From an optimization exercise on the open Yosys and OpenROAD flow, aimed at small area, a short achievable clock period and few clock cycles; shortcuts taken in it are not production practice. At most, simulation tests tie the RTL to the original design; equivalence was not proved. Some runs may be left out. An edit can pass the tests and still lose a function that they never use. For run 6, only the layout was checked, not whether the RTL still works. With no activity given, the tool overestimates toggling in this design, so its power and IR-drop figures are unreliable.

--- flow/run.sh ---
#!/bin/bash
set -e
echo 'export BUFFER_PORTS_ARGS = -buffer_cell sky130_fd_sc_hd__buf_1' >> config.mk
bash standard.sh SETUP_SLACK_MARGIN=7.8 finish > standard.log 2>&1
--- standard.sh ---
#!/bin/bash
# synth_recipe.tcl (not shown) runs the flow's synth.tcl, then flattens the netlist and writes it again
# the make line also repeats each setting of config.mk as NAME=value (left out here)
make -C /OpenROAD-flow-scripts/flow DESIGN_CONFIG=/design/flow/config.mk WORK_HOME=/design/flow/orfs CLKGATE_MAP_FILE= SYNTH_SCRIPT=/design/flow/synth_recipe.tcl "${@:-finish}"
--- config.mk ---
export PLATFORM = sky130hd
export DESIGN_NAME = produto_escalar
export DESIGN_NICKNAME = produto_escalar
export VERILOG_FILES = /design/flow/design.v
export SDC_FILE = /design/flow/constraint.sdc
export NUM_CORES = 4
export LEC_CHECK = 0
export CAP_MARGIN = 20
export CORE_MARGIN = 2
export CORE_UTILIZATION = 33
export SLEW_MARGIN = 20
export SYNTH_HIERARCHICAL = 1
export SYNTH_MINIMUM_KEEP_SIZE = 0
export BUFFER_PORTS_ARGS = -buffer_cell sky130_fd_sc_hd__buf_1
--- constraint.sdc ---
create_clock -name core_clock -period 11.5 [get_ports {clk_i}]
set_input_delay 2.3000 -clock core_clock [delete_from_list [all_inputs] [get_ports {clk_i}]]
set_output_delay 2.3000 -clock core_clock [all_outputs]
set_load 0.01 [all_outputs]
--- design.v ---
module produto_escalar (
    input  logic         clk_i,
    input  logic         rst_i,
    input  logic         iniciar,
    input  logic [31:0]  a0, a1, a2, a3, a4, a5, a6, a7,
    input  logic [31:0]  b0, b1, b2, b3, b4, b5, b6, b7,
    output logic [63:0]  resultado,
    output logic         concluido
);
  logic        iniciar_prev;
  logic [9:1]  fase;           
  logic [31:0] a_r;
  logic [15:0] one_r, dif_r, neg_r;
  logic [63:0] prod0, prod1, prod2;
  wire ocupado = |fase;
  wire inicio  = iniciar & ~iniciar_prev & ~ocupado;
  always_ff @(posedge clk_i) begin
    if (rst_i) begin
      iniciar_prev <= 1'b0;
      fase         <= 9'd0;
      concluido    <= 1'b0;
    end else begin
      iniciar_prev <= iniciar;
      fase         <= {fase[8:1], inicio};
      if (inicio)       concluido <= 1'b0;
      else if (fase[9]) concluido <= 1'b1;
    end
  end
  wire [31:0] a_sel = ({32{inicio}}   & a0) | ({32{fase[1]}} & a1) |
                      ({32{fase[2]}} & a2) | ({32{fase[3]}} & a3) |
                      ({32{fase[4]}} & a4) | ({32{fase[5]}} & a5) |
                      ({32{fase[6]}} & a6) | ({32{fase[7]}} & a7);
  wire [31:0] b_sel = ({32{~ocupado}} & b0) | ({32{fase[1]}} & b1) |
                      ({32{fase[2]}} & b2) | ({32{fase[3]}} & b3) |
                      ({32{fase[4]}} & b4) | ({32{fase[5]}} & b5) |
                      ({32{fase[6]}} & b6) | ({32{fase[7]}} & b7);
  wire [15:0] one_d, dif_d, neg_d;
  assign one_d[0] = b_sel[0] ^ 1'b0;
  assign dif_d[0] = b_sel[1] ^ b_sel[0];
  assign neg_d[0] = b_sel[1];
  assign one_d[1] = b_sel[2] ^ b_sel[1];
  assign dif_d[1] = b_sel[3] ^ b_sel[2];
  assign neg_d[1] = b_sel[3];
  assign one_d[2] = b_sel[4] ^ b_sel[3];
  assign dif_d[2] = b_sel[5] ^ b_sel[4];
  assign neg_d[2] = b_sel[5];
  assign one_d[3] = b_sel[6] ^ b_sel[5];
  assign dif_d[3] = b_sel[7] ^ b_sel[6];
  assign neg_d[3] = b_sel[7];
  assign one_d[4] = b_sel[8] ^ b_sel[7];
  assign dif_d[4] = b_sel[9] ^ b_sel[8];
  assign neg_d[4] = b_sel[9];
  assign one_d[5] = b_sel[10] ^ b_sel[9];
  assign dif_d[5] = b_sel[11] ^ b_sel[10];
  assign neg_d[5] = b_sel[11];
  assign one_d[6] = b_sel[12] ^ b_sel[11];
  assign dif_d[6] = b_sel[13] ^ b_sel[12];
  assign neg_d[6] = b_sel[13];
  assign one_d[7] = b_sel[14] ^ b_sel[13];
  assign dif_d[7] = b_sel[15] ^ b_sel[14];
  assign neg_d[7] = b_sel[15];
  assign one_d[8] = b_sel[16] ^ b_sel[15];
  assign dif_d[8] = b_sel[17] ^ b_sel[16];
  assign neg_d[8] = b_sel[17];
  assign one_d[9] = b_sel[18] ^ b_sel[17];
  assign dif_d[9] = b_sel[19] ^ b_sel[18];
  assign neg_d[9] = b_sel[19];
  assign one_d[10] = b_sel[20] ^ b_sel[19];
  assign dif_d[10] = b_sel[21] ^ b_sel[20];
  assign neg_d[10] = b_sel[21];
  assign one_d[11] = b_sel[22] ^ b_sel[21];
  assign dif_d[11] = b_sel[23] ^ b_sel[22];
  assign neg_d[11] = b_sel[23];
  assign one_d[12] = b_sel[24] ^ b_sel[23];
  assign dif_d[12] = b_sel[25] ^ b_sel[24];
  assign neg_d[12] = b_sel[25];
  assign one_d[13] = b_sel[26] ^ b_sel[25];
  assign dif_d[13] = b_sel[27] ^ b_sel[26];
  assign neg_d[13] = b_sel[27];
  assign one_d[14] = b_sel[28] ^ b_sel[27];
  assign dif_d[14] = b_sel[29] ^ b_sel[28];
  assign neg_d[14] = b_sel[29];
  assign one_d[15] = b_sel[30] ^ b_sel[29];
  assign dif_d[15] = b_sel[31] ^ b_sel[30];
  assign neg_d[15] = b_sel[31];
  always_ff @(posedge clk_i) begin
    a_r   <= a_sel;
    one_r <= one_d;
    dif_r <= dif_d;
    neg_r <= neg_d;
  end
  wire [32:0] a_ext = {a_r[31], a_r};
  wire [15:0] two_r = dif_r & ~one_r;
  wire [32:0] x0 = ({33{one_r[0]}} & a_ext) | ({33{two_r[0]}} & {a_r, 1'b0});
  wire [32:0] pp0 = {~(x0[32] ^ neg_r[0]), x0[31:0] ^ {32{neg_r[0]}}};
  wire [32:0] x1 = ({33{one_r[1]}} & a_ext) | ({33{two_r[1]}} & {a_r, 1'b0});
  wire [32:0] pp1 = {~(x1[32] ^ neg_r[1]), x1[31:0] ^ {32{neg_r[1]}}};
  wire [32:0] x2 = ({33{one_r[2]}} & a_ext) | ({33{two_r[2]}} & {a_r, 1'b0});
  wire [32:0] pp2 = {~(x2[32] ^ neg_r[2]), x2[31:0] ^ {32{neg_r[2]}}};
  wire [32:0] x3 = ({33{one_r[3]}} & a_ext) | ({33{two_r[3]}} & {a_r, 1'b0});
  wire [32:0] pp3 = {~(x3[32] ^ neg_r[3]), x3[31:0] ^ {32{neg_r[3]}}};
  wire [32:0] x4 = ({33{one_r[4]}} & a_ext) | ({33{two_r[4]}} & {a_r, 1'b0});
  wire [32:0] pp4 = {~(x4[32] ^ neg_r[4]), x4[31:0] ^ {32{neg_r[4]}}};
  wire [32:0] x5 = ({33{one_r[5]}} & a_ext) | ({33{two_r[5]}} & {a_r, 1'b0});
  wire [32:0] pp5 = {~(x5[32] ^ neg_r[5]), x5[31:0] ^ {32{neg_r[5]}}};
  wire [32:0] x6 = ({33{one_r[6]}} & a_ext) | ({33{two_r[6]}} & {a_r, 1'b0});
  wire [32:0] pp6 = {~(x6[32] ^ neg_r[6]), x6[31:0] ^ {32{neg_r[6]}}};
  wire [32:0] x7 = ({33{one_r[7]}} & a_ext) | ({33{two_r[7]}} & {a_r, 1'b0});
  wire [32:0] pp7 = {~(x7[32] ^ neg_r[7]), x7[31:0] ^ {32{neg_r[7]}}};
  wire [32:0] x8 = ({33{one_r[8]}} & a_ext) | ({33{two_r[8]}} & {a_r, 1'b0});
  wire [32:0] pp8 = {~(x8[32] ^ neg_r[8]), x8[31:0] ^ {32{neg_r[8]}}};
  wire [32:0] x9 = ({33{one_r[9]}} & a_ext) | ({33{two_r[9]}} & {a_r, 1'b0});
  wire [32:0] pp9 = {~(x9[32] ^ neg_r[9]), x9[31:0] ^ {32{neg_r[9]}}};
  wire [32:0] x10 = ({33{one_r[10]}} & a_ext) | ({33{two_r[10]}} & {a_r, 1'b0});
  wire [32:0] pp10 = {~(x10[32] ^ neg_r[10]), x10[31:0] ^ {32{neg_r[10]}}};
  wire [32:0] x11 = ({33{one_r[11]}} & a_ext) | ({33{two_r[11]}} & {a_r, 1'b0});
  wire [32:0] pp11 = {~(x11[32] ^ neg_r[11]), x11[31:0] ^ {32{neg_r[11]}}};
  wire [32:0] x12 = ({33{one_r[12]}} & a_ext) | ({33{two_r[12]}} & {a_r, 1'b0});
  wire [32:0] pp12 = {~(x12[32] ^ neg_r[12]), x12[31:0] ^ {32{neg_r[12]}}};
  wire [32:0] x13 = ({33{one_r[13]}} & a_ext) | ({33{two_r[13]}} & {a_r, 1'b0});
  wire [32:0] pp13 = {~(x13[32] ^ neg_r[13]), x13[31:0] ^ {32{neg_r[13]}}};
  wire [32:0] x14 = ({33{one_r[14]}} & a_ext) | ({33{two_r[14]}} & {a_r, 1'b0});
  wire [32:0] pp14 = {~(x14[32] ^ neg_r[14]), x14[31:0] ^ {32{neg_r[14]}}};
  wire [32:0] x15 = ({33{one_r[15]}} & a_ext) | ({33{two_r[15]}} & {a_r, 1'b0});
  wire [32:0] pp15 = {~(x15[32] ^ neg_r[15]), x15[31:0] ^ {32{neg_r[15]}}};
  wire [63:0] nxt0, nxt1, nxt2;
  wire hs0 = neg_r[12] ^ pp0[24];
  wire hc0 = neg_r[12] & pp0[24];
  wire hs1 = pp0[25] ^ pp10[5];
  wire hc1 = pp0[25] & pp10[5];
  wire fs0, fc0;
  produto_escalar_fa u_fa0 (.a(neg_r[13]), .b(pp0[26]), .c(pp10[6]), .s(fs0), .co(fc0));
  wire hs2 = pp11[4] ^ pp12[2];
  wire hc2 = pp11[4] & pp12[2];
  wire fs1, fc1;
  produto_escalar_fa u_fa1 (.a(pp0[27]), .b(pp10[7]), .c(pp11[5]), .s(fs1), .co(fc1));
  wire hs3 = pp12[3] ^ pp13[1];
  wire hc3 = pp12[3] & pp13[1];
  wire fs2, fc2;
  produto_escalar_fa u_fa2 (.a(neg_r[14]), .b(pp0[28]), .c(pp10[8]), .s(fs2), .co(fc2));
  wire fs3, fc3;
  produto_escalar_fa u_fa3 (.a(pp11[6]), .b(pp12[4]), .c(pp13[2]), .s(fs3), .co(fc3));
  wire hs4 = pp14[0] ^ pp1[26];
  wire hc4 = pp14[0] & pp1[26];
  wire fs4, fc4;
  produto_escalar_fa u_fa4 (.a(pp0[29]), .b(pp10[9]), .c(pp11[7]), .s(fs4), .co(fc4));
  wire fs5, fc5;
  produto_escalar_fa u_fa5 (.a(pp12[5]), .b(pp13[3]), .c(pp14[1]), .s(fs5), .co(fc5));
  wire hs5 = pp1[27] ^ pp2[25];
  wire hc5 = pp1[27] & pp2[25];
  wire fs6, fc6;
  produto_escalar_fa u_fa6 (.a(neg_r[15]), .b(pp0[30]), .c(pp10[10]), .s(fs6), .co(fc6));
  wire fs7, fc7;
  produto_escalar_fa u_fa7 (.a(pp11[8]), .b(pp12[6]), .c(pp13[4]), .s(fs7), .co(fc7));
  wire fs8, fc8;
  produto_escalar_fa u_fa8 (.a(pp14[2]), .b(pp15[0]), .c(pp1[28]), .s(fs8), .co(fc8));
  wire hs6 = pp2[26] ^ pp3[24];
  wire hc6 = pp2[26] & pp3[24];
  wire fs9, fc9;
  produto_escalar_fa u_fa9 (.a(pp0[31]), .b(pp10[11]), .c(pp11[9]), .s(fs9), .co(fc9));
  wire fs10, fc10;
  produto_escalar_fa u_fa10 (.a(pp12[7]), .b(pp13[5]), .c(pp14[3]), .s(fs10), .co(fc10));
  wire fs11, fc11;
  produto_escalar_fa u_fa11 (.a(pp15[1]), .b(pp1[29]), .c(pp2[27]), .s(fs11), .co(fc11));
  wire hs7 = pp3[25] ^ pp4[23];
  wire hc7 = pp3[25] & pp4[23];
  wire fs12 = ~(pp0[32] ^ pp10[12]);
  wire fc12 = pp0[32] | pp10[12];
  wire fs13, fc13;
  produto_escalar_fa u_fa13 (.a(pp11[10]), .b(pp12[8]), .c(pp13[6]), .s(fs13), .co(fc13));
  wire fs14, fc14;
  produto_escalar_fa u_fa14 (.a(pp14[4]), .b(pp15[2]), .c(pp1[30]), .s(fs14), .co(fc14));
  wire fs15, fc15;
  produto_escalar_fa u_fa15 (.a(pp2[28]), .b(pp3[26]), .c(pp4[24]), .s(fs15), .co(fc15));
  wire fs16 = ~(pp10[13] ^ pp11[11]);
  wire fc16 = pp10[13] | pp11[11];
  wire fs17, fc17;
  produto_escalar_fa u_fa17 (.a(pp12[9]), .b(pp13[7]), .c(pp14[5]), .s(fs17), .co(fc17));
  wire fs18, fc18;
  produto_escalar_fa u_fa18 (.a(pp15[3]), .b(pp1[31]), .c(pp2[29]), .s(fs18), .co(fc18));
  wire hs8 = pp3[27] ^ pp4[25];
  wire hc8 = pp3[27] & pp4[25];
  wire fs19, fc19;
  produto_escalar_fa u_fa19 (.a(pp10[14]), .b(pp11[12]), .c(pp12[10]), .s(fs19), .co(fc19));
  wire fs20, fc20;
  produto_escalar_fa u_fa20 (.a(pp13[8]), .b(pp14[6]), .c(pp15[4]), .s(fs20), .co(fc20));
  wire fs21, fc21;
  produto_escalar_fa u_fa21 (.a(pp1[32]), .b(pp2[30]), .c(pp3[28]), .s(fs21), .co(fc21));
  wire fs22 = ~(pp10[15] ^ pp11[13]);
  wire fc22 = pp10[15] | pp11[13];
  wire fs23, fc23;
  produto_escalar_fa u_fa23 (.a(pp12[11]), .b(pp13[9]), .c(pp14[7]), .s(fs23), .co(fc23));
  wire hs9 = pp15[5] ^ pp2[31];
  wire hc9 = pp15[5] & pp2[31];
  wire fs24, fc24;
  produto_escalar_fa u_fa24 (.a(pp10[16]), .b(pp11[14]), .c(pp12[12]), .s(fs24), .co(fc24));
  wire fs25, fc25;
  produto_escalar_fa u_fa25 (.a(pp13[10]), .b(pp14[8]), .c(pp15[6]), .s(fs25), .co(fc25));
  wire fs26 = ~(pp10[17] ^ pp11[15]);
  wire fc26 = pp10[17] | pp11[15];
  wire hs10 = pp12[13] ^ pp13[11];
  wire hc10 = pp12[13] & pp13[11];
  wire fs27, fc27;
  produto_escalar_fa u_fa27 (.a(pp10[18]), .b(pp11[16]), .c(pp12[14]), .s(fs27), .co(fc27));
  wire hs11 = ~pp10[19];
  wire hc11 = pp10[19];
  wire hs12 = neg_r[8] ^ pp0[16];
  wire hc12 = neg_r[8] & pp0[16];
  wire hs13 = pp0[17] ^ pp1[15];
  wire hc13 = pp0[17] & pp1[15];
  wire fs28, fc28;
  produto_escalar_fa u_fa28 (.a(neg_r[9]), .b(pp0[18]), .c(pp1[16]), .s(fs28), .co(fc28));
  wire hs14 = pp2[14] ^ pp3[12];
  wire hc14 = pp2[14] & pp3[12];
  wire fs29, fc29;
  produto_escalar_fa u_fa29 (.a(pp0[19]), .b(pp1[17]), .c(pp2[15]), .s(fs29), .co(fc29));
  wire hs15 = pp3[13] ^ pp4[11];
  wire hc15 = pp3[13] & pp4[11];
  wire fs30, fc30;
  produto_escalar_fa u_fa30 (.a(neg_r[10]), .b(pp0[20]), .c(pp10[0]), .s(fs30), .co(fc30));
  wire fs31, fc31;
  produto_escalar_fa u_fa31 (.a(pp1[18]), .b(pp2[16]), .c(pp3[14]), .s(fs31), .co(fc31));
  wire hs16 = pp4[12] ^ pp5[10];
  wire hc16 = pp4[12] & pp5[10];
  wire fs32, fc32;
  produto_escalar_fa u_fa32 (.a(pp0[21]), .b(pp10[1]), .c(pp1[19]), .s(fs32), .co(fc32));
  wire fs33, fc33;
  produto_escalar_fa u_fa33 (.a(pp2[17]), .b(pp3[15]), .c(pp4[13]), .s(fs33), .co(fc33));
  wire hs17 = pp5[11] ^ pp6[9];
  wire hc17 = pp5[11] & pp6[9];
  wire fs34, fc34;
  produto_escalar_fa u_fa34 (.a(neg_r[11]), .b(pp0[22]), .c(pp10[2]), .s(fs34), .co(fc34));
  wire fs35, fc35;
  produto_escalar_fa u_fa35 (.a(pp11[0]), .b(pp1[20]), .c(pp2[18]), .s(fs35), .co(fc35));
  wire fs36, fc36;
  produto_escalar_fa u_fa36 (.a(pp3[16]), .b(pp4[14]), .c(pp5[12]), .s(fs36), .co(fc36));
  wire hs18 = pp6[10] ^ pp7[8];
  wire hc18 = pp6[10] & pp7[8];
  wire fs37, fc37;
  produto_escalar_fa u_fa37 (.a(pp0[23]), .b(pp10[3]), .c(pp11[1]), .s(fs37), .co(fc37));
  wire fs38, fc38;
  produto_escalar_fa u_fa38 (.a(pp1[21]), .b(pp2[19]), .c(pp3[17]), .s(fs38), .co(fc38));
  wire fs39, fc39;
  produto_escalar_fa u_fa39 (.a(pp4[15]), .b(pp5[13]), .c(pp6[11]), .s(fs39), .co(fc39));
  wire hs19 = pp7[9] ^ pp8[7];
  wire hc19 = pp7[9] & pp8[7];
  wire fs40, fc40;
  produto_escalar_fa u_fa40 (.a(pp10[4]), .b(pp11[2]), .c(pp12[0]), .s(fs40), .co(fc40));
  wire fs41, fc41;
  produto_escalar_fa u_fa41 (.a(pp1[22]), .b(pp2[20]), .c(pp3[18]), .s(fs41), .co(fc41));
  wire fs42, fc42;
  produto_escalar_fa u_fa42 (.a(pp4[16]), .b(pp5[14]), .c(pp6[12]), .s(fs42), .co(fc42));
  wire fs43, fc43;
  produto_escalar_fa u_fa43 (.a(pp7[10]), .b(pp8[8]), .c(pp9[6]), .s(fs43), .co(fc43));
  wire fs44, fc44;
  produto_escalar_fa u_fa44 (.a(pp11[3]), .b(pp12[1]), .c(pp1[23]), .s(fs44), .co(fc44));
  wire fs45, fc45;
  produto_escalar_fa u_fa45 (.a(pp2[21]), .b(pp3[19]), .c(pp4[17]), .s(fs45), .co(fc45));
  wire fs46, fc46;
  produto_escalar_fa u_fa46 (.a(pp5[15]), .b(pp6[13]), .c(pp7[11]), .s(fs46), .co(fc46));
  wire fs47, fc47;
  produto_escalar_fa u_fa47 (.a(pp8[9]), .b(pp9[7]), .c(hc0), .s(fs47), .co(fc47));
  wire fs48, fc48;
  produto_escalar_fa u_fa48 (.a(pp13[0]), .b(pp1[24]), .c(pp2[22]), .s(fs48), .co(fc48));
  wire fs49, fc49;
  produto_escalar_fa u_fa49 (.a(pp3[20]), .b(pp4[18]), .c(pp5[16]), .s(fs49), .co(fc49));
  wire fs50, fc50;
  produto_escalar_fa u_fa50 (.a(pp6[14]), .b(pp7[12]), .c(pp8[10]), .s(fs50), .co(fc50));
  wire fs51, fc51;
  produto_escalar_fa u_fa51 (.a(pp9[8]), .b(hc1), .c(hs2), .s(fs51), .co(fc51));
  wire fs52, fc52;
  produto_escalar_fa u_fa52 (.a(pp1[25]), .b(pp2[23]), .c(pp3[21]), .s(fs52), .co(fc52));
  wire fs53, fc53;
  produto_escalar_fa u_fa53 (.a(pp4[19]), .b(pp5[17]), .c(pp6[15]), .s(fs53), .co(fc53));
  wire fs54, fc54;
  produto_escalar_fa u_fa54 (.a(pp7[13]), .b(pp8[11]), .c(pp9[9]), .s(fs54), .co(fc54));
  wire fs55, fc55;
  produto_escalar_fa u_fa55 (.a(hc2), .b(hs3), .c(fc0), .s(fs55), .co(fc55));
  wire fs56, fc56;
  produto_escalar_fa u_fa56 (.a(pp2[24]), .b(pp3[22]), .c(pp4[20]), .s(fs56), .co(fc56));
  wire fs57, fc57;
  produto_escalar_fa u_fa57 (.a(pp5[18]), .b(pp6[16]), .c(pp7[14]), .s(fs57), .co(fc57));
  wire fs58, fc58;
  produto_escalar_fa u_fa58 (.a(pp8[12]), .b(pp9[10]), .c(hc3), .s(fs58), .co(fc58));
  wire fs59, fc59;
  produto_escalar_fa u_fa59 (.a(hs4), .b(fc1), .c(fs2), .s(fs59), .co(fc59));
  wire fs60, fc60;
  produto_escalar_fa u_fa60 (.a(pp3[23]), .b(pp4[21]), .c(pp5[19]), .s(fs60), .co(fc60));
  wire fs61, fc61;
  produto_escalar_fa u_fa61 (.a(pp6[17]), .b(pp7[15]), .c(pp8[13]), .s(fs61), .co(fc61));
  wire fs62, fc62;
  produto_escalar_fa u_fa62 (.a(pp9[11]), .b(hc4), .c(hs5), .s(fs62), .co(fc62));
  wire fs63, fc63;
  produto_escalar_fa u_fa63 (.a(fc2), .b(fc3), .c(fs4), .s(fs63), .co(fc63));
  wire fs64, fc64;
  produto_escalar_fa u_fa64 (.a(pp4[22]), .b(pp5[20]), .c(pp6[18]), .s(fs64), .co(fc64));
  wire fs65, fc65;
  produto_escalar_fa u_fa65 (.a(pp7[16]), .b(pp8[14]), .c(pp9[12]), .s(fs65), .co(fc65));
  wire fs66, fc66;
  produto_escalar_fa u_fa66 (.a(hc5), .b(hs6), .c(fc4), .s(fs66), .co(fc66));
  wire fs67, fc67;
  produto_escalar_fa u_fa67 (.a(fc5), .b(fs6), .c(fs7), .s(fs67), .co(fc67));
  wire fs68, fc68;
  produto_escalar_fa u_fa68 (.a(pp5[21]), .b(pp6[19]), .c(pp7[17]), .s(fs68), .co(fc68));
  wire fs69, fc69;
  produto_escalar_fa u_fa69 (.a(pp8[15]), .b(pp9[13]), .c(hc6), .s(fs69), .co(fc69));
  wire fs70, fc70;
  produto_escalar_fa u_fa70 (.a(hs7), .b(fc6), .c(fc7), .s(fs70), .co(fc70));
  wire fs71, fc71;
  produto_escalar_fa u_fa71 (.a(fc8), .b(fs10), .c(fs11), .s(fs71), .co(fc71));
  wire fs72, fc72;
  produto_escalar_fa u_fa72 (.a(pp5[22]), .b(pp6[20]), .c(pp7[18]), .s(fs72), .co(fc72));
  wire fs73, fc73;
  produto_escalar_fa u_fa73 (.a(pp8[16]), .b(pp9[14]), .c(fs12), .s(fs73), .co(fc73));
  wire fs74, fc74;
  produto_escalar_fa u_fa74 (.a(hc7), .b(fc10), .c(fc11), .s(fs74), .co(fc74));
  wire fs75, fc75;
  produto_escalar_fa u_fa75 (.a(fc9), .b(fs13), .c(fs14), .s(fs75), .co(fc75));
  wire fs76, fc76;
  produto_escalar_fa u_fa76 (.a(pp5[23]), .b(pp6[21]), .c(pp7[19]), .s(fs76), .co(fc76));
  wire fs77, fc77;
  produto_escalar_fa u_fa77 (.a(pp8[17]), .b(pp9[15]), .c(fc12), .s(fs77), .co(fc77));
  wire fs78, fc78;
  produto_escalar_fa u_fa78 (.a(fs16), .b(hs8), .c(fc13), .s(fs78), .co(fc78));
  wire fs79, fc79;
  produto_escalar_fa u_fa79 (.a(fc14), .b(fc15), .c(fs17), .s(fs79), .co(fc79));
  wire fs80, fc80;
  produto_escalar_fa u_fa80 (.a(pp4[26]), .b(pp5[24]), .c(pp6[22]), .s(fs80), .co(fc80));
  wire fs81, fc81;
  produto_escalar_fa u_fa81 (.a(pp7[20]), .b(pp8[18]), .c(pp9[16]), .s(fs81), .co(fc81));
  wire fs82, fc82;
  produto_escalar_fa u_fa82 (.a(fc16), .b(hc8), .c(fc17), .s(fs82), .co(fc82));
  wire fs83, fc83;
  produto_escalar_fa u_fa83 (.a(fc18), .b(fs19), .c(fs20), .s(fs83), .co(fc83));
  wire fs84, fc84;
  produto_escalar_fa u_fa84 (.a(pp3[29]), .b(pp4[27]), .c(pp5[25]), .s(fs84), .co(fc84));
  wire fs85, fc85;
  produto_escalar_fa u_fa85 (.a(pp6[23]), .b(pp7[21]), .c(pp8[19]), .s(fs85), .co(fc85));
  wire fs86, fc86;
  produto_escalar_fa u_fa86 (.a(pp9[17]), .b(fs22), .c(hs9), .s(fs86), .co(fc86));
  wire fs87, fc87;
  produto_escalar_fa u_fa87 (.a(fc19), .b(fc20), .c(fc21), .s(fs87), .co(fc87));
  wire fs88, fc88;
  produto_escalar_fa u_fa88 (.a(pp2[32]), .b(pp3[30]), .c(pp4[28]), .s(fs88), .co(fc88));
  wire fs89, fc89;
  produto_escalar_fa u_fa89 (.a(pp5[26]), .b(pp6[24]), .c(pp7[22]), .s(fs89), .co(fc89));
  wire fs90, fc90;
  produto_escalar_fa u_fa90 (.a(pp8[20]), .b(pp9[18]), .c(fc22), .s(fs90), .co(fc90));
  wire fs91, fc91;
  produto_escalar_fa u_fa91 (.a(hc9), .b(fc23), .c(fs24), .s(fs91), .co(fc91));
  wire fs92, fc92;
  produto_escalar_fa u_fa92 (.a(pp14[9]), .b(pp15[7]), .c(pp3[31]), .s(fs92), .co(fc92));
  wire fs93, fc93;
  produto_escalar_fa u_fa93 (.a(pp4[29]), .b(pp5[27]), .c(pp6[25]), .s(fs93), .co(fc93));
  wire fs94, fc94;
  produto_escalar_fa u_fa94 (.a(pp7[23]), .b(pp8[21]), .c(pp9[19]), .s(fs94), .co(fc94));
  wire fs95, fc95;
  produto_escalar_fa u_fa95 (.a(fs26), .b(hs10), .c(fc24), .s(fs95), .co(fc95));
  wire fs96, fc96;
  produto_escalar_fa u_fa96 (.a(pp13[12]), .b(pp14[10]), .c(pp15[8]), .s(fs96), .co(fc96));
  wire fs97, fc97;
  produto_escalar_fa u_fa97 (.a(pp3[32]), .b(pp4[30]), .c(pp5[28]), .s(fs97), .co(fc97));
  wire fs98, fc98;
  produto_escalar_fa u_fa98 (.a(pp6[26]), .b(pp7[24]), .c(pp8[22]), .s(fs98), .co(fc98));
  wire fs99, fc99;
  produto_escalar_fa u_fa99 (.a(pp9[20]), .b(fc26), .c(hc10), .s(fs99), .co(fc99));
  wire fs100, fc100;
  produto_escalar_fa u_fa100 (.a(pp11[17]), .b(pp12[15]), .c(pp13[13]), .s(fs100), .co(fc100));
  wire fs101, fc101;
  produto_escalar_fa u_fa101 (.a(pp14[11]), .b(pp15[9]), .c(pp4[31]), .s(fs101), .co(fc101));
  wire fs102, fc102;
  produto_escalar_fa u_fa102 (.a(pp5[29]), .b(pp6[27]), .c(pp7[25]), .s(fs102), .co(fc102));
  wire fs103, fc103;
  produto_escalar_fa u_fa103 (.a(pp8[23]), .b(pp9[21]), .c(hs11), .s(fs103), .co(fc103));
  wire fs104, fc104;
  produto_escalar_fa u_fa104 (.a(pp10[20]), .b(pp11[18]), .c(pp12[16]), .s(fs104), .co(fc104));
  wire fs105, fc105;
  produto_escalar_fa u_fa105 (.a(pp13[14]), .b(pp14[12]), .c(pp15[10]), .s(fs105), .co(fc105));
  wire fs106, fc106;
  produto_escalar_fa u_fa106 (.a(pp4[32]), .b(pp5[30]), .c(pp6[28]), .s(fs106), .co(fc106));
  wire fs107, fc107;
  produto_escalar_fa u_fa107 (.a(pp7[26]), .b(pp8[24]), .c(pp9[22]), .s(fs107), .co(fc107));
  wire fs108 = ~(pp10[21] ^ pp11[19]);
  wire fc108 = pp10[21] | pp11[19];
  wire fs109, fc109;
  produto_escalar_fa u_fa109 (.a(pp12[17]), .b(pp13[15]), .c(pp14[13]), .s(fs109), .co(fc109));
  wire fs110, fc110;
  produto_escalar_fa u_fa110 (.a(pp15[11]), .b(pp5[31]), .c(pp6[29]), .s(fs110), .co(fc110));
  wire hs20 = pp7[27] ^ pp8[25];
  wire hc20 = pp7[27] & pp8[25];
  wire fs111, fc111;
  produto_escalar_fa u_fa111 (.a(pp10[22]), .b(pp11[20]), .c(pp12[18]), .s(fs111), .co(fc111));
  wire fs112, fc112;
  produto_escalar_fa u_fa112 (.a(pp13[16]), .b(pp14[14]), .c(pp15[12]), .s(fs112), .co(fc112));
  wire fs113, fc113;
  produto_escalar_fa u_fa113 (.a(pp5[32]), .b(pp6[30]), .c(pp7[28]), .s(fs113), .co(fc113));
  wire fs114 = ~(pp10[23] ^ pp11[21]);
  wire fc114 = pp10[23] | pp11[21];
  wire fs115, fc115;
  produto_escalar_fa u_fa115 (.a(pp12[19]), .b(pp13[17]), .c(pp14[15]), .s(fs115), .co(fc115));
  wire hs21 = pp15[13] ^ pp6[31];
  wire hc21 = pp15[13] & pp6[31];
  wire fs116, fc116;
  produto_escalar_fa u_fa116 (.a(pp10[24]), .b(pp11[22]), .c(pp12[20]), .s(fs116), .co(fc116));
  wire fs117, fc117;
  produto_escalar_fa u_fa117 (.a(pp13[18]), .b(pp14[16]), .c(pp15[14]), .s(fs117), .co(fc117));
  wire fs118 = ~(pp10[25] ^ pp11[23]);
  wire fc118 = pp10[25] | pp11[23];
  wire hs22 = pp12[21] ^ pp13[19];
  wire hc22 = pp12[21] & pp13[19];
  wire fs119, fc119;
  produto_escalar_fa u_fa119 (.a(pp10[26]), .b(pp11[24]), .c(pp12[22]), .s(fs119), .co(fc119));
  wire hs23 = ~pp10[27];
  wire hc23 = pp10[27];
  wire hs24 = neg_r[5] ^ pp0[10];
  wire hc24 = neg_r[5] & pp0[10];
  wire hs25 = pp0[11] ^ pp1[9];
  wire hc25 = pp0[11] & pp1[9];
  wire fs120, fc120;
  produto_escalar_fa u_fa120 (.a(neg_r[6]), .b(pp0[12]), .c(pp1[10]), .s(fs120), .co(fc120));
  wire hs26 = pp2[8] ^ pp3[6];
  wire hc26 = pp2[8] & pp3[6];
  wire fs121, fc121;
  produto_escalar_fa u_fa121 (.a(pp0[13]), .b(pp1[11]), .c(pp2[9]), .s(fs121), .co(fc121));
  wire hs27 = pp3[7] ^ pp4[5];
  wire hc27 = pp3[7] & pp4[5];
  wire fs122, fc122;
  produto_escalar_fa u_fa122 (.a(neg_r[7]), .b(pp0[14]), .c(pp1[12]), .s(fs122), .co(fc122));
  wire fs123, fc123;
  produto_escalar_fa u_fa123 (.a(pp2[10]), .b(pp3[8]), .c(pp4[6]), .s(fs123), .co(fc123));
  wire hs28 = pp5[4] ^ pp6[2];
  wire hc28 = pp5[4] & pp6[2];
  wire fs124, fc124;
  produto_escalar_fa u_fa124 (.a(pp0[15]), .b(pp1[13]), .c(pp2[11]), .s(fs124), .co(fc124));
  wire fs125, fc125;
  produto_escalar_fa u_fa125 (.a(pp3[9]), .b(pp4[7]), .c(pp5[5]), .s(fs125), .co(fc125));
  wire hs29 = pp6[3] ^ pp7[1];
  wire hc29 = pp6[3] & pp7[1];
  wire fs126, fc126;
  produto_escalar_fa u_fa126 (.a(pp1[14]), .b(pp2[12]), .c(pp3[10]), .s(fs126), .co(fc126));
  wire fs127, fc127;
  produto_escalar_fa u_fa127 (.a(pp4[8]), .b(pp5[6]), .c(pp6[4]), .s(fs127), .co(fc127));
  wire fs128, fc128;
  produto_escalar_fa u_fa128 (.a(pp7[2]), .b(pp8[0]), .c(hs12), .s(fs128), .co(fc128));
  wire fs129, fc129;
  produto_escalar_fa u_fa129 (.a(pp2[13]), .b(pp3[11]), .c(pp4[9]), .s(fs129), .co(fc129));
  wire fs130, fc130;
  produto_escalar_fa u_fa130 (.a(pp5[7]), .b(pp6[5]), .c(pp7[3]), .s(fs130), .co(fc130));
  wire fs131, fc131;
  produto_escalar_fa u_fa131 (.a(pp8[1]), .b(hc12), .c(hs13), .s(fs131), .co(fc131));
  wire fs132, fc132;
  produto_escalar_fa u_fa132 (.a(pp4[10]), .b(pp5[8]), .c(pp6[6]), .s(fs132), .co(fc132));
  wire fs133, fc133;
  produto_escalar_fa u_fa133 (.a(pp7[4]), .b(pp8[2]), .c(pp9[0]), .s(fs133), .co(fc133));
  wire fs134, fc134;
  produto_escalar_fa u_fa134 (.a(hc13), .b(hs14), .c(fs28), .s(fs134), .co(fc134));
  wire fs135, fc135;
  produto_escalar_fa u_fa135 (.a(pp5[9]), .b(pp6[7]), .c(pp7[5]), .s(fs135), .co(fc135));
  wire fs136, fc136;
  produto_escalar_fa u_fa136 (.a(pp8[3]), .b(pp9[1]), .c(hc14), .s(fs136), .co(fc136));
  wire fs137, fc137;
  produto_escalar_fa u_fa137 (.a(hs15), .b(fc28), .c(fs29), .s(fs137), .co(fc137));
  wire fs138, fc138;
  produto_escalar_fa u_fa138 (.a(pp6[8]), .b(pp7[6]), .c(pp8[4]), .s(fs138), .co(fc138));
  wire fs139, fc139;
  produto_escalar_fa u_fa139 (.a(pp9[2]), .b(hc15), .c(hs16), .s(fs139), .co(fc139));
  wire fs140, fc140;
  produto_escalar_fa u_fa140 (.a(fc29), .b(fs30), .c(fs31), .s(fs140), .co(fc140));
  wire fs141, fc141;
  produto_escalar_fa u_fa141 (.a(pp7[7]), .b(pp8[5]), .c(pp9[3]), .s(fs141), .co(fc141));
  wire fs142, fc142;
  produto_escalar_fa u_fa142 (.a(hc16), .b(hs17), .c(fc30), .s(fs142), .co(fc142));
  wire fs143, fc143;
  produto_escalar_fa u_fa143 (.a(fc31), .b(fs32), .c(fs33), .s(fs143), .co(fc143));
  wire fs144, fc144;
  produto_escalar_fa u_fa144 (.a(pp8[6]), .b(pp9[4]), .c(hc17), .s(fs144), .co(fc144));
  wire fs145, fc145;
  produto_escalar_fa u_fa145 (.a(hs18), .b(fc32), .c(fc33), .s(fs145), .co(fc145));
  wire fs146, fc146;
  produto_escalar_fa u_fa146 (.a(fs34), .b(fs35), .c(fs36), .s(fs146), .co(fc146));
  wire fs147, fc147;
  produto_escalar_fa u_fa147 (.a(pp9[5]), .b(hc18), .c(hs19), .s(fs147), .co(fc147));
  wire fs148, fc148;
  produto_escalar_fa u_fa148 (.a(fc34), .b(fc35), .c(fc36), .s(fs148), .co(fc148));
  wire fs149, fc149;
  produto_escalar_fa u_fa149 (.a(fs37), .b(fs38), .c(fs39), .s(fs149), .co(fc149));
  wire fs150, fc150;
  produto_escalar_fa u_fa150 (.a(hc19), .b(hs0), .c(fc37), .s(fs150), .co(fc150));
  wire fs151, fc151;
  produto_escalar_fa u_fa151 (.a(fc38), .b(fc39), .c(fs40), .s(fs151), .co(fc151));
  wire fs152, fc152;
  produto_escalar_fa u_fa152 (.a(fs41), .b(fs42), .c(fs43), .s(fs152), .co(fc152));
  wire fs153, fc153;
  produto_escalar_fa u_fa153 (.a(hs1), .b(fc40), .c(fc41), .s(fs153), .co(fc153));
  wire fs154, fc154;
  produto_escalar_fa u_fa154 (.a(fc42), .b(fc43), .c(fs44), .s(fs154), .co(fc154));
  wire fs155, fc155;
  produto_escalar_fa u_fa155 (.a(fs45), .b(fs46), .c(fs47), .s(fs155), .co(fc155));
  wire fs156, fc156;
  produto_escalar_fa u_fa156 (.a(fc44), .b(fc45), .c(fc46), .s(fs156), .co(fc156));
  wire fs157, fc157;
  produto_escalar_fa u_fa157 (.a(fs0), .b(fs48), .c(fs49), .s(fs157), .co(fc157));
  wire fs158, fc158;
  produto_escalar_fa u_fa158 (.a(fs50), .b(fc47), .c(fs51), .s(fs158), .co(fc158));
  wire fs159, fc159;
  produto_escalar_fa u_fa159 (.a(fc48), .b(fc49), .c(fc50), .s(fs159), .co(fc159));
  wire fs160, fc160;
  produto_escalar_fa u_fa160 (.a(fs1), .b(fs52), .c(fs53), .s(fs160), .co(fc160));
  wire fs161, fc161;
  produto_escalar_fa u_fa161 (.a(fs54), .b(fc51), .c(fs55), .s(fs161), .co(fc161));
  wire fs162, fc162;
  produto_escalar_fa u_fa162 (.a(fc52), .b(fc53), .c(fc54), .s(fs162), .co(fc162));
  wire fs163, fc163;
  produto_escalar_fa u_fa163 (.a(fs3), .b(fs56), .c(fs57), .s(fs163), .co(fc163));
  wire fs164, fc164;
  produto_escalar_fa u_fa164 (.a(fs58), .b(fc55), .c(fs59), .s(fs164), .co(fc164));
  wire fs165, fc165;
  produto_escalar_fa u_fa165 (.a(fc56), .b(fc57), .c(fs5), .s(fs165), .co(fc165));
  wire fs166, fc166;
  produto_escalar_fa u_fa166 (.a(fs60), .b(fs61), .c(fc58), .s(fs166), .co(fc166));
  wire fs167, fc167;
  produto_escalar_fa u_fa167 (.a(fs62), .b(fc59), .c(fs63), .s(fs167), .co(fc167));
  wire fs168, fc168;
  produto_escalar_fa u_fa168 (.a(fc60), .b(fc61), .c(fs64), .s(fs168), .co(fc168));
  wire fs169, fc169;
  produto_escalar_fa u_fa169 (.a(fs65), .b(fs8), .c(fc62), .s(fs169), .co(fc169));
  wire fs170, fc170;
  produto_escalar_fa u_fa170 (.a(fc63), .b(fs66), .c(fs67), .s(fs170), .co(fc170));
  wire fs171, fc171;
  produto_escalar_fa u_fa171 (.a(fc64), .b(fc65), .c(fs68), .s(fs171), .co(fc171));
  wire fs172, fc172;
  produto_escalar_fa u_fa172 (.a(fs9), .b(fs69), .c(fc66), .s(fs172), .co(fc172));
  wire fs173, fc173;
  produto_escalar_fa u_fa173 (.a(fc67), .b(fs70), .c(fs71), .s(fs173), .co(fc173));
  wire fs174, fc174;
  produto_escalar_fa u_fa174 (.a(fc68), .b(fs15), .c(fs72), .s(fs174), .co(fc174));
  wire fs175, fc175;
  produto_escalar_fa u_fa175 (.a(fc69), .b(fs73), .c(fc70), .s(fs175), .co(fc175));
  wire fs176, fc176;
  produto_escalar_fa u_fa176 (.a(fc71), .b(fs74), .c(fs75), .s(fs176), .co(fc176));
  wire fs177, fc177;
  produto_escalar_fa u_fa177 (.a(fc72), .b(fs18), .c(fs76), .s(fs177), .co(fc177));
  wire fs178, fc178;
  produto_escalar_fa u_fa178 (.a(fc73), .b(fs77), .c(fc74), .s(fs178), .co(fc178));
  wire fs179, fc179;
  produto_escalar_fa u_fa179 (.a(fc75), .b(fs78), .c(fs79), .s(fs179), .co(fc179));
  wire fs180, fc180;
  produto_escalar_fa u_fa180 (.a(fc76), .b(fs21), .c(fs80), .s(fs180), .co(fc180));
  wire fs181, fc181;
  produto_escalar_fa u_fa181 (.a(fs81), .b(fc77), .c(fc78), .s(fs181), .co(fc181));
  wire fs182, fc182;
  produto_escalar_fa u_fa182 (.a(fc79), .b(fs82), .c(fs83), .s(fs182), .co(fc182));
  wire fs183, fc183;
  produto_escalar_fa u_fa183 (.a(fc80), .b(fc81), .c(fs23), .s(fs183), .co(fc183));
  wire fs184, fc184;
  produto_escalar_fa u_fa184 (.a(fs84), .b(fs85), .c(fs86), .s(fs184), .co(fc184));
  wire fs185, fc185;
  produto_escalar_fa u_fa185 (.a(fc82), .b(fc83), .c(fs87), .s(fs185), .co(fc185));
  wire fs186, fc186;
  produto_escalar_fa u_fa186 (.a(fc84), .b(fc85), .c(fs25), .s(fs186), .co(fc186));
  wire fs187, fc187;
  produto_escalar_fa u_fa187 (.a(fs88), .b(fs89), .c(fs90), .s(fs187), .co(fc187));
  wire fs188, fc188;
  produto_escalar_fa u_fa188 (.a(fc86), .b(fc87), .c(fs91), .s(fs188), .co(fc188));
  wire fs189, fc189;
  produto_escalar_fa u_fa189 (.a(fc25), .b(fc88), .c(fc89), .s(fs189), .co(fc189));
  wire fs190, fc190;
  produto_escalar_fa u_fa190 (.a(fs92), .b(fs93), .c(fs94), .s(fs190), .co(fc190));
  wire fs191, fc191;
  produto_escalar_fa u_fa191 (.a(fc90), .b(fc91), .c(fs95), .s(fs191), .co(fc191));
  wire fs192, fc192;
  produto_escalar_fa u_fa192 (.a(fc92), .b(fc93), .c(fc94), .s(fs192), .co(fc192));
  wire fs193, fc193;
  produto_escalar_fa u_fa193 (.a(fs27), .b(fs96), .c(fs97), .s(fs193), .co(fc193));
  wire fs194, fc194;
  produto_escalar_fa u_fa194 (.a(fs98), .b(fs99), .c(fc95), .s(fs194), .co(fc194));
  wire fs195, fc195;
  produto_escalar_fa u_fa195 (.a(fc27), .b(fc96), .c(fc97), .s(fs195), .co(fc195));
  wire fs196, fc196;
  produto_escalar_fa u_fa196 (.a(fc98), .b(fs100), .c(fs101), .s(fs196), .co(fc196));
  wire fs197, fc197;
  produto_escalar_fa u_fa197 (.a(fs102), .b(fc99), .c(fs103), .s(fs197), .co(fc197));
  wire fs198, fc198;
  produto_escalar_fa u_fa198 (.a(hc11), .b(fc100), .c(fc101), .s(fs198), .co(fc198));
  wire fs199, fc199;
  produto_escalar_fa u_fa199 (.a(fc102), .b(fs104), .c(fs105), .s(fs199), .co(fc199));
  wire fs200, fc200;
  produto_escalar_fa u_fa200 (.a(fs106), .b(fs107), .c(fc103), .s(fs200), .co(fc200));
  wire fs201, fc201;
  produto_escalar_fa u_fa201 (.a(pp9[23]), .b(fs108), .c(hs20), .s(fs201), .co(fc201));
  wire fs202, fc202;
  produto_escalar_fa u_fa202 (.a(fc104), .b(fc105), .c(fc106), .s(fs202), .co(fc202));
  wire fs203, fc203;
  produto_escalar_fa u_fa203 (.a(fc107), .b(fs109), .c(fs110), .s(fs203), .co(fc203));
  wire fs204, fc204;
  produto_escalar_fa u_fa204 (.a(pp8[26]), .b(pp9[24]), .c(fc108), .s(fs204), .co(fc204));
  wire fs205, fc205;
  produto_escalar_fa u_fa205 (.a(hc20), .b(fc109), .c(fc110), .s(fs205), .co(fc205));
  wire fs206, fc206;
  produto_escalar_fa u_fa206 (.a(fs111), .b(fs112), .c(fs113), .s(fs206), .co(fc206));
  wire fs207, fc207;
  produto_escalar_fa u_fa207 (.a(pp7[29]), .b(pp8[27]), .c(pp9[25]), .s(fs207), .co(fc207));
  wire fs208, fc208;
  produto_escalar_fa u_fa208 (.a(fs114), .b(hs21), .c(fc111), .s(fs208), .co(fc208));
  wire fs209, fc209;
  produto_escalar_fa u_fa209 (.a(fc112), .b(fc113), .c(fs115), .s(fs209), .co(fc209));
  wire fs210, fc210;
  produto_escalar_fa u_fa210 (.a(pp6[32]), .b(pp7[30]), .c(pp8[28]), .s(fs210), .co(fc210));
  wire fs211, fc211;
  produto_escalar_fa u_fa211 (.a(pp9[26]), .b(fc114), .c(hc21), .s(fs211), .co(fc211));
  wire fs212, fc212;
  produto_escalar_fa u_fa212 (.a(fc115), .b(fs116), .c(fs117), .s(fs212), .co(fc212));
  wire fs213, fc213;
  produto_escalar_fa u_fa213 (.a(pp14[17]), .b(pp15[15]), .c(pp7[31]), .s(fs213), .co(fc213));
  wire fs214, fc214;
  produto_escalar_fa u_fa214 (.a(pp8[29]), .b(pp9[27]), .c(fs118), .s(fs214), .co(fc214));
  wire fs215, fc215;
  produto_escalar_fa u_fa215 (.a(hs22), .b(fc116), .c(fc117), .s(fs215), .co(fc215));
  wire fs216, fc216;
  produto_escalar_fa u_fa216 (.a(pp13[20]), .b(pp14[18]), .c(pp15[16]), .s(fs216), .co(fc216));
  wire fs217, fc217;
  produto_escalar_fa u_fa217 (.a(pp7[32]), .b(pp8[30]), .c(pp9[28]), .s(fs217), .co(fc217));
  wire fs218, fc218;
  produto_escalar_fa u_fa218 (.a(fc118), .b(hc22), .c(fs119), .s(fs218), .co(fc218));
  wire fs219, fc219;
  produto_escalar_fa u_fa219 (.a(pp11[25]), .b(pp12[23]), .c(pp13[21]), .s(fs219), .co(fc219));
  wire fs220, fc220;
  produto_escalar_fa u_fa220 (.a(pp14[19]), .b(pp15[17]), .c(pp8[31]), .s(fs220), .co(fc220));
  wire fs221, fc221;
  produto_escalar_fa u_fa221 (.a(pp9[29]), .b(hs23), .c(fc119), .s(fs221), .co(fc221));
  wire fs222, fc222;
  produto_escalar_fa u_fa222 (.a(pp10[28]), .b(pp11[26]), .c(pp12[24]), .s(fs222), .co(fc222));
  wire fs223, fc223;
  produto_escalar_fa u_fa223 (.a(pp13[22]), .b(pp14[20]), .c(pp15[18]), .s(fs223), .co(fc223));
  wire fs224, fc224;
  produto_escalar_fa u_fa224 (.a(pp8[32]), .b(pp9[30]), .c(hc23), .s(fs224), .co(fc224));
  wire fs225 = ~(pp10[29] ^ pp11[27]);
  wire fc225 = pp10[29] | pp11[27];
  wire fs226, fc226;
  produto_escalar_fa u_fa226 (.a(pp12[25]), .b(pp13[23]), .c(pp14[21]), .s(fs226), .co(fc226));
  wire hs30 = pp15[19] ^ pp9[31];
  wire hc30 = pp15[19] & pp9[31];
  wire fs227, fc227;
  produto_escalar_fa u_fa227 (.a(pp10[30]), .b(pp11[28]), .c(pp12[26]), .s(fs227), .co(fc227));
  wire fs228, fc228;
  produto_escalar_fa u_fa228 (.a(pp13[24]), .b(pp14[22]), .c(pp15[20]), .s(fs228), .co(fc228));
  wire fs229 = ~(pp10[31] ^ pp11[29]);
  wire fc229 = pp10[31] | pp11[29];
  wire hs31 = pp12[27] ^ pp13[25];
  wire hc31 = pp12[27] & pp13[25];
  wire fs230, fc230;
  produto_escalar_fa u_fa230 (.a(pp10[32]), .b(pp11[30]), .c(pp12[28]), .s(fs230), .co(fc230));
  wire hs32 = ~pp11[31];
  wire hc32 = pp11[31];
  wire hs33 = neg_r[3] ^ pp0[6];
  wire hc33 = neg_r[3] & pp0[6];
  wire hs34 = pp0[7] ^ pp1[5];
  wire hc34 = pp0[7] & pp1[5];
  wire fs231, fc231;
  produto_escalar_fa u_fa231 (.a(neg_r[4]), .b(pp0[8]), .c(pp1[6]), .s(fs231), .co(fc231));
  wire hs35 = pp2[4] ^ pp3[2];
  wire hc35 = pp2[4] & pp3[2];
  wire fs232, fc232;
  produto_escalar_fa u_fa232 (.a(pp0[9]), .b(pp1[7]), .c(pp2[5]), .s(fs232), .co(fc232));
  wire hs36 = pp3[3] ^ pp4[1];
  wire hc36 = pp3[3] & pp4[1];
  wire fs233, fc233;
  produto_escalar_fa u_fa233 (.a(pp1[8]), .b(pp2[6]), .c(pp3[4]), .s(fs233), .co(fc233));
  wire fs234, fc234;
  produto_escalar_fa u_fa234 (.a(pp4[2]), .b(pp5[0]), .c(hs24), .s(fs234), .co(fc234));
  wire fs235, fc235;
  produto_escalar_fa u_fa235 (.a(pp2[7]), .b(pp3[5]), .c(pp4[3]), .s(fs235), .co(fc235));
  wire fs236, fc236;
  produto_escalar_fa u_fa236 (.a(pp5[1]), .b(hc24), .c(hs25), .s(fs236), .co(fc236));
  wire fs237, fc237;
  produto_escalar_fa u_fa237 (.a(pp4[4]), .b(pp5[2]), .c(pp6[0]), .s(fs237), .co(fc237));
  wire fs238, fc238;
  produto_escalar_fa u_fa238 (.a(hc25), .b(hs26), .c(fs120), .s(fs238), .co(fc238));
  wire fs239, fc239;
  produto_escalar_fa u_fa239 (.a(pp5[3]), .b(pp6[1]), .c(hc26), .s(fs239), .co(fc239));
  wire fs240, fc240;
  produto_escalar_fa u_fa240 (.a(hs27), .b(fc120), .c(fs121), .s(fs240), .co(fc240));
  wire fs241, fc241;
  produto_escalar_fa u_fa241 (.a(pp7[0]), .b(hc27), .c(hs28), .s(fs241), .co(fc241));
  wire fs242, fc242;
  produto_escalar_fa u_fa242 (.a(fc121), .b(fs122), .c(fs123), .s(fs242), .co(fc242));
  wire fs243, fc243;
  produto_escalar_fa u_fa243 (.a(hc28), .b(hs29), .c(fc122), .s(fs243), .co(fc243));
  wire fs244, fc244;
  produto_escalar_fa u_fa244 (.a(fc123), .b(fs124), .c(fs125), .s(fs244), .co(fc244));
  wire fs245, fc245;
  produto_escalar_fa u_fa245 (.a(hc29), .b(fc124), .c(fc125), .s(fs245), .co(fc245));
  wire fs246, fc246;
  produto_escalar_fa u_fa246 (.a(fs126), .b(fs127), .c(fs128), .s(fs246), .co(fc246));
  wire fs247, fc247;
  produto_escalar_fa u_fa247 (.a(fc126), .b(fc127), .c(fs129), .s(fs247), .co(fc247));
  wire fs248, fc248;
  produto_escalar_fa u_fa248 (.a(fs130), .b(fc128), .c(fs131), .s(fs248), .co(fc248));
  wire fs249, fc249;
  produto_escalar_fa u_fa249 (.a(fc129), .b(fc130), .c(fs132), .s(fs249), .co(fc249));
  wire fs250, fc250;
  produto_escalar_fa u_fa250 (.a(fs133), .b(fc131), .c(fs134), .s(fs250), .co(fc250));
  wire fs251, fc251;
  produto_escalar_fa u_fa251 (.a(fc132), .b(fc133), .c(fs135), .s(fs251), .co(fc251));
  wire fs252, fc252;
  produto_escalar_fa u_fa252 (.a(fs136), .b(fc134), .c(fs137), .s(fs252), .co(fc252));
  wire fs253, fc253;
  produto_escalar_fa u_fa253 (.a(fc135), .b(fs138), .c(fc136), .s(fs253), .co(fc253));
  wire fs254, fc254;
  produto_escalar_fa u_fa254 (.a(fs139), .b(fc137), .c(fs140), .s(fs254), .co(fc254));
  wire fs255, fc255;
  produto_escalar_fa u_fa255 (.a(fc138), .b(fs141), .c(fc139), .s(fs255), .co(fc255));
  wire fs256, fc256;
  produto_escalar_fa u_fa256 (.a(fc140), .b(fs142), .c(fs143), .s(fs256), .co(fc256));
  wire fs257, fc257;
  produto_escalar_fa u_fa257 (.a(fc141), .b(fs144), .c(fc142), .s(fs257), .co(fc257));
  wire fs258, fc258;
  produto_escalar_fa u_fa258 (.a(fc143), .b(fs145), .c(fs146), .s(fs258), .co(fc258));
  wire fs259, fc259;
  produto_escalar_fa u_fa259 (.a(fc144), .b(fs147), .c(fc145), .s(fs259), .co(fc259));
  wire fs260, fc260;
  produto_escalar_fa u_fa260 (.a(fc146), .b(fs148), .c(fs149), .s(fs260), .co(fc260));
  wire fs261, fc261;
  produto_escalar_fa u_fa261 (.a(fc147), .b(fc148), .c(fc149), .s(fs261), .co(fc261));
  wire fs262, fc262;
  produto_escalar_fa u_fa262 (.a(fs150), .b(fs151), .c(fs152), .s(fs262), .co(fc262));
  wire fs263, fc263;
  produto_escalar_fa u_fa263 (.a(fc150), .b(fc151), .c(fc152), .s(fs263), .co(fc263));
  wire fs264, fc264;
  produto_escalar_fa u_fa264 (.a(fs153), .b(fs154), .c(fs155), .s(fs264), .co(fc264));
  wire fs265, fc265;
  produto_escalar_fa u_fa265 (.a(fc153), .b(fc154), .c(fs156), .s(fs265), .co(fc265));
  wire fs266, fc266;
  produto_escalar_fa u_fa266 (.a(fs157), .b(fc155), .c(fs158), .s(fs266), .co(fc266));
  wire fs267, fc267;
  produto_escalar_fa u_fa267 (.a(fc156), .b(fc157), .c(fs159), .s(fs267), .co(fc267));
  wire fs268, fc268;
  produto_escalar_fa u_fa268 (.a(fs160), .b(fc158), .c(fs161), .s(fs268), .co(fc268));
  wire fs269, fc269;
  produto_escalar_fa u_fa269 (.a(fc159), .b(fc160), .c(fs162), .s(fs269), .co(fc269));
  wire fs270, fc270;
  produto_escalar_fa u_fa270 (.a(fs163), .b(fc161), .c(fs164), .s(fs270), .co(fc270));
  wire fs271, fc271;
  produto_escalar_fa u_fa271 (.a(fc162), .b(fc163), .c(fs165), .s(fs271), .co(fc271));
  wire fs272, fc272;
  produto_escalar_fa u_fa272 (.a(fs166), .b(fc164), .c(fs167), .s(fs272), .co(fc272));
  wire fs273, fc273;
  produto_escalar_fa u_fa273 (.a(fc165), .b(fs168), .c(fc166), .s(fs273), .co(fc273));
  wire fs274, fc274;
  produto_escalar_fa u_fa274 (.a(fs169), .b(fc167), .c(fs170), .s(fs274), .co(fc274));
  wire fs275, fc275;
  produto_escalar_fa u_fa275 (.a(fc168), .b(fs171), .c(fc169), .s(fs275), .co(fc275));
  wire fs276, fc276;
  produto_escalar_fa u_fa276 (.a(fs172), .b(fc170), .c(fs173), .s(fs276), .co(fc276));
  wire fs277, fc277;
  produto_escalar_fa u_fa277 (.a(fc171), .b(fs174), .c(fc172), .s(fs277), .co(fc277));
  wire fs278, fc278;
  produto_escalar_fa u_fa278 (.a(fs175), .b(fc173), .c(fs176), .s(fs278), .co(fc278));
  wire fs279, fc279;
  produto_escalar_fa u_fa279 (.a(fc174), .b(fs177), .c(fc175), .s(fs279), .co(fc279));
  wire fs280, fc280;
  produto_escalar_fa u_fa280 (.a(fs178), .b(fc176), .c(fs179), .s(fs280), .co(fc280));
  wire fs281, fc281;
  produto_escalar_fa u_fa281 (.a(fc177), .b(fs180), .c(fc178), .s(fs281), .co(fc281));
  wire fs282, fc282;
  produto_escalar_fa u_fa282 (.a(fs181), .b(fc179), .c(fs182), .s(fs282), .co(fc282));
  wire fs283, fc283;
  produto_escalar_fa u_fa283 (.a(fc180), .b(fs183), .c(fs184), .s(fs283), .co(fc283));
  wire fs284, fc284;
  produto_escalar_fa u_fa284 (.a(fc181), .b(fc182), .c(fs185), .s(fs284), .co(fc284));
  wire fs285, fc285;
  produto_escalar_fa u_fa285 (.a(fc183), .b(fs186), .c(fs187), .s(fs285), .co(fc285));
  wire fs286, fc286;
  produto_escalar_fa u_fa286 (.a(fc184), .b(fc185), .c(fs188), .s(fs286), .co(fc286));
  wire fs287, fc287;
  produto_escalar_fa u_fa287 (.a(fc186), .b(fs189), .c(fs190), .s(fs287), .co(fc287));
  wire fs288, fc288;
  produto_escalar_fa u_fa288 (.a(fc187), .b(fc188), .c(fs191), .s(fs288), .co(fc288));
  wire fs289, fc289;
  produto_escalar_fa u_fa289 (.a(fc189), .b(fc190), .c(fs192), .s(fs289), .co(fc289));
  wire fs290, fc290;
  produto_escalar_fa u_fa290 (.a(fs193), .b(fc191), .c(fs194), .s(fs290), .co(fc290));
  wire fs291, fc291;
  produto_escalar_fa u_fa291 (.a(fc192), .b(fc193), .c(fs195), .s(fs291), .co(fc291));
  wire fs292, fc292;
  produto_escalar_fa u_fa292 (.a(fs196), .b(fs197), .c(fc194), .s(fs292), .co(fc292));
  wire fs293, fc293;
  produto_escalar_fa u_fa293 (.a(fc195), .b(fc196), .c(fs198), .s(fs293), .co(fc293));
  wire fs294, fc294;
  produto_escalar_fa u_fa294 (.a(fs199), .b(fc197), .c(fs200), .s(fs294), .co(fc294));
  wire fs295, fc295;
  produto_escalar_fa u_fa295 (.a(fs201), .b(fc198), .c(fc199), .s(fs295), .co(fc295));
  wire fs296, fc296;
  produto_escalar_fa u_fa296 (.a(fs202), .b(fs203), .c(fc200), .s(fs296), .co(fc296));
  wire fs297, fc297;
  produto_escalar_fa u_fa297 (.a(fs204), .b(fc201), .c(fc202), .s(fs297), .co(fc297));
  wire fs298, fc298;
  produto_escalar_fa u_fa298 (.a(fc203), .b(fs205), .c(fs206), .s(fs298), .co(fc298));
  wire fs299, fc299;
  produto_escalar_fa u_fa299 (.a(fs207), .b(fc204), .c(fc205), .s(fs299), .co(fc299));
  wire fs300, fc300;
  produto_escalar_fa u_fa300 (.a(fc206), .b(fs208), .c(fs209), .s(fs300), .co(fc300));
  wire fs301, fc301;
  produto_escalar_fa u_fa301 (.a(fc207), .b(fs210), .c(fs211), .s(fs301), .co(fc301));
  wire fs302, fc302;
  produto_escalar_fa u_fa302 (.a(fc208), .b(fc209), .c(fs212), .s(fs302), .co(fc302));
  wire fs303, fc303;
  produto_escalar_fa u_fa303 (.a(fc210), .b(fs213), .c(fc211), .s(fs303), .co(fc303));
  wire fs304, fc304;
  produto_escalar_fa u_fa304 (.a(fs214), .b(fc212), .c(fs215), .s(fs304), .co(fc304));
  wire fs305, fc305;
  produto_escalar_fa u_fa305 (.a(fc213), .b(fs216), .c(fs217), .s(fs305), .co(fc305));
  wire fs306, fc306;
  produto_escalar_fa u_fa306 (.a(fc214), .b(fc215), .c(fs218), .s(fs306), .co(fc306));
  wire fs307, fc307;
  produto_escalar_fa u_fa307 (.a(fc216), .b(fc217), .c(fs219), .s(fs307), .co(fc307));
  wire fs308, fc308;
  produto_escalar_fa u_fa308 (.a(fs220), .b(fc218), .c(fs221), .s(fs308), .co(fc308));
  wire fs309, fc309;
  produto_escalar_fa u_fa309 (.a(fc219), .b(fc220), .c(fs222), .s(fs309), .co(fc309));
  wire fs310, fc310;
  produto_escalar_fa u_fa310 (.a(fs223), .b(fs224), .c(fc221), .s(fs310), .co(fc310));
  wire fs311, fc311;
  produto_escalar_fa u_fa311 (.a(fs225), .b(hs30), .c(fc222), .s(fs311), .co(fc311));
  wire fs312, fc312;
  produto_escalar_fa u_fa312 (.a(fc223), .b(fs226), .c(fc224), .s(fs312), .co(fc312));
  wire fs313, fc313;
  produto_escalar_fa u_fa313 (.a(pp9[32]), .b(fc225), .c(hc30), .s(fs313), .co(fc313));
  wire fs314, fc314;
  produto_escalar_fa u_fa314 (.a(fc226), .b(fs227), .c(fs228), .s(fs314), .co(fc314));
  wire fs315, fc315;
  produto_escalar_fa u_fa315 (.a(pp14[23]), .b(pp15[21]), .c(fs229), .s(fs315), .co(fc315));
  wire fs316, fc316;
  produto_escalar_fa u_fa316 (.a(hs31), .b(fc227), .c(fc228), .s(fs316), .co(fc316));
  wire fs317, fc317;
  produto_escalar_fa u_fa317 (.a(pp13[26]), .b(pp14[24]), .c(pp15[22]), .s(fs317), .co(fc317));
  wire fs318, fc318;
  produto_escalar_fa u_fa318 (.a(fc229), .b(hc31), .c(fs230), .s(fs318), .co(fc318));
  wire fs319, fc319;
  produto_escalar_fa u_fa319 (.a(pp12[29]), .b(pp13[27]), .c(pp14[25]), .s(fs319), .co(fc319));
  wire fs320, fc320;
  produto_escalar_fa u_fa320 (.a(pp15[23]), .b(hs32), .c(fc230), .s(fs320), .co(fc320));
  wire fs321, fc321;
  produto_escalar_fa u_fa321 (.a(pp11[32]), .b(pp12[30]), .c(pp13[28]), .s(fs321), .co(fc321));
  wire fs322, fc322;
  produto_escalar_fa u_fa322 (.a(pp14[26]), .b(pp15[24]), .c(hc32), .s(fs322), .co(fc322));
  wire fs323 = ~(pp12[31] ^ pp13[29]);
  wire fc323 = pp12[31] | pp13[29];
  wire hs37 = pp14[27] ^ pp15[25];
  wire hc37 = pp14[27] & pp15[25];
  wire fs324, fc324;
  produto_escalar_fa u_fa324 (.a(pp12[32]), .b(pp13[30]), .c(pp14[28]), .s(fs324), .co(fc324));
  wire hs38 = ~pp13[31];
  wire hc38 = pp13[31];
  wire hs39 = neg_r[2] ^ pp0[4];
  wire hc39 = neg_r[2] & pp0[4];
  wire hs40 = pp0[5] ^ pp1[3];
  wire hc40 = pp0[5] & pp1[3];
  wire fs325, fc325;
  produto_escalar_fa u_fa325 (.a(pp1[4]), .b(pp2[2]), .c(pp3[0]), .s(fs325), .co(fc325));
  wire fs326, fc326;
  produto_escalar_fa u_fa326 (.a(pp2[3]), .b(pp3[1]), .c(hc33), .s(fs326), .co(fc326));
  wire fs327, fc327;
  produto_escalar_fa u_fa327 (.a(pp4[0]), .b(hc34), .c(hs35), .s(fs327), .co(fc327));
  wire fs328, fc328;
  produto_escalar_fa u_fa328 (.a(hc35), .b(hs36), .c(fc231), .s(fs328), .co(fc328));
  wire fs329, fc329;
  produto_escalar_fa u_fa329 (.a(hc36), .b(fc232), .c(fs233), .s(fs329), .co(fc329));
  wire fs330, fc330;
  produto_escalar_fa u_fa330 (.a(fc233), .b(fs235), .c(fc234), .s(fs330), .co(fc330));
  wire fs331, fc331;
  produto_escalar_fa u_fa331 (.a(fc235), .b(fs237), .c(fc236), .s(fs331), .co(fc331));
  wire fs332, fc332;
  produto_escalar_fa u_fa332 (.a(fc237), .b(fs239), .c(fc238), .s(fs332), .co(fc332));
  wire fs333, fc333;
  produto_escalar_fa u_fa333 (.a(fc239), .b(fs241), .c(fc240), .s(fs333), .co(fc333));
  wire fs334, fc334;
  produto_escalar_fa u_fa334 (.a(fc241), .b(fc242), .c(fs243), .s(fs334), .co(fc334));
  wire fs335, fc335;
  produto_escalar_fa u_fa335 (.a(fc243), .b(fc244), .c(fs245), .s(fs335), .co(fc335));
  wire fs336, fc336;
  produto_escalar_fa u_fa336 (.a(fc245), .b(fs247), .c(fc246), .s(fs336), .co(fc336));
  wire fs337, fc337;
  produto_escalar_fa u_fa337 (.a(fc247), .b(fs249), .c(fc248), .s(fs337), .co(fc337));
  wire fs338, fc338;
  produto_escalar_fa u_fa338 (.a(fc249), .b(fs251), .c(fc250), .s(fs338), .co(fc338));
  wire fs339, fc339;
  produto_escalar_fa u_fa339 (.a(fc251), .b(fs253), .c(fc252), .s(fs339), .co(fc339));
  wire fs340, fc340;
  produto_escalar_fa u_fa340 (.a(fc253), .b(fs255), .c(fc254), .s(fs340), .co(fc340));
  wire fs341, fc341;
  produto_escalar_fa u_fa341 (.a(fc255), .b(fs257), .c(fc256), .s(fs341), .co(fc341));
  wire fs342, fc342;
  produto_escalar_fa u_fa342 (.a(fc257), .b(fs259), .c(fc258), .s(fs342), .co(fc342));
  wire fs343, fc343;
  produto_escalar_fa u_fa343 (.a(fc259), .b(fc260), .c(fs261), .s(fs343), .co(fc343));
  wire fs344, fc344;
  produto_escalar_fa u_fa344 (.a(fc261), .b(fc262), .c(fs263), .s(fs344), .co(fc344));
  wire fs345, fc345;
  produto_escalar_fa u_fa345 (.a(fc263), .b(fs265), .c(fc264), .s(fs345), .co(fc345));
  wire fs346, fc346;
  produto_escalar_fa u_fa346 (.a(fc265), .b(fs267), .c(fc266), .s(fs346), .co(fc346));
  wire fs347, fc347;
  produto_escalar_fa u_fa347 (.a(fc267), .b(fs269), .c(fc268), .s(fs347), .co(fc347));
  wire fs348, fc348;
  produto_escalar_fa u_fa348 (.a(fc269), .b(fs271), .c(fc270), .s(fs348), .co(fc348));
  wire fs349, fc349;
  produto_escalar_fa u_fa349 (.a(fc271), .b(fs273), .c(fc272), .s(fs349), .co(fc349));
  wire fs350, fc350;
  produto_escalar_fa u_fa350 (.a(fc273), .b(fs275), .c(fc274), .s(fs350), .co(fc350));
  wire fs351, fc351;
  produto_escalar_fa u_fa351 (.a(fc275), .b(fs277), .c(fc276), .s(fs351), .co(fc351));
  wire fs352, fc352;
  produto_escalar_fa u_fa352 (.a(fc277), .b(fs279), .c(fc278), .s(fs352), .co(fc352));
  wire fs353, fc353;
  produto_escalar_fa u_fa353 (.a(fc279), .b(fs281), .c(fc280), .s(fs353), .co(fc353));
  wire fs354, fc354;
  produto_escalar_fa u_fa354 (.a(fs283), .b(fc281), .c(fc282), .s(fs354), .co(fc354));
  wire fs355, fc355;
  produto_escalar_fa u_fa355 (.a(fs285), .b(fc283), .c(fc284), .s(fs355), .co(fc355));
  wire fs356, fc356;
  produto_escalar_fa u_fa356 (.a(fs287), .b(fc285), .c(fc286), .s(fs356), .co(fc356));
  wire fs357, fc357;
  produto_escalar_fa u_fa357 (.a(fc287), .b(fs289), .c(fc288), .s(fs357), .co(fc357));
  wire fs358, fc358;
  produto_escalar_fa u_fa358 (.a(fc289), .b(fs291), .c(fc290), .s(fs358), .co(fc358));
  wire fs359, fc359;
  produto_escalar_fa u_fa359 (.a(fc291), .b(fs293), .c(fs294), .s(fs359), .co(fc359));
  wire fs360, fc360;
  produto_escalar_fa u_fa360 (.a(fc293), .b(fs295), .c(fc294), .s(fs360), .co(fc360));
  wire fs361, fc361;
  produto_escalar_fa u_fa361 (.a(fc295), .b(fs297), .c(fs298), .s(fs361), .co(fc361));
  wire fs362, fc362;
  produto_escalar_fa u_fa362 (.a(fc297), .b(fs299), .c(fc298), .s(fs362), .co(fc362));
  wire fs363, fc363;
  produto_escalar_fa u_fa363 (.a(fs301), .b(fc299), .c(fc300), .s(fs363), .co(fc363));
  wire fs364, fc364;
  produto_escalar_fa u_fa364 (.a(fc301), .b(fs303), .c(fc302), .s(fs364), .co(fc364));
  wire fs365, fc365;
  produto_escalar_fa u_fa365 (.a(fs305), .b(fc303), .c(fc304), .s(fs365), .co(fc365));
  wire fs366, fc366;
  produto_escalar_fa u_fa366 (.a(fc305), .b(fs307), .c(fc306), .s(fs366), .co(fc366));
  wire fs367, fc367;
  produto_escalar_fa u_fa367 (.a(fc307), .b(fs309), .c(fc308), .s(fs367), .co(fc367));
  wire fs368, fc368;
  produto_escalar_fa u_fa368 (.a(fc309), .b(fs311), .c(fs312), .s(fs368), .co(fc368));
  wire fs369, fc369;
  produto_escalar_fa u_fa369 (.a(fs313), .b(fc311), .c(fs314), .s(fs369), .co(fc369));
  wire fs370, fc370;
  produto_escalar_fa u_fa370 (.a(fc313), .b(fs315), .c(fc314), .s(fs370), .co(fc370));
  wire fs371, fc371;
  produto_escalar_fa u_fa371 (.a(fs317), .b(fc315), .c(fc316), .s(fs371), .co(fc371));
  wire fs372, fc372;
  produto_escalar_fa u_fa372 (.a(fc317), .b(fs319), .c(fc318), .s(fs372), .co(fc372));
  wire fs373, fc373;
  produto_escalar_fa u_fa373 (.a(fc319), .b(fs321), .c(fs322), .s(fs373), .co(fc373));
  wire fs374, fc374;
  produto_escalar_fa u_fa374 (.a(fs323), .b(hs37), .c(fc321), .s(fs374), .co(fc374));
  wire fs375, fc375;
  produto_escalar_fa u_fa375 (.a(pp15[26]), .b(fc323), .c(hc37), .s(fs375), .co(fc375));
  wire fs376, fc376;
  produto_escalar_fa u_fa376 (.a(pp14[29]), .b(pp15[27]), .c(hs38), .s(fs376), .co(fc376));
  wire fs377, fc377;
  produto_escalar_fa u_fa377 (.a(pp13[32]), .b(pp14[30]), .c(pp15[28]), .s(fs377), .co(fc377));
  wire hs41 = ~pp14[31];
  wire hc41 = pp14[31];
  assign nxt0[0] = neg_r[0];
  assign nxt0[1] = pp0[1];
  assign nxt0[2] = neg_r[1];
  assign nxt0[3] = pp0[3];
  assign nxt0[4] = pp1[2];
  assign nxt0[5] = pp2[1];
  assign nxt0[6] = hc40;
  assign nxt0[7] = hs34;
  assign nxt0[8] = fs231;
  assign nxt0[9] = fs232;
  assign nxt0[10] = fs234;
  assign nxt0[11] = fs236;
  assign nxt0[12] = fs238;
  assign nxt0[13] = fs240;
  assign nxt0[14] = fs242;
  assign nxt0[15] = fs244;
  assign nxt0[16] = fs246;
  assign nxt0[17] = fs248;
  assign nxt0[18] = fs250;
  assign nxt0[19] = fs252;
  assign nxt0[20] = fs254;
  assign nxt0[21] = fs256;
  assign nxt0[22] = fs258;
  assign nxt0[23] = fs260;
  assign nxt0[24] = fs262;
  assign nxt0[25] = fs264;
  assign nxt0[26] = fs266;
  assign nxt0[27] = fs268;
  assign nxt0[28] = fs270;
  assign nxt0[29] = fs272;
  assign nxt0[30] = fs274;
  assign nxt0[31] = fs276;
  assign nxt0[32] = fs278;
  assign nxt0[33] = fs280;
  assign nxt0[34] = fs282;
  assign nxt0[35] = fs284;
  assign nxt0[36] = fs286;
  assign nxt0[37] = fs288;
  assign nxt0[38] = fs290;
  assign nxt0[39] = fs292;
  assign nxt0[40] = fc292;
  assign nxt0[41] = fs296;
  assign nxt0[42] = fc296;
  assign nxt0[43] = fs300;
  assign nxt0[44] = fs302;
  assign nxt0[45] = fs304;
  assign nxt0[46] = fs306;
  assign nxt0[47] = fs308;
  assign nxt0[48] = fs310;
  assign nxt0[49] = fc310;
  assign nxt0[50] = fc312;
  assign nxt0[51] = fs316;
  assign nxt0[52] = fs318;
  assign nxt0[53] = fs320;
  assign nxt0[54] = fc320;
  assign nxt0[55] = fc322;
  assign nxt0[56] = fs324;
  assign nxt0[57] = fc324;
  assign nxt0[58] = hc38;
  assign nxt0[59] = pp15[29];
  assign nxt0[60] = pp14[32];
  assign nxt0[61] = 1'b1;
  assign nxt0[62] = pp15[32];
  assign nxt0[63] = 1'b1;
  assign nxt1[0] = pp0[0];
  assign nxt1[1] = 1'b0;
  assign nxt1[2] = pp0[2];
  assign nxt1[3] = pp1[1];
  assign nxt1[4] = pp2[0];
  assign nxt1[5] = hc39;
  assign nxt1[6] = hs33;
  assign nxt1[7] = fc325;
  assign nxt1[8] = fc326;
  assign nxt1[9] = fc327;
  assign nxt1[10] = fc328;
  assign nxt1[11] = fc329;
  assign nxt1[12] = fc330;
  assign nxt1[13] = fc331;
  assign nxt1[14] = fc332;
  assign nxt1[15] = fc333;
  assign nxt1[16] = fc334;
  assign nxt1[17] = fc335;
  assign nxt1[18] = fc336;
  assign nxt1[19] = fc337;
  assign nxt1[20] = fc338;
  assign nxt1[21] = fc339;
  assign nxt1[22] = fc340;
  assign nxt1[23] = fc341;
  assign nxt1[24] = fc342;
  assign nxt1[25] = fc343;
  assign nxt1[26] = fc344;
  assign nxt1[27] = fc345;
  assign nxt1[28] = fc346;
  assign nxt1[29] = fc347;
  assign nxt1[30] = fc348;
  assign nxt1[31] = fc349;
  assign nxt1[32] = fc350;
  assign nxt1[33] = fc351;
  assign nxt1[34] = fc352;
  assign nxt1[35] = fc353;
  assign nxt1[36] = fc354;
  assign nxt1[37] = fc355;
  assign nxt1[38] = fc356;
  assign nxt1[39] = fc357;
  assign nxt1[40] = fs359;
  assign nxt1[41] = fc359;
  assign nxt1[42] = fs361;
  assign nxt1[43] = fc361;
  assign nxt1[44] = fc362;
  assign nxt1[45] = fc363;
  assign nxt1[46] = fc364;
  assign nxt1[47] = fc365;
  assign nxt1[48] = fc366;
  assign nxt1[49] = fs368;
  assign nxt1[50] = fs369;
  assign nxt1[51] = fc369;
  assign nxt1[52] = fc370;
  assign nxt1[53] = fc371;
  assign nxt1[54] = fs373;
  assign nxt1[55] = fs374;
  assign nxt1[56] = fs375;
  assign nxt1[57] = fc375;
  assign nxt1[58] = fs377;
  assign nxt1[59] = hs41;
  assign nxt1[60] = pp15[30];
  assign nxt1[61] = pp15[31];
  assign nxt1[62] = 1'b0;
  assign nxt1[63] = 1'b0;
  assign nxt2[0] = 1'b0;
  assign nxt2[1] = 1'b0;
  assign nxt2[2] = pp1[0];
  assign nxt2[3] = 1'b0;
  assign nxt2[4] = hs39;
  assign nxt2[5] = hs40;
  assign nxt2[6] = fs325;
  assign nxt2[7] = fs326;
  assign nxt2[8] = fs327;
  assign nxt2[9] = fs328;
  assign nxt2[10] = fs329;
  assign nxt2[11] = fs330;
  assign nxt2[12] = fs331;
  assign nxt2[13] = fs332;
  assign nxt2[14] = fs333;
  assign nxt2[15] = fs334;
  assign nxt2[16] = fs335;
  assign nxt2[17] = fs336;
  assign nxt2[18] = fs337;
  assign nxt2[19] = fs338;
  assign nxt2[20] = fs339;
  assign nxt2[21] = fs340;
  assign nxt2[22] = fs341;
  assign nxt2[23] = fs342;
  assign nxt2[24] = fs343;
  assign nxt2[25] = fs344;
  assign nxt2[26] = fs345;
  assign nxt2[27] = fs346;
  assign nxt2[28] = fs347;
  assign nxt2[29] = fs348;
  assign nxt2[30] = fs349;
  assign nxt2[31] = fs350;
  assign nxt2[32] = fs351;
  assign nxt2[33] = fs352;
  assign nxt2[34] = fs353;
  assign nxt2[35] = fs354;
  assign nxt2[36] = fs355;
  assign nxt2[37] = fs356;
  assign nxt2[38] = fs357;
  assign nxt2[39] = fs358;
  assign nxt2[40] = fc358;
  assign nxt2[41] = fs360;
  assign nxt2[42] = fc360;
  assign nxt2[43] = fs362;
  assign nxt2[44] = fs363;
  assign nxt2[45] = fs364;
  assign nxt2[46] = fs365;
  assign nxt2[47] = fs366;
  assign nxt2[48] = fs367;
  assign nxt2[49] = fc367;
  assign nxt2[50] = fc368;
  assign nxt2[51] = fs370;
  assign nxt2[52] = fs371;
  assign nxt2[53] = fs372;
  assign nxt2[54] = fc372;
  assign nxt2[55] = fc373;
  assign nxt2[56] = fc374;
  assign nxt2[57] = fs376;
  assign nxt2[58] = fc376;
  assign nxt2[59] = fc377;
  assign nxt2[60] = hc41;
  assign nxt2[61] = 1'b0;
  assign nxt2[62] = 1'b0;
  assign nxt2[63] = 1'b0;
  always_ff @(posedge clk_i) begin
    prod0 <= nxt0;
    prod1 <= nxt1;
    prod2 <= nxt2;
  end
  wire [63:0] acc_g = resultado & {64{~fase[2]}};
  wire [63:0] soma0, soma1;
  wire hs42 = prod0[0] ^ prod1[0];
  wire hc42 = prod0[0] & prod1[0];
  wire fs378, fc378;
  produto_escalar_fa u_fa378 (.a(prod0[1]), .b(prod1[1]), .c(prod2[1]), .s(fs378), .co(fc378));
  wire fs379, fc379;
  produto_escalar_fa u_fa379 (.a(prod0[2]), .b(prod1[2]), .c(prod2[2]), .s(fs379), .co(fc379));
  wire fs380, fc380;
  produto_escalar_fa u_fa380 (.a(prod0[3]), .b(prod1[3]), .c(prod2[3]), .s(fs380), .co(fc380));
  wire fs381, fc381;
  produto_escalar_fa u_fa381 (.a(prod0[4]), .b(prod1[4]), .c(prod2[4]), .s(fs381), .co(fc381));
  wire fs382, fc382;
  produto_escalar_fa u_fa382 (.a(prod0[5]), .b(prod1[5]), .c(prod2[5]), .s(fs382), .co(fc382));
  wire fs383, fc383;
  produto_escalar_fa u_fa383 (.a(prod0[6]), .b(prod1[6]), .c(prod2[6]), .s(fs383), .co(fc383));
  wire fs384, fc384;
  produto_escalar_fa u_fa384 (.a(prod0[7]), .b(prod1[7]), .c(prod2[7]), .s(fs384), .co(fc384));
  wire fs385, fc385;
  produto_escalar_fa u_fa385 (.a(prod0[8]), .b(prod1[8]), .c(prod2[8]), .s(fs385), .co(fc385));
  wire fs386, fc386;
  produto_escalar_fa u_fa386 (.a(prod0[9]), .b(prod1[9]), .c(prod2[9]), .s(fs386), .co(fc386));
  wire fs387, fc387;
  produto_escalar_fa u_fa387 (.a(prod0[10]), .b(prod1[10]), .c(prod2[10]), .s(fs387), .co(fc387));
  wire fs388, fc388;
  produto_escalar_fa u_fa388 (.a(prod0[11]), .b(prod1[11]), .c(prod2[11]), .s(fs388), .co(fc388));
  wire fs389, fc389;
  produto_escalar_fa u_fa389 (.a(prod0[12]), .b(prod1[12]), .c(prod2[12]), .s(fs389), .co(fc389));
  wire fs390, fc390;
  produto_escalar_fa u_fa390 (.a(prod0[13]), .b(prod1[13]), .c(prod2[13]), .s(fs390), .co(fc390));
  wire fs391, fc391;
  produto_escalar_fa u_fa391 (.a(prod0[14]), .b(prod1[14]), .c(prod2[14]), .s(fs391), .co(fc391));
  wire fs392, fc392;
  produto_escalar_fa u_fa392 (.a(prod0[15]), .b(prod1[15]), .c(prod2[15]), .s(fs392), .co(fc392));
  wire fs393, fc393;
  produto_escalar_fa u_fa393 (.a(prod0[16]), .b(prod1[16]), .c(prod2[16]), .s(fs393), .co(fc393));
  wire fs394, fc394;
  produto_escalar_fa u_fa394 (.a(prod0[17]), .b(prod1[17]), .c(prod2[17]), .s(fs394), .co(fc394));
  wire fs395, fc395;
  produto_escalar_fa u_fa395 (.a(prod0[18]), .b(prod1[18]), .c(prod2[18]), .s(fs395), .co(fc395));
  wire fs396, fc396;
  produto_escalar_fa u_fa396 (.a(prod0[19]), .b(prod1[19]), .c(prod2[19]), .s(fs396), .co(fc396));
  wire fs397, fc397;
  produto_escalar_fa u_fa397 (.a(prod0[20]), .b(prod1[20]), .c(prod2[20]), .s(fs397), .co(fc397));
  wire fs398, fc398;
  produto_escalar_fa u_fa398 (.a(prod0[21]), .b(prod1[21]), .c(prod2[21]), .s(fs398), .co(fc398));
  wire fs399, fc399;
  produto_escalar_fa u_fa399 (.a(prod0[22]), .b(prod1[22]), .c(prod2[22]), .s(fs399), .co(fc399));
  wire fs400, fc400;
  produto_escalar_fa u_fa400 (.a(prod0[23]), .b(prod1[23]), .c(prod2[23]), .s(fs400), .co(fc400));
  wire fs401, fc401;
  produto_escalar_fa u_fa401 (.a(prod0[24]), .b(prod1[24]), .c(prod2[24]), .s(fs401), .co(fc401));
  wire fs402, fc402;
  produto_escalar_fa u_fa402 (.a(prod0[25]), .b(prod1[25]), .c(prod2[25]), .s(fs402), .co(fc402));
  wire fs403, fc403;
  produto_escalar_fa u_fa403 (.a(prod0[26]), .b(prod1[26]), .c(prod2[26]), .s(fs403), .co(fc403));
  wire fs404, fc404;
  produto_escalar_fa u_fa404 (.a(prod0[27]), .b(prod1[27]), .c(prod2[27]), .s(fs404), .co(fc404));
  wire fs405, fc405;
  produto_escalar_fa u_fa405 (.a(prod0[28]), .b(prod1[28]), .c(prod2[28]), .s(fs405), .co(fc405));
  wire fs406, fc406;
  produto_escalar_fa u_fa406 (.a(prod0[29]), .b(prod1[29]), .c(prod2[29]), .s(fs406), .co(fc406));
  wire fs407, fc407;
  produto_escalar_fa u_fa407 (.a(prod0[30]), .b(prod1[30]), .c(prod2[30]), .s(fs407), .co(fc407));
  wire fs408, fc408;
  produto_escalar_fa u_fa408 (.a(prod0[31]), .b(prod1[31]), .c(prod2[31]), .s(fs408), .co(fc408));
  wire fs409, fc409;
  produto_escalar_fa u_fa409 (.a(prod0[32]), .b(prod1[32]), .c(prod2[32]), .s(fs409), .co(fc409));
  wire fs410, fc410;
  produto_escalar_fa u_fa410 (.a(prod0[33]), .b(prod1[33]), .c(prod2[33]), .s(fs410), .co(fc410));
  wire fs411, fc411;
  produto_escalar_fa u_fa411 (.a(prod0[34]), .b(prod1[34]), .c(prod2[34]), .s(fs411), .co(fc411));
  wire fs412, fc412;
  produto_escalar_fa u_fa412 (.a(prod0[35]), .b(prod1[35]), .c(prod2[35]), .s(fs412), .co(fc412));
  wire fs413, fc413;
  produto_escalar_fa u_fa413 (.a(prod0[36]), .b(prod1[36]), .c(prod2[36]), .s(fs413), .co(fc413));
  wire fs414, fc414;
  produto_escalar_fa u_fa414 (.a(prod0[37]), .b(prod1[37]), .c(prod2[37]), .s(fs414), .co(fc414));
  wire fs415, fc415;
  produto_escalar_fa u_fa415 (.a(prod0[38]), .b(prod1[38]), .c(prod2[38]), .s(fs415), .co(fc415));
  wire fs416, fc416;
  produto_escalar_fa u_fa416 (.a(prod0[39]), .b(prod1[39]), .c(prod2[39]), .s(fs416), .co(fc416));
  wire fs417, fc417;
  produto_escalar_fa u_fa417 (.a(prod0[40]), .b(prod1[40]), .c(prod2[40]), .s(fs417), .co(fc417));
  wire fs418, fc418;
  produto_escalar_fa u_fa418 (.a(prod0[41]), .b(prod1[41]), .c(prod2[41]), .s(fs418), .co(fc418));
  wire fs419, fc419;
  produto_escalar_fa u_fa419 (.a(prod0[42]), .b(prod1[42]), .c(prod2[42]), .s(fs419), .co(fc419));
  wire fs420, fc420;
  produto_escalar_fa u_fa420 (.a(prod0[43]), .b(prod1[43]), .c(prod2[43]), .s(fs420), .co(fc420));
  wire fs421, fc421;
  produto_escalar_fa u_fa421 (.a(prod0[44]), .b(prod1[44]), .c(prod2[44]), .s(fs421), .co(fc421));
  wire fs422, fc422;
  produto_escalar_fa u_fa422 (.a(prod0[45]), .b(prod1[45]), .c(prod2[45]), .s(fs422), .co(fc422));
  wire fs423, fc423;
  produto_escalar_fa u_fa423 (.a(prod0[46]), .b(prod1[46]), .c(prod2[46]), .s(fs423), .co(fc423));
  wire fs424, fc424;
  produto_escalar_fa u_fa424 (.a(prod0[47]), .b(prod1[47]), .c(prod2[47]), .s(fs424), .co(fc424));
  wire fs425, fc425;
  produto_escalar_fa u_fa425 (.a(prod0[48]), .b(prod1[48]), .c(prod2[48]), .s(fs425), .co(fc425));
  wire fs426, fc426;
  produto_escalar_fa u_fa426 (.a(prod0[49]), .b(prod1[49]), .c(prod2[49]), .s(fs426), .co(fc426));
  wire fs427, fc427;
  produto_escalar_fa u_fa427 (.a(prod0[50]), .b(prod1[50]), .c(prod2[50]), .s(fs427), .co(fc427));
  wire fs428, fc428;
  produto_escalar_fa u_fa428 (.a(prod0[51]), .b(prod1[51]), .c(prod2[51]), .s(fs428), .co(fc428));
  wire fs429, fc429;
  produto_escalar_fa u_fa429 (.a(prod0[52]), .b(prod1[52]), .c(prod2[52]), .s(fs429), .co(fc429));
  wire fs430, fc430;
  produto_escalar_fa u_fa430 (.a(prod0[53]), .b(prod1[53]), .c(prod2[53]), .s(fs430), .co(fc430));
  wire fs431, fc431;
  produto_escalar_fa u_fa431 (.a(prod0[54]), .b(prod1[54]), .c(prod2[54]), .s(fs431), .co(fc431));
  wire fs432, fc432;
  produto_escalar_fa u_fa432 (.a(prod0[55]), .b(prod1[55]), .c(prod2[55]), .s(fs432), .co(fc432));
  wire fs433, fc433;
  produto_escalar_fa u_fa433 (.a(prod0[56]), .b(prod1[56]), .c(prod2[56]), .s(fs433), .co(fc433));
  wire fs434, fc434;
  produto_escalar_fa u_fa434 (.a(prod0[57]), .b(prod1[57]), .c(prod2[57]), .s(fs434), .co(fc434));
  wire fs435, fc435;
  produto_escalar_fa u_fa435 (.a(prod0[58]), .b(prod1[58]), .c(prod2[58]), .s(fs435), .co(fc435));
  wire fs436, fc436;
  produto_escalar_fa u_fa436 (.a(prod0[59]), .b(prod1[59]), .c(prod2[59]), .s(fs436), .co(fc436));
  wire fs437, fc437;
  produto_escalar_fa u_fa437 (.a(prod0[60]), .b(prod1[60]), .c(prod2[60]), .s(fs437), .co(fc437));
  wire fs438, fc438;
  produto_escalar_fa u_fa438 (.a(prod0[61]), .b(prod1[61]), .c(prod2[61]), .s(fs438), .co(fc438));
  wire fs439, fc439;
  produto_escalar_fa u_fa439 (.a(prod0[62]), .b(prod1[62]), .c(prod2[62]), .s(fs439), .co(fc439));
  wire fs440, fc440;
  produto_escalar_fa u_fa440 (.a(prod0[63]), .b(prod1[63]), .c(prod2[63]), .s(fs440), .co(fc440));
  wire hs43 = prod2[0] ^ hs42;
  wire hc43 = prod2[0] & hs42;
  wire fs441, fc441;
  produto_escalar_fa u_fa441 (.a(hc42), .b(fs378), .c(acc_g[1]), .s(fs441), .co(fc441));
  wire fs442, fc442;
  produto_escalar_fa u_fa442 (.a(fc378), .b(fs379), .c(acc_g[2]), .s(fs442), .co(fc442));
  wire fs443, fc443;
  produto_escalar_fa u_fa443 (.a(fc379), .b(fs380), .c(acc_g[3]), .s(fs443), .co(fc443));
  wire fs444, fc444;
  produto_escalar_fa u_fa444 (.a(fc380), .b(fs381), .c(acc_g[4]), .s(fs444), .co(fc444));
  wire fs445, fc445;
  produto_escalar_fa u_fa445 (.a(fc381), .b(fs382), .c(acc_g[5]), .s(fs445), .co(fc445));
  wire fs446, fc446;
  produto_escalar_fa u_fa446 (.a(fc382), .b(fs383), .c(acc_g[6]), .s(fs446), .co(fc446));
  wire fs447, fc447;
  produto_escalar_fa u_fa447 (.a(fc383), .b(fs384), .c(acc_g[7]), .s(fs447), .co(fc447));
  wire fs448, fc448;
  produto_escalar_fa u_fa448 (.a(fc384), .b(fs385), .c(acc_g[8]), .s(fs448), .co(fc448));
  wire fs449, fc449;
  produto_escalar_fa u_fa449 (.a(fc385), .b(fs386), .c(acc_g[9]), .s(fs449), .co(fc449));
  wire fs450, fc450;
  produto_escalar_fa u_fa450 (.a(fc386), .b(fs387), .c(acc_g[10]), .s(fs450), .co(fc450));
  wire fs451, fc451;
  produto_escalar_fa u_fa451 (.a(fc387), .b(fs388), .c(acc_g[11]), .s(fs451), .co(fc451));
  wire fs452, fc452;
  produto_escalar_fa u_fa452 (.a(fc388), .b(fs389), .c(acc_g[12]), .s(fs452), .co(fc452));
  wire fs453, fc453;
  produto_escalar_fa u_fa453 (.a(fc389), .b(fs390), .c(acc_g[13]), .s(fs453), .co(fc453));
  wire fs454, fc454;
  produto_escalar_fa u_fa454 (.a(fc390), .b(fs391), .c(acc_g[14]), .s(fs454), .co(fc454));
  wire fs455, fc455;
  produto_escalar_fa u_fa455 (.a(fc391), .b(fs392), .c(acc_g[15]), .s(fs455), .co(fc455));
  wire fs456, fc456;
  produto_escalar_fa u_fa456 (.a(fc392), .b(fs393), .c(acc_g[16]), .s(fs456), .co(fc456));
  wire fs457, fc457;
  produto_escalar_fa u_fa457 (.a(fc393), .b(fs394), .c(acc_g[17]), .s(fs457), .co(fc457));
  wire fs458, fc458;
  produto_escalar_fa u_fa458 (.a(fc394), .b(fs395), .c(acc_g[18]), .s(fs458), .co(fc458));
  wire fs459, fc459;
  produto_escalar_fa u_fa459 (.a(fc395), .b(fs396), .c(acc_g[19]), .s(fs459), .co(fc459));
  wire fs460, fc460;
  produto_escalar_fa u_fa460 (.a(fc396), .b(fs397), .c(acc_g[20]), .s(fs460), .co(fc460));
  wire fs461, fc461;
  produto_escalar_fa u_fa461 (.a(fc397), .b(fs398), .c(acc_g[21]), .s(fs461), .co(fc461));
  wire fs462, fc462;
  produto_escalar_fa u_fa462 (.a(fc398), .b(fs399), .c(acc_g[22]), .s(fs462), .co(fc462));
  wire fs463, fc463;
  produto_escalar_fa u_fa463 (.a(fc399), .b(fs400), .c(acc_g[23]), .s(fs463), .co(fc463));
  wire fs464, fc464;
  produto_escalar_fa u_fa464 (.a(fc400), .b(fs401), .c(acc_g[24]), .s(fs464), .co(fc464));
  wire fs465, fc465;
  produto_escalar_fa u_fa465 (.a(fc401), .b(fs402), .c(acc_g[25]), .s(fs465), .co(fc465));
  wire fs466, fc466;
  produto_escalar_fa u_fa466 (.a(fc402), .b(fs403), .c(acc_g[26]), .s(fs466), .co(fc466));
  wire fs467, fc467;
  produto_escalar_fa u_fa467 (.a(fc403), .b(fs404), .c(acc_g[27]), .s(fs467), .co(fc467));
  wire fs468, fc468;
  produto_escalar_fa u_fa468 (.a(fc404), .b(fs405), .c(acc_g[28]), .s(fs468), .co(fc468));
  wire fs469, fc469;
  produto_escalar_fa u_fa469 (.a(fc405), .b(fs406), .c(acc_g[29]), .s(fs469), .co(fc469));
  wire fs470, fc470;
  produto_escalar_fa u_fa470 (.a(fc406), .b(fs407), .c(acc_g[30]), .s(fs470), .co(fc470));
  wire fs471, fc471;
  produto_escalar_fa u_fa471 (.a(fc407), .b(fs408), .c(acc_g[31]), .s(fs471), .co(fc471));
  wire fs472, fc472;
  produto_escalar_fa u_fa472 (.a(fc408), .b(fs409), .c(acc_g[32]), .s(fs472), .co(fc472));
  wire fs473, fc473;
  produto_escalar_fa u_fa473 (.a(fc409), .b(fs410), .c(acc_g[33]), .s(fs473), .co(fc473));
  wire fs474, fc474;
  produto_escalar_fa u_fa474 (.a(fc410), .b(fs411), .c(acc_g[34]), .s(fs474), .co(fc474));
  wire fs475, fc475;
  produto_escalar_fa u_fa475 (.a(fc411), .b(fs412), .c(acc_g[35]), .s(fs475), .co(fc475));
  wire fs476, fc476;
  produto_escalar_fa u_fa476 (.a(fc412), .b(fs413), .c(acc_g[36]), .s(fs476), .co(fc476));
  wire fs477, fc477;
  produto_escalar_fa u_fa477 (.a(fc413), .b(fs414), .c(acc_g[37]), .s(fs477), .co(fc477));
  wire fs478, fc478;
  produto_escalar_fa u_fa478 (.a(fc414), .b(fs415), .c(acc_g[38]), .s(fs478), .co(fc478));
  wire fs479, fc479;
  produto_escalar_fa u_fa479 (.a(fc415), .b(fs416), .c(acc_g[39]), .s(fs479), .co(fc479));
  wire fs480, fc480;
  produto_escalar_fa u_fa480 (.a(fc416), .b(fs417), .c(acc_g[40]), .s(fs480), .co(fc480));
  wire fs481, fc481;
  produto_escalar_fa u_fa481 (.a(fc417), .b(fs418), .c(acc_g[41]), .s(fs481), .co(fc481));
  wire fs482, fc482;
  produto_escalar_fa u_fa482 (.a(fc418), .b(fs419), .c(acc_g[42]), .s(fs482), .co(fc482));
  wire fs483, fc483;
  produto_escalar_fa u_fa483 (.a(fc419), .b(fs420), .c(acc_g[43]), .s(fs483), .co(fc483));
  wire fs484, fc484;
  produto_escalar_fa u_fa484 (.a(fc420), .b(fs421), .c(acc_g[44]), .s(fs484), .co(fc484));
  wire fs485, fc485;
  produto_escalar_fa u_fa485 (.a(fc421), .b(fs422), .c(acc_g[45]), .s(fs485), .co(fc485));
  wire fs486, fc486;
  produto_escalar_fa u_fa486 (.a(fc422), .b(fs423), .c(acc_g[46]), .s(fs486), .co(fc486));
  wire fs487, fc487;
  produto_escalar_fa u_fa487 (.a(fc423), .b(fs424), .c(acc_g[47]), .s(fs487), .co(fc487));
  wire fs488, fc488;
  produto_escalar_fa u_fa488 (.a(fc424), .b(fs425), .c(acc_g[48]), .s(fs488), .co(fc488));
  wire fs489, fc489;
  produto_escalar_fa u_fa489 (.a(fc425), .b(fs426), .c(acc_g[49]), .s(fs489), .co(fc489));
  wire fs490, fc490;
  produto_escalar_fa u_fa490 (.a(fc426), .b(fs427), .c(acc_g[50]), .s(fs490), .co(fc490));
  wire fs491, fc491;
  produto_escalar_fa u_fa491 (.a(fc427), .b(fs428), .c(acc_g[51]), .s(fs491), .co(fc491));
  wire fs492, fc492;
  produto_escalar_fa u_fa492 (.a(fc428), .b(fs429), .c(acc_g[52]), .s(fs492), .co(fc492));
  wire fs493, fc493;
  produto_escalar_fa u_fa493 (.a(fc429), .b(fs430), .c(acc_g[53]), .s(fs493), .co(fc493));
  wire fs494, fc494;
  produto_escalar_fa u_fa494 (.a(fc430), .b(fs431), .c(acc_g[54]), .s(fs494), .co(fc494));
  wire fs495, fc495;
  produto_escalar_fa u_fa495 (.a(fc431), .b(fs432), .c(acc_g[55]), .s(fs495), .co(fc495));
  wire fs496, fc496;
  produto_escalar_fa u_fa496 (.a(fc432), .b(fs433), .c(acc_g[56]), .s(fs496), .co(fc496));
  wire fs497, fc497;
  produto_escalar_fa u_fa497 (.a(fc433), .b(fs434), .c(acc_g[57]), .s(fs497), .co(fc497));
  wire fs498, fc498;
  produto_escalar_fa u_fa498 (.a(fc434), .b(fs435), .c(acc_g[58]), .s(fs498), .co(fc498));
  wire fs499, fc499;
  produto_escalar_fa u_fa499 (.a(fc435), .b(fs436), .c(acc_g[59]), .s(fs499), .co(fc499));
  wire fs500, fc500;
  produto_escalar_fa u_fa500 (.a(fc436), .b(fs437), .c(acc_g[60]), .s(fs500), .co(fc500));
  wire fs501, fc501;
  produto_escalar_fa u_fa501 (.a(fc437), .b(fs438), .c(acc_g[61]), .s(fs501), .co(fc501));
  wire fs502, fc502;
  produto_escalar_fa u_fa502 (.a(fc438), .b(fs439), .c(acc_g[62]), .s(fs502), .co(fc502));
  wire fs503, fc503;
  produto_escalar_fa u_fa503 (.a(fc439), .b(fs440), .c(acc_g[63]), .s(fs503), .co(fc503));
  assign soma0[0] = acc_g[0];
  assign soma0[1] = hc43;
  assign soma0[2] = fc441;
  assign soma0[3] = fc442;
  assign soma0[4] = fc443;
  assign soma0[5] = fc444;
  assign soma0[6] = fc445;
  assign soma0[7] = fc446;
  assign soma0[8] = fc447;
  assign soma0[9] = fc448;
  assign soma0[10] = fc449;
  assign soma0[11] = fc450;
  assign soma0[12] = fc451;
  assign soma0[13] = fc452;
  assign soma0[14] = fc453;
  assign soma0[15] = fc454;
  assign soma0[16] = fc455;
  assign soma0[17] = fc456;
  assign soma0[18] = fc457;
  assign soma0[19] = fc458;
  assign soma0[20] = fc459;
  assign soma0[21] = fc460;
  assign soma0[22] = fc461;
  assign soma0[23] = fc462;
  assign soma0[24] = fc463;
  assign soma0[25] = fc464;
  assign soma0[26] = fc465;
  assign soma0[27] = fc466;
  assign soma0[28] = fc467;
  assign soma0[29] = fc468;
  assign soma0[30] = fc469;
  assign soma0[31] = fc470;
  assign soma0[32] = fc471;
  assign soma0[33] = fc472;
  assign soma0[34] = fc473;
  assign soma0[35] = fc474;
  assign soma0[36] = fc475;
  assign soma0[37] = fc476;
  assign soma0[38] = fc477;
  assign soma0[39] = fc478;
  assign soma0[40] = fc479;
  assign soma0[41] = fc480;
  assign soma0[42] = fc481;
  assign soma0[43] = fc482;
  assign soma0[44] = fc483;
  assign soma0[45] = fc484;
  assign soma0[46] = fc485;
  assign soma0[47] = fc486;
  assign soma0[48] = fc487;
  assign soma0[49] = fc488;
  assign soma0[50] = fc489;
  assign soma0[51] = fc490;
  assign soma0[52] = fc491;
  assign soma0[53] = fc492;
  assign soma0[54] = fc493;
  assign soma0[55] = fc494;
  assign soma0[56] = fc495;
  assign soma0[57] = fc496;
  assign soma0[58] = fc497;
  assign soma0[59] = fc498;
  assign soma0[60] = fc499;
  assign soma0[61] = fc500;
  assign soma0[62] = fc501;
  assign soma0[63] = fc502;
  assign soma1[0] = hs43;
  assign soma1[1] = fs441;
  assign soma1[2] = fs442;
  assign soma1[3] = fs443;
  assign soma1[4] = fs444;
  assign soma1[5] = fs445;
  assign soma1[6] = fs446;
  assign soma1[7] = fs447;
  assign soma1[8] = fs448;
  assign soma1[9] = fs449;
  assign soma1[10] = fs450;
  assign soma1[11] = fs451;
  assign soma1[12] = fs452;
  assign soma1[13] = fs453;
  assign soma1[14] = fs454;
  assign soma1[15] = fs455;
  assign soma1[16] = fs456;
  assign soma1[17] = fs457;
  assign soma1[18] = fs458;
  assign soma1[19] = fs459;
  assign soma1[20] = fs460;
  assign soma1[21] = fs461;
  assign soma1[22] = fs462;
  assign soma1[23] = fs463;
  assign soma1[24] = fs464;
  assign soma1[25] = fs465;
  assign soma1[26] = fs466;
  assign soma1[27] = fs467;
  assign soma1[28] = fs468;
  assign soma1[29] = fs469;
  assign soma1[30] = fs470;
  assign soma1[31] = fs471;
  assign soma1[32] = fs472;
  assign soma1[33] = fs473;
  assign soma1[34] = fs474;
  assign soma1[35] = fs475;
  assign soma1[36] = fs476;
  assign soma1[37] = fs477;
  assign soma1[38] = fs478;
  assign soma1[39] = fs479;
  assign soma1[40] = fs480;
  assign soma1[41] = fs481;
  assign soma1[42] = fs482;
  assign soma1[43] = fs483;
  assign soma1[44] = fs484;
  assign soma1[45] = fs485;
  assign soma1[46] = fs486;
  assign soma1[47] = fs487;
  assign soma1[48] = fs488;
  assign soma1[49] = fs489;
  assign soma1[50] = fs490;
  assign soma1[51] = fs491;
  assign soma1[52] = fs492;
  assign soma1[53] = fs493;
  assign soma1[54] = fs494;
  assign soma1[55] = fs495;
  assign soma1[56] = fs496;
  assign soma1[57] = fs497;
  assign soma1[58] = fs498;
  assign soma1[59] = fs499;
  assign soma1[60] = fs500;
  assign soma1[61] = fs501;
  assign soma1[62] = fs502;
  assign soma1[63] = fs503;
  wire [63:0] g0, p0;
  produto_escalar_ha u_pg0 (.a(soma0[0]), .b(soma1[0]), .s(p0[0]), .co(g0[0]));
  produto_escalar_ha u_pg1 (.a(soma0[1]), .b(soma1[1]), .s(p0[1]), .co(g0[1]));
  produto_escalar_ha u_pg2 (.a(soma0[2]), .b(soma1[2]), .s(p0[2]), .co(g0[2]));
  produto_escalar_ha u_pg3 (.a(soma0[3]), .b(soma1[3]), .s(p0[3]), .co(g0[3]));
  produto_escalar_ha u_pg4 (.a(soma0[4]), .b(soma1[4]), .s(p0[4]), .co(g0[4]));
  produto_escalar_ha u_pg5 (.a(soma0[5]), .b(soma1[5]), .s(p0[5]), .co(g0[5]));
  produto_escalar_ha u_pg6 (.a(soma0[6]), .b(soma1[6]), .s(p0[6]), .co(g0[6]));
  produto_escalar_ha u_pg7 (.a(soma0[7]), .b(soma1[7]), .s(p0[7]), .co(g0[7]));
  produto_escalar_ha u_pg8 (.a(soma0[8]), .b(soma1[8]), .s(p0[8]), .co(g0[8]));
  produto_escalar_ha u_pg9 (.a(soma0[9]), .b(soma1[9]), .s(p0[9]), .co(g0[9]));
  produto_escalar_ha u_pg10 (.a(soma0[10]), .b(soma1[10]), .s(p0[10]), .co(g0[10]));
  produto_escalar_ha u_pg11 (.a(soma0[11]), .b(soma1[11]), .s(p0[11]), .co(g0[11]));
  produto_escalar_ha u_pg12 (.a(soma0[12]), .b(soma1[12]), .s(p0[12]), .co(g0[12]));
  produto_escalar_ha u_pg13 (.a(soma0[13]), .b(soma1[13]), .s(p0[13]), .co(g0[13]));
  produto_escalar_ha u_pg14 (.a(soma0[14]), .b(soma1[14]), .s(p0[14]), .co(g0[14]));
  produto_escalar_ha u_pg15 (.a(soma0[15]), .b(soma1[15]), .s(p0[15]), .co(g0[15]));
  produto_escalar_ha u_pg16 (.a(soma0[16]), .b(soma1[16]), .s(p0[16]), .co(g0[16]));
  produto_escalar_ha u_pg17 (.a(soma0[17]), .b(soma1[17]), .s(p0[17]), .co(g0[17]));
  produto_escalar_ha u_pg18 (.a(soma0[18]), .b(soma1[18]), .s(p0[18]), .co(g0[18]));
  produto_escalar_ha u_pg19 (.a(soma0[19]), .b(soma1[19]), .s(p0[19]), .co(g0[19]));
  produto_escalar_ha u_pg20 (.a(soma0[20]), .b(soma1[20]), .s(p0[20]), .co(g0[20]));
  produto_escalar_ha u_pg21 (.a(soma0[21]), .b(soma1[21]), .s(p0[21]), .co(g0[21]));
  produto_escalar_ha u_pg22 (.a(soma0[22]), .b(soma1[22]), .s(p0[22]), .co(g0[22]));
  produto_escalar_ha u_pg23 (.a(soma0[23]), .b(soma1[23]), .s(p0[23]), .co(g0[23]));
  produto_escalar_ha u_pg24 (.a(soma0[24]), .b(soma1[24]), .s(p0[24]), .co(g0[24]));
  produto_escalar_ha u_pg25 (.a(soma0[25]), .b(soma1[25]), .s(p0[25]), .co(g0[25]));
  produto_escalar_ha u_pg26 (.a(soma0[26]), .b(soma1[26]), .s(p0[26]), .co(g0[26]));
  produto_escalar_ha u_pg27 (.a(soma0[27]), .b(soma1[27]), .s(p0[27]), .co(g0[27]));
  produto_escalar_ha u_pg28 (.a(soma0[28]), .b(soma1[28]), .s(p0[28]), .co(g0[28]));
  produto_escalar_ha u_pg29 (.a(soma0[29]), .b(soma1[29]), .s(p0[29]), .co(g0[29]));
  produto_escalar_ha u_pg30 (.a(soma0[30]), .b(soma1[30]), .s(p0[30]), .co(g0[30]));
  produto_escalar_ha u_pg31 (.a(soma0[31]), .b(soma1[31]), .s(p0[31]), .co(g0[31]));
  produto_escalar_ha u_pg32 (.a(soma0[32]), .b(soma1[32]), .s(p0[32]), .co(g0[32]));
  produto_escalar_ha u_pg33 (.a(soma0[33]), .b(soma1[33]), .s(p0[33]), .co(g0[33]));
  produto_escalar_ha u_pg34 (.a(soma0[34]), .b(soma1[34]), .s(p0[34]), .co(g0[34]));
  produto_escalar_ha u_pg35 (.a(soma0[35]), .b(soma1[35]), .s(p0[35]), .co(g0[35]));
  produto_escalar_ha u_pg36 (.a(soma0[36]), .b(soma1[36]), .s(p0[36]), .co(g0[36]));
  produto_escalar_ha u_pg37 (.a(soma0[37]), .b(soma1[37]), .s(p0[37]), .co(g0[37]));
  produto_escalar_ha u_pg38 (.a(soma0[38]), .b(soma1[38]), .s(p0[38]), .co(g0[38]));
  produto_escalar_ha u_pg39 (.a(soma0[39]), .b(soma1[39]), .s(p0[39]), .co(g0[39]));
  produto_escalar_ha u_pg40 (.a(soma0[40]), .b(soma1[40]), .s(p0[40]), .co(g0[40]));
  produto_escalar_ha u_pg41 (.a(soma0[41]), .b(soma1[41]), .s(p0[41]), .co(g0[41]));
  produto_escalar_ha u_pg42 (.a(soma0[42]), .b(soma1[42]), .s(p0[42]), .co(g0[42]));
  produto_escalar_ha u_pg43 (.a(soma0[43]), .b(soma1[43]), .s(p0[43]), .co(g0[43]));
  produto_escalar_ha u_pg44 (.a(soma0[44]), .b(soma1[44]), .s(p0[44]), .co(g0[44]));
  produto_escalar_ha u_pg45 (.a(soma0[45]), .b(soma1[45]), .s(p0[45]), .co(g0[45]));
  produto_escalar_ha u_pg46 (.a(soma0[46]), .b(soma1[46]), .s(p0[46]), .co(g0[46]));
  produto_escalar_ha u_pg47 (.a(soma0[47]), .b(soma1[47]), .s(p0[47]), .co(g0[47]));
  produto_escalar_ha u_pg48 (.a(soma0[48]), .b(soma1[48]), .s(p0[48]), .co(g0[48]));
  produto_escalar_ha u_pg49 (.a(soma0[49]), .b(soma1[49]), .s(p0[49]), .co(g0[49]));
  produto_escalar_ha u_pg50 (.a(soma0[50]), .b(soma1[50]), .s(p0[50]), .co(g0[50]));
  produto_escalar_ha u_pg51 (.a(soma0[51]), .b(soma1[51]), .s(p0[51]), .co(g0[51]));
  produto_escalar_ha u_pg52 (.a(soma0[52]), .b(soma1[52]), .s(p0[52]), .co(g0[52]));
  produto_escalar_ha u_pg53 (.a(soma0[53]), .b(soma1[53]), .s(p0[53]), .co(g0[53]));
  produto_escalar_ha u_pg54 (.a(soma0[54]), .b(soma1[54]), .s(p0[54]), .co(g0[54]));
  produto_escalar_ha u_pg55 (.a(soma0[55]), .b(soma1[55]), .s(p0[55]), .co(g0[55]));
  produto_escalar_ha u_pg56 (.a(soma0[56]), .b(soma1[56]), .s(p0[56]), .co(g0[56]));
  produto_escalar_ha u_pg57 (.a(soma0[57]), .b(soma1[57]), .s(p0[57]), .co(g0[57]));
  produto_escalar_ha u_pg58 (.a(soma0[58]), .b(soma1[58]), .s(p0[58]), .co(g0[58]));
  produto_escalar_ha u_pg59 (.a(soma0[59]), .b(soma1[59]), .s(p0[59]), .co(g0[59]));
  produto_escalar_ha u_pg60 (.a(soma0[60]), .b(soma1[60]), .s(p0[60]), .co(g0[60]));
  produto_escalar_ha u_pg61 (.a(soma0[61]), .b(soma1[61]), .s(p0[61]), .co(g0[61]));
  produto_escalar_ha u_pg62 (.a(soma0[62]), .b(soma1[62]), .s(p0[62]), .co(g0[62]));
  produto_escalar_ha u_pg63 (.a(soma0[63]), .b(soma1[63]), .s(p0[63]), .co(g0[63]));
  wire gk1_1;
  produto_escalar_gn u_g1_1 (.gh(g0[1]), .ph(p0[1]), .gl(g0[0]), .g(gk1_1));
  wire gk1_3, pk1_3;
  produto_escalar_pgn u_pg1_3 (.gh(g0[3]), .ph(p0[3]), .gl(g0[2]), .pl(p0[2]), .g(gk1_3), .p(pk1_3));
  wire gk1_5, pk1_5;
  produto_escalar_pgn u_pg1_5 (.gh(g0[5]), .ph(p0[5]), .gl(g0[4]), .pl(p0[4]), .g(gk1_5), .p(pk1_5));
  wire gk1_7, pk1_7;
  produto_escalar_pgn u_pg1_7 (.gh(g0[7]), .ph(p0[7]), .gl(g0[6]), .pl(p0[6]), .g(gk1_7), .p(pk1_7));
  wire gk1_9, pk1_9;
  produto_escalar_pgn u_pg1_9 (.gh(g0[9]), .ph(p0[9]), .gl(g0[8]), .pl(p0[8]), .g(gk1_9), .p(pk1_9));
  wire gk1_11, pk1_11;
  produto_escalar_pgn u_pg1_11 (.gh(g0[11]), .ph(p0[11]), .gl(g0[10]), .pl(p0[10]), .g(gk1_11), .p(pk1_11));
  wire gk1_13, pk1_13;
  produto_escalar_pgn u_pg1_13 (.gh(g0[13]), .ph(p0[13]), .gl(g0[12]), .pl(p0[12]), .g(gk1_13), .p(pk1_13));
  wire gk1_15, pk1_15;
  produto_escalar_pgn u_pg1_15 (.gh(g0[15]), .ph(p0[15]), .gl(g0[14]), .pl(p0[14]), .g(gk1_15), .p(pk1_15));
  wire gk1_17, pk1_17;
  produto_escalar_pgn u_pg1_17 (.gh(g0[17]), .ph(p0[17]), .gl(g0[16]), .pl(p0[16]), .g(gk1_17), .p(pk1_17));
  wire gk1_19, pk1_19;
  produto_escalar_pgn u_pg1_19 (.gh(g0[19]), .ph(p0[19]), .gl(g0[18]), .pl(p0[18]), .g(gk1_19), .p(pk1_19));
  wire gk1_21, pk1_21;
  produto_escalar_pgn u_pg1_21 (.gh(g0[21]), .ph(p0[21]), .gl(g0[20]), .pl(p0[20]), .g(gk1_21), .p(pk1_21));
  wire gk1_23, pk1_23;
  produto_escalar_pgn u_pg1_23 (.gh(g0[23]), .ph(p0[23]), .gl(g0[22]), .pl(p0[22]), .g(gk1_23), .p(pk1_23));
  wire gk1_25, pk1_25;
  produto_escalar_pgn u_pg1_25 (.gh(g0[25]), .ph(p0[25]), .gl(g0[24]), .pl(p0[24]), .g(gk1_25), .p(pk1_25));
  wire gk1_27, pk1_27;
  produto_escalar_pgn u_pg1_27 (.gh(g0[27]), .ph(p0[27]), .gl(g0[26]), .pl(p0[26]), .g(gk1_27), .p(pk1_27));
  wire gk1_29, pk1_29;
  produto_escalar_pgn u_pg1_29 (.gh(g0[29]), .ph(p0[29]), .gl(g0[28]), .pl(p0[28]), .g(gk1_29), .p(pk1_29));
  wire gk1_31, pk1_31;
  produto_escalar_pgn u_pg1_31 (.gh(g0[31]), .ph(p0[31]), .gl(g0[30]), .pl(p0[30]), .g(gk1_31), .p(pk1_31));
  wire gk1_33, pk1_33;
  produto_escalar_pgn u_pg1_33 (.gh(g0[33]), .ph(p0[33]), .gl(g0[32]), .pl(p0[32]), .g(gk1_33), .p(pk1_33));
  wire gk1_35, pk1_35;
  produto_escalar_pgn u_pg1_35 (.gh(g0[35]), .ph(p0[35]), .gl(g0[34]), .pl(p0[34]), .g(gk1_35), .p(pk1_35));
  wire gk1_37, pk1_37;
  produto_escalar_pgn u_pg1_37 (.gh(g0[37]), .ph(p0[37]), .gl(g0[36]), .pl(p0[36]), .g(gk1_37), .p(pk1_37));
  wire gk1_39, pk1_39;
  produto_escalar_pgn u_pg1_39 (.gh(g0[39]), .ph(p0[39]), .gl(g0[38]), .pl(p0[38]), .g(gk1_39), .p(pk1_39));
  wire gk1_41, pk1_41;
  produto_escalar_pgn u_pg1_41 (.gh(g0[41]), .ph(p0[41]), .gl(g0[40]), .pl(p0[40]), .g(gk1_41), .p(pk1_41));
  wire gk1_43, pk1_43;
  produto_escalar_pgn u_pg1_43 (.gh(g0[43]), .ph(p0[43]), .gl(g0[42]), .pl(p0[42]), .g(gk1_43), .p(pk1_43));
  wire gk1_45, pk1_45;
  produto_escalar_pgn u_pg1_45 (.gh(g0[45]), .ph(p0[45]), .gl(g0[44]), .pl(p0[44]), .g(gk1_45), .p(pk1_45));
  wire gk1_47, pk1_47;
  produto_escalar_pgn u_pg1_47 (.gh(g0[47]), .ph(p0[47]), .gl(g0[46]), .pl(p0[46]), .g(gk1_47), .p(pk1_47));
  wire gk1_49, pk1_49;
  produto_escalar_pgn u_pg1_49 (.gh(g0[49]), .ph(p0[49]), .gl(g0[48]), .pl(p0[48]), .g(gk1_49), .p(pk1_49));
  wire gk1_51, pk1_51;
  produto_escalar_pgn u_pg1_51 (.gh(g0[51]), .ph(p0[51]), .gl(g0[50]), .pl(p0[50]), .g(gk1_51), .p(pk1_51));
  wire gk1_53, pk1_53;
  produto_escalar_pgn u_pg1_53 (.gh(g0[53]), .ph(p0[53]), .gl(g0[52]), .pl(p0[52]), .g(gk1_53), .p(pk1_53));
  wire gk1_55, pk1_55;
  produto_escalar_pgn u_pg1_55 (.gh(g0[55]), .ph(p0[55]), .gl(g0[54]), .pl(p0[54]), .g(gk1_55), .p(pk1_55));
  wire gk1_57, pk1_57;
  produto_escalar_pgn u_pg1_57 (.gh(g0[57]), .ph(p0[57]), .gl(g0[56]), .pl(p0[56]), .g(gk1_57), .p(pk1_57));
  wire gk1_59, pk1_59;
  produto_escalar_pgn u_pg1_59 (.gh(g0[59]), .ph(p0[59]), .gl(g0[58]), .pl(p0[58]), .g(gk1_59), .p(pk1_59));
  wire gk1_61, pk1_61;
  produto_escalar_pgn u_pg1_61 (.gh(g0[61]), .ph(p0[61]), .gl(g0[60]), .pl(p0[60]), .g(gk1_61), .p(pk1_61));
  wire gk1_63, pk1_63;
  produto_escalar_pgn u_pg1_63 (.gh(g0[63]), .ph(p0[63]), .gl(g0[62]), .pl(p0[62]), .g(gk1_63), .p(pk1_63));
  wire gk2_63, pk2_63;
  produto_escalar_pgp u_pg2_63 (.gh(gk1_63), .ph(pk1_63), .gl(gk1_61), .pl(pk1_61), .g(gk2_63), .p(pk2_63));
  wire gk2_61, pk2_61;
  produto_escalar_pgp u_pg2_61 (.gh(gk1_61), .ph(pk1_61), .gl(gk1_59), .pl(pk1_59), .g(gk2_61), .p(pk2_61));
  wire gk2_59, pk2_59;
  produto_escalar_pgp u_pg2_59 (.gh(gk1_59), .ph(pk1_59), .gl(gk1_57), .pl(pk1_57), .g(gk2_59), .p(pk2_59));
  wire gk2_57, pk2_57;
  produto_escalar_pgp u_pg2_57 (.gh(gk1_57), .ph(pk1_57), .gl(gk1_55), .pl(pk1_55), .g(gk2_57), .p(pk2_57));
  wire gk2_55, pk2_55;
  produto_escalar_pgp u_pg2_55 (.gh(gk1_55), .ph(pk1_55), .gl(gk1_53), .pl(pk1_53), .g(gk2_55), .p(pk2_55));
  wire gk2_53, pk2_53;
  produto_escalar_pgp u_pg2_53 (.gh(gk1_53), .ph(pk1_53), .gl(gk1_51), .pl(pk1_51), .g(gk2_53), .p(pk2_53));
  wire gk2_51, pk2_51;
  produto_escalar_pgp u_pg2_51 (.gh(gk1_51), .ph(pk1_51), .gl(gk1_49), .pl(pk1_49), .g(gk2_51), .p(pk2_51));
  wire gk2_49, pk2_49;
  produto_escalar_pgp u_pg2_49 (.gh(gk1_49), .ph(pk1_49), .gl(gk1_47), .pl(pk1_47), .g(gk2_49), .p(pk2_49));
  wire gk2_47, pk2_47;
  produto_escalar_pgp u_pg2_47 (.gh(gk1_47), .ph(pk1_47), .gl(gk1_45), .pl(pk1_45), .g(gk2_47), .p(pk2_47));
  wire gk2_45, pk2_45;
  produto_escalar_pgp u_pg2_45 (.gh(gk1_45), .ph(pk1_45), .gl(gk1_43), .pl(pk1_43), .g(gk2_45), .p(pk2_45));
  wire gk2_43, pk2_43;
  produto_escalar_pgp u_pg2_43 (.gh(gk1_43), .ph(pk1_43), .gl(gk1_41), .pl(pk1_41), .g(gk2_43), .p(pk2_43));
  wire gk2_41, pk2_41;
  produto_escalar_pgp u_pg2_41 (.gh(gk1_41), .ph(pk1_41), .gl(gk1_39), .pl(pk1_39), .g(gk2_41), .p(pk2_41));
  wire gk2_39, pk2_39;
  produto_escalar_pgp u_pg2_39 (.gh(gk1_39), .ph(pk1_39), .gl(gk1_37), .pl(pk1_37), .g(gk2_39), .p(pk2_39));
  wire gk2_37, pk2_37;
  produto_escalar_pgp u_pg2_37 (.gh(gk1_37), .ph(pk1_37), .gl(gk1_35), .pl(pk1_35), .g(gk2_37), .p(pk2_37));
  wire gk2_35, pk2_35;
  produto_escalar_pgp u_pg2_35 (.gh(gk1_35), .ph(pk1_35), .gl(gk1_33), .pl(pk1_33), .g(gk2_35), .p(pk2_35));
  wire gk2_33, pk2_33;
  produto_escalar_pgp u_pg2_33 (.gh(gk1_33), .ph(pk1_33), .gl(gk1_31), .pl(pk1_31), .g(gk2_33), .p(pk2_33));
  wire gk2_31, pk2_31;
  produto_escalar_pgp u_pg2_31 (.gh(gk1_31), .ph(pk1_31), .gl(gk1_29), .pl(pk1_29), .g(gk2_31), .p(pk2_31));
  wire gk2_29, pk2_29;
  produto_escalar_pgp u_pg2_29 (.gh(gk1_29), .ph(pk1_29), .gl(gk1_27), .pl(pk1_27), .g(gk2_29), .p(pk2_29));
  wire gk2_27, pk2_27;
  produto_escalar_pgp u_pg2_27 (.gh(gk1_27), .ph(pk1_27), .gl(gk1_25), .pl(pk1_25), .g(gk2_27), .p(pk2_27));
  wire gk2_25, pk2_25;
  produto_escalar_pgp u_pg2_25 (.gh(gk1_25), .ph(pk1_25), .gl(gk1_23), .pl(pk1_23), .g(gk2_25), .p(pk2_25));
  wire gk2_23, pk2_23;
  produto_escalar_pgp u_pg2_23 (.gh(gk1_23), .ph(pk1_23), .gl(gk1_21), .pl(pk1_21), .g(gk2_23), .p(pk2_23));
  wire gk2_21, pk2_21;
  produto_escalar_pgp u_pg2_21 (.gh(gk1_21), .ph(pk1_21), .gl(gk1_19), .pl(pk1_19), .g(gk2_21), .p(pk2_21));
  wire gk2_19, pk2_19;
  produto_escalar_pgp u_pg2_19 (.gh(gk1_19), .ph(pk1_19), .gl(gk1_17), .pl(pk1_17), .g(gk2_19), .p(pk2_19));
  wire gk2_17, pk2_17;
  produto_escalar_pgp u_pg2_17 (.gh(gk1_17), .ph(pk1_17), .gl(gk1_15), .pl(pk1_15), .g(gk2_17), .p(pk2_17));
  wire gk2_15, pk2_15;
  produto_escalar_pgp u_pg2_15 (.gh(gk1_15), .ph(pk1_15), .gl(gk1_13), .pl(pk1_13), .g(gk2_15), .p(pk2_15));
  wire gk2_13, pk2_13;
  produto_escalar_pgp u_pg2_13 (.gh(gk1_13), .ph(pk1_13), .gl(gk1_11), .pl(pk1_11), .g(gk2_13), .p(pk2_13));
  wire gk2_11, pk2_11;
  produto_escalar_pgp u_pg2_11 (.gh(gk1_11), .ph(pk1_11), .gl(gk1_9), .pl(pk1_9), .g(gk2_11), .p(pk2_11));
  wire gk2_9, pk2_9;
  produto_escalar_pgp u_pg2_9 (.gh(gk1_9), .ph(pk1_9), .gl(gk1_7), .pl(pk1_7), .g(gk2_9), .p(pk2_9));
  wire gk2_7, pk2_7;
  produto_escalar_pgp u_pg2_7 (.gh(gk1_7), .ph(pk1_7), .gl(gk1_5), .pl(pk1_5), .g(gk2_7), .p(pk2_7));
  wire gk2_5, pk2_5;
  produto_escalar_pgp u_pg2_5 (.gh(gk1_5), .ph(pk1_5), .gl(gk1_3), .pl(pk1_3), .g(gk2_5), .p(pk2_5));
  wire gk2_3;
  produto_escalar_gp u_g2_3 (.gh(gk1_3), .ph(pk1_3), .gl(gk1_1), .g(gk2_3));
  wire gk3_63, pk3_63;
  produto_escalar_pgn u_pg3_63 (.gh(gk2_63), .ph(pk2_63), .gl(gk2_59), .pl(pk2_59), .g(gk3_63), .p(pk3_63));
  wire gk3_61, pk3_61;
  produto_escalar_pgn u_pg3_61 (.gh(gk2_61), .ph(pk2_61), .gl(gk2_57), .pl(pk2_57), .g(gk3_61), .p(pk3_61));
  wire gk3_59, pk3_59;
  produto_escalar_pgn u_pg3_59 (.gh(gk2_59), .ph(pk2_59), .gl(gk2_55), .pl(pk2_55), .g(gk3_59), .p(pk3_59));
  wire gk3_57, pk3_57;
  produto_escalar_pgn u_pg3_57 (.gh(gk2_57), .ph(pk2_57), .gl(gk2_53), .pl(pk2_53), .g(gk3_57), .p(pk3_57));
  wire gk3_55, pk3_55;
  produto_escalar_pgn u_pg3_55 (.gh(gk2_55), .ph(pk2_55), .gl(gk2_51), .pl(pk2_51), .g(gk3_55), .p(pk3_55));
  wire gk3_53, pk3_53;
  produto_escalar_pgn u_pg3_53 (.gh(gk2_53), .ph(pk2_53), .gl(gk2_49), .pl(pk2_49), .g(gk3_53), .p(pk3_53));
  wire gk3_51, pk3_51;
  produto_escalar_pgn u_pg3_51 (.gh(gk2_51), .ph(pk2_51), .gl(gk2_47), .pl(pk2_47), .g(gk3_51), .p(pk3_51));
  wire gk3_49, pk3_49;
  produto_escalar_pgn u_pg3_49 (.gh(gk2_49), .ph(pk2_49), .gl(gk2_45), .pl(pk2_45), .g(gk3_49), .p(pk3_49));
  wire gk3_47, pk3_47;
  produto_escalar_pgn u_pg3_47 (.gh(gk2_47), .ph(pk2_47), .gl(gk2_43), .pl(pk2_43), .g(gk3_47), .p(pk3_47));
  wire gk3_45, pk3_45;
  produto_escalar_pgn u_pg3_45 (.gh(gk2_45), .ph(pk2_45), .gl(gk2_41), .pl(pk2_41), .g(gk3_45), .p(pk3_45));
  wire gk3_43, pk3_43;
  produto_escalar_pgn u_pg3_43 (.gh(gk2_43), .ph(pk2_43), .gl(gk2_39), .pl(pk2_39), .g(gk3_43), .p(pk3_43));
  wire gk3_41, pk3_41;
  produto_escalar_pgn u_pg3_41 (.gh(gk2_41), .ph(pk2_41), .gl(gk2_37), .pl(pk2_37), .g(gk3_41), .p(pk3_41));
  wire gk3_39, pk3_39;
  produto_escalar_pgn u_pg3_39 (.gh(gk2_39), .ph(pk2_39), .gl(gk2_35), .pl(pk2_35), .g(gk3_39), .p(pk3_39));
  wire gk3_37, pk3_37;
  produto_escalar_pgn u_pg3_37 (.gh(gk2_37), .ph(pk2_37), .gl(gk2_33), .pl(pk2_33), .g(gk3_37), .p(pk3_37));
  wire gk3_35, pk3_35;
  produto_escalar_pgn u_pg3_35 (.gh(gk2_35), .ph(pk2_35), .gl(gk2_31), .pl(pk2_31), .g(gk3_35), .p(pk3_35));
  wire gk3_33, pk3_33;
  produto_escalar_pgn u_pg3_33 (.gh(gk2_33), .ph(pk2_33), .gl(gk2_29), .pl(pk2_29), .g(gk3_33), .p(pk3_33));
  wire gk3_31, pk3_31;
  produto_escalar_pgn u_pg3_31 (.gh(gk2_31), .ph(pk2_31), .gl(gk2_27), .pl(pk2_27), .g(gk3_31), .p(pk3_31));
  wire gk3_29, pk3_29;
  produto_escalar_pgn u_pg3_29 (.gh(gk2_29), .ph(pk2_29), .gl(gk2_25), .pl(pk2_25), .g(gk3_29), .p(pk3_29));
  wire gk3_27, pk3_27;
  produto_escalar_pgn u_pg3_27 (.gh(gk2_27), .ph(pk2_27), .gl(gk2_23), .pl(pk2_23), .g(gk3_27), .p(pk3_27));
  wire gk3_25, pk3_25;
  produto_escalar_pgn u_pg3_25 (.gh(gk2_25), .ph(pk2_25), .gl(gk2_21), .pl(pk2_21), .g(gk3_25), .p(pk3_25));
  wire gk3_23, pk3_23;
  produto_escalar_pgn u_pg3_23 (.gh(gk2_23), .ph(pk2_23), .gl(gk2_19), .pl(pk2_19), .g(gk3_23), .p(pk3_23));
  wire gk3_21, pk3_21;
  produto_escalar_pgn u_pg3_21 (.gh(gk2_21), .ph(pk2_21), .gl(gk2_17), .pl(pk2_17), .g(gk3_21), .p(pk3_21));
  wire gk3_19, pk3_19;
  produto_escalar_pgn u_pg3_19 (.gh(gk2_19), .ph(pk2_19), .gl(gk2_15), .pl(pk2_15), .g(gk3_19), .p(pk3_19));
  wire gk3_17, pk3_17;
  produto_escalar_pgn u_pg3_17 (.gh(gk2_17), .ph(pk2_17), .gl(gk2_13), .pl(pk2_13), .g(gk3_17), .p(pk3_17));
  wire gk3_15, pk3_15;
  produto_escalar_pgn u_pg3_15 (.gh(gk2_15), .ph(pk2_15), .gl(gk2_11), .pl(pk2_11), .g(gk3_15), .p(pk3_15));
  wire gk3_13, pk3_13;
  produto_escalar_pgn u_pg3_13 (.gh(gk2_13), .ph(pk2_13), .gl(gk2_9), .pl(pk2_9), .g(gk3_13), .p(pk3_13));
  wire gk3_11, pk3_11;
  produto_escalar_pgn u_pg3_11 (.gh(gk2_11), .ph(pk2_11), .gl(gk2_7), .pl(pk2_7), .g(gk3_11), .p(pk3_11));
  wire gk3_9, pk3_9;
  produto_escalar_pgn u_pg3_9 (.gh(gk2_9), .ph(pk2_9), .gl(gk2_5), .pl(pk2_5), .g(gk3_9), .p(pk3_9));
  wire gk3_7;
  produto_escalar_gn u_g3_7 (.gh(gk2_7), .ph(pk2_7), .gl(gk2_3), .g(gk3_7));
  wire ni1 = ~gk1_1;
  wire gk3_5;
  produto_escalar_gn u_g3_5 (.gh(gk2_5), .ph(pk2_5), .gl(ni1), .g(gk3_5));
  wire gk4_63, pk4_63;
  produto_escalar_pgp u_pg4_63 (.gh(gk3_63), .ph(pk3_63), .gl(gk3_55), .pl(pk3_55), .g(gk4_63), .p(pk4_63));
  wire gk4_61, pk4_61;
  produto_escalar_pgp u_pg4_61 (.gh(gk3_61), .ph(pk3_61), .gl(gk3_53), .pl(pk3_53), .g(gk4_61), .p(pk4_61));
  wire gk4_59, pk4_59;
  produto_escalar_pgp u_pg4_59 (.gh(gk3_59), .ph(pk3_59), .gl(gk3_51), .pl(pk3_51), .g(gk4_59), .p(pk4_59));
  wire gk4_57, pk4_57;
  produto_escalar_pgp u_pg4_57 (.gh(gk3_57), .ph(pk3_57), .gl(gk3_49), .pl(pk3_49), .g(gk4_57), .p(pk4_57));
  wire gk4_55, pk4_55;
  produto_escalar_pgp u_pg4_55 (.gh(gk3_55), .ph(pk3_55), .gl(gk3_47), .pl(pk3_47), .g(gk4_55), .p(pk4_55));
  wire gk4_53, pk4_53;
  produto_escalar_pgp u_pg4_53 (.gh(gk3_53), .ph(pk3_53), .gl(gk3_45), .pl(pk3_45), .g(gk4_53), .p(pk4_53));
  wire gk4_51, pk4_51;
  produto_escalar_pgp u_pg4_51 (.gh(gk3_51), .ph(pk3_51), .gl(gk3_43), .pl(pk3_43), .g(gk4_51), .p(pk4_51));
  wire gk4_49, pk4_49;
  produto_escalar_pgp u_pg4_49 (.gh(gk3_49), .ph(pk3_49), .gl(gk3_41), .pl(pk3_41), .g(gk4_49), .p(pk4_49));
  wire gk4_47, pk4_47;
  produto_escalar_pgp u_pg4_47 (.gh(gk3_47), .ph(pk3_47), .gl(gk3_39), .pl(pk3_39), .g(gk4_47), .p(pk4_47));
  wire gk4_45, pk4_45;
  produto_escalar_pgp u_pg4_45 (.gh(gk3_45), .ph(pk3_45), .gl(gk3_37), .pl(pk3_37), .g(gk4_45), .p(pk4_45));
  wire gk4_43, pk4_43;
  produto_escalar_pgp u_pg4_43 (.gh(gk3_43), .ph(pk3_43), .gl(gk3_35), .pl(pk3_35), .g(gk4_43), .p(pk4_43));
  wire gk4_41, pk4_41;
  produto_escalar_pgp u_pg4_41 (.gh(gk3_41), .ph(pk3_41), .gl(gk3_33), .pl(pk3_33), .g(gk4_41), .p(pk4_41));
  wire gk4_39, pk4_39;
  produto_escalar_pgp u_pg4_39 (.gh(gk3_39), .ph(pk3_39), .gl(gk3_31), .pl(pk3_31), .g(gk4_39), .p(pk4_39));
  wire gk4_37, pk4_37;
  produto_escalar_pgp u_pg4_37 (.gh(gk3_37), .ph(pk3_37), .gl(gk3_29), .pl(pk3_29), .g(gk4_37), .p(pk4_37));
  wire gk4_35, pk4_35;
  produto_escalar_pgp u_pg4_35 (.gh(gk3_35), .ph(pk3_35), .gl(gk3_27), .pl(pk3_27), .g(gk4_35), .p(pk4_35));
  wire gk4_33, pk4_33;
  produto_escalar_pgp u_pg4_33 (.gh(gk3_33), .ph(pk3_33), .gl(gk3_25), .pl(pk3_25), .g(gk4_33), .p(pk4_33));
  wire gk4_31, pk4_31;
  produto_escalar_pgp u_pg4_31 (.gh(gk3_31), .ph(pk3_31), .gl(gk3_23), .pl(pk3_23), .g(gk4_31), .p(pk4_31));
  wire gk4_29, pk4_29;
  produto_escalar_pgp u_pg4_29 (.gh(gk3_29), .ph(pk3_29), .gl(gk3_21), .pl(pk3_21), .g(gk4_29), .p(pk4_29));
  wire gk4_27, pk4_27;
  produto_escalar_pgp u_pg4_27 (.gh(gk3_27), .ph(pk3_27), .gl(gk3_19), .pl(pk3_19), .g(gk4_27), .p(pk4_27));
  wire gk4_25, pk4_25;
  produto_escalar_pgp u_pg4_25 (.gh(gk3_25), .ph(pk3_25), .gl(gk3_17), .pl(pk3_17), .g(gk4_25), .p(pk4_25));
  wire gk4_23, pk4_23;
  produto_escalar_pgp u_pg4_23 (.gh(gk3_23), .ph(pk3_23), .gl(gk3_15), .pl(pk3_15), .g(gk4_23), .p(pk4_23));
  wire gk4_21, pk4_21;
  produto_escalar_pgp u_pg4_21 (.gh(gk3_21), .ph(pk3_21), .gl(gk3_13), .pl(pk3_13), .g(gk4_21), .p(pk4_21));
  wire gk4_19, pk4_19;
  produto_escalar_pgp u_pg4_19 (.gh(gk3_19), .ph(pk3_19), .gl(gk3_11), .pl(pk3_11), .g(gk4_19), .p(pk4_19));
  wire gk4_17, pk4_17;
  produto_escalar_pgp u_pg4_17 (.gh(gk3_17), .ph(pk3_17), .gl(gk3_9), .pl(pk3_9), .g(gk4_17), .p(pk4_17));
  wire gk4_15;
  produto_escalar_gp u_g4_15 (.gh(gk3_15), .ph(pk3_15), .gl(gk3_7), .g(gk4_15));
  wire gk4_13;
  produto_escalar_gp u_g4_13 (.gh(gk3_13), .ph(pk3_13), .gl(gk3_5), .g(gk4_13));
  wire ni2 = ~gk2_3;
  wire gk4_11;
  produto_escalar_gp u_g4_11 (.gh(gk3_11), .ph(pk3_11), .gl(ni2), .g(gk4_11));
  wire gk4_9;
  produto_escalar_gp u_g4_9 (.gh(gk3_9), .ph(pk3_9), .gl(gk1_1), .g(gk4_9));
  wire gk5_63, pk5_63;
  produto_escalar_pgn u_pg5_63 (.gh(gk4_63), .ph(pk4_63), .gl(gk4_47), .pl(pk4_47), .g(gk5_63), .p(pk5_63));
  wire gk5_61, pk5_61;
  produto_escalar_pgn u_pg5_61 (.gh(gk4_61), .ph(pk4_61), .gl(gk4_45), .pl(pk4_45), .g(gk5_61), .p(pk5_61));
  wire gk5_59, pk5_59;
  produto_escalar_pgn u_pg5_59 (.gh(gk4_59), .ph(pk4_59), .gl(gk4_43), .pl(pk4_43), .g(gk5_59), .p(pk5_59));
  wire gk5_57, pk5_57;
  produto_escalar_pgn u_pg5_57 (.gh(gk4_57), .ph(pk4_57), .gl(gk4_41), .pl(pk4_41), .g(gk5_57), .p(pk5_57));
  wire gk5_55, pk5_55;
  produto_escalar_pgn u_pg5_55 (.gh(gk4_55), .ph(pk4_55), .gl(gk4_39), .pl(pk4_39), .g(gk5_55), .p(pk5_55));
  wire gk5_53, pk5_53;
  produto_escalar_pgn u_pg5_53 (.gh(gk4_53), .ph(pk4_53), .gl(gk4_37), .pl(pk4_37), .g(gk5_53), .p(pk5_53));
  wire gk5_51, pk5_51;
  produto_escalar_pgn u_pg5_51 (.gh(gk4_51), .ph(pk4_51), .gl(gk4_35), .pl(pk4_35), .g(gk5_51), .p(pk5_51));
  wire gk5_49, pk5_49;
  produto_escalar_pgn u_pg5_49 (.gh(gk4_49), .ph(pk4_49), .gl(gk4_33), .pl(pk4_33), .g(gk5_49), .p(pk5_49));
  wire gk5_47, pk5_47;
  produto_escalar_pgn u_pg5_47 (.gh(gk4_47), .ph(pk4_47), .gl(gk4_31), .pl(pk4_31), .g(gk5_47), .p(pk5_47));
  wire gk5_45, pk5_45;
  produto_escalar_pgn u_pg5_45 (.gh(gk4_45), .ph(pk4_45), .gl(gk4_29), .pl(pk4_29), .g(gk5_45), .p(pk5_45));
  wire gk5_43, pk5_43;
  produto_escalar_pgn u_pg5_43 (.gh(gk4_43), .ph(pk4_43), .gl(gk4_27), .pl(pk4_27), .g(gk5_43), .p(pk5_43));
  wire gk5_41, pk5_41;
  produto_escalar_pgn u_pg5_41 (.gh(gk4_41), .ph(pk4_41), .gl(gk4_25), .pl(pk4_25), .g(gk5_41), .p(pk5_41));
  wire gk5_39, pk5_39;
  produto_escalar_pgn u_pg5_39 (.gh(gk4_39), .ph(pk4_39), .gl(gk4_23), .pl(pk4_23), .g(gk5_39), .p(pk5_39));
  wire gk5_37, pk5_37;
  produto_escalar_pgn u_pg5_37 (.gh(gk4_37), .ph(pk4_37), .gl(gk4_21), .pl(pk4_21), .g(gk5_37), .p(pk5_37));
  wire gk5_35, pk5_35;
  produto_escalar_pgn u_pg5_35 (.gh(gk4_35), .ph(pk4_35), .gl(gk4_19), .pl(pk4_19), .g(gk5_35), .p(pk5_35));
  wire gk5_33, pk5_33;
  produto_escalar_pgn u_pg5_33 (.gh(gk4_33), .ph(pk4_33), .gl(gk4_17), .pl(pk4_17), .g(gk5_33), .p(pk5_33));
  wire gk5_31;
  produto_escalar_gn u_g5_31 (.gh(gk4_31), .ph(pk4_31), .gl(gk4_15), .g(gk5_31));
  wire gk5_29;
  produto_escalar_gn u_g5_29 (.gh(gk4_29), .ph(pk4_29), .gl(gk4_13), .g(gk5_29));
  wire gk5_27;
  produto_escalar_gn u_g5_27 (.gh(gk4_27), .ph(pk4_27), .gl(gk4_11), .g(gk5_27));
  wire gk5_25;
  produto_escalar_gn u_g5_25 (.gh(gk4_25), .ph(pk4_25), .gl(gk4_9), .g(gk5_25));
  wire ni3 = ~gk3_7;
  wire gk5_23;
  produto_escalar_gn u_g5_23 (.gh(gk4_23), .ph(pk4_23), .gl(ni3), .g(gk5_23));
  wire ni4 = ~gk3_5;
  wire gk5_21;
  produto_escalar_gn u_g5_21 (.gh(gk4_21), .ph(pk4_21), .gl(ni4), .g(gk5_21));
  wire gk5_19;
  produto_escalar_gn u_g5_19 (.gh(gk4_19), .ph(pk4_19), .gl(gk2_3), .g(gk5_19));
  wire ni5 = ~gk1_1;
  wire gk5_17;
  produto_escalar_gn u_g5_17 (.gh(gk4_17), .ph(pk4_17), .gl(ni5), .g(gk5_17));
  wire gk6_63;
  produto_escalar_gp u_g6_63 (.gh(gk5_63), .ph(pk5_63), .gl(gk5_31), .g(gk6_63));
  wire gk6_61;
  produto_escalar_gp u_g6_61 (.gh(gk5_61), .ph(pk5_61), .gl(gk5_29), .g(gk6_61));
  wire gk6_59;
  produto_escalar_gp u_g6_59 (.gh(gk5_59), .ph(pk5_59), .gl(gk5_27), .g(gk6_59));
  wire gk6_57;
  produto_escalar_gp u_g6_57 (.gh(gk5_57), .ph(pk5_57), .gl(gk5_25), .g(gk6_57));
  wire gk6_55;
  produto_escalar_gp u_g6_55 (.gh(gk5_55), .ph(pk5_55), .gl(gk5_23), .g(gk6_55));
  wire gk6_53;
  produto_escalar_gp u_g6_53 (.gh(gk5_53), .ph(pk5_53), .gl(gk5_21), .g(gk6_53));
  wire gk6_51;
  produto_escalar_gp u_g6_51 (.gh(gk5_51), .ph(pk5_51), .gl(gk5_19), .g(gk6_51));
  wire gk6_49;
  produto_escalar_gp u_g6_49 (.gh(gk5_49), .ph(pk5_49), .gl(gk5_17), .g(gk6_49));
  wire ni6 = ~gk4_15;
  wire gk6_47;
  produto_escalar_gp u_g6_47 (.gh(gk5_47), .ph(pk5_47), .gl(ni6), .g(gk6_47));
  wire ni7 = ~gk4_13;
  wire gk6_45;
  produto_escalar_gp u_g6_45 (.gh(gk5_45), .ph(pk5_45), .gl(ni7), .g(gk6_45));
  wire ni8 = ~gk4_11;
  wire gk6_43;
  produto_escalar_gp u_g6_43 (.gh(gk5_43), .ph(pk5_43), .gl(ni8), .g(gk6_43));
  wire ni9 = ~gk4_9;
  wire gk6_41;
  produto_escalar_gp u_g6_41 (.gh(gk5_41), .ph(pk5_41), .gl(ni9), .g(gk6_41));
  wire gk6_39;
  produto_escalar_gp u_g6_39 (.gh(gk5_39), .ph(pk5_39), .gl(gk3_7), .g(gk6_39));
  wire gk6_37;
  produto_escalar_gp u_g6_37 (.gh(gk5_37), .ph(pk5_37), .gl(gk3_5), .g(gk6_37));
  wire ni10 = ~gk2_3;
  wire gk6_35;
  produto_escalar_gp u_g6_35 (.gh(gk5_35), .ph(pk5_35), .gl(ni10), .g(gk6_35));
  wire gk6_33;
  produto_escalar_gp u_g6_33 (.gh(gk5_33), .ph(pk5_33), .gl(gk1_1), .g(gk6_33));
  wire ni11 = ~gk1_1;
  wire gk7_2;
  produto_escalar_gn u_g7_2 (.gh(g0[2]), .ph(p0[2]), .gl(ni11), .g(gk7_2));
  wire gk7_4;
  produto_escalar_gn u_g7_4 (.gh(g0[4]), .ph(p0[4]), .gl(gk2_3), .g(gk7_4));
  wire ni12 = ~gk3_5;
  wire gk7_6;
  produto_escalar_gn u_g7_6 (.gh(g0[6]), .ph(p0[6]), .gl(ni12), .g(gk7_6));
  wire ni13 = ~gk3_7;
  wire gk7_8;
  produto_escalar_gn u_g7_8 (.gh(g0[8]), .ph(p0[8]), .gl(ni13), .g(gk7_8));
  wire gk7_10;
  produto_escalar_gn u_g7_10 (.gh(g0[10]), .ph(p0[10]), .gl(gk4_9), .g(gk7_10));
  wire gk7_12;
  produto_escalar_gn u_g7_12 (.gh(g0[12]), .ph(p0[12]), .gl(gk4_11), .g(gk7_12));
  wire gk7_14;
  produto_escalar_gn u_g7_14 (.gh(g0[14]), .ph(p0[14]), .gl(gk4_13), .g(gk7_14));
  wire gk7_16;
  produto_escalar_gn u_g7_16 (.gh(g0[16]), .ph(p0[16]), .gl(gk4_15), .g(gk7_16));
  wire ni14 = ~gk5_17;
  wire gk7_18;
  produto_escalar_gn u_g7_18 (.gh(g0[18]), .ph(p0[18]), .gl(ni14), .g(gk7_18));
  wire ni15 = ~gk5_19;
  wire gk7_20;
  produto_escalar_gn u_g7_20 (.gh(g0[20]), .ph(p0[20]), .gl(ni15), .g(gk7_20));
  wire ni16 = ~gk5_21;
  wire gk7_22;
  produto_escalar_gn u_g7_22 (.gh(g0[22]), .ph(p0[22]), .gl(ni16), .g(gk7_22));
  wire ni17 = ~gk5_23;
  wire gk7_24;
  produto_escalar_gn u_g7_24 (.gh(g0[24]), .ph(p0[24]), .gl(ni17), .g(gk7_24));
  wire ni18 = ~gk5_25;
  wire gk7_26;
  produto_escalar_gn u_g7_26 (.gh(g0[26]), .ph(p0[26]), .gl(ni18), .g(gk7_26));
  wire ni19 = ~gk5_27;
  wire gk7_28;
  produto_escalar_gn u_g7_28 (.gh(g0[28]), .ph(p0[28]), .gl(ni19), .g(gk7_28));
  wire ni20 = ~gk5_29;
  wire gk7_30;
  produto_escalar_gn u_g7_30 (.gh(g0[30]), .ph(p0[30]), .gl(ni20), .g(gk7_30));
  wire ni21 = ~gk5_31;
  wire gk7_32;
  produto_escalar_gn u_g7_32 (.gh(g0[32]), .ph(p0[32]), .gl(ni21), .g(gk7_32));
  wire gk7_34;
  produto_escalar_gn u_g7_34 (.gh(g0[34]), .ph(p0[34]), .gl(gk6_33), .g(gk7_34));
  wire gk7_36;
  produto_escalar_gn u_g7_36 (.gh(g0[36]), .ph(p0[36]), .gl(gk6_35), .g(gk7_36));
  wire gk7_38;
  produto_escalar_gn u_g7_38 (.gh(g0[38]), .ph(p0[38]), .gl(gk6_37), .g(gk7_38));
  wire gk7_40;
  produto_escalar_gn u_g7_40 (.gh(g0[40]), .ph(p0[40]), .gl(gk6_39), .g(gk7_40));
  wire gk7_42;
  produto_escalar_gn u_g7_42 (.gh(g0[42]), .ph(p0[42]), .gl(gk6_41), .g(gk7_42));
  wire gk7_44;
  produto_escalar_gn u_g7_44 (.gh(g0[44]), .ph(p0[44]), .gl(gk6_43), .g(gk7_44));
  wire gk7_46;
  produto_escalar_gn u_g7_46 (.gh(g0[46]), .ph(p0[46]), .gl(gk6_45), .g(gk7_46));
  wire gk7_48;
  produto_escalar_gn u_g7_48 (.gh(g0[48]), .ph(p0[48]), .gl(gk6_47), .g(gk7_48));
  wire gk7_50;
  produto_escalar_gn u_g7_50 (.gh(g0[50]), .ph(p0[50]), .gl(gk6_49), .g(gk7_50));
  wire gk7_52;
  produto_escalar_gn u_g7_52 (.gh(g0[52]), .ph(p0[52]), .gl(gk6_51), .g(gk7_52));
  wire gk7_54;
  produto_escalar_gn u_g7_54 (.gh(g0[54]), .ph(p0[54]), .gl(gk6_53), .g(gk7_54));
  wire gk7_56;
  produto_escalar_gn u_g7_56 (.gh(g0[56]), .ph(p0[56]), .gl(gk6_55), .g(gk7_56));
  wire gk7_58;
  produto_escalar_gn u_g7_58 (.gh(g0[58]), .ph(p0[58]), .gl(gk6_57), .g(gk7_58));
  wire gk7_60;
  produto_escalar_gn u_g7_60 (.gh(g0[60]), .ph(p0[60]), .gl(gk6_59), .g(gk7_60));
  wire gk7_62;
  produto_escalar_gn u_g7_62 (.gh(g0[62]), .ph(p0[62]), .gl(gk6_61), .g(gk7_62));
  wire [63:0] soma = {~(p0[63] ^ gk7_62), (p0[62] ^ gk6_61), ~(p0[61] ^ gk7_60), (p0[60] ^ gk6_59), ~(p0[59] ^ gk7_58), (p0[58] ^ gk6_57), ~(p0[57] ^ gk7_56), (p0[56] ^ gk6_55), ~(p0[55] ^ gk7_54), (p0[54] ^ gk6_53), ~(p0[53] ^ gk7_52), (p0[52] ^ gk6_51), ~(p0[51] ^ gk7_50), (p0[50] ^ gk6_49), ~(p0[49] ^ gk7_48), (p0[48] ^ gk6_47), ~(p0[47] ^ gk7_46), (p0[46] ^ gk6_45), ~(p0[45] ^ gk7_44), (p0[44] ^ gk6_43), ~(p0[43] ^ gk7_42), (p0[42] ^ gk6_41), ~(p0[41] ^ gk7_40), (p0[40] ^ gk6_39), ~(p0[39] ^ gk7_38), (p0[38] ^ gk6_37), ~(p0[37] ^ gk7_36), (p0[36] ^ gk6_35), ~(p0[35] ^ gk7_34), (p0[34] ^ gk6_33), ~(p0[33] ^ gk7_32), ~(p0[32] ^ gk5_31), ~(p0[31] ^ gk7_30), ~(p0[30] ^ gk5_29), ~(p0[29] ^ gk7_28), ~(p0[28] ^ gk5_27), ~(p0[27] ^ gk7_26), ~(p0[26] ^ gk5_25), ~(p0[25] ^ gk7_24), ~(p0[24] ^ gk5_23), ~(p0[23] ^ gk7_22), ~(p0[22] ^ gk5_21), ~(p0[21] ^ gk7_20), ~(p0[20] ^ gk5_19), ~(p0[19] ^ gk7_18), ~(p0[18] ^ gk5_17), ~(p0[17] ^ gk7_16), (p0[16] ^ gk4_15), ~(p0[15] ^ gk7_14), (p0[14] ^ gk4_13), ~(p0[13] ^ gk7_12), (p0[12] ^ gk4_11), ~(p0[11] ^ gk7_10), (p0[10] ^ gk4_9), ~(p0[9] ^ gk7_8), ~(p0[8] ^ gk3_7), ~(p0[7] ^ gk7_6), ~(p0[6] ^ gk3_5), ~(p0[5] ^ gk7_4), (p0[4] ^ gk2_3), ~(p0[3] ^ gk7_2), ~(p0[2] ^ gk1_1), (p0[1] ^ g0[0]), p0[0]};
  always_ff @(posedge clk_i) begin
    resultado <= soma;
  end
endmodule
module produto_escalar_pgn (
    input  logic gh, ph, gl, pl,
    output logic g, p
);
  assign g = ~(gh | (ph & gl));
  assign p = ~(ph & pl);
endmodule
module produto_escalar_gn (
    input  logic gh, ph, gl,
    output logic g
);
  assign g = ~(gh | (ph & gl));
endmodule
module produto_escalar_pgp (
    input  logic gh, ph, gl, pl,
    output logic g, p
);
  assign g = ~(gh & (ph | gl));
  assign p = ~(ph | pl);
endmodule
module produto_escalar_gp (
    input  logic gh, ph, gl,
    output logic g
);
  assign g = ~(gh & (ph | gl));
endmodule
module produto_escalar_ha (
    input  logic a, b,
    output logic s, co
);
  assign s  = a ^ b;
  assign co = a & b;
endmodule
module produto_escalar_fa (
    input  logic a, b, c,
    output logic s, co
);
  assign s  = a ^ b ^ c;
  assign co = (a & b) | (a & c) | (b & c);
endmodule
**Run 1: the metal 1 layer**

Supply wires on this layer in grey. Cells faint in the background.
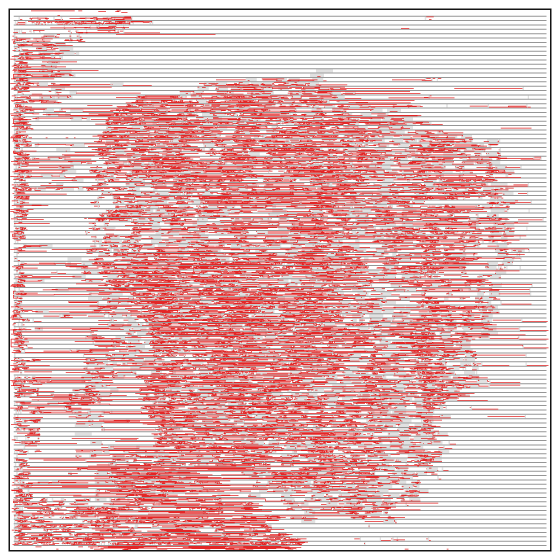
main direction: horizontal
wire length on this layer: 62.9 mm
drt total wl: 171,000 um
via count: 32.3k
met1 GRT Util: 36.7%

**Run 1: met2 routing**

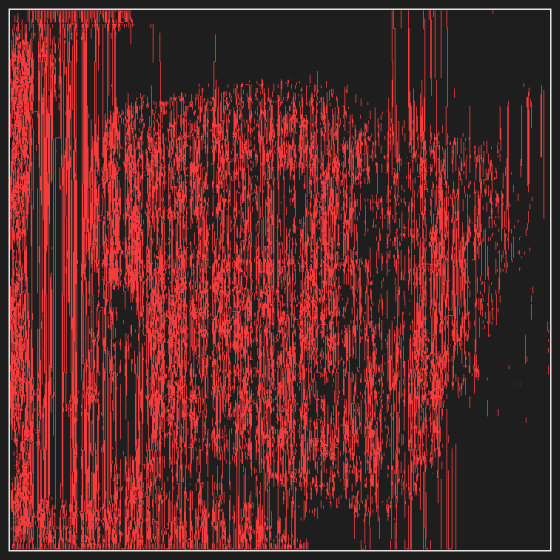
wire length on this layer: 76.5 mm
main direction: vertical
nets with wire on the layer: 4,308
longest straight run: 231 um
grt met2 use: 47.4%

**Run 1: signal wires on met3**

The bar under the picture is 100 um long. Cells faint in the background.
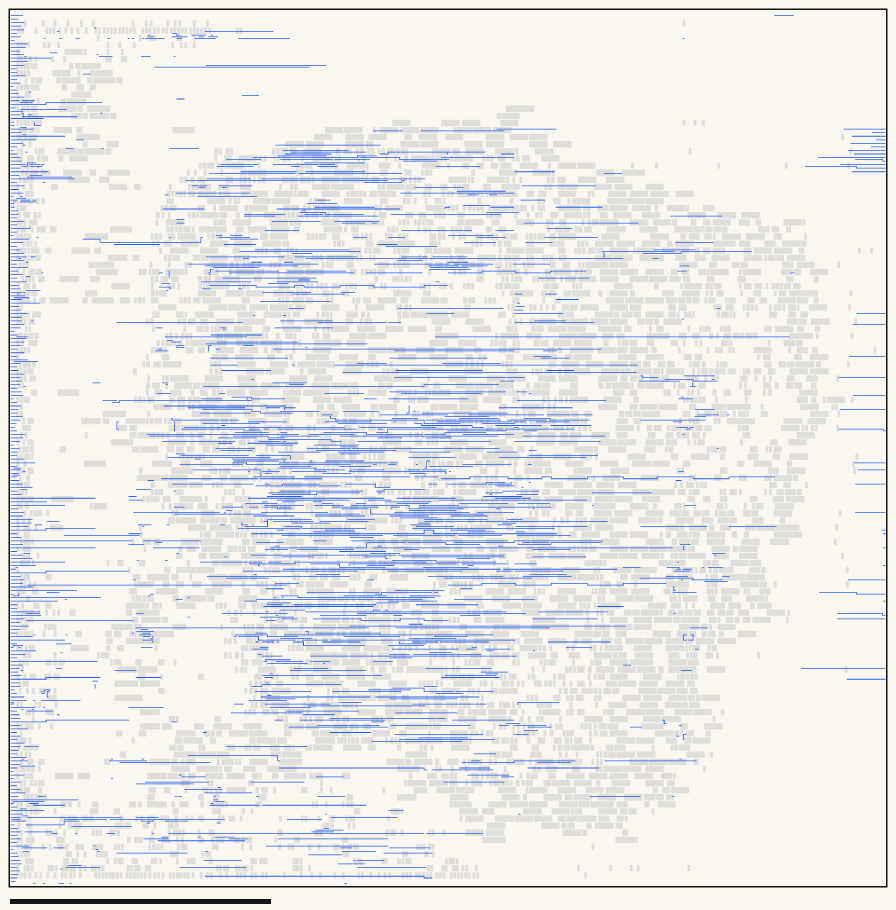
main direction: horizontal
nets with wire on the layer: 657
wire length on this layer: 17,200 um
share of all routed wire: 10%
M3 GR Usage: 6.01%

-- run 1: through the flow --
stage	setup WS (ns)	utilization, %	instance area, sq um	hold WS, ns	std cells
after global placement	7.48	36.2	39500	0.473	5855
final	7.84	38.2	41700	0.491	5953
after detailed placement	7.39	36.2	39500	0.484	5855
after CTS	7.73	37.8	41200	0.493	5935
after floorplan	7.84	-	36300	0.329	4168
after global routing	7.76	38.2	41700	0.507	5952
-- run 1: flip-flops by register name, indices dropped and copies added (netlist names) --
signal,count
prod1,61
neg_r,16
resultado,64
prod2,58
concluido,1
prod0,62
one_r,16
a_r,32
iniciar_prev,1
dif_r,16
fase,9
-- run 1: Yosys cell counts --
cell type | count | area, sq um
o21ai_0 | 6 | 30.0
or3_1 | 1 | 6.26
nor2b_1 | 75 | 469
a21o_2 | 1 | 8.76
ha_1 | 112 | 1400
xor2_1 | 514 | 4500
or3b_1 | 1 | 8.76
a21oi_1 | 5 | 25.0
fa_1 | 494 | 9890
a21oi_2 | 114 | 998
a22oi_1 | 158 | 1190
buf_4 | 2 | 15.0
dfxtp_1 | 336 | 6730
nand3_1 | 64 | 320
a21o_1 | 60 | 450
nor4_4 | 2 | 42.5
o21ai_2 | 52 | 455
buf_6 | 4 | 45.0
o21ai_1 | 491 | 2460
nand2_1 | 1015 | 3810
clkbuf_1 | 296 | 1110
a222oi_1 | 64 | 641
conb_1 | 2 | 7.51
nor3_1 | 1 | 5.00
a21o_4 | 3 | 45.0
xnor2_1 | 113 | 990
or4_4 | 1 | 11.3
buf_1 | 78 | 293
inv_1 | 36 | 135
nor2_1 | 58 | 218
-- run 1: tightest hold or removal path: cells and delay by family (launching register included) --
| kind | cells | cell delay [ns] |
|---|---|---|
| DFF | 1 | 0.31 |
| and+or+nand+nor | 2 | 0.14 |
-- run 1: Yosys stat by module, one instance, submodules excluded --
module,times used,flops+latches,cells inside,area (sq um)
produto_escalar,1,336,3291,23600
produto_escalar_fa,494,0,1,20.0
produto_escalar_gn,42,0,1,8.76
produto_escalar_gp,20,0,1,5.00
produto_escalar_ha,64,0,1,12.5
produto_escalar_pgn,72,0,2,12.5
produto_escalar_pgp,52,0,2,12.5
==> summary.txt, run 1 <==
- CTS sink cnt: about 340
- Top Layer Used: met5
- Initial antenna violation count: 26
- Seq/Total Area, Yosys: about 19%
- Sequential share of cell area: around 16%
- WL met1: roughly 63,000 um
- Multi-input combinational area share: between 60% and 70%
- R2R cell count: 9
- Min Tclk post-route: 3.66 ns
- Post-Route Setup TNS: 0 ns
- RR Startpoint: a_r[5]$_DFF_P_
- Max stage delay on crit path: roughly 0.55 ns
- Non-clock buffers: 663
- Nature of the critical path endpoint: flop
- Xor and xnor fraction of the mapped netlist area: between 10% and 20%
- Die width: between 300 and 400 um
- Avg Cell Area, Syn: ~8.7 sq um
- Fin nets: ~5.6k
- Antenna cells: 9
- Yosys cell types: 30
- CP startpoint: a_r[5]$_DFF_P_
- FF+latch count: ~340
- CP delay by family, top: adder cells
- Fillers: approximately 11k
- Element type at the critical path start: flop
- I/O Buffers: 579
- Core Box Area: roughly 0.11 sq mm
- Hold-fix buffers at CTS: 0
- Die Y: between 300 and 400 um
- Adder-Cell Fraction of Synth Area: around 31%
- CP Cell Sequence: buf_6 > nand2_1 > o21ai_1 > xor2_1 > fa_1 > fa_1 > fa_1 > fa_1 > fa_1
- Crit Path Max Fanout: 32
- Mapped Area: 0.0363 sq mm
- Post-route ant nets: 0
- Storage cell area: 0.00687 sq mm
- CTS root buffer: clkbuf_16
- DRT Pass-1 Iters: 6
- Most common cell after layout, fill and taps aside: nand2_1
- Leading cell kind: multi-input gates
- Hold/Removal Path Class: flop to flop
- Signal inverters: 36
- Area taken by multi-input logic gates: approximately 0.028 sq mm
- Reg2Reg Capture Point: prod2[31]$_DFF_P_
- Remaining Overflow, GRT: 0
- Met3 WL: roughly 17,000 um
- Hold wc startpoint: fase[9]$_SDFF_PP0_
- Mux share of post-synthesis cell area: 0%
- Final setup vio count: 0
- Grt peak-use layer: met2
- Clock Pin Slew Worst Setup and Hold Paths: 0.06 ns
- TritonCTS clock tree: done
- Synth Register Bits: about 340
- Clock buffers: 56
- CP bufs+invs: 1
- FF-to-FF setup slack: around 8 ns
- Vias in the first global route: roughly 32k
- Gr usage total: 29.9%
- WL/cell: 28.8 um
- Met2 wire len: between 70,000 and 80,000 um
- # IOs: between 500 and 600
- DRT iter0 DRCs: between 3k and 4k
- Crit path kind: flop to flop
- Worst Path Required: 12.01 ns
- Largest family of logic cells by synthesized area: adder cells
- RSZ-0062 raised after global routing: yes
- Status: finished clean
- Crit-path slowest cell: fa_1
- Mapped Cells: between 4k and 5k
- Area fraction in compound gates after synthesis: around 17%
- Slew @ Worst Pin: about 0.98 ns
- Simple-gate portion of the synthesized area: 13.5%
- Area grow syn2layout: 14.7%
- Critical Path End: prod2[31]$_DFF_P_
- Vias/cell: around 5.4
- RePlAce Congestion: a little under 1
- Ys Warns: 7
- Layout cell share with drive strength beyond 1: about 9.0%
- Initial core utilization: approximately a third
- First-pass GRT wire length: between 200,000 and 250,000 um
- CTS Buf Count: 44
- Worst-Skew Late Latency: 0.64 ns
- Final Hold Fails: 0
- CP arrival: between 4 and 5 ns
- Count of multi-input gates: ~3.4k
- Largest net degree at the start of global routing: between 60 and 70
- Detail Placement HPWL: 124,000 um
- Final clock skew: roughly 0.022 ns
- Fin crit share: 31.9%
- Row count: about 120
- Rel. slew slack: between 30% and 40%
- Hold depth: 2
- Die area: approximately 0.11 sq mm
- H-tree depth: 2
- Max Root-Sink Buffers: 3
- Tap Count: approximately 1.4k
- Signal buf overhead: between 7 and 8%
- ClkCell Share: 3.74%
- Max-Cap Viols: 0
Testbench counts for the RTL of run 1, summed over its fixed seeds: cycles 26,400.
==> inputs of run 2 (changes only) <==
--- a/design.v
+++ b/design.v
@@ -10,7 +10,7 @@
   logic        iniciar_prev;
   logic [9:1]  fase;           
   logic [31:0] a_r;
-  logic [15:0] one_r, dif_r, neg_r;
+  logic [15:0] one_r, two_r, neg_r;
   logic [63:0] prod0, prod1, prod2;
   wire ocupado = |fase;
   wire inicio  = iniciar & ~iniciar_prev & ~ocupado;
@@ -34,63 +34,62 @@
                       ({32{fase[2]}} & b2) | ({32{fase[3]}} & b3) |
                       ({32{fase[4]}} & b4) | ({32{fase[5]}} & b5) |
                       ({32{fase[6]}} & b6) | ({32{fase[7]}} & b7);
-  wire [15:0] one_d, dif_d, neg_d;
+  wire [15:0] one_d, two_d, neg_d;
   assign one_d[0] = b_sel[0] ^ 1'b0;
-  assign dif_d[0] = b_sel[1] ^ b_sel[0];
+  assign two_d[0] = (b_sel[1] ^ b_sel[0]) & ~(b_sel[0] ^ 1'b0);
   assign neg_d[0] = b_sel[1];
   assign one_d[1] = b_sel[2] ^ b_sel[1];
-  assign dif_d[1] = b_sel[3] ^ b_sel[2];
+  assign two_d[1] = (b_sel[3] ^ b_sel[2]) & ~(b_sel[2] ^ b_sel[1]);
   assign neg_d[1] = b_sel[3];
   assign one_d[2] = b_sel[4] ^ b_sel[3];
-  assign dif_d[2] = b_sel[5] ^ b_sel[4];
+  assign two_d[2] = (b_sel[5] ^ b_sel[4]) & ~(b_sel[4] ^ b_sel[3]);
   assign neg_d[2] = b_sel[5];
   assign one_d[3] = b_sel[6] ^ b_sel[5];
-  assign dif_d[3] = b_sel[7] ^ b_sel[6];
+  assign two_d[3] = (b_sel[7] ^ b_sel[6]) & ~(b_sel[6] ^ b_sel[5]);
   assign neg_d[3] = b_sel[7];
   assign one_d[4] = b_sel[8] ^ b_sel[7];
-  assign dif_d[4] = b_sel[9] ^ b_sel[8];
+  assign two_d[4] = (b_sel[9] ^ b_sel[8]) & ~(b_sel[8] ^ b_sel[7]);
   assign neg_d[4] = b_sel[9];
   assign one_d[5] = b_sel[10] ^ b_sel[9];
-  assign dif_d[5] = b_sel[11] ^ b_sel[10];
+  assign two_d[5] = (b_sel[11] ^ b_sel[10]) & ~(b_sel[10] ^ b_sel[9]);
   assign neg_d[5] = b_sel[11];
   assign one_d[6] = b_sel[12] ^ b_sel[11];
-  assign dif_d[6] = b_sel[13] ^ b_sel[12];
+  assign two_d[6] = (b_sel[13] ^ b_sel[12]) & ~(b_sel[12] ^ b_sel[11]);
   assign neg_d[6] = b_sel[13];
   assign one_d[7] = b_sel[14] ^ b_sel[13];
-  assign dif_d[7] = b_sel[15] ^ b_sel[14];
+  assign two_d[7] = (b_sel[15] ^ b_sel[14]) & ~(b_sel[14] ^ b_sel[13]);
   assign neg_d[7] = b_sel[15];
   assign one_d[8] = b_sel[16] ^ b_sel[15];
-  assign dif_d[8] = b_sel[17] ^ b_sel[16];
+  assign two_d[8] = (b_sel[17] ^ b_sel[16]) & ~(b_sel[16] ^ b_sel[15]);
   assign neg_d[8] = b_sel[17];
   assign one_d[9] = b_sel[18] ^ b_sel[17];
-  assign dif_d[9] = b_sel[19] ^ b_sel[18];
+  assign two_d[9] = (b_sel[19] ^ b_sel[18]) & ~(b_sel[18] ^ b_sel[17]);
   assign neg_d[9] = b_sel[19];
   assign one_d[10] = b_sel[20] ^ b_sel[19];
-  assign dif_d[10] = b_sel[21] ^ b_sel[20];
+  assign two_d[10] = (b_sel[21] ^ b_sel[20]) & ~(b_sel[20] ^ b_sel[19]);
   assign neg_d[10] = b_sel[21];
   assign one_d[11] = b_sel[22] ^ b_sel[21];
-  assign dif_d[11] = b_sel[23] ^ b_sel[22];
+  assign two_d[11] = (b_sel[23] ^ b_sel[22]) & ~(b_sel[22] ^ b_sel[21]);
   assign neg_d[11] = b_sel[23];
   assign one_d[12] = b_sel[24] ^ b_sel[23];
-  assign dif_d[12] = b_sel[25] ^ b_sel[24];
+  assign two_d[12] = (b_sel[25] ^ b_sel[24]) & ~(b_sel[24] ^ b_sel[23]);
   assign neg_d[12] = b_sel[25];
   assign one_d[13] = b_sel[26] ^ b_sel[25];
-  assign dif_d[13] = b_sel[27] ^ b_sel[26];
+  assign two_d[13] = (b_sel[27] ^ b_sel[26]) & ~(b_sel[26] ^ b_sel[25]);
   assign neg_d[13] = b_sel[27];
   assign one_d[14] = b_sel[28] ^ b_sel[27];
-  assign dif_d[14] = b_sel[29] ^ b_sel[28];
+  assign two_d[14] = (b_sel[29] ^ b_sel[28]) & ~(b_sel[28] ^ b_sel[27]);
   assign neg_d[14] = b_sel[29];
   assign one_d[15] = b_sel[30] ^ b_sel[29];
-  assign dif_d[15] = b_sel[31] ^ b_sel[30];
+  assign two_d[15] = (b_sel[31] ^ b_sel[30]) & ~(b_sel[30] ^ b_sel[29]);
   assign neg_d[15] = b_sel[31];
   always_ff @(posedge clk_i) begin
     a_r   <= a_sel;
     one_r <= one_d;
-    dif_r <= dif_d;
+    two_r <= two_d;
     neg_r <= neg_d;
   end
   wire [32:0] a_ext = {a_r[31], a_r};
-  wire [15:0] two_r = dif_r & ~one_r;
   wire [32:0] x0 = ({33{one_r[0]}} & a_ext) | ({33{two_r[0]}} & {a_r, 1'b0});
   wire [32:0] pp0 = {~(x0[32] ^ neg_r[0]), x0[31:0] ^ {32{neg_r[0]}}};
   wire [32:0] x1 = ({33{one_r[1]}} & a_ext) | ({33{two_r[1]}} & {a_r, 1'b0});
--- a/config.mk
+++ b/config.mk
@@ -8,6 +8,7 @@
 export CAP_MARGIN = 20
 export CORE_MARGIN = 2
 export CORE_UTILIZATION = 33
+export CTS_BUF_LIST = sky130_fd_sc_hd__clkbuf_4 sky130_fd_sc_hd__clkbuf_8
 export SLEW_MARGIN = 20
 export SYNTH_HIERARCHICAL = 1
 export SYNTH_MINIMUM_KEEP_SIZE = 0
**Run 2: met2 routing**

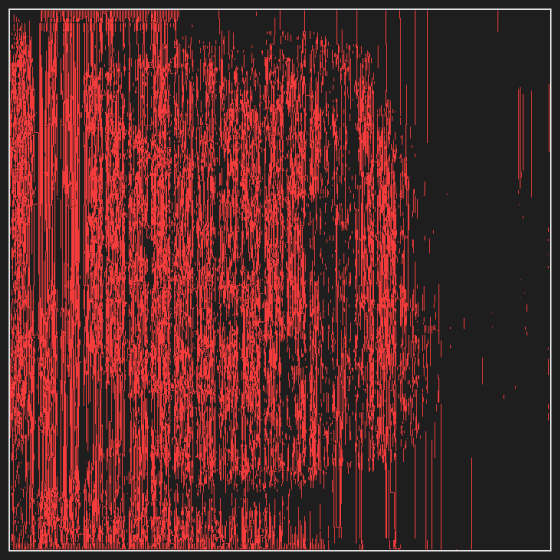
nets with wire on the layer: 3,992
main direction: vertical
wire length on this layer: 72.4 mm
grt met2 use: 47.9%
drt total wl: 169,000 um
via count: 29.9k

**Run 2: signal wires on met4**

The bar under the picture is 100 um long. Supply wires on this layer in grey.
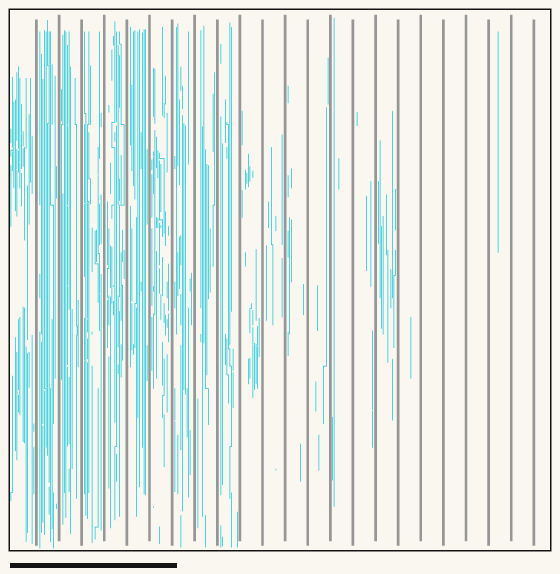
nets with wire on the layer: 204
longest straight run: 293 um
main direction: vertical
share of all routed wire: 12%
wire length on this layer: 19,400 um

==> summary.txt, run 2 <==
- Status: finished clean
- Initial antenna violation count: 22
- Mapped Area: around 0.034 sq mm
- Nature of the critical path endpoint: flop
- Post-synth EDFFs: 0
- Mux share of post-synthesis cell area: less than 1%
- Largest family of logic cells by synthesized area: adder cells
- Worst Path Required: 12.01 ns
- CP startpoint: one_r[12]$_DFF_P_
- Core Box Area: a little over 0.1 sq mm
- CTS Buf Count: 66
- Post-Route Setup TNS: 0 ns
- Post-synth top area share: approximately 29%
- Final Non-Filler Cells: approximately 5.0k
- Placed cell count: 4,899
- Crit Path Max Fanout: 33
- First-pass GRT wire length: 233,000 um
- DRT iter0 DRCs: 4,169
- Clock Pin Slew Worst Setup and Hold Paths: 0.06 ns
- RePlAce Congestion: roughly 0.96
- Reg2Reg Capture Point: prod2[32]$_DFF_P_
- Die Y: roughly 320 um
- Mapped Cells: 3,211
- R2R cell count: 7
- WL/cell: 33.5 um
- Fin nets: approximately 4.7k
- Post-synth top area cell: fa_1
- Post-route ant nets: 0
- Most frequent cell after synthesis: a22oi_1
- Initial core utilization: around a third
- Final setup vio count: 0
- Commonest cells post-synth: a22oi_1, xnor2_1, fa_1
- Final clock skew: 0.0530 ns
- Hold-fix buffers at CTS: 0
- Area grow syn2layout: 16.1%
- Hold depth: 2
- Yosys cell types: 32
- Layout cell share with drive strength beyond 1: 12.9%
- Max reg flops: 64
- DRT Pass-1 Iters: 10
- Xor and xnor fraction of the mapped netlist area: 15.7%
- Crit path kind: flop to flop
- Die width: between 300 and 400 um
- TritonCTS clock tree: done
- Rel. slew slack: 31.1%
- Worst-Skew Late Latency: 0.69 ns
- Top cells by area, synth: fa_1, dfxtp_1, xnor2_1
- Row count: 117
- Post-place setup slack: 7.20 ns
- Regs by FF count: resultado: 64 flops, prod0: 62 flops, prod1: 61 flops
- Largest net degree at the start of global routing: 58
- FF-to-FF setup slack: around 7.8 ns
- I/O Buffers: between 500 and 600
- Worst hold slack: roughly 0.50 ns
- CP arrival: between 4 and 5 ns
- Seq/Total Area, Yosys: 19.9%
- Hold/Removal Path Class: flop to flop
- H-tree depth: 3
- Final instance area: 0.0393 sq mm
- Asr flop ratio synth: 0%
- Fin crit share: 32.3%
- Cell Area, Placed: between 0.03 and 0.04 sq mm
- Synth Register Bits: 336
- Vias/cell: between 5 and 6
- Avg Cell Area, Syn: approximately 11 sq um
- RR Startpoint: one_r[12]$_DFF_P_
- Element type at the critical path start: flop
- CTS root buffer: clkbuf_8
- Max-Cap Viols: 0
- Synth Flop Type: dfxtp_1
- Largest Register: resultado
- Vias in the first global route: around 30k
- Die area: 0.105 sq mm
- Most common cell after layout, fill and taps aside: a22oi_1
- Min Tclk post-route: between 3 and 4 ns
Testbench counts for the RTL of run 2, summed over its fixed seeds: cycles 26,400.
**Run 2: the metal 1 layer**

Supply wires on this layer in grey. Cells faint in the background.
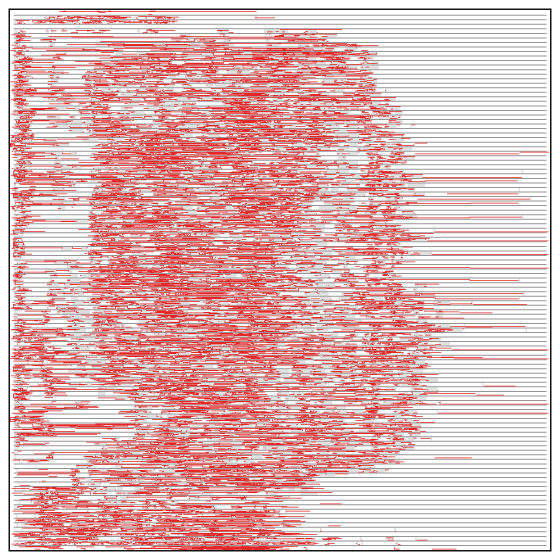
nets with wire on the layer: 4,203
wire length on this layer: 56.0 mm
met1 GRT Util: 35.3%

**Run 2: signal wires on met3**

The bar under the picture is 100 um long. Cells faint in the background.
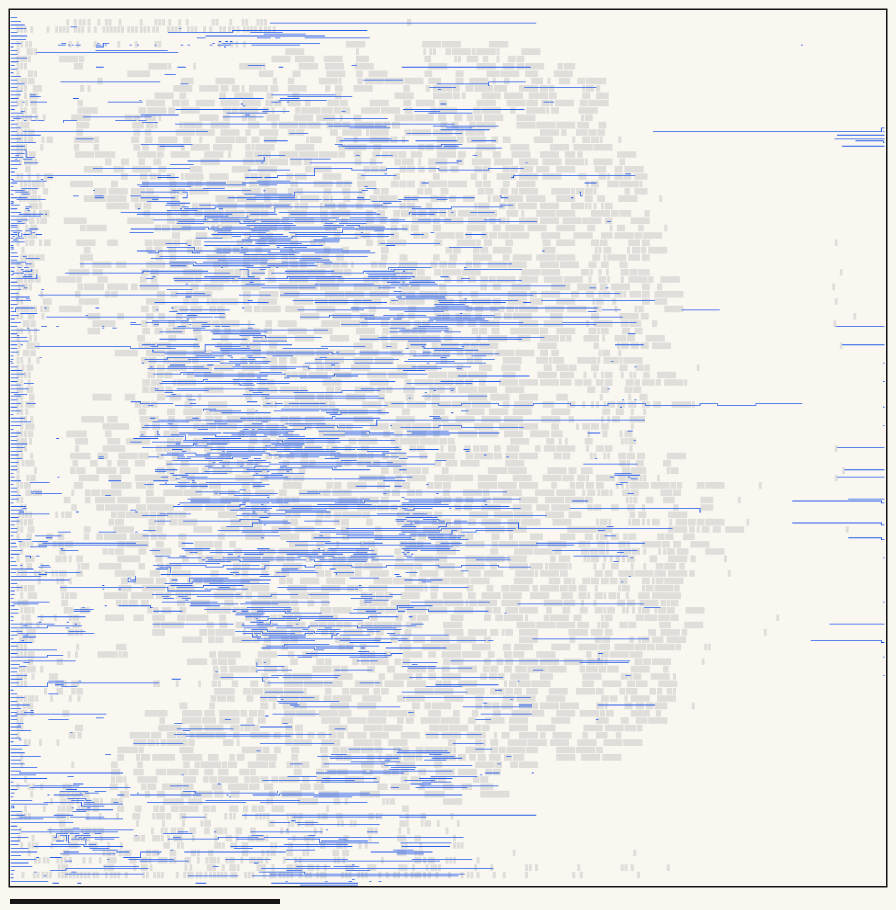
wire length on this layer: 20.8 mm
longest straight run: 128 um
M3 GR Usage: 10.4%

-- run 2: metrics by stage --
stage          utilization, %
2_1_floorplan               -
3_3_place_gp             36.4
3_5_place_dp             36.4
4_1_cts                  38.1
5_1_grt                  38.6
6_report                 38.6
-- run 2: how the worst min path moves through the flow --
stage                       start                endpoint
2_1_floorplan    neg_r[0]$_DFF_P_        prod0[0]$_DFF_P_
3_3_place_gp   fase[9]$_SDFF_PP0_  concluido$_SDFFE_PP0P_
3_5_place_dp   fase[9]$_SDFF_PP0_  concluido$_SDFFE_PP0P_
4_1_cts        fase[9]$_SDFF_PP0_  concluido$_SDFFE_PP0P_
5_1_grt        fase[8]$_SDFF_PP0_      fase[9]$_SDFF_PP0_
6_report       fase[9]$_SDFF_PP0_  concluido$_SDFFE_PP0P_
-- run 2: repair_timing --
| item | CTS | global route |
|---|---|---|
| pin swaps | 2 | 2 |
| resized for setup | 46 | 62 |
| endpoints found under the setup margin | 64 | 57 |
| setup buffers | 4 | 12 |
-- run 2: routing by layer --
| metal | GRT usage (%) | part of all wire [%] |
|---|---|---|
| met2 | 47.9 | 43 |
| met1 | 35.3 | 33 |
| met3 | 10.4 | 12 |
| met5 | 0.139 | 0.031 |
| met4 | 28.4 | 12 |
-- run 2: layout make-up --
cell class / count / area [sq um]
clock inverter: 27 / 344
tap: 1368 / 1710
fill: 10100 / 62500
clock buffer: 88 / 1150
antenna: 11 / 27.5
sequential: 336 / 6880
multi-input combinational: 2507 / 25800
inverter: 41 / 154
timing repair buffer: 663 / 3190
-- run 2: per-module statistics from Yosys (local to each module, per instance) --
module,flip-flops and latches,times used
produto_escalar,336,1
produto_escalar_fa,0,494
produto_escalar_gn,0,42
produto_escalar_gp,0,20
produto_escalar_ha,0,64
produto_escalar_pgn,0,72
produto_escalar_pgp,0,52
-- run 2: worst max-delay path: stages (launching register included) --
cell     delay [ns]
dfxtp_4        0.67
a22oi_1        0.21
xnor2_1        0.20
fa_1           0.53
fa_1           0.57
fa_1           0.45
fa_1           0.41
fa_1           0.49
==> inputs of run 3 (changes only) <==
--- a/config.mk
+++ b/config.mk
@@ -8,7 +8,6 @@
 export CAP_MARGIN = 20
 export CORE_MARGIN = 2
 export CORE_UTILIZATION = 33
-export CTS_BUF_LIST = sky130_fd_sc_hd__clkbuf_4 sky130_fd_sc_hd__clkbuf_8
 export SLEW_MARGIN = 20
 export SYNTH_HIERARCHICAL = 1
 export SYNTH_MINIMUM_KEEP_SIZE = 0
**Run 3: signal wires on met3**

The bar under the picture is 100 um long. Cells faint in the background.
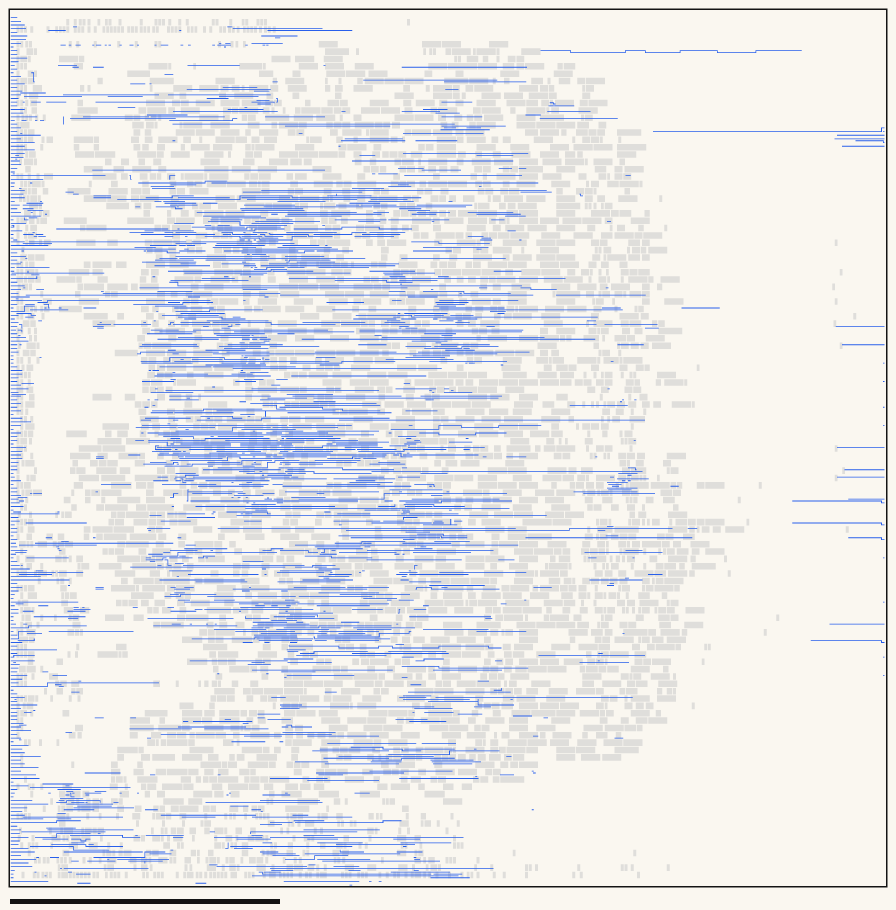
longest straight run: 127 um
wire length on this layer: 19,800 um
main direction: horizontal
share of all routed wire: 12%
drt total wl: 169,000 um
M3 GR Usage: 9.25%

**Run 3: signal wires on met4**

The bar under the picture is 100 um long. Supply wires on this layer in grey.
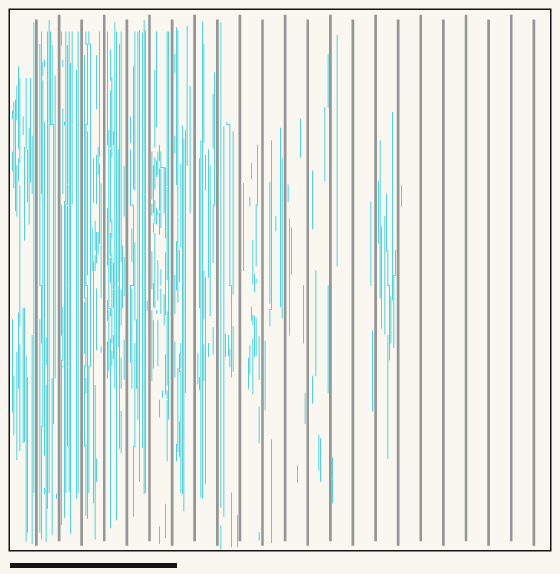
main direction: vertical
wire length on this layer: 18,500 um
via count: 29.8k

==> summary.txt, run 3 <==
- Status: finished clean
- Top cells by area, synth: fa_1, dfxtp_1, xnor2_1
- RePlAce Congestion: 0.957
- Largest Register: resultado
- Adder-Cell Fraction of Synth Area: between 30% and 40%
- Regs by FF count: resultado: 64 flops, prod0: 62 flops, prod1: 61 flops
- Slew @ Worst Pin: ~1.1 ns
- Cell mode on critical path: fa_1
- Vias in the first global route: 30.6k
- End-of-flow core utilization: between 30% and 40%
- CP arrival: 4.11 ns
- Crit-path slowest cell: dfxtp_4
- Core Box Area: roughly 0.1 sq mm
- Max reg flops: 64
- Post-synth EDFFs: 0
- Yosys cell types: 32
- WL/cell: between 30 and 40 um
- Max-Cap Viols: 0
- TritonCTS clock tree: done
- Area grow syn2layout: 16.1%
- Most frequent cell after synthesis: a22oi_1
- Mapped Cells: around 3.2k
- Fin nets: ~4.7k
- Crit Path Max Fanout: 32
- H-tree depth: 2
- Synth Flop Type: dfxtp_1
- Initial antenna violation count: 19
- Die width: 324 um
- Largest net degree at the start of global routing: 58
- Xor and xnor fraction of the mapped netlist area: 15.7%
- Initial core utilization: 33.2%
- Worst Path Required: roughly 12 ns
- FF-to-FF setup slack: between 7 and 8 ns
- Layout cell share with drive strength beyond 1: a little under an eighth
- Post-synth top area share: slightly below 30%
- Area fraction in compound gates after synthesis: a little over a fifth
- Worst-Skew Late Latency: ~0.63 ns
- RSZ-0062 raised after global routing: yes
- Die area: 0.105 sq mm
- Final setup vio count: 0
- # IOs: 580
- Synth Register Bits: around 340
**Run 3: the metal 1 layer**

Supply wires on this layer in grey. Cells faint in the background.
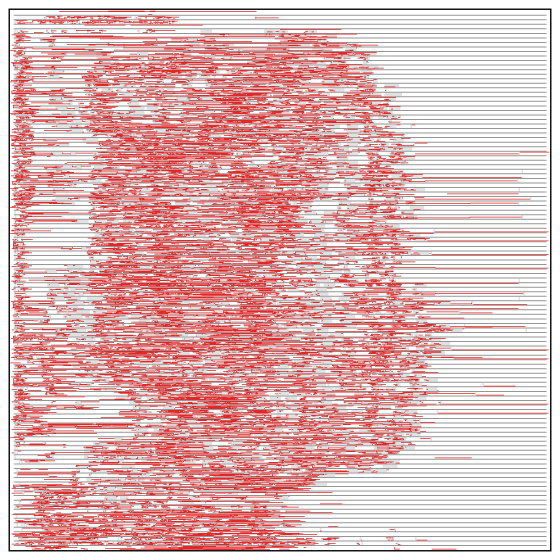
main direction: horizontal
nets with wire on the layer: 4,177
wire length on this layer: 56.6 mm
met1 GRT Util: 35.7%

**Run 3: met2 routing**

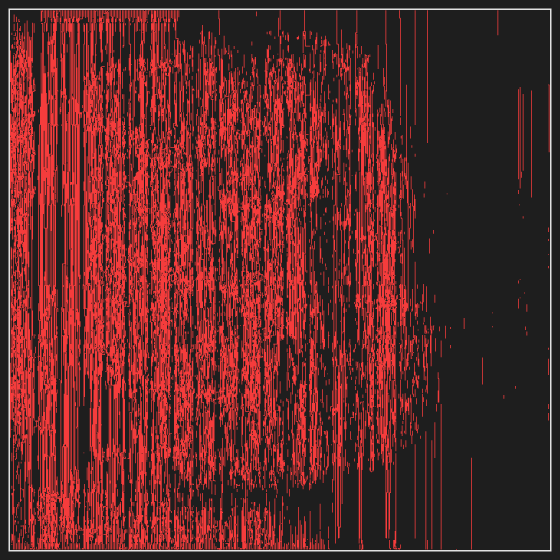
wire length on this layer: 73.9 mm
share of all routed wire: 44%
longest straight run: 207 um
nets with wire on the layer: 3,987
grt met2 use: 48.8%

run 3: cell counts after synthesis:
No cell type changed its count.
run 3: worst register-to-register path, delay by kind of cell (launching register included):
family / cells / cell delay [ns]
fa+ha+maj: 5 / 2.40
flops: 1 / 0.71
compound gates: 1 / 0.21
xor+xnor: 1 / 0.19
run 3: area by class of cell:
| type | instances | area [sq um] |
|---|---|---|
| clock buffer | 54 | 1150 |
| antenna | 10 | 25.0 |
| tap | 1368 | 1710 |
| multi-input combinational | 2507 | 25800 |
| fill | 10200 | 62500 |
| inverter | 41 | 154 |
| sequential | 336 | 6880 |
| timing repair buffer | 665 | 3220 |
| clock inverter | 24 | 324 |
run 3: path summary, 6_finish.rpt:
check | endpoint | cells past startpoint | start
worst min-delay path | concluido$_SDFFE_PP0P_ | 2 | fase[9]$_SDFF_PP0_
worst max-delay path | prod2[39]$_DFF_P_ | 7 | two_r[10]$_DFF_P_
worst min register to register | concluido$_SDFFE_PP0P_ | 2 | fase[9]$_SDFF_PP0_
worst max register to register | prod2[39]$_DFF_P_ | 7 | two_r[10]$_DFF_P_
run 3: logic make-up (layout without fill, tap and decap cells):
| group | after synthesis | in the layout |
|---|---|---|
| multiplexers | 15 | 15 |
| flip-flops | 336 | 336 |
| other | 2 | 21 |
| XOR/XNOR | 606 | 606 |
| AND/OR/NAND/NOR | 363 | 363 |
| adder cells (fa/ha/maj) | 606 | 606 |
| AO/OA/AOI/OAI | 906 | 906 |
| buffers and inverters | 377 | 784 |
run 3: metrics by stage:
| stage | instance area, sq um | std cells | hold slack [ns] |
|---|---|---|---|
| floorplan | 33900 | 3220 | 0.329 |
| detailed placement | 37000 | 4899 | 0.491 |
| global placement | 37000 | 4899 | 0.488 |
| finish | 39300 | 5005 | 0.498 |
| global route | 39200 | 4997 | 0.516 |
| CTS | 38700 | 4981 | 0.501 |
run 3: timing repair:
action / CTS / global route
setup buffers: 4 / 14
endpoints found under the setup margin: 57 / 52
pin swaps: 2 / 2
hold buffers: 0 / 0
resized for setup: 39 / 59
hold endpoints to repair: 0 / 0
run 3: per-layer routing:
metal / GRT usage (%) / up-vias / part of all wire, %
li1: - / 12100 / -
met1: 35.7 / 14700 / 34
met2: 48.8 / 2441 / 44
met3: 9.25 / 622 / 12
met4: 26.4 / 6 / 11
met5: 0 / - / 0.023
==> inputs of run 4 (changes only) <==
==> flow/run.sh (replaced) <==
#!/bin/bash
set -e
echo 'export BUFFER_PORTS_ARGS = -buffer_cell sky130_fd_sc_hd__buf_1' >> config.mk
bash standard.sh SETUP_SLACK_MARGIN=8.1 finish > standard.log 2>&1
**Run 4: the metal 1 layer**

Supply wires on this layer in grey. Cells faint in the background.
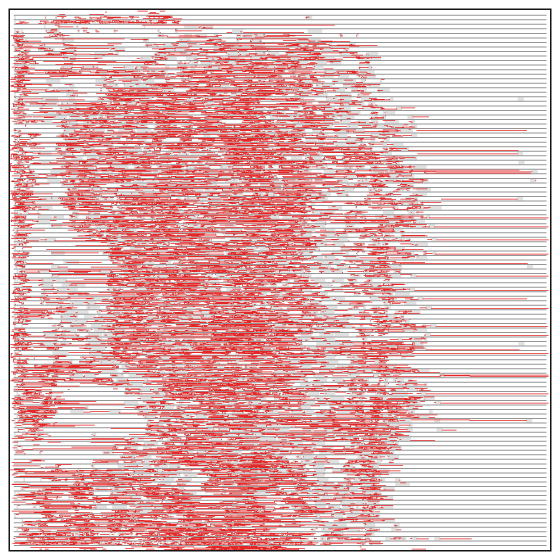
nets with wire on the layer: 4,294
share of all routed wire: 33%
wire length on this layer: 57.3 mm
main direction: horizontal
drt total wl: 175,000 um
met1 GRT Util: 34.9%

**Run 4: signal wires on met4**

The bar under the picture is 100 um long. Supply wires on this layer in grey.
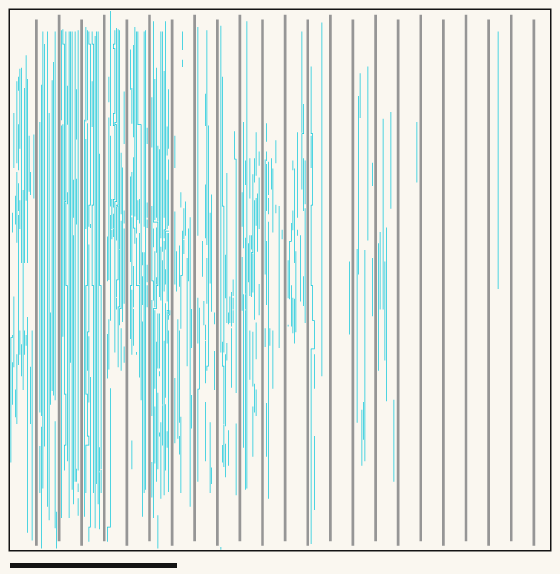
share of all routed wire: 12%
main direction: vertical
via count: 31.0k

==> summary.txt, run 4 <==
- Final Hold Fails: 0
- Final instance area: between 0.04 and 0.05 sq mm
- DRT iter0 DRCs: about 4.8k
- Initial core utilization: ~33%
- RR Startpoint: one_r[1]$_DFF_P_
- Hold-fix buffers at CTS: 0
- CP delay by family, top: adder cells
- Most common cell after layout, fill and taps aside: a22oi_1
- CP Cell Sequence: buf_12 > o21ai_0 > xor2_1 > fa_1 > fa_2 > fa_1 > fa_1 > fa_1
- Worst Path Required: around 12 ns
- Status: finished clean
- Avg Cell Area, Syn: 10.5 sq um
- RSZ-0062 raised after global routing: yes
- Remaining Overflow, GRT: 0
- Element type at the critical path start: flop
- Largest net degree at the start of global routing: 56
- Post-synth EDFFs: 0
- End-of-flow core utilization: between 40% and 50%
- TritonCTS clock tree: done
- Min Tclk post-route: around 3.5 ns
- # IOs: between 500 and 600
- Mapped Area: 0.0338 sq mm
- Post-synth top area cell: fa_1
- Gr usage total: a little under a third
- Mapped Cells: about 3.2k
- Crit path kind: flop to flop
- Top cells by area, synth: fa_1, dfxtp_1, xnor2_1
- CP arrival: roughly 4 ns
- Commonest cells post-synth: a22oi_1, xnor2_1, fa_1
- Crit-path slowest cell: fa_2
- Fin nets: 4,858
- FF-to-FF setup slack: about 8 ns
- R2R cell count: 8
- Final setup vio count: 0
- Post-Route Setup TNS: 0 ns
- Clock Pin Slew Worst Setup and Hold Paths: about 0.06 ns
- Regs by FF count: resultado: 64 flops, prod0: 62 flops, prod1: 61 flops
- Storage cell area: between 0.007 and 0.008 sq mm
- Layout cell share with drive strength beyond 1: between 20% and 30%
- H-tree depth: 2
- Rel. slew slack: around 36%
- Core Box Area: slightly above 0.1 sq mm
- Max-Cap Viols: 0
- First-pass GRT wire length: about 230,000 um
- Yosys cell types: 32
- Critical Path End: prod2[36]$_DFF_P_
- CP startpoint: one_r[1]$_DFF_P_
- Cell mode on critical path: fa_1
- Die width: between 300 and 400 um
- Vias in the first global route: about 31k
- Detail Placement HPWL: around 120,000 um
- Row count: between 100 and 150
- RePlAce Congestion: just under 1
- Crit path depth: 8
- Post-route ant nets: 0
- Slew @ Worst Pin: 0.957 ns
- Post-place setup slack: slightly above 7 ns
- Most frequent cell after synthesis: a22oi_1
- Crit Path Max Fanout: 17
- Fin crit share: a little under a third
- Hold wc startpoint: fase[9]$_SDFF_PP0_
- Final clock skew: between 0.01 and 0.015 ns
- Cell Area, Placed: 0.0371 sq mm
- Ys Warns: 7
- Post-synth top area share: 29.2%
- WL/cell: between 30 and 40 um
- Die Y: between 300 and 400 um
- Die area: approximately 0.11 sq mm
- Worst-Skew Late Latency: approximately 0.62 ns
- CP bufs+invs: 1
- Area grow syn2layout: 26.1%
- Fillers: approximately 9.8k
- Nature of the critical path endpoint: flop
- Setup ws final: between 8 and 9 ns
- Synth Flop Type: dfxtp_1
**Run 4: signal wires on met3**

The bar under the picture is 100 um long. Cells faint in the background.
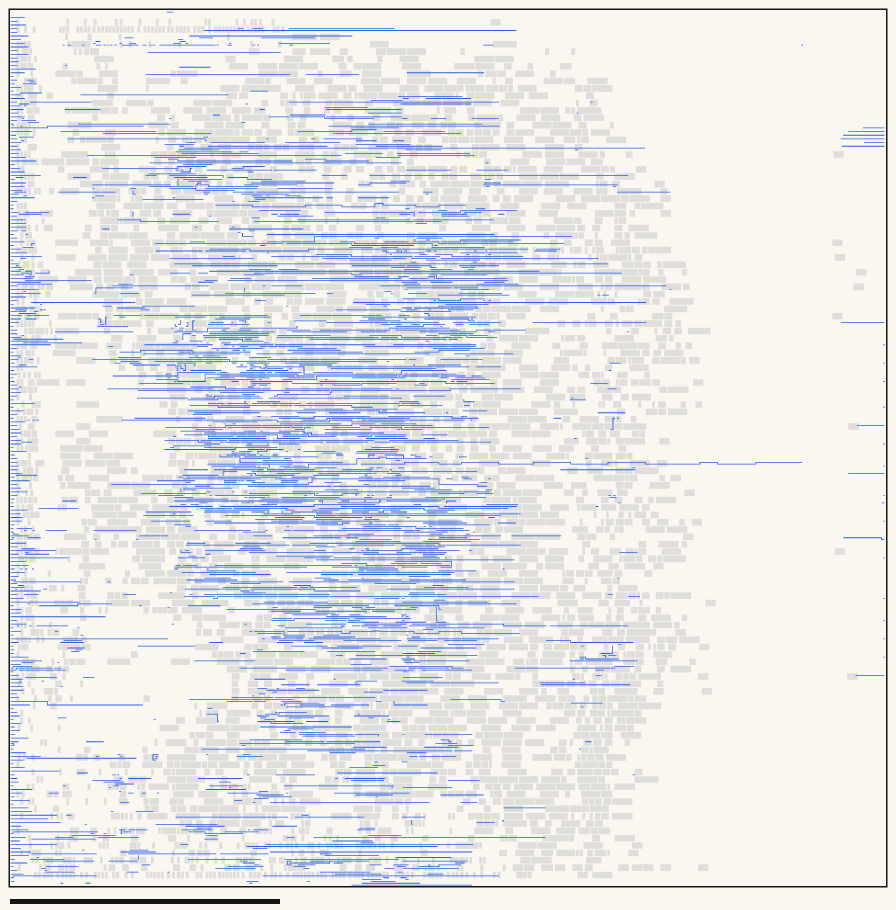
longest straight run: 170 um
nets with wire on the layer: 824
main direction: horizontal
wire length on this layer: 21.1 mm
M3 GR Usage: 11.6%

**Run 4: met2 routing**

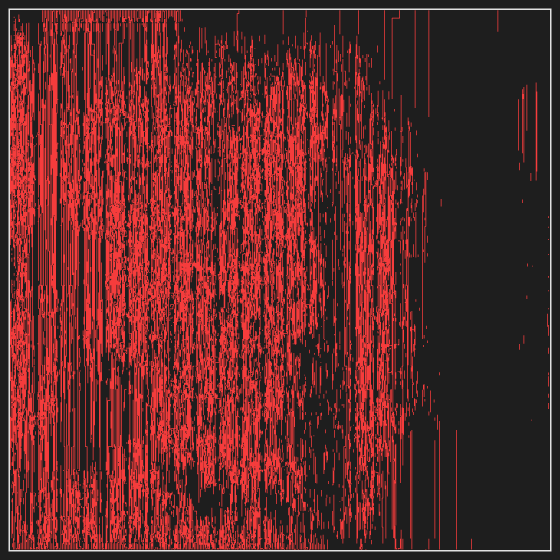
share of all routed wire: 43%
nets with wire on the layer: 4,161
grt met2 use: 48.4%

[run 4: cell counts after synthesis]
No cell type changed its count.
[run 4: per-stage QoR]
step | hold WS, ns | cells
after floorplan | 0.329 | 3220
after global placement | 0.464 | 4899
after detailed placement | 0.469 | 4899
after CTS | 0.472 | 5030
after global routing | 0.520 | 5138
final | 0.473 | 5152
[run 4: timing repair]
item | in CTS | in global routing
pin swaps | 7 | 30
resized for setup | 460 | 142
endpoints found under the setup margin | 188 | 82
cloned | 3 | 23
endpoints found under the hold margin | 0 | 0
buffers inserted | 53 | 83
[run 4: metal layers]
metal  part of all wire (%)  routed length (um)  GRT usage, %
met5                  0.045                  79             0
met2                     43               75300          48.4
met3                     12               21100          11.6
met1                     33               57300          34.9
met4                     12               21300          29.0
[run 4: per-module statistics from Yosys (local to each module, per instance)]
module	copies in the design	cells
produto_escalar_gn	42	1
produto_escalar_ha	64	1
produto_escalar_pgp	52	2
produto_escalar_fa	494	1
produto_escalar_pgn	72	2
produto_escalar	1	2343
produto_escalar_gp	20	1
[run 4: logic make-up after synthesis]
family,after synthesis,synth area share [%]
flops,336,19.9
buf+inv,377,4.27
mux,15,0.444
xor+xnor,606,15.7
fa+ha+maj,606,33.4
compound gates,906,21.0
other cells,2,0.0222
simple gates,363,5.32
[run 4: worst min-delay path by stage]
stage | to | slack (ns) | cells past startpoint
after global placement | concluido$_SDFFE_PP0P_ | 0.46 | 2
after global routing | concluido$_SDFFE_PP0P_ | 0.52 | 2
after floorplan | prod0[0]$_DFF_P_ | 0.33 | 0
after detailed placement | concluido$_SDFFE_PP0P_ | 0.47 | 2
final | concluido$_SDFFE_PP0P_ | 0.47 | 2
after CTS | concluido$_SDFFE_PP0P_ | 0.47 | 2
[run 4: worst min-delay path: stages, from the launching register on]
cell and delay, ns:
dfxtp_1 0.31, nor2_1 0.08, nor3_1 0.05
[run 4: area by class of cell]
cell class | instances | share of cell area, %
timing repair buffer | 809 | 13.7
sequential | 336 | 16.6
tap | 1368 | 4.01
antenna | 16 | 0.0939
inverter | 41 | 0.361
clock inverter | 20 | 0.654
multi-input combinational | 2507 | 61.9
clock buffer | 55 | 2.70
==> inputs of run 5 (changes only) <==
==> flow/run.sh (replaced) <==
#!/bin/bash
set -e
echo 'export BUFFER_PORTS_ARGS = -buffer_cell sky130_fd_sc_hd__buf_1' >> config.mk
bash standard.sh SETUP_SLACK_MARGIN=7.95 finish > standard.log 2>&1
**Run 5: signal wires on met3**

The bar under the picture is 100 um long. Cells faint in the background.
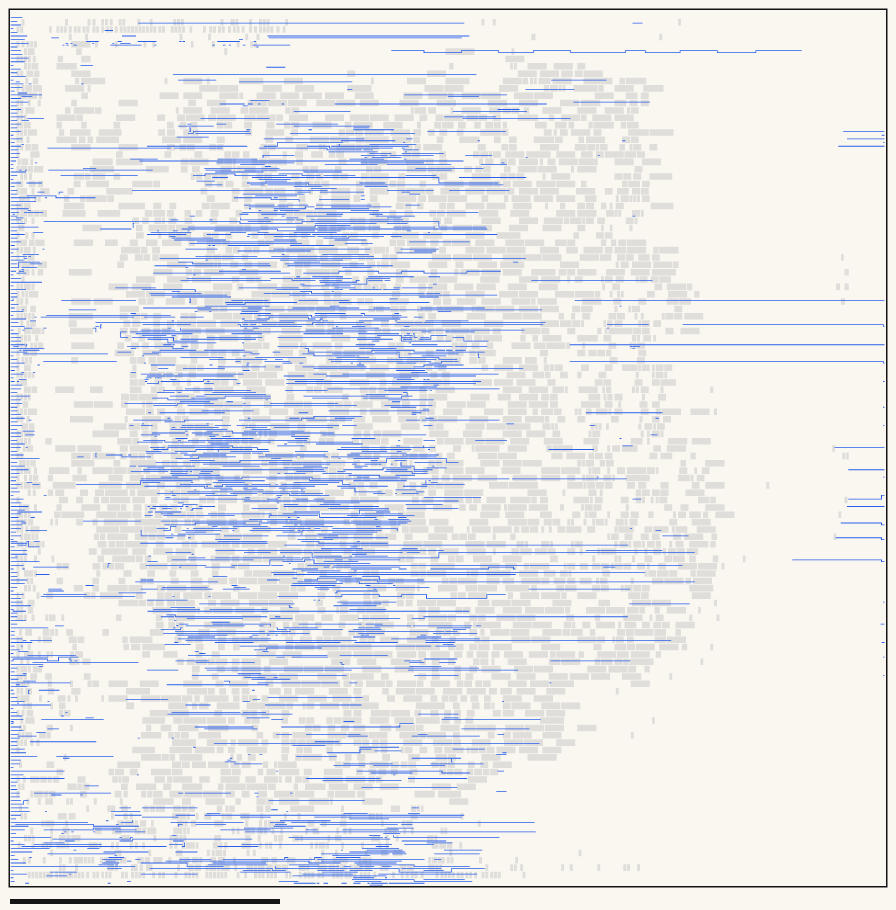
share of all routed wire: 12%
wire length on this layer: 21.2 mm
nets with wire on the layer: 722
longest straight run: 135 um
via count: 30.2k
M3 GR Usage: 12.0%

**Run 5: signal wires on met4**

The bar under the picture is 100 um long. Supply wires on this layer in grey.
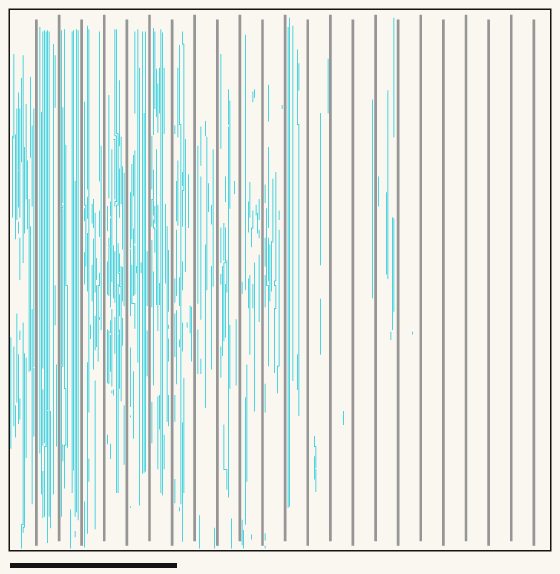
nets with wire on the layer: 191
wire length on this layer: 17,900 um
drt total wl: 172,000 um

==> summary.txt, run 5 <==
- Hold wc startpoint: fase[1]$_SDFF_PP0_
- Slew @ Worst Pin: 1.15 ns
- R2R cell count: 7
- Synth Flop Type: dfxtp_1
- Max reg flops: between 60 and 70
- Multi-input combinational area share: between 60% and 70%
- Synth Register Bits: around 340
- Tap Count: 1,368
- Vias/cell: 5.97
- Top cells by area, synth: fa_1, dfxtp_1, xnor2_1
- Hold/Removal Path Class: flop to flop
- Initial antenna violation count: 29
- Asr flop ratio synth: 0%
- Ys Warns: 7
- Post-place setup slack: roughly 6.8 ns
- CTS sink cnt: 336
- WL met1: approximately 58,000 um
- Antenna cells: 22
- Fillers: about 10k
- Mapped Area: around 0.034 sq mm
- Die Y: 324 um
- Initial core utilization: about 33%
- Fin crit share: between 30 and 40%
- End-of-flow core utilization: about two fifths
- Final setup vio count: 0
- I/O Buffers: 579
- Largest net degree at the start of global routing: 65
- Hold path endpoint: fase[2]$_SDFF_PP0_
- Clock Pin Slew Worst Setup and Hold Paths: 0.06 ns
- Top Layer Used: met5
- Post-synth EDFFs: 0
- Remaining Overflow, GRT: 0
- Cell Area, Placed: approximately 0.037 sq mm
- Max-Cap Viols: 0
- Worst-Skew Late Latency: about 0.60 ns
- RSZ-0062 raised after global routing: yes
- DRT iter0 DRCs: approximately 4.1k
- CP arrival: 4.00 ns
- Status: finished clean
- Die width: around 320 um
- Clock buffers: between 40 and 50
- Detail Placement HPWL: around 120,000 um
- Post-synth top area share: around 29%
**Run 5: met2 routing**

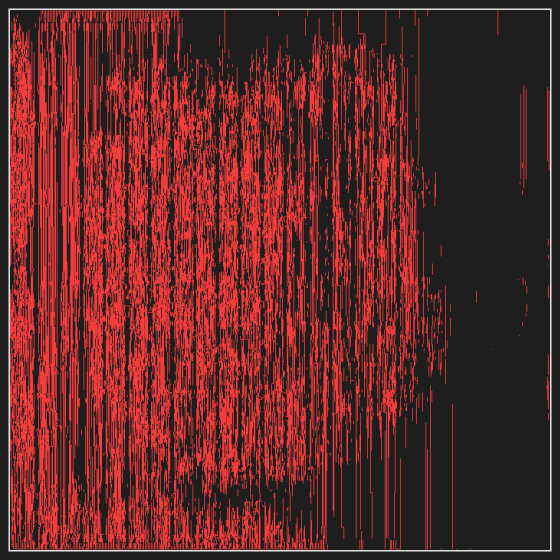
main direction: vertical
nets with wire on the layer: 4,071
grt met2 use: 49.1%

**Run 5: IR drop map**

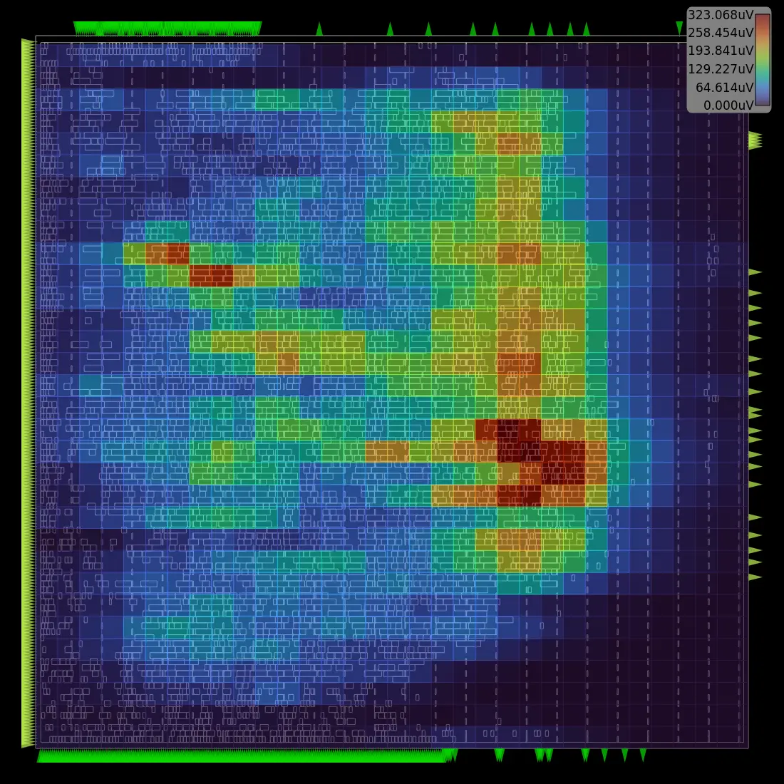

-- run 5: cells by family (layout without fill, tap and decap cells) --
family,after synthesis,after routing,synth area share (%)
xor gates and xnor gates,606,606,15.7
adders and majority gates,606,606,33.4
muxes,15,15,0.444
AOI/OAI and AO/OA,906,906,21.0
DFF,336,336,19.9
other,2,33,0.0222
and+or+nand+nor,363,363,5.32
buffers and inverters,377,821,4.27
-- run 5: metrics by stage --
| step | cells |
|---|---|
| finish | 5054 |
| global route | 5039 |
| CTS | 4990 |
| detailed placement | 4893 |
| global placement | 4893 |
| floorplan | 3220 |
-- run 5: worst max-delay path: stages (launching register included) --
cell and delay [ns]:
dfxtp_4 0.70, a22oi_1 0.17, xnor2_1 0.16, ha_1 0.35, fa_1 0.61, fa_1 0.49, fa_1 0.42, fa_1 0.49
-- run 5: worst max-delay path by stage --
stage | from | depth (start not counted) | to | slack (ns)
6_report | a_r[22]$_DFF_P_ | 7 | prod2[32]$_DFF_P_ | 7.94
5_1_grt | fase[2]$_SDFF_PP0_ | 12 | resultado[49]$_DFF_P_ | 7.90
4_1_cts | prod0[22]$_DFF_P_ | 11 | resultado[49]$_DFF_P_ | 7.95
3_5_place_dp | fase[2]$_SDFF_PP0_ | 12 | resultado[49]$_DFF_P_ | 6.84
3_3_place_gp | fase[2]$_SDFF_PP0_ | 12 | resultado[61]$_DFF_P_ | 6.89
2_1_floorplan | neg_r[10]$_DFF_P_ | 8 | prod2[31]$_DFF_P_ | 7.95
-- run 5: Yosys stat by module (local to each module, per instance) --
module,flops+latches,copies in the design,cells
produto_escalar_gn,0,42,1
produto_escalar_gp,0,20,1
produto_escalar_fa,0,494,1
produto_escalar_pgn,0,72,2
produto_escalar,336,1,2343
produto_escalar_pgp,0,52,2
produto_escalar_ha,0,64,1
-- run 5: layer usage --
layer / vias to the layer above / track usage [%]
met2: 2473 / 49.1
met1: 14900 / 35.6
li1: 12200 / -
met3: 628 / 12.0
met5: - / 0
met4: 12 / 26.3
## Run 6: large edit since run 5, in outline
design.v: 2063 -> 2146 lines; modules unchanged: 6
  produto_escalar: edited, 2023 -> 2106 lines
==> flow/run.sh (replaced) <==
#!/bin/bash
set -e
echo 'export BUFFER_PORTS_ARGS = -buffer_cell sky130_fd_sc_hd__buf_1' >> config.mk
bash standard.sh SETUP_SLACK_MARGIN=7.5 finish > standard.log 2>&1
--- a/config.mk
+++ b/config.mk
@@ -8,5 +8,5 @@
 export CAP_MARGIN = 20
 export CORE_MARGIN = 2
-export CORE_UTILIZATION = 33
+export CORE_UTILIZATION = 40
 export SLEW_MARGIN = 20
 export SYNTH_HIERARCHICAL = 1
**Run 6: met2 routing**

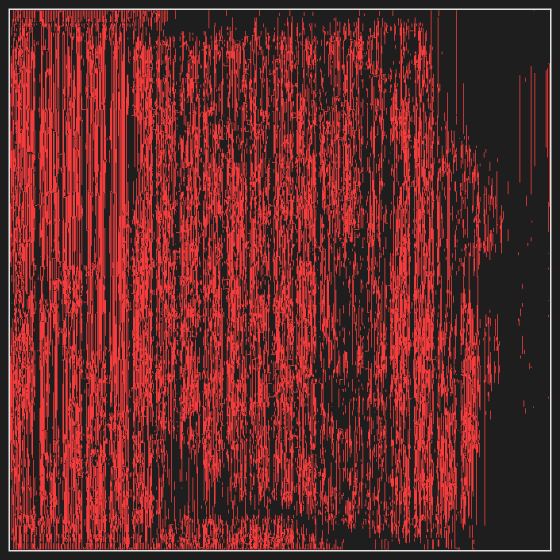
share of all routed wire: 44%
main direction: vertical
nets with wire on the layer: 4,550
via count: 35.4k
grt met2 use: 57.5%
drt total wl: 188,000 um

**Run 6: signal wires on met3**

The bar under the picture is 100 um long. Cells faint in the background.
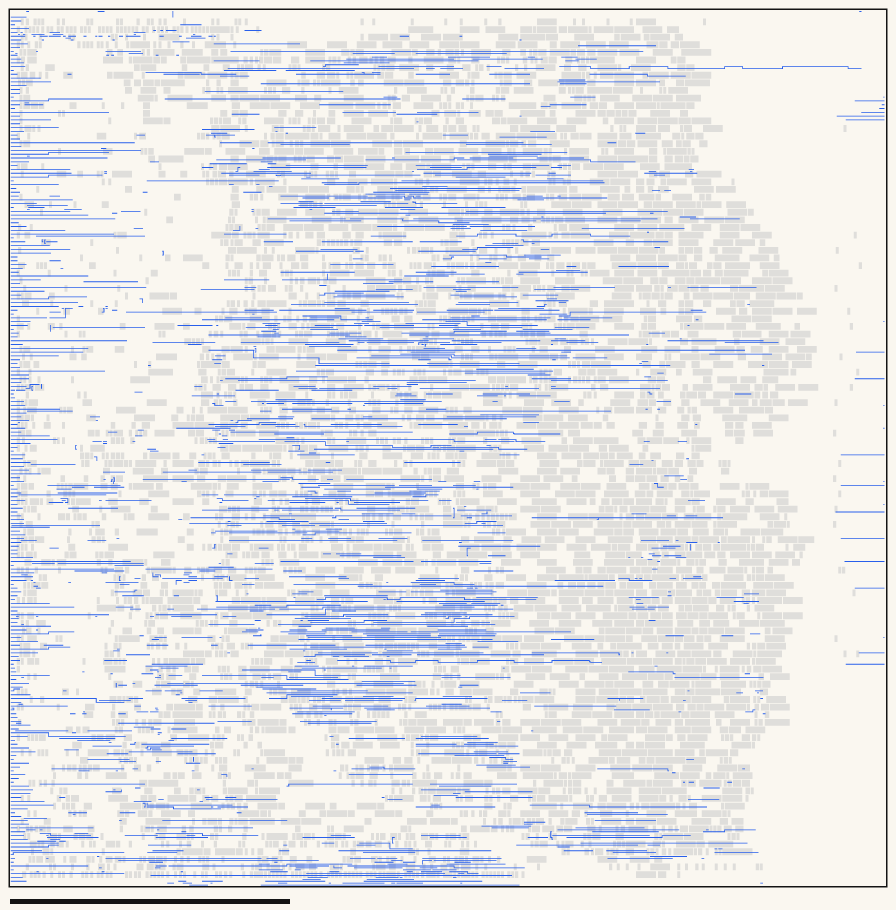
nets with wire on the layer: 757
share of all routed wire: 10%
wire length on this layer: 19,500 um
longest straight run: 147 um
main direction: horizontal
M3 GR Usage: 9.88%

==> summary.txt, run 6 <==
- RSZ-0062 raised after global routing: yes
- Final clock skew: 0.0350 ns
- Met2 wire len: 82,800 um
- Vias/cell: 5.77
- Final instance area: 0.0455 sq mm
- Post-synth top area share: 26.4%
- Regs by FF count: resultado: 64 flops, prod0: 61 flops, prod1: 60 flops
- Storage cell area: 0.00784 sq mm
- Top cells by area, synth: fa_1, dfxtp_1, xor2_1
- Max stage delay on crit path: ~0.6 ns
- Fin nets: between 5k and 6k
- Mapped Cells: about 4.4k
- Row count: 113
- Sequential share of cell area: ~17%
- Crit-path slowest cell: fa_2
- Asr flop ratio synth: 0%
- Pins over their slew limit: 0
- Top Layer Used: met5
- I/O Buffers: ~580
- Final setup vio count: 0
- Post-Route Setup TNS: 0 ns
- Worst Path Required: approximately 12 ns
- Ys Warns: 7
- Initial antenna violation count: 30
- DRT Pass-1 Iters: 8
- Post-synth top area cell: fa_1
- Largest Register: resultado
- Avg Cell Area, Syn: between 8 and 9 sq um
- Fmax: around 0.25 GHz
- Hold-fix buffers at CTS: 0
- CP arrival: approximately 4.6 ns
- Fillers: 8,892
- Post-cts sizing count: between 150 and 200
- Max-Cap Viols: 0
- Clock Pin Slew Worst Setup and Hold Paths: 0.07 ns
- Remaining Overflow, GRT: 0
- Synth Flop Type: dfxtp_1
- Met3 WL: 19,500 um
- Detail Placement HPWL: about 130,000 um
- Max reg flops: 64
- Count of multi-input gates: 3,624
- Area taken by multi-input logic gates: roughly 0.031 sq mm
- Vias in the first global route: 34.5k
- WL met1: between 60,000 and 70,000 um
- Cell Area, Placed: 0.0413 sq mm
- DRT iter0 DRCs: 4,545
- CP Cell Sequence: buf_12 > buf_12 > buf_16 > nor2b_4 > fa_2 > fa_1 > fa_2 > ha_4 > a21oi_4 > o21ai_4 > a21oi_4 > o21ai_4 > a21oi_4 > o21ai_4 > a21oi_2 > xnor2_1
- Seq/Total Area, Yosys: between 20% and 30%
- Post-route ant nets: 0
- Max Root-Sink Buffers: 3
- Hold/Removal Path Class: flop to flop
- H-tree depth: 2
- WL/cell: between 30 and 40 um
- Layout cell share with drive strength beyond 1: 13.2%
- Leading cell kind: multi-input gates
- Post-synth EDFFs: 0
- Multi-input combinational area share: slightly below 70%
- Area grow syn2layout: 19.2%
- # IOs: 580
- Element type at the critical path start: flop
- First-pass GRT wire length: 260,000 um
- Crit Path Max Fanout: 7
- Placed cell count: about 6.0k
- Die area: 0.0980 sq mm
- CTS Buf Count: between 40 and 50
- Fin crit share: 35.3%
- Tap Count: around 1.3k
- Drt drc: 0
- CTS root buffer: clkbuf_16
- Core Box Area: 0.0949 sq mm
- Rel. slew slack: between 20% and 30%
- Synth Register Bits: between 300 and 400
- ClkCell Share: 3.79%
- RePlAce Congestion: 0.997
- Final Hold Fails: 0
- Setup Fix Bufs, Post-CTS: 30
- Crit path kind: flop to flop
- Initial core utilization: 40.3%
- Commonest cells post-synth: nand2_1, o21ai_0, fa_1
- Signal buf overhead: under 10%
- Clock buffers: 56
- Min Tclk post-route: between 4 and 5 ns
- TritonCTS clock tree: done
- CTS sink cnt: between 300 and 400
- Most common cell after layout, fill and taps aside: nand2_1
- Non-clock buffers: 723
- Yosys cell types: 36
- Status: finished clean
- Most frequent cells in the layout: nand2_1, buf_1, o21ai_0, fa_1, xor2_1
- Slew @ Worst Pin: between 1 and 1.5 ns
- Most frequent cell after synthesis: nand2_1
- Gr usage total: between 30 and 40%
- Final Non-Filler Cells: between 6k and 7k
- Largest net degree at the start of global routing: between 60 and 70
- Signal inverters: 40
- FF+latch count: 388
- Worst-Skew Late Latency: ~0.64 ns
- Mapped Area: between 0.03 and 0.04 sq mm
- Nature of the critical path endpoint: flop
- Die Y: between 300 and 400 um
- Die width: between 300 and 400 um
- Antenna cells: 20
**Run 6: signal wires on met4**

The bar under the picture is 100 um long. Supply wires on this layer in grey.
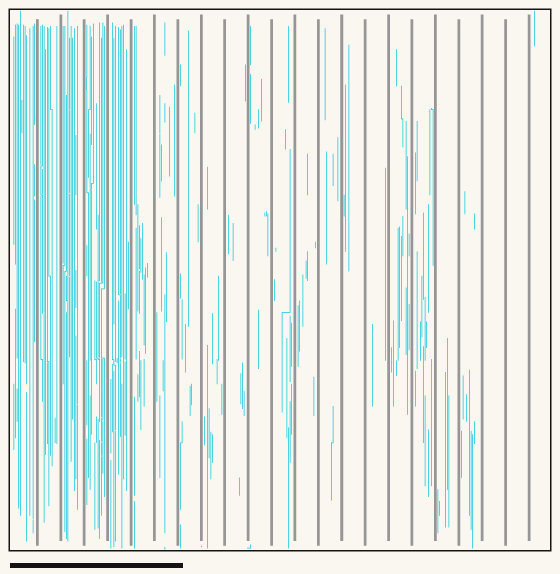
main direction: vertical
share of all routed wire: 9.2%
wire length on this layer: 17,200 um
longest straight run: 292 um

**Run 6: the metal 1 layer**

Supply wires on this layer in grey. Cells faint in the background.
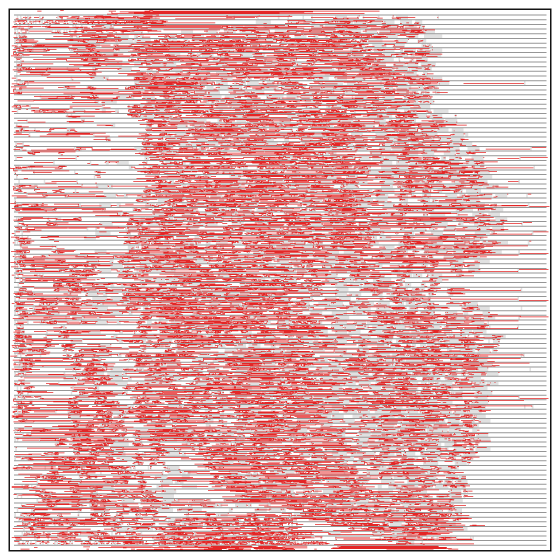
nets with wire on the layer: 5,359
wire length on this layer: 68.0 mm
main direction: horizontal
met1 GRT Util: 44.6%

run 6: critical path, delay by kind of cell, from the launching register on:
kind / cells / cell delay [ns]
XOR/XNOR: 1 / 0.08
adder cells (fa/ha/maj): 4 / 1.69
AO/OA/AOI/OAI: 7 / 1.28
buffers and inverters: 3 / 0.45
flip-flops: 1 / 0.36
AND/OR/NAND/NOR: 1 / 0.05
run 6: worst paths after layout:
check	start	to	slack [ns]	cells after the start
setup / recovery	fase[2]$_SDFF_PP0_	resultado[51]$_DFF_P_	7.44	16
hold / removal	hs40$_DFF_P_	resultado[0]$_DFF_P_	0.46	1
setup reg to reg	fase[2]$_SDFF_PP0_	resultado[51]$_DFF_P_	7.44	16
hold reg to reg	hs40$_DFF_P_	resultado[0]$_DFF_P_	0.46	1
run 6: cell families (layout without fill, tap and decap cells):
logic type,count (synthesis),after routing,synth area share (%)
and+or+nand+nor,1394,1394,14.7
AOI/OAI and AO/OA,1002,1002,17.0
adders and majority gates,614,614,30.0
xor gates and xnor gates,591,591,13.6
buffers and inverters,431,848,4.35
DFF,388,388,20.3
other,2,43,0.0197
run 6: Yosys stat by module (local to each module, per instance):
| module | times used | cells | flops+latches | cell area (sq um) |
|---|---|---|---|---|
| produto_escalar | 1 | 3544 | 388 | 25300 |
| produto_escalar_fa | 504 | 1 | 0 | 20.0 |
| produto_escalar_gn | 42 | 1 | 0 | 8.76 |
| produto_escalar_gp | 20 | 1 | 0 | 5.00 |
| produto_escalar_ha | 64 | 1 | 0 | 12.5 |
| produto_escalar_pgn | 72 | 2 | 0 | 12.5 |
| produto_escalar_pgp | 52 | 2 | 0 | 12.5 |
run 6: routing by layer:
metal  global-route usage (%)  vias up
met5                        0        -
met4                     28.5        8
met3                     9.88      513
met2                     57.5     2443
met1                     44.6    17100
li1                         -    15400
run 6: per-stage QoR:
step                      hold WS, ns  utilization [%]  worst slack (ns)
after floorplan                 0.329                -              7.52
after global placement          0.458             43.5              6.09
after detailed placement        0.446             43.5              6.06
after CTS                       0.469             46.7              7.46
after global routing            0.489             47.9              7.37
final                           0.464             48.0              7.44

==> layout pictures side by side <==
IR drop map.
image #1
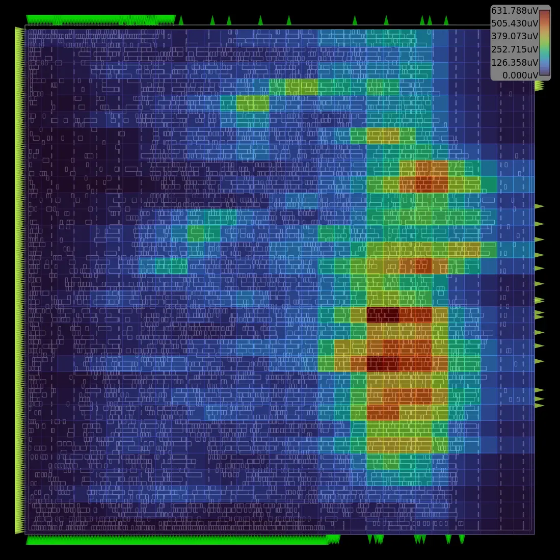
image #2
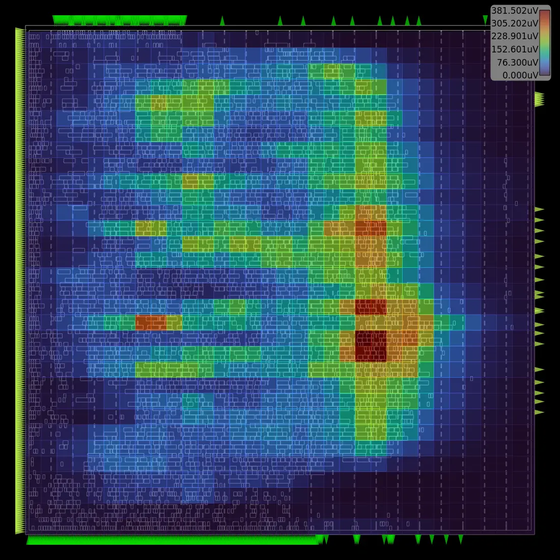
image #3
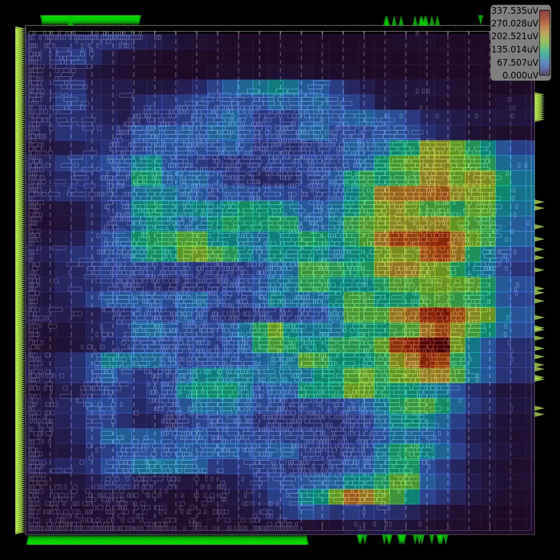
image #2: run 3
image #1: run 6
image #3: run 1

==> port drivers added, routing unchanged <==
How much do the figures lean on ideal ports? The routed layouts below were timed once more, with nothing changed but the port constraints. Step 1 sets driving cells, clkbuf_16 on the clock port and buf_2 on the other inputs (assumed; they add their load-dependent delay and slew). Step 2 also shifts input and output timing later by t, the mid clock arrival at the registers, as if the neighbouring blocks saw the same clock. Three values: no drivers, after step 1, after step 2; two values: the first two.
run	shift t [ns]	setup WS [ns]	hold slack, ns	clock arrival spread, ns	cell pins on the clock port's net
run 1	0.706	7.835 / 7.823 / 7.683	0.491 / 0.491 / 0.491	0.024 / 0.024	1
run 2	0.734	7.782 / 7.782 / 7.186	0.496 / 0.496 / 0.496	0.053 / 0.053	1
run 3	0.683	7.825 / 7.807 / 7.312	0.498 / 0.498 / 0.498	0.037 / 0.037	1
run 4	0.681	8.038 / 8.023 / 7.490	0.473 / 0.473 / 0.473	0.015 / 0.015	1
run 5	0.661	7.941 / 7.909 / 7.363	0.472 / 0.472 / 0.472	0.027 / 0.027	1
run 6	0.692	7.435 / 7.435 / 6.793	0.464 / 0.464 / 0.464	0.035 / 0.035	1
After both steps setup and hold are still met in every run listed. The setup slack of run 6, which loses most, moves by 0.000 ns with the drivers and by -0.642 ns with both steps.
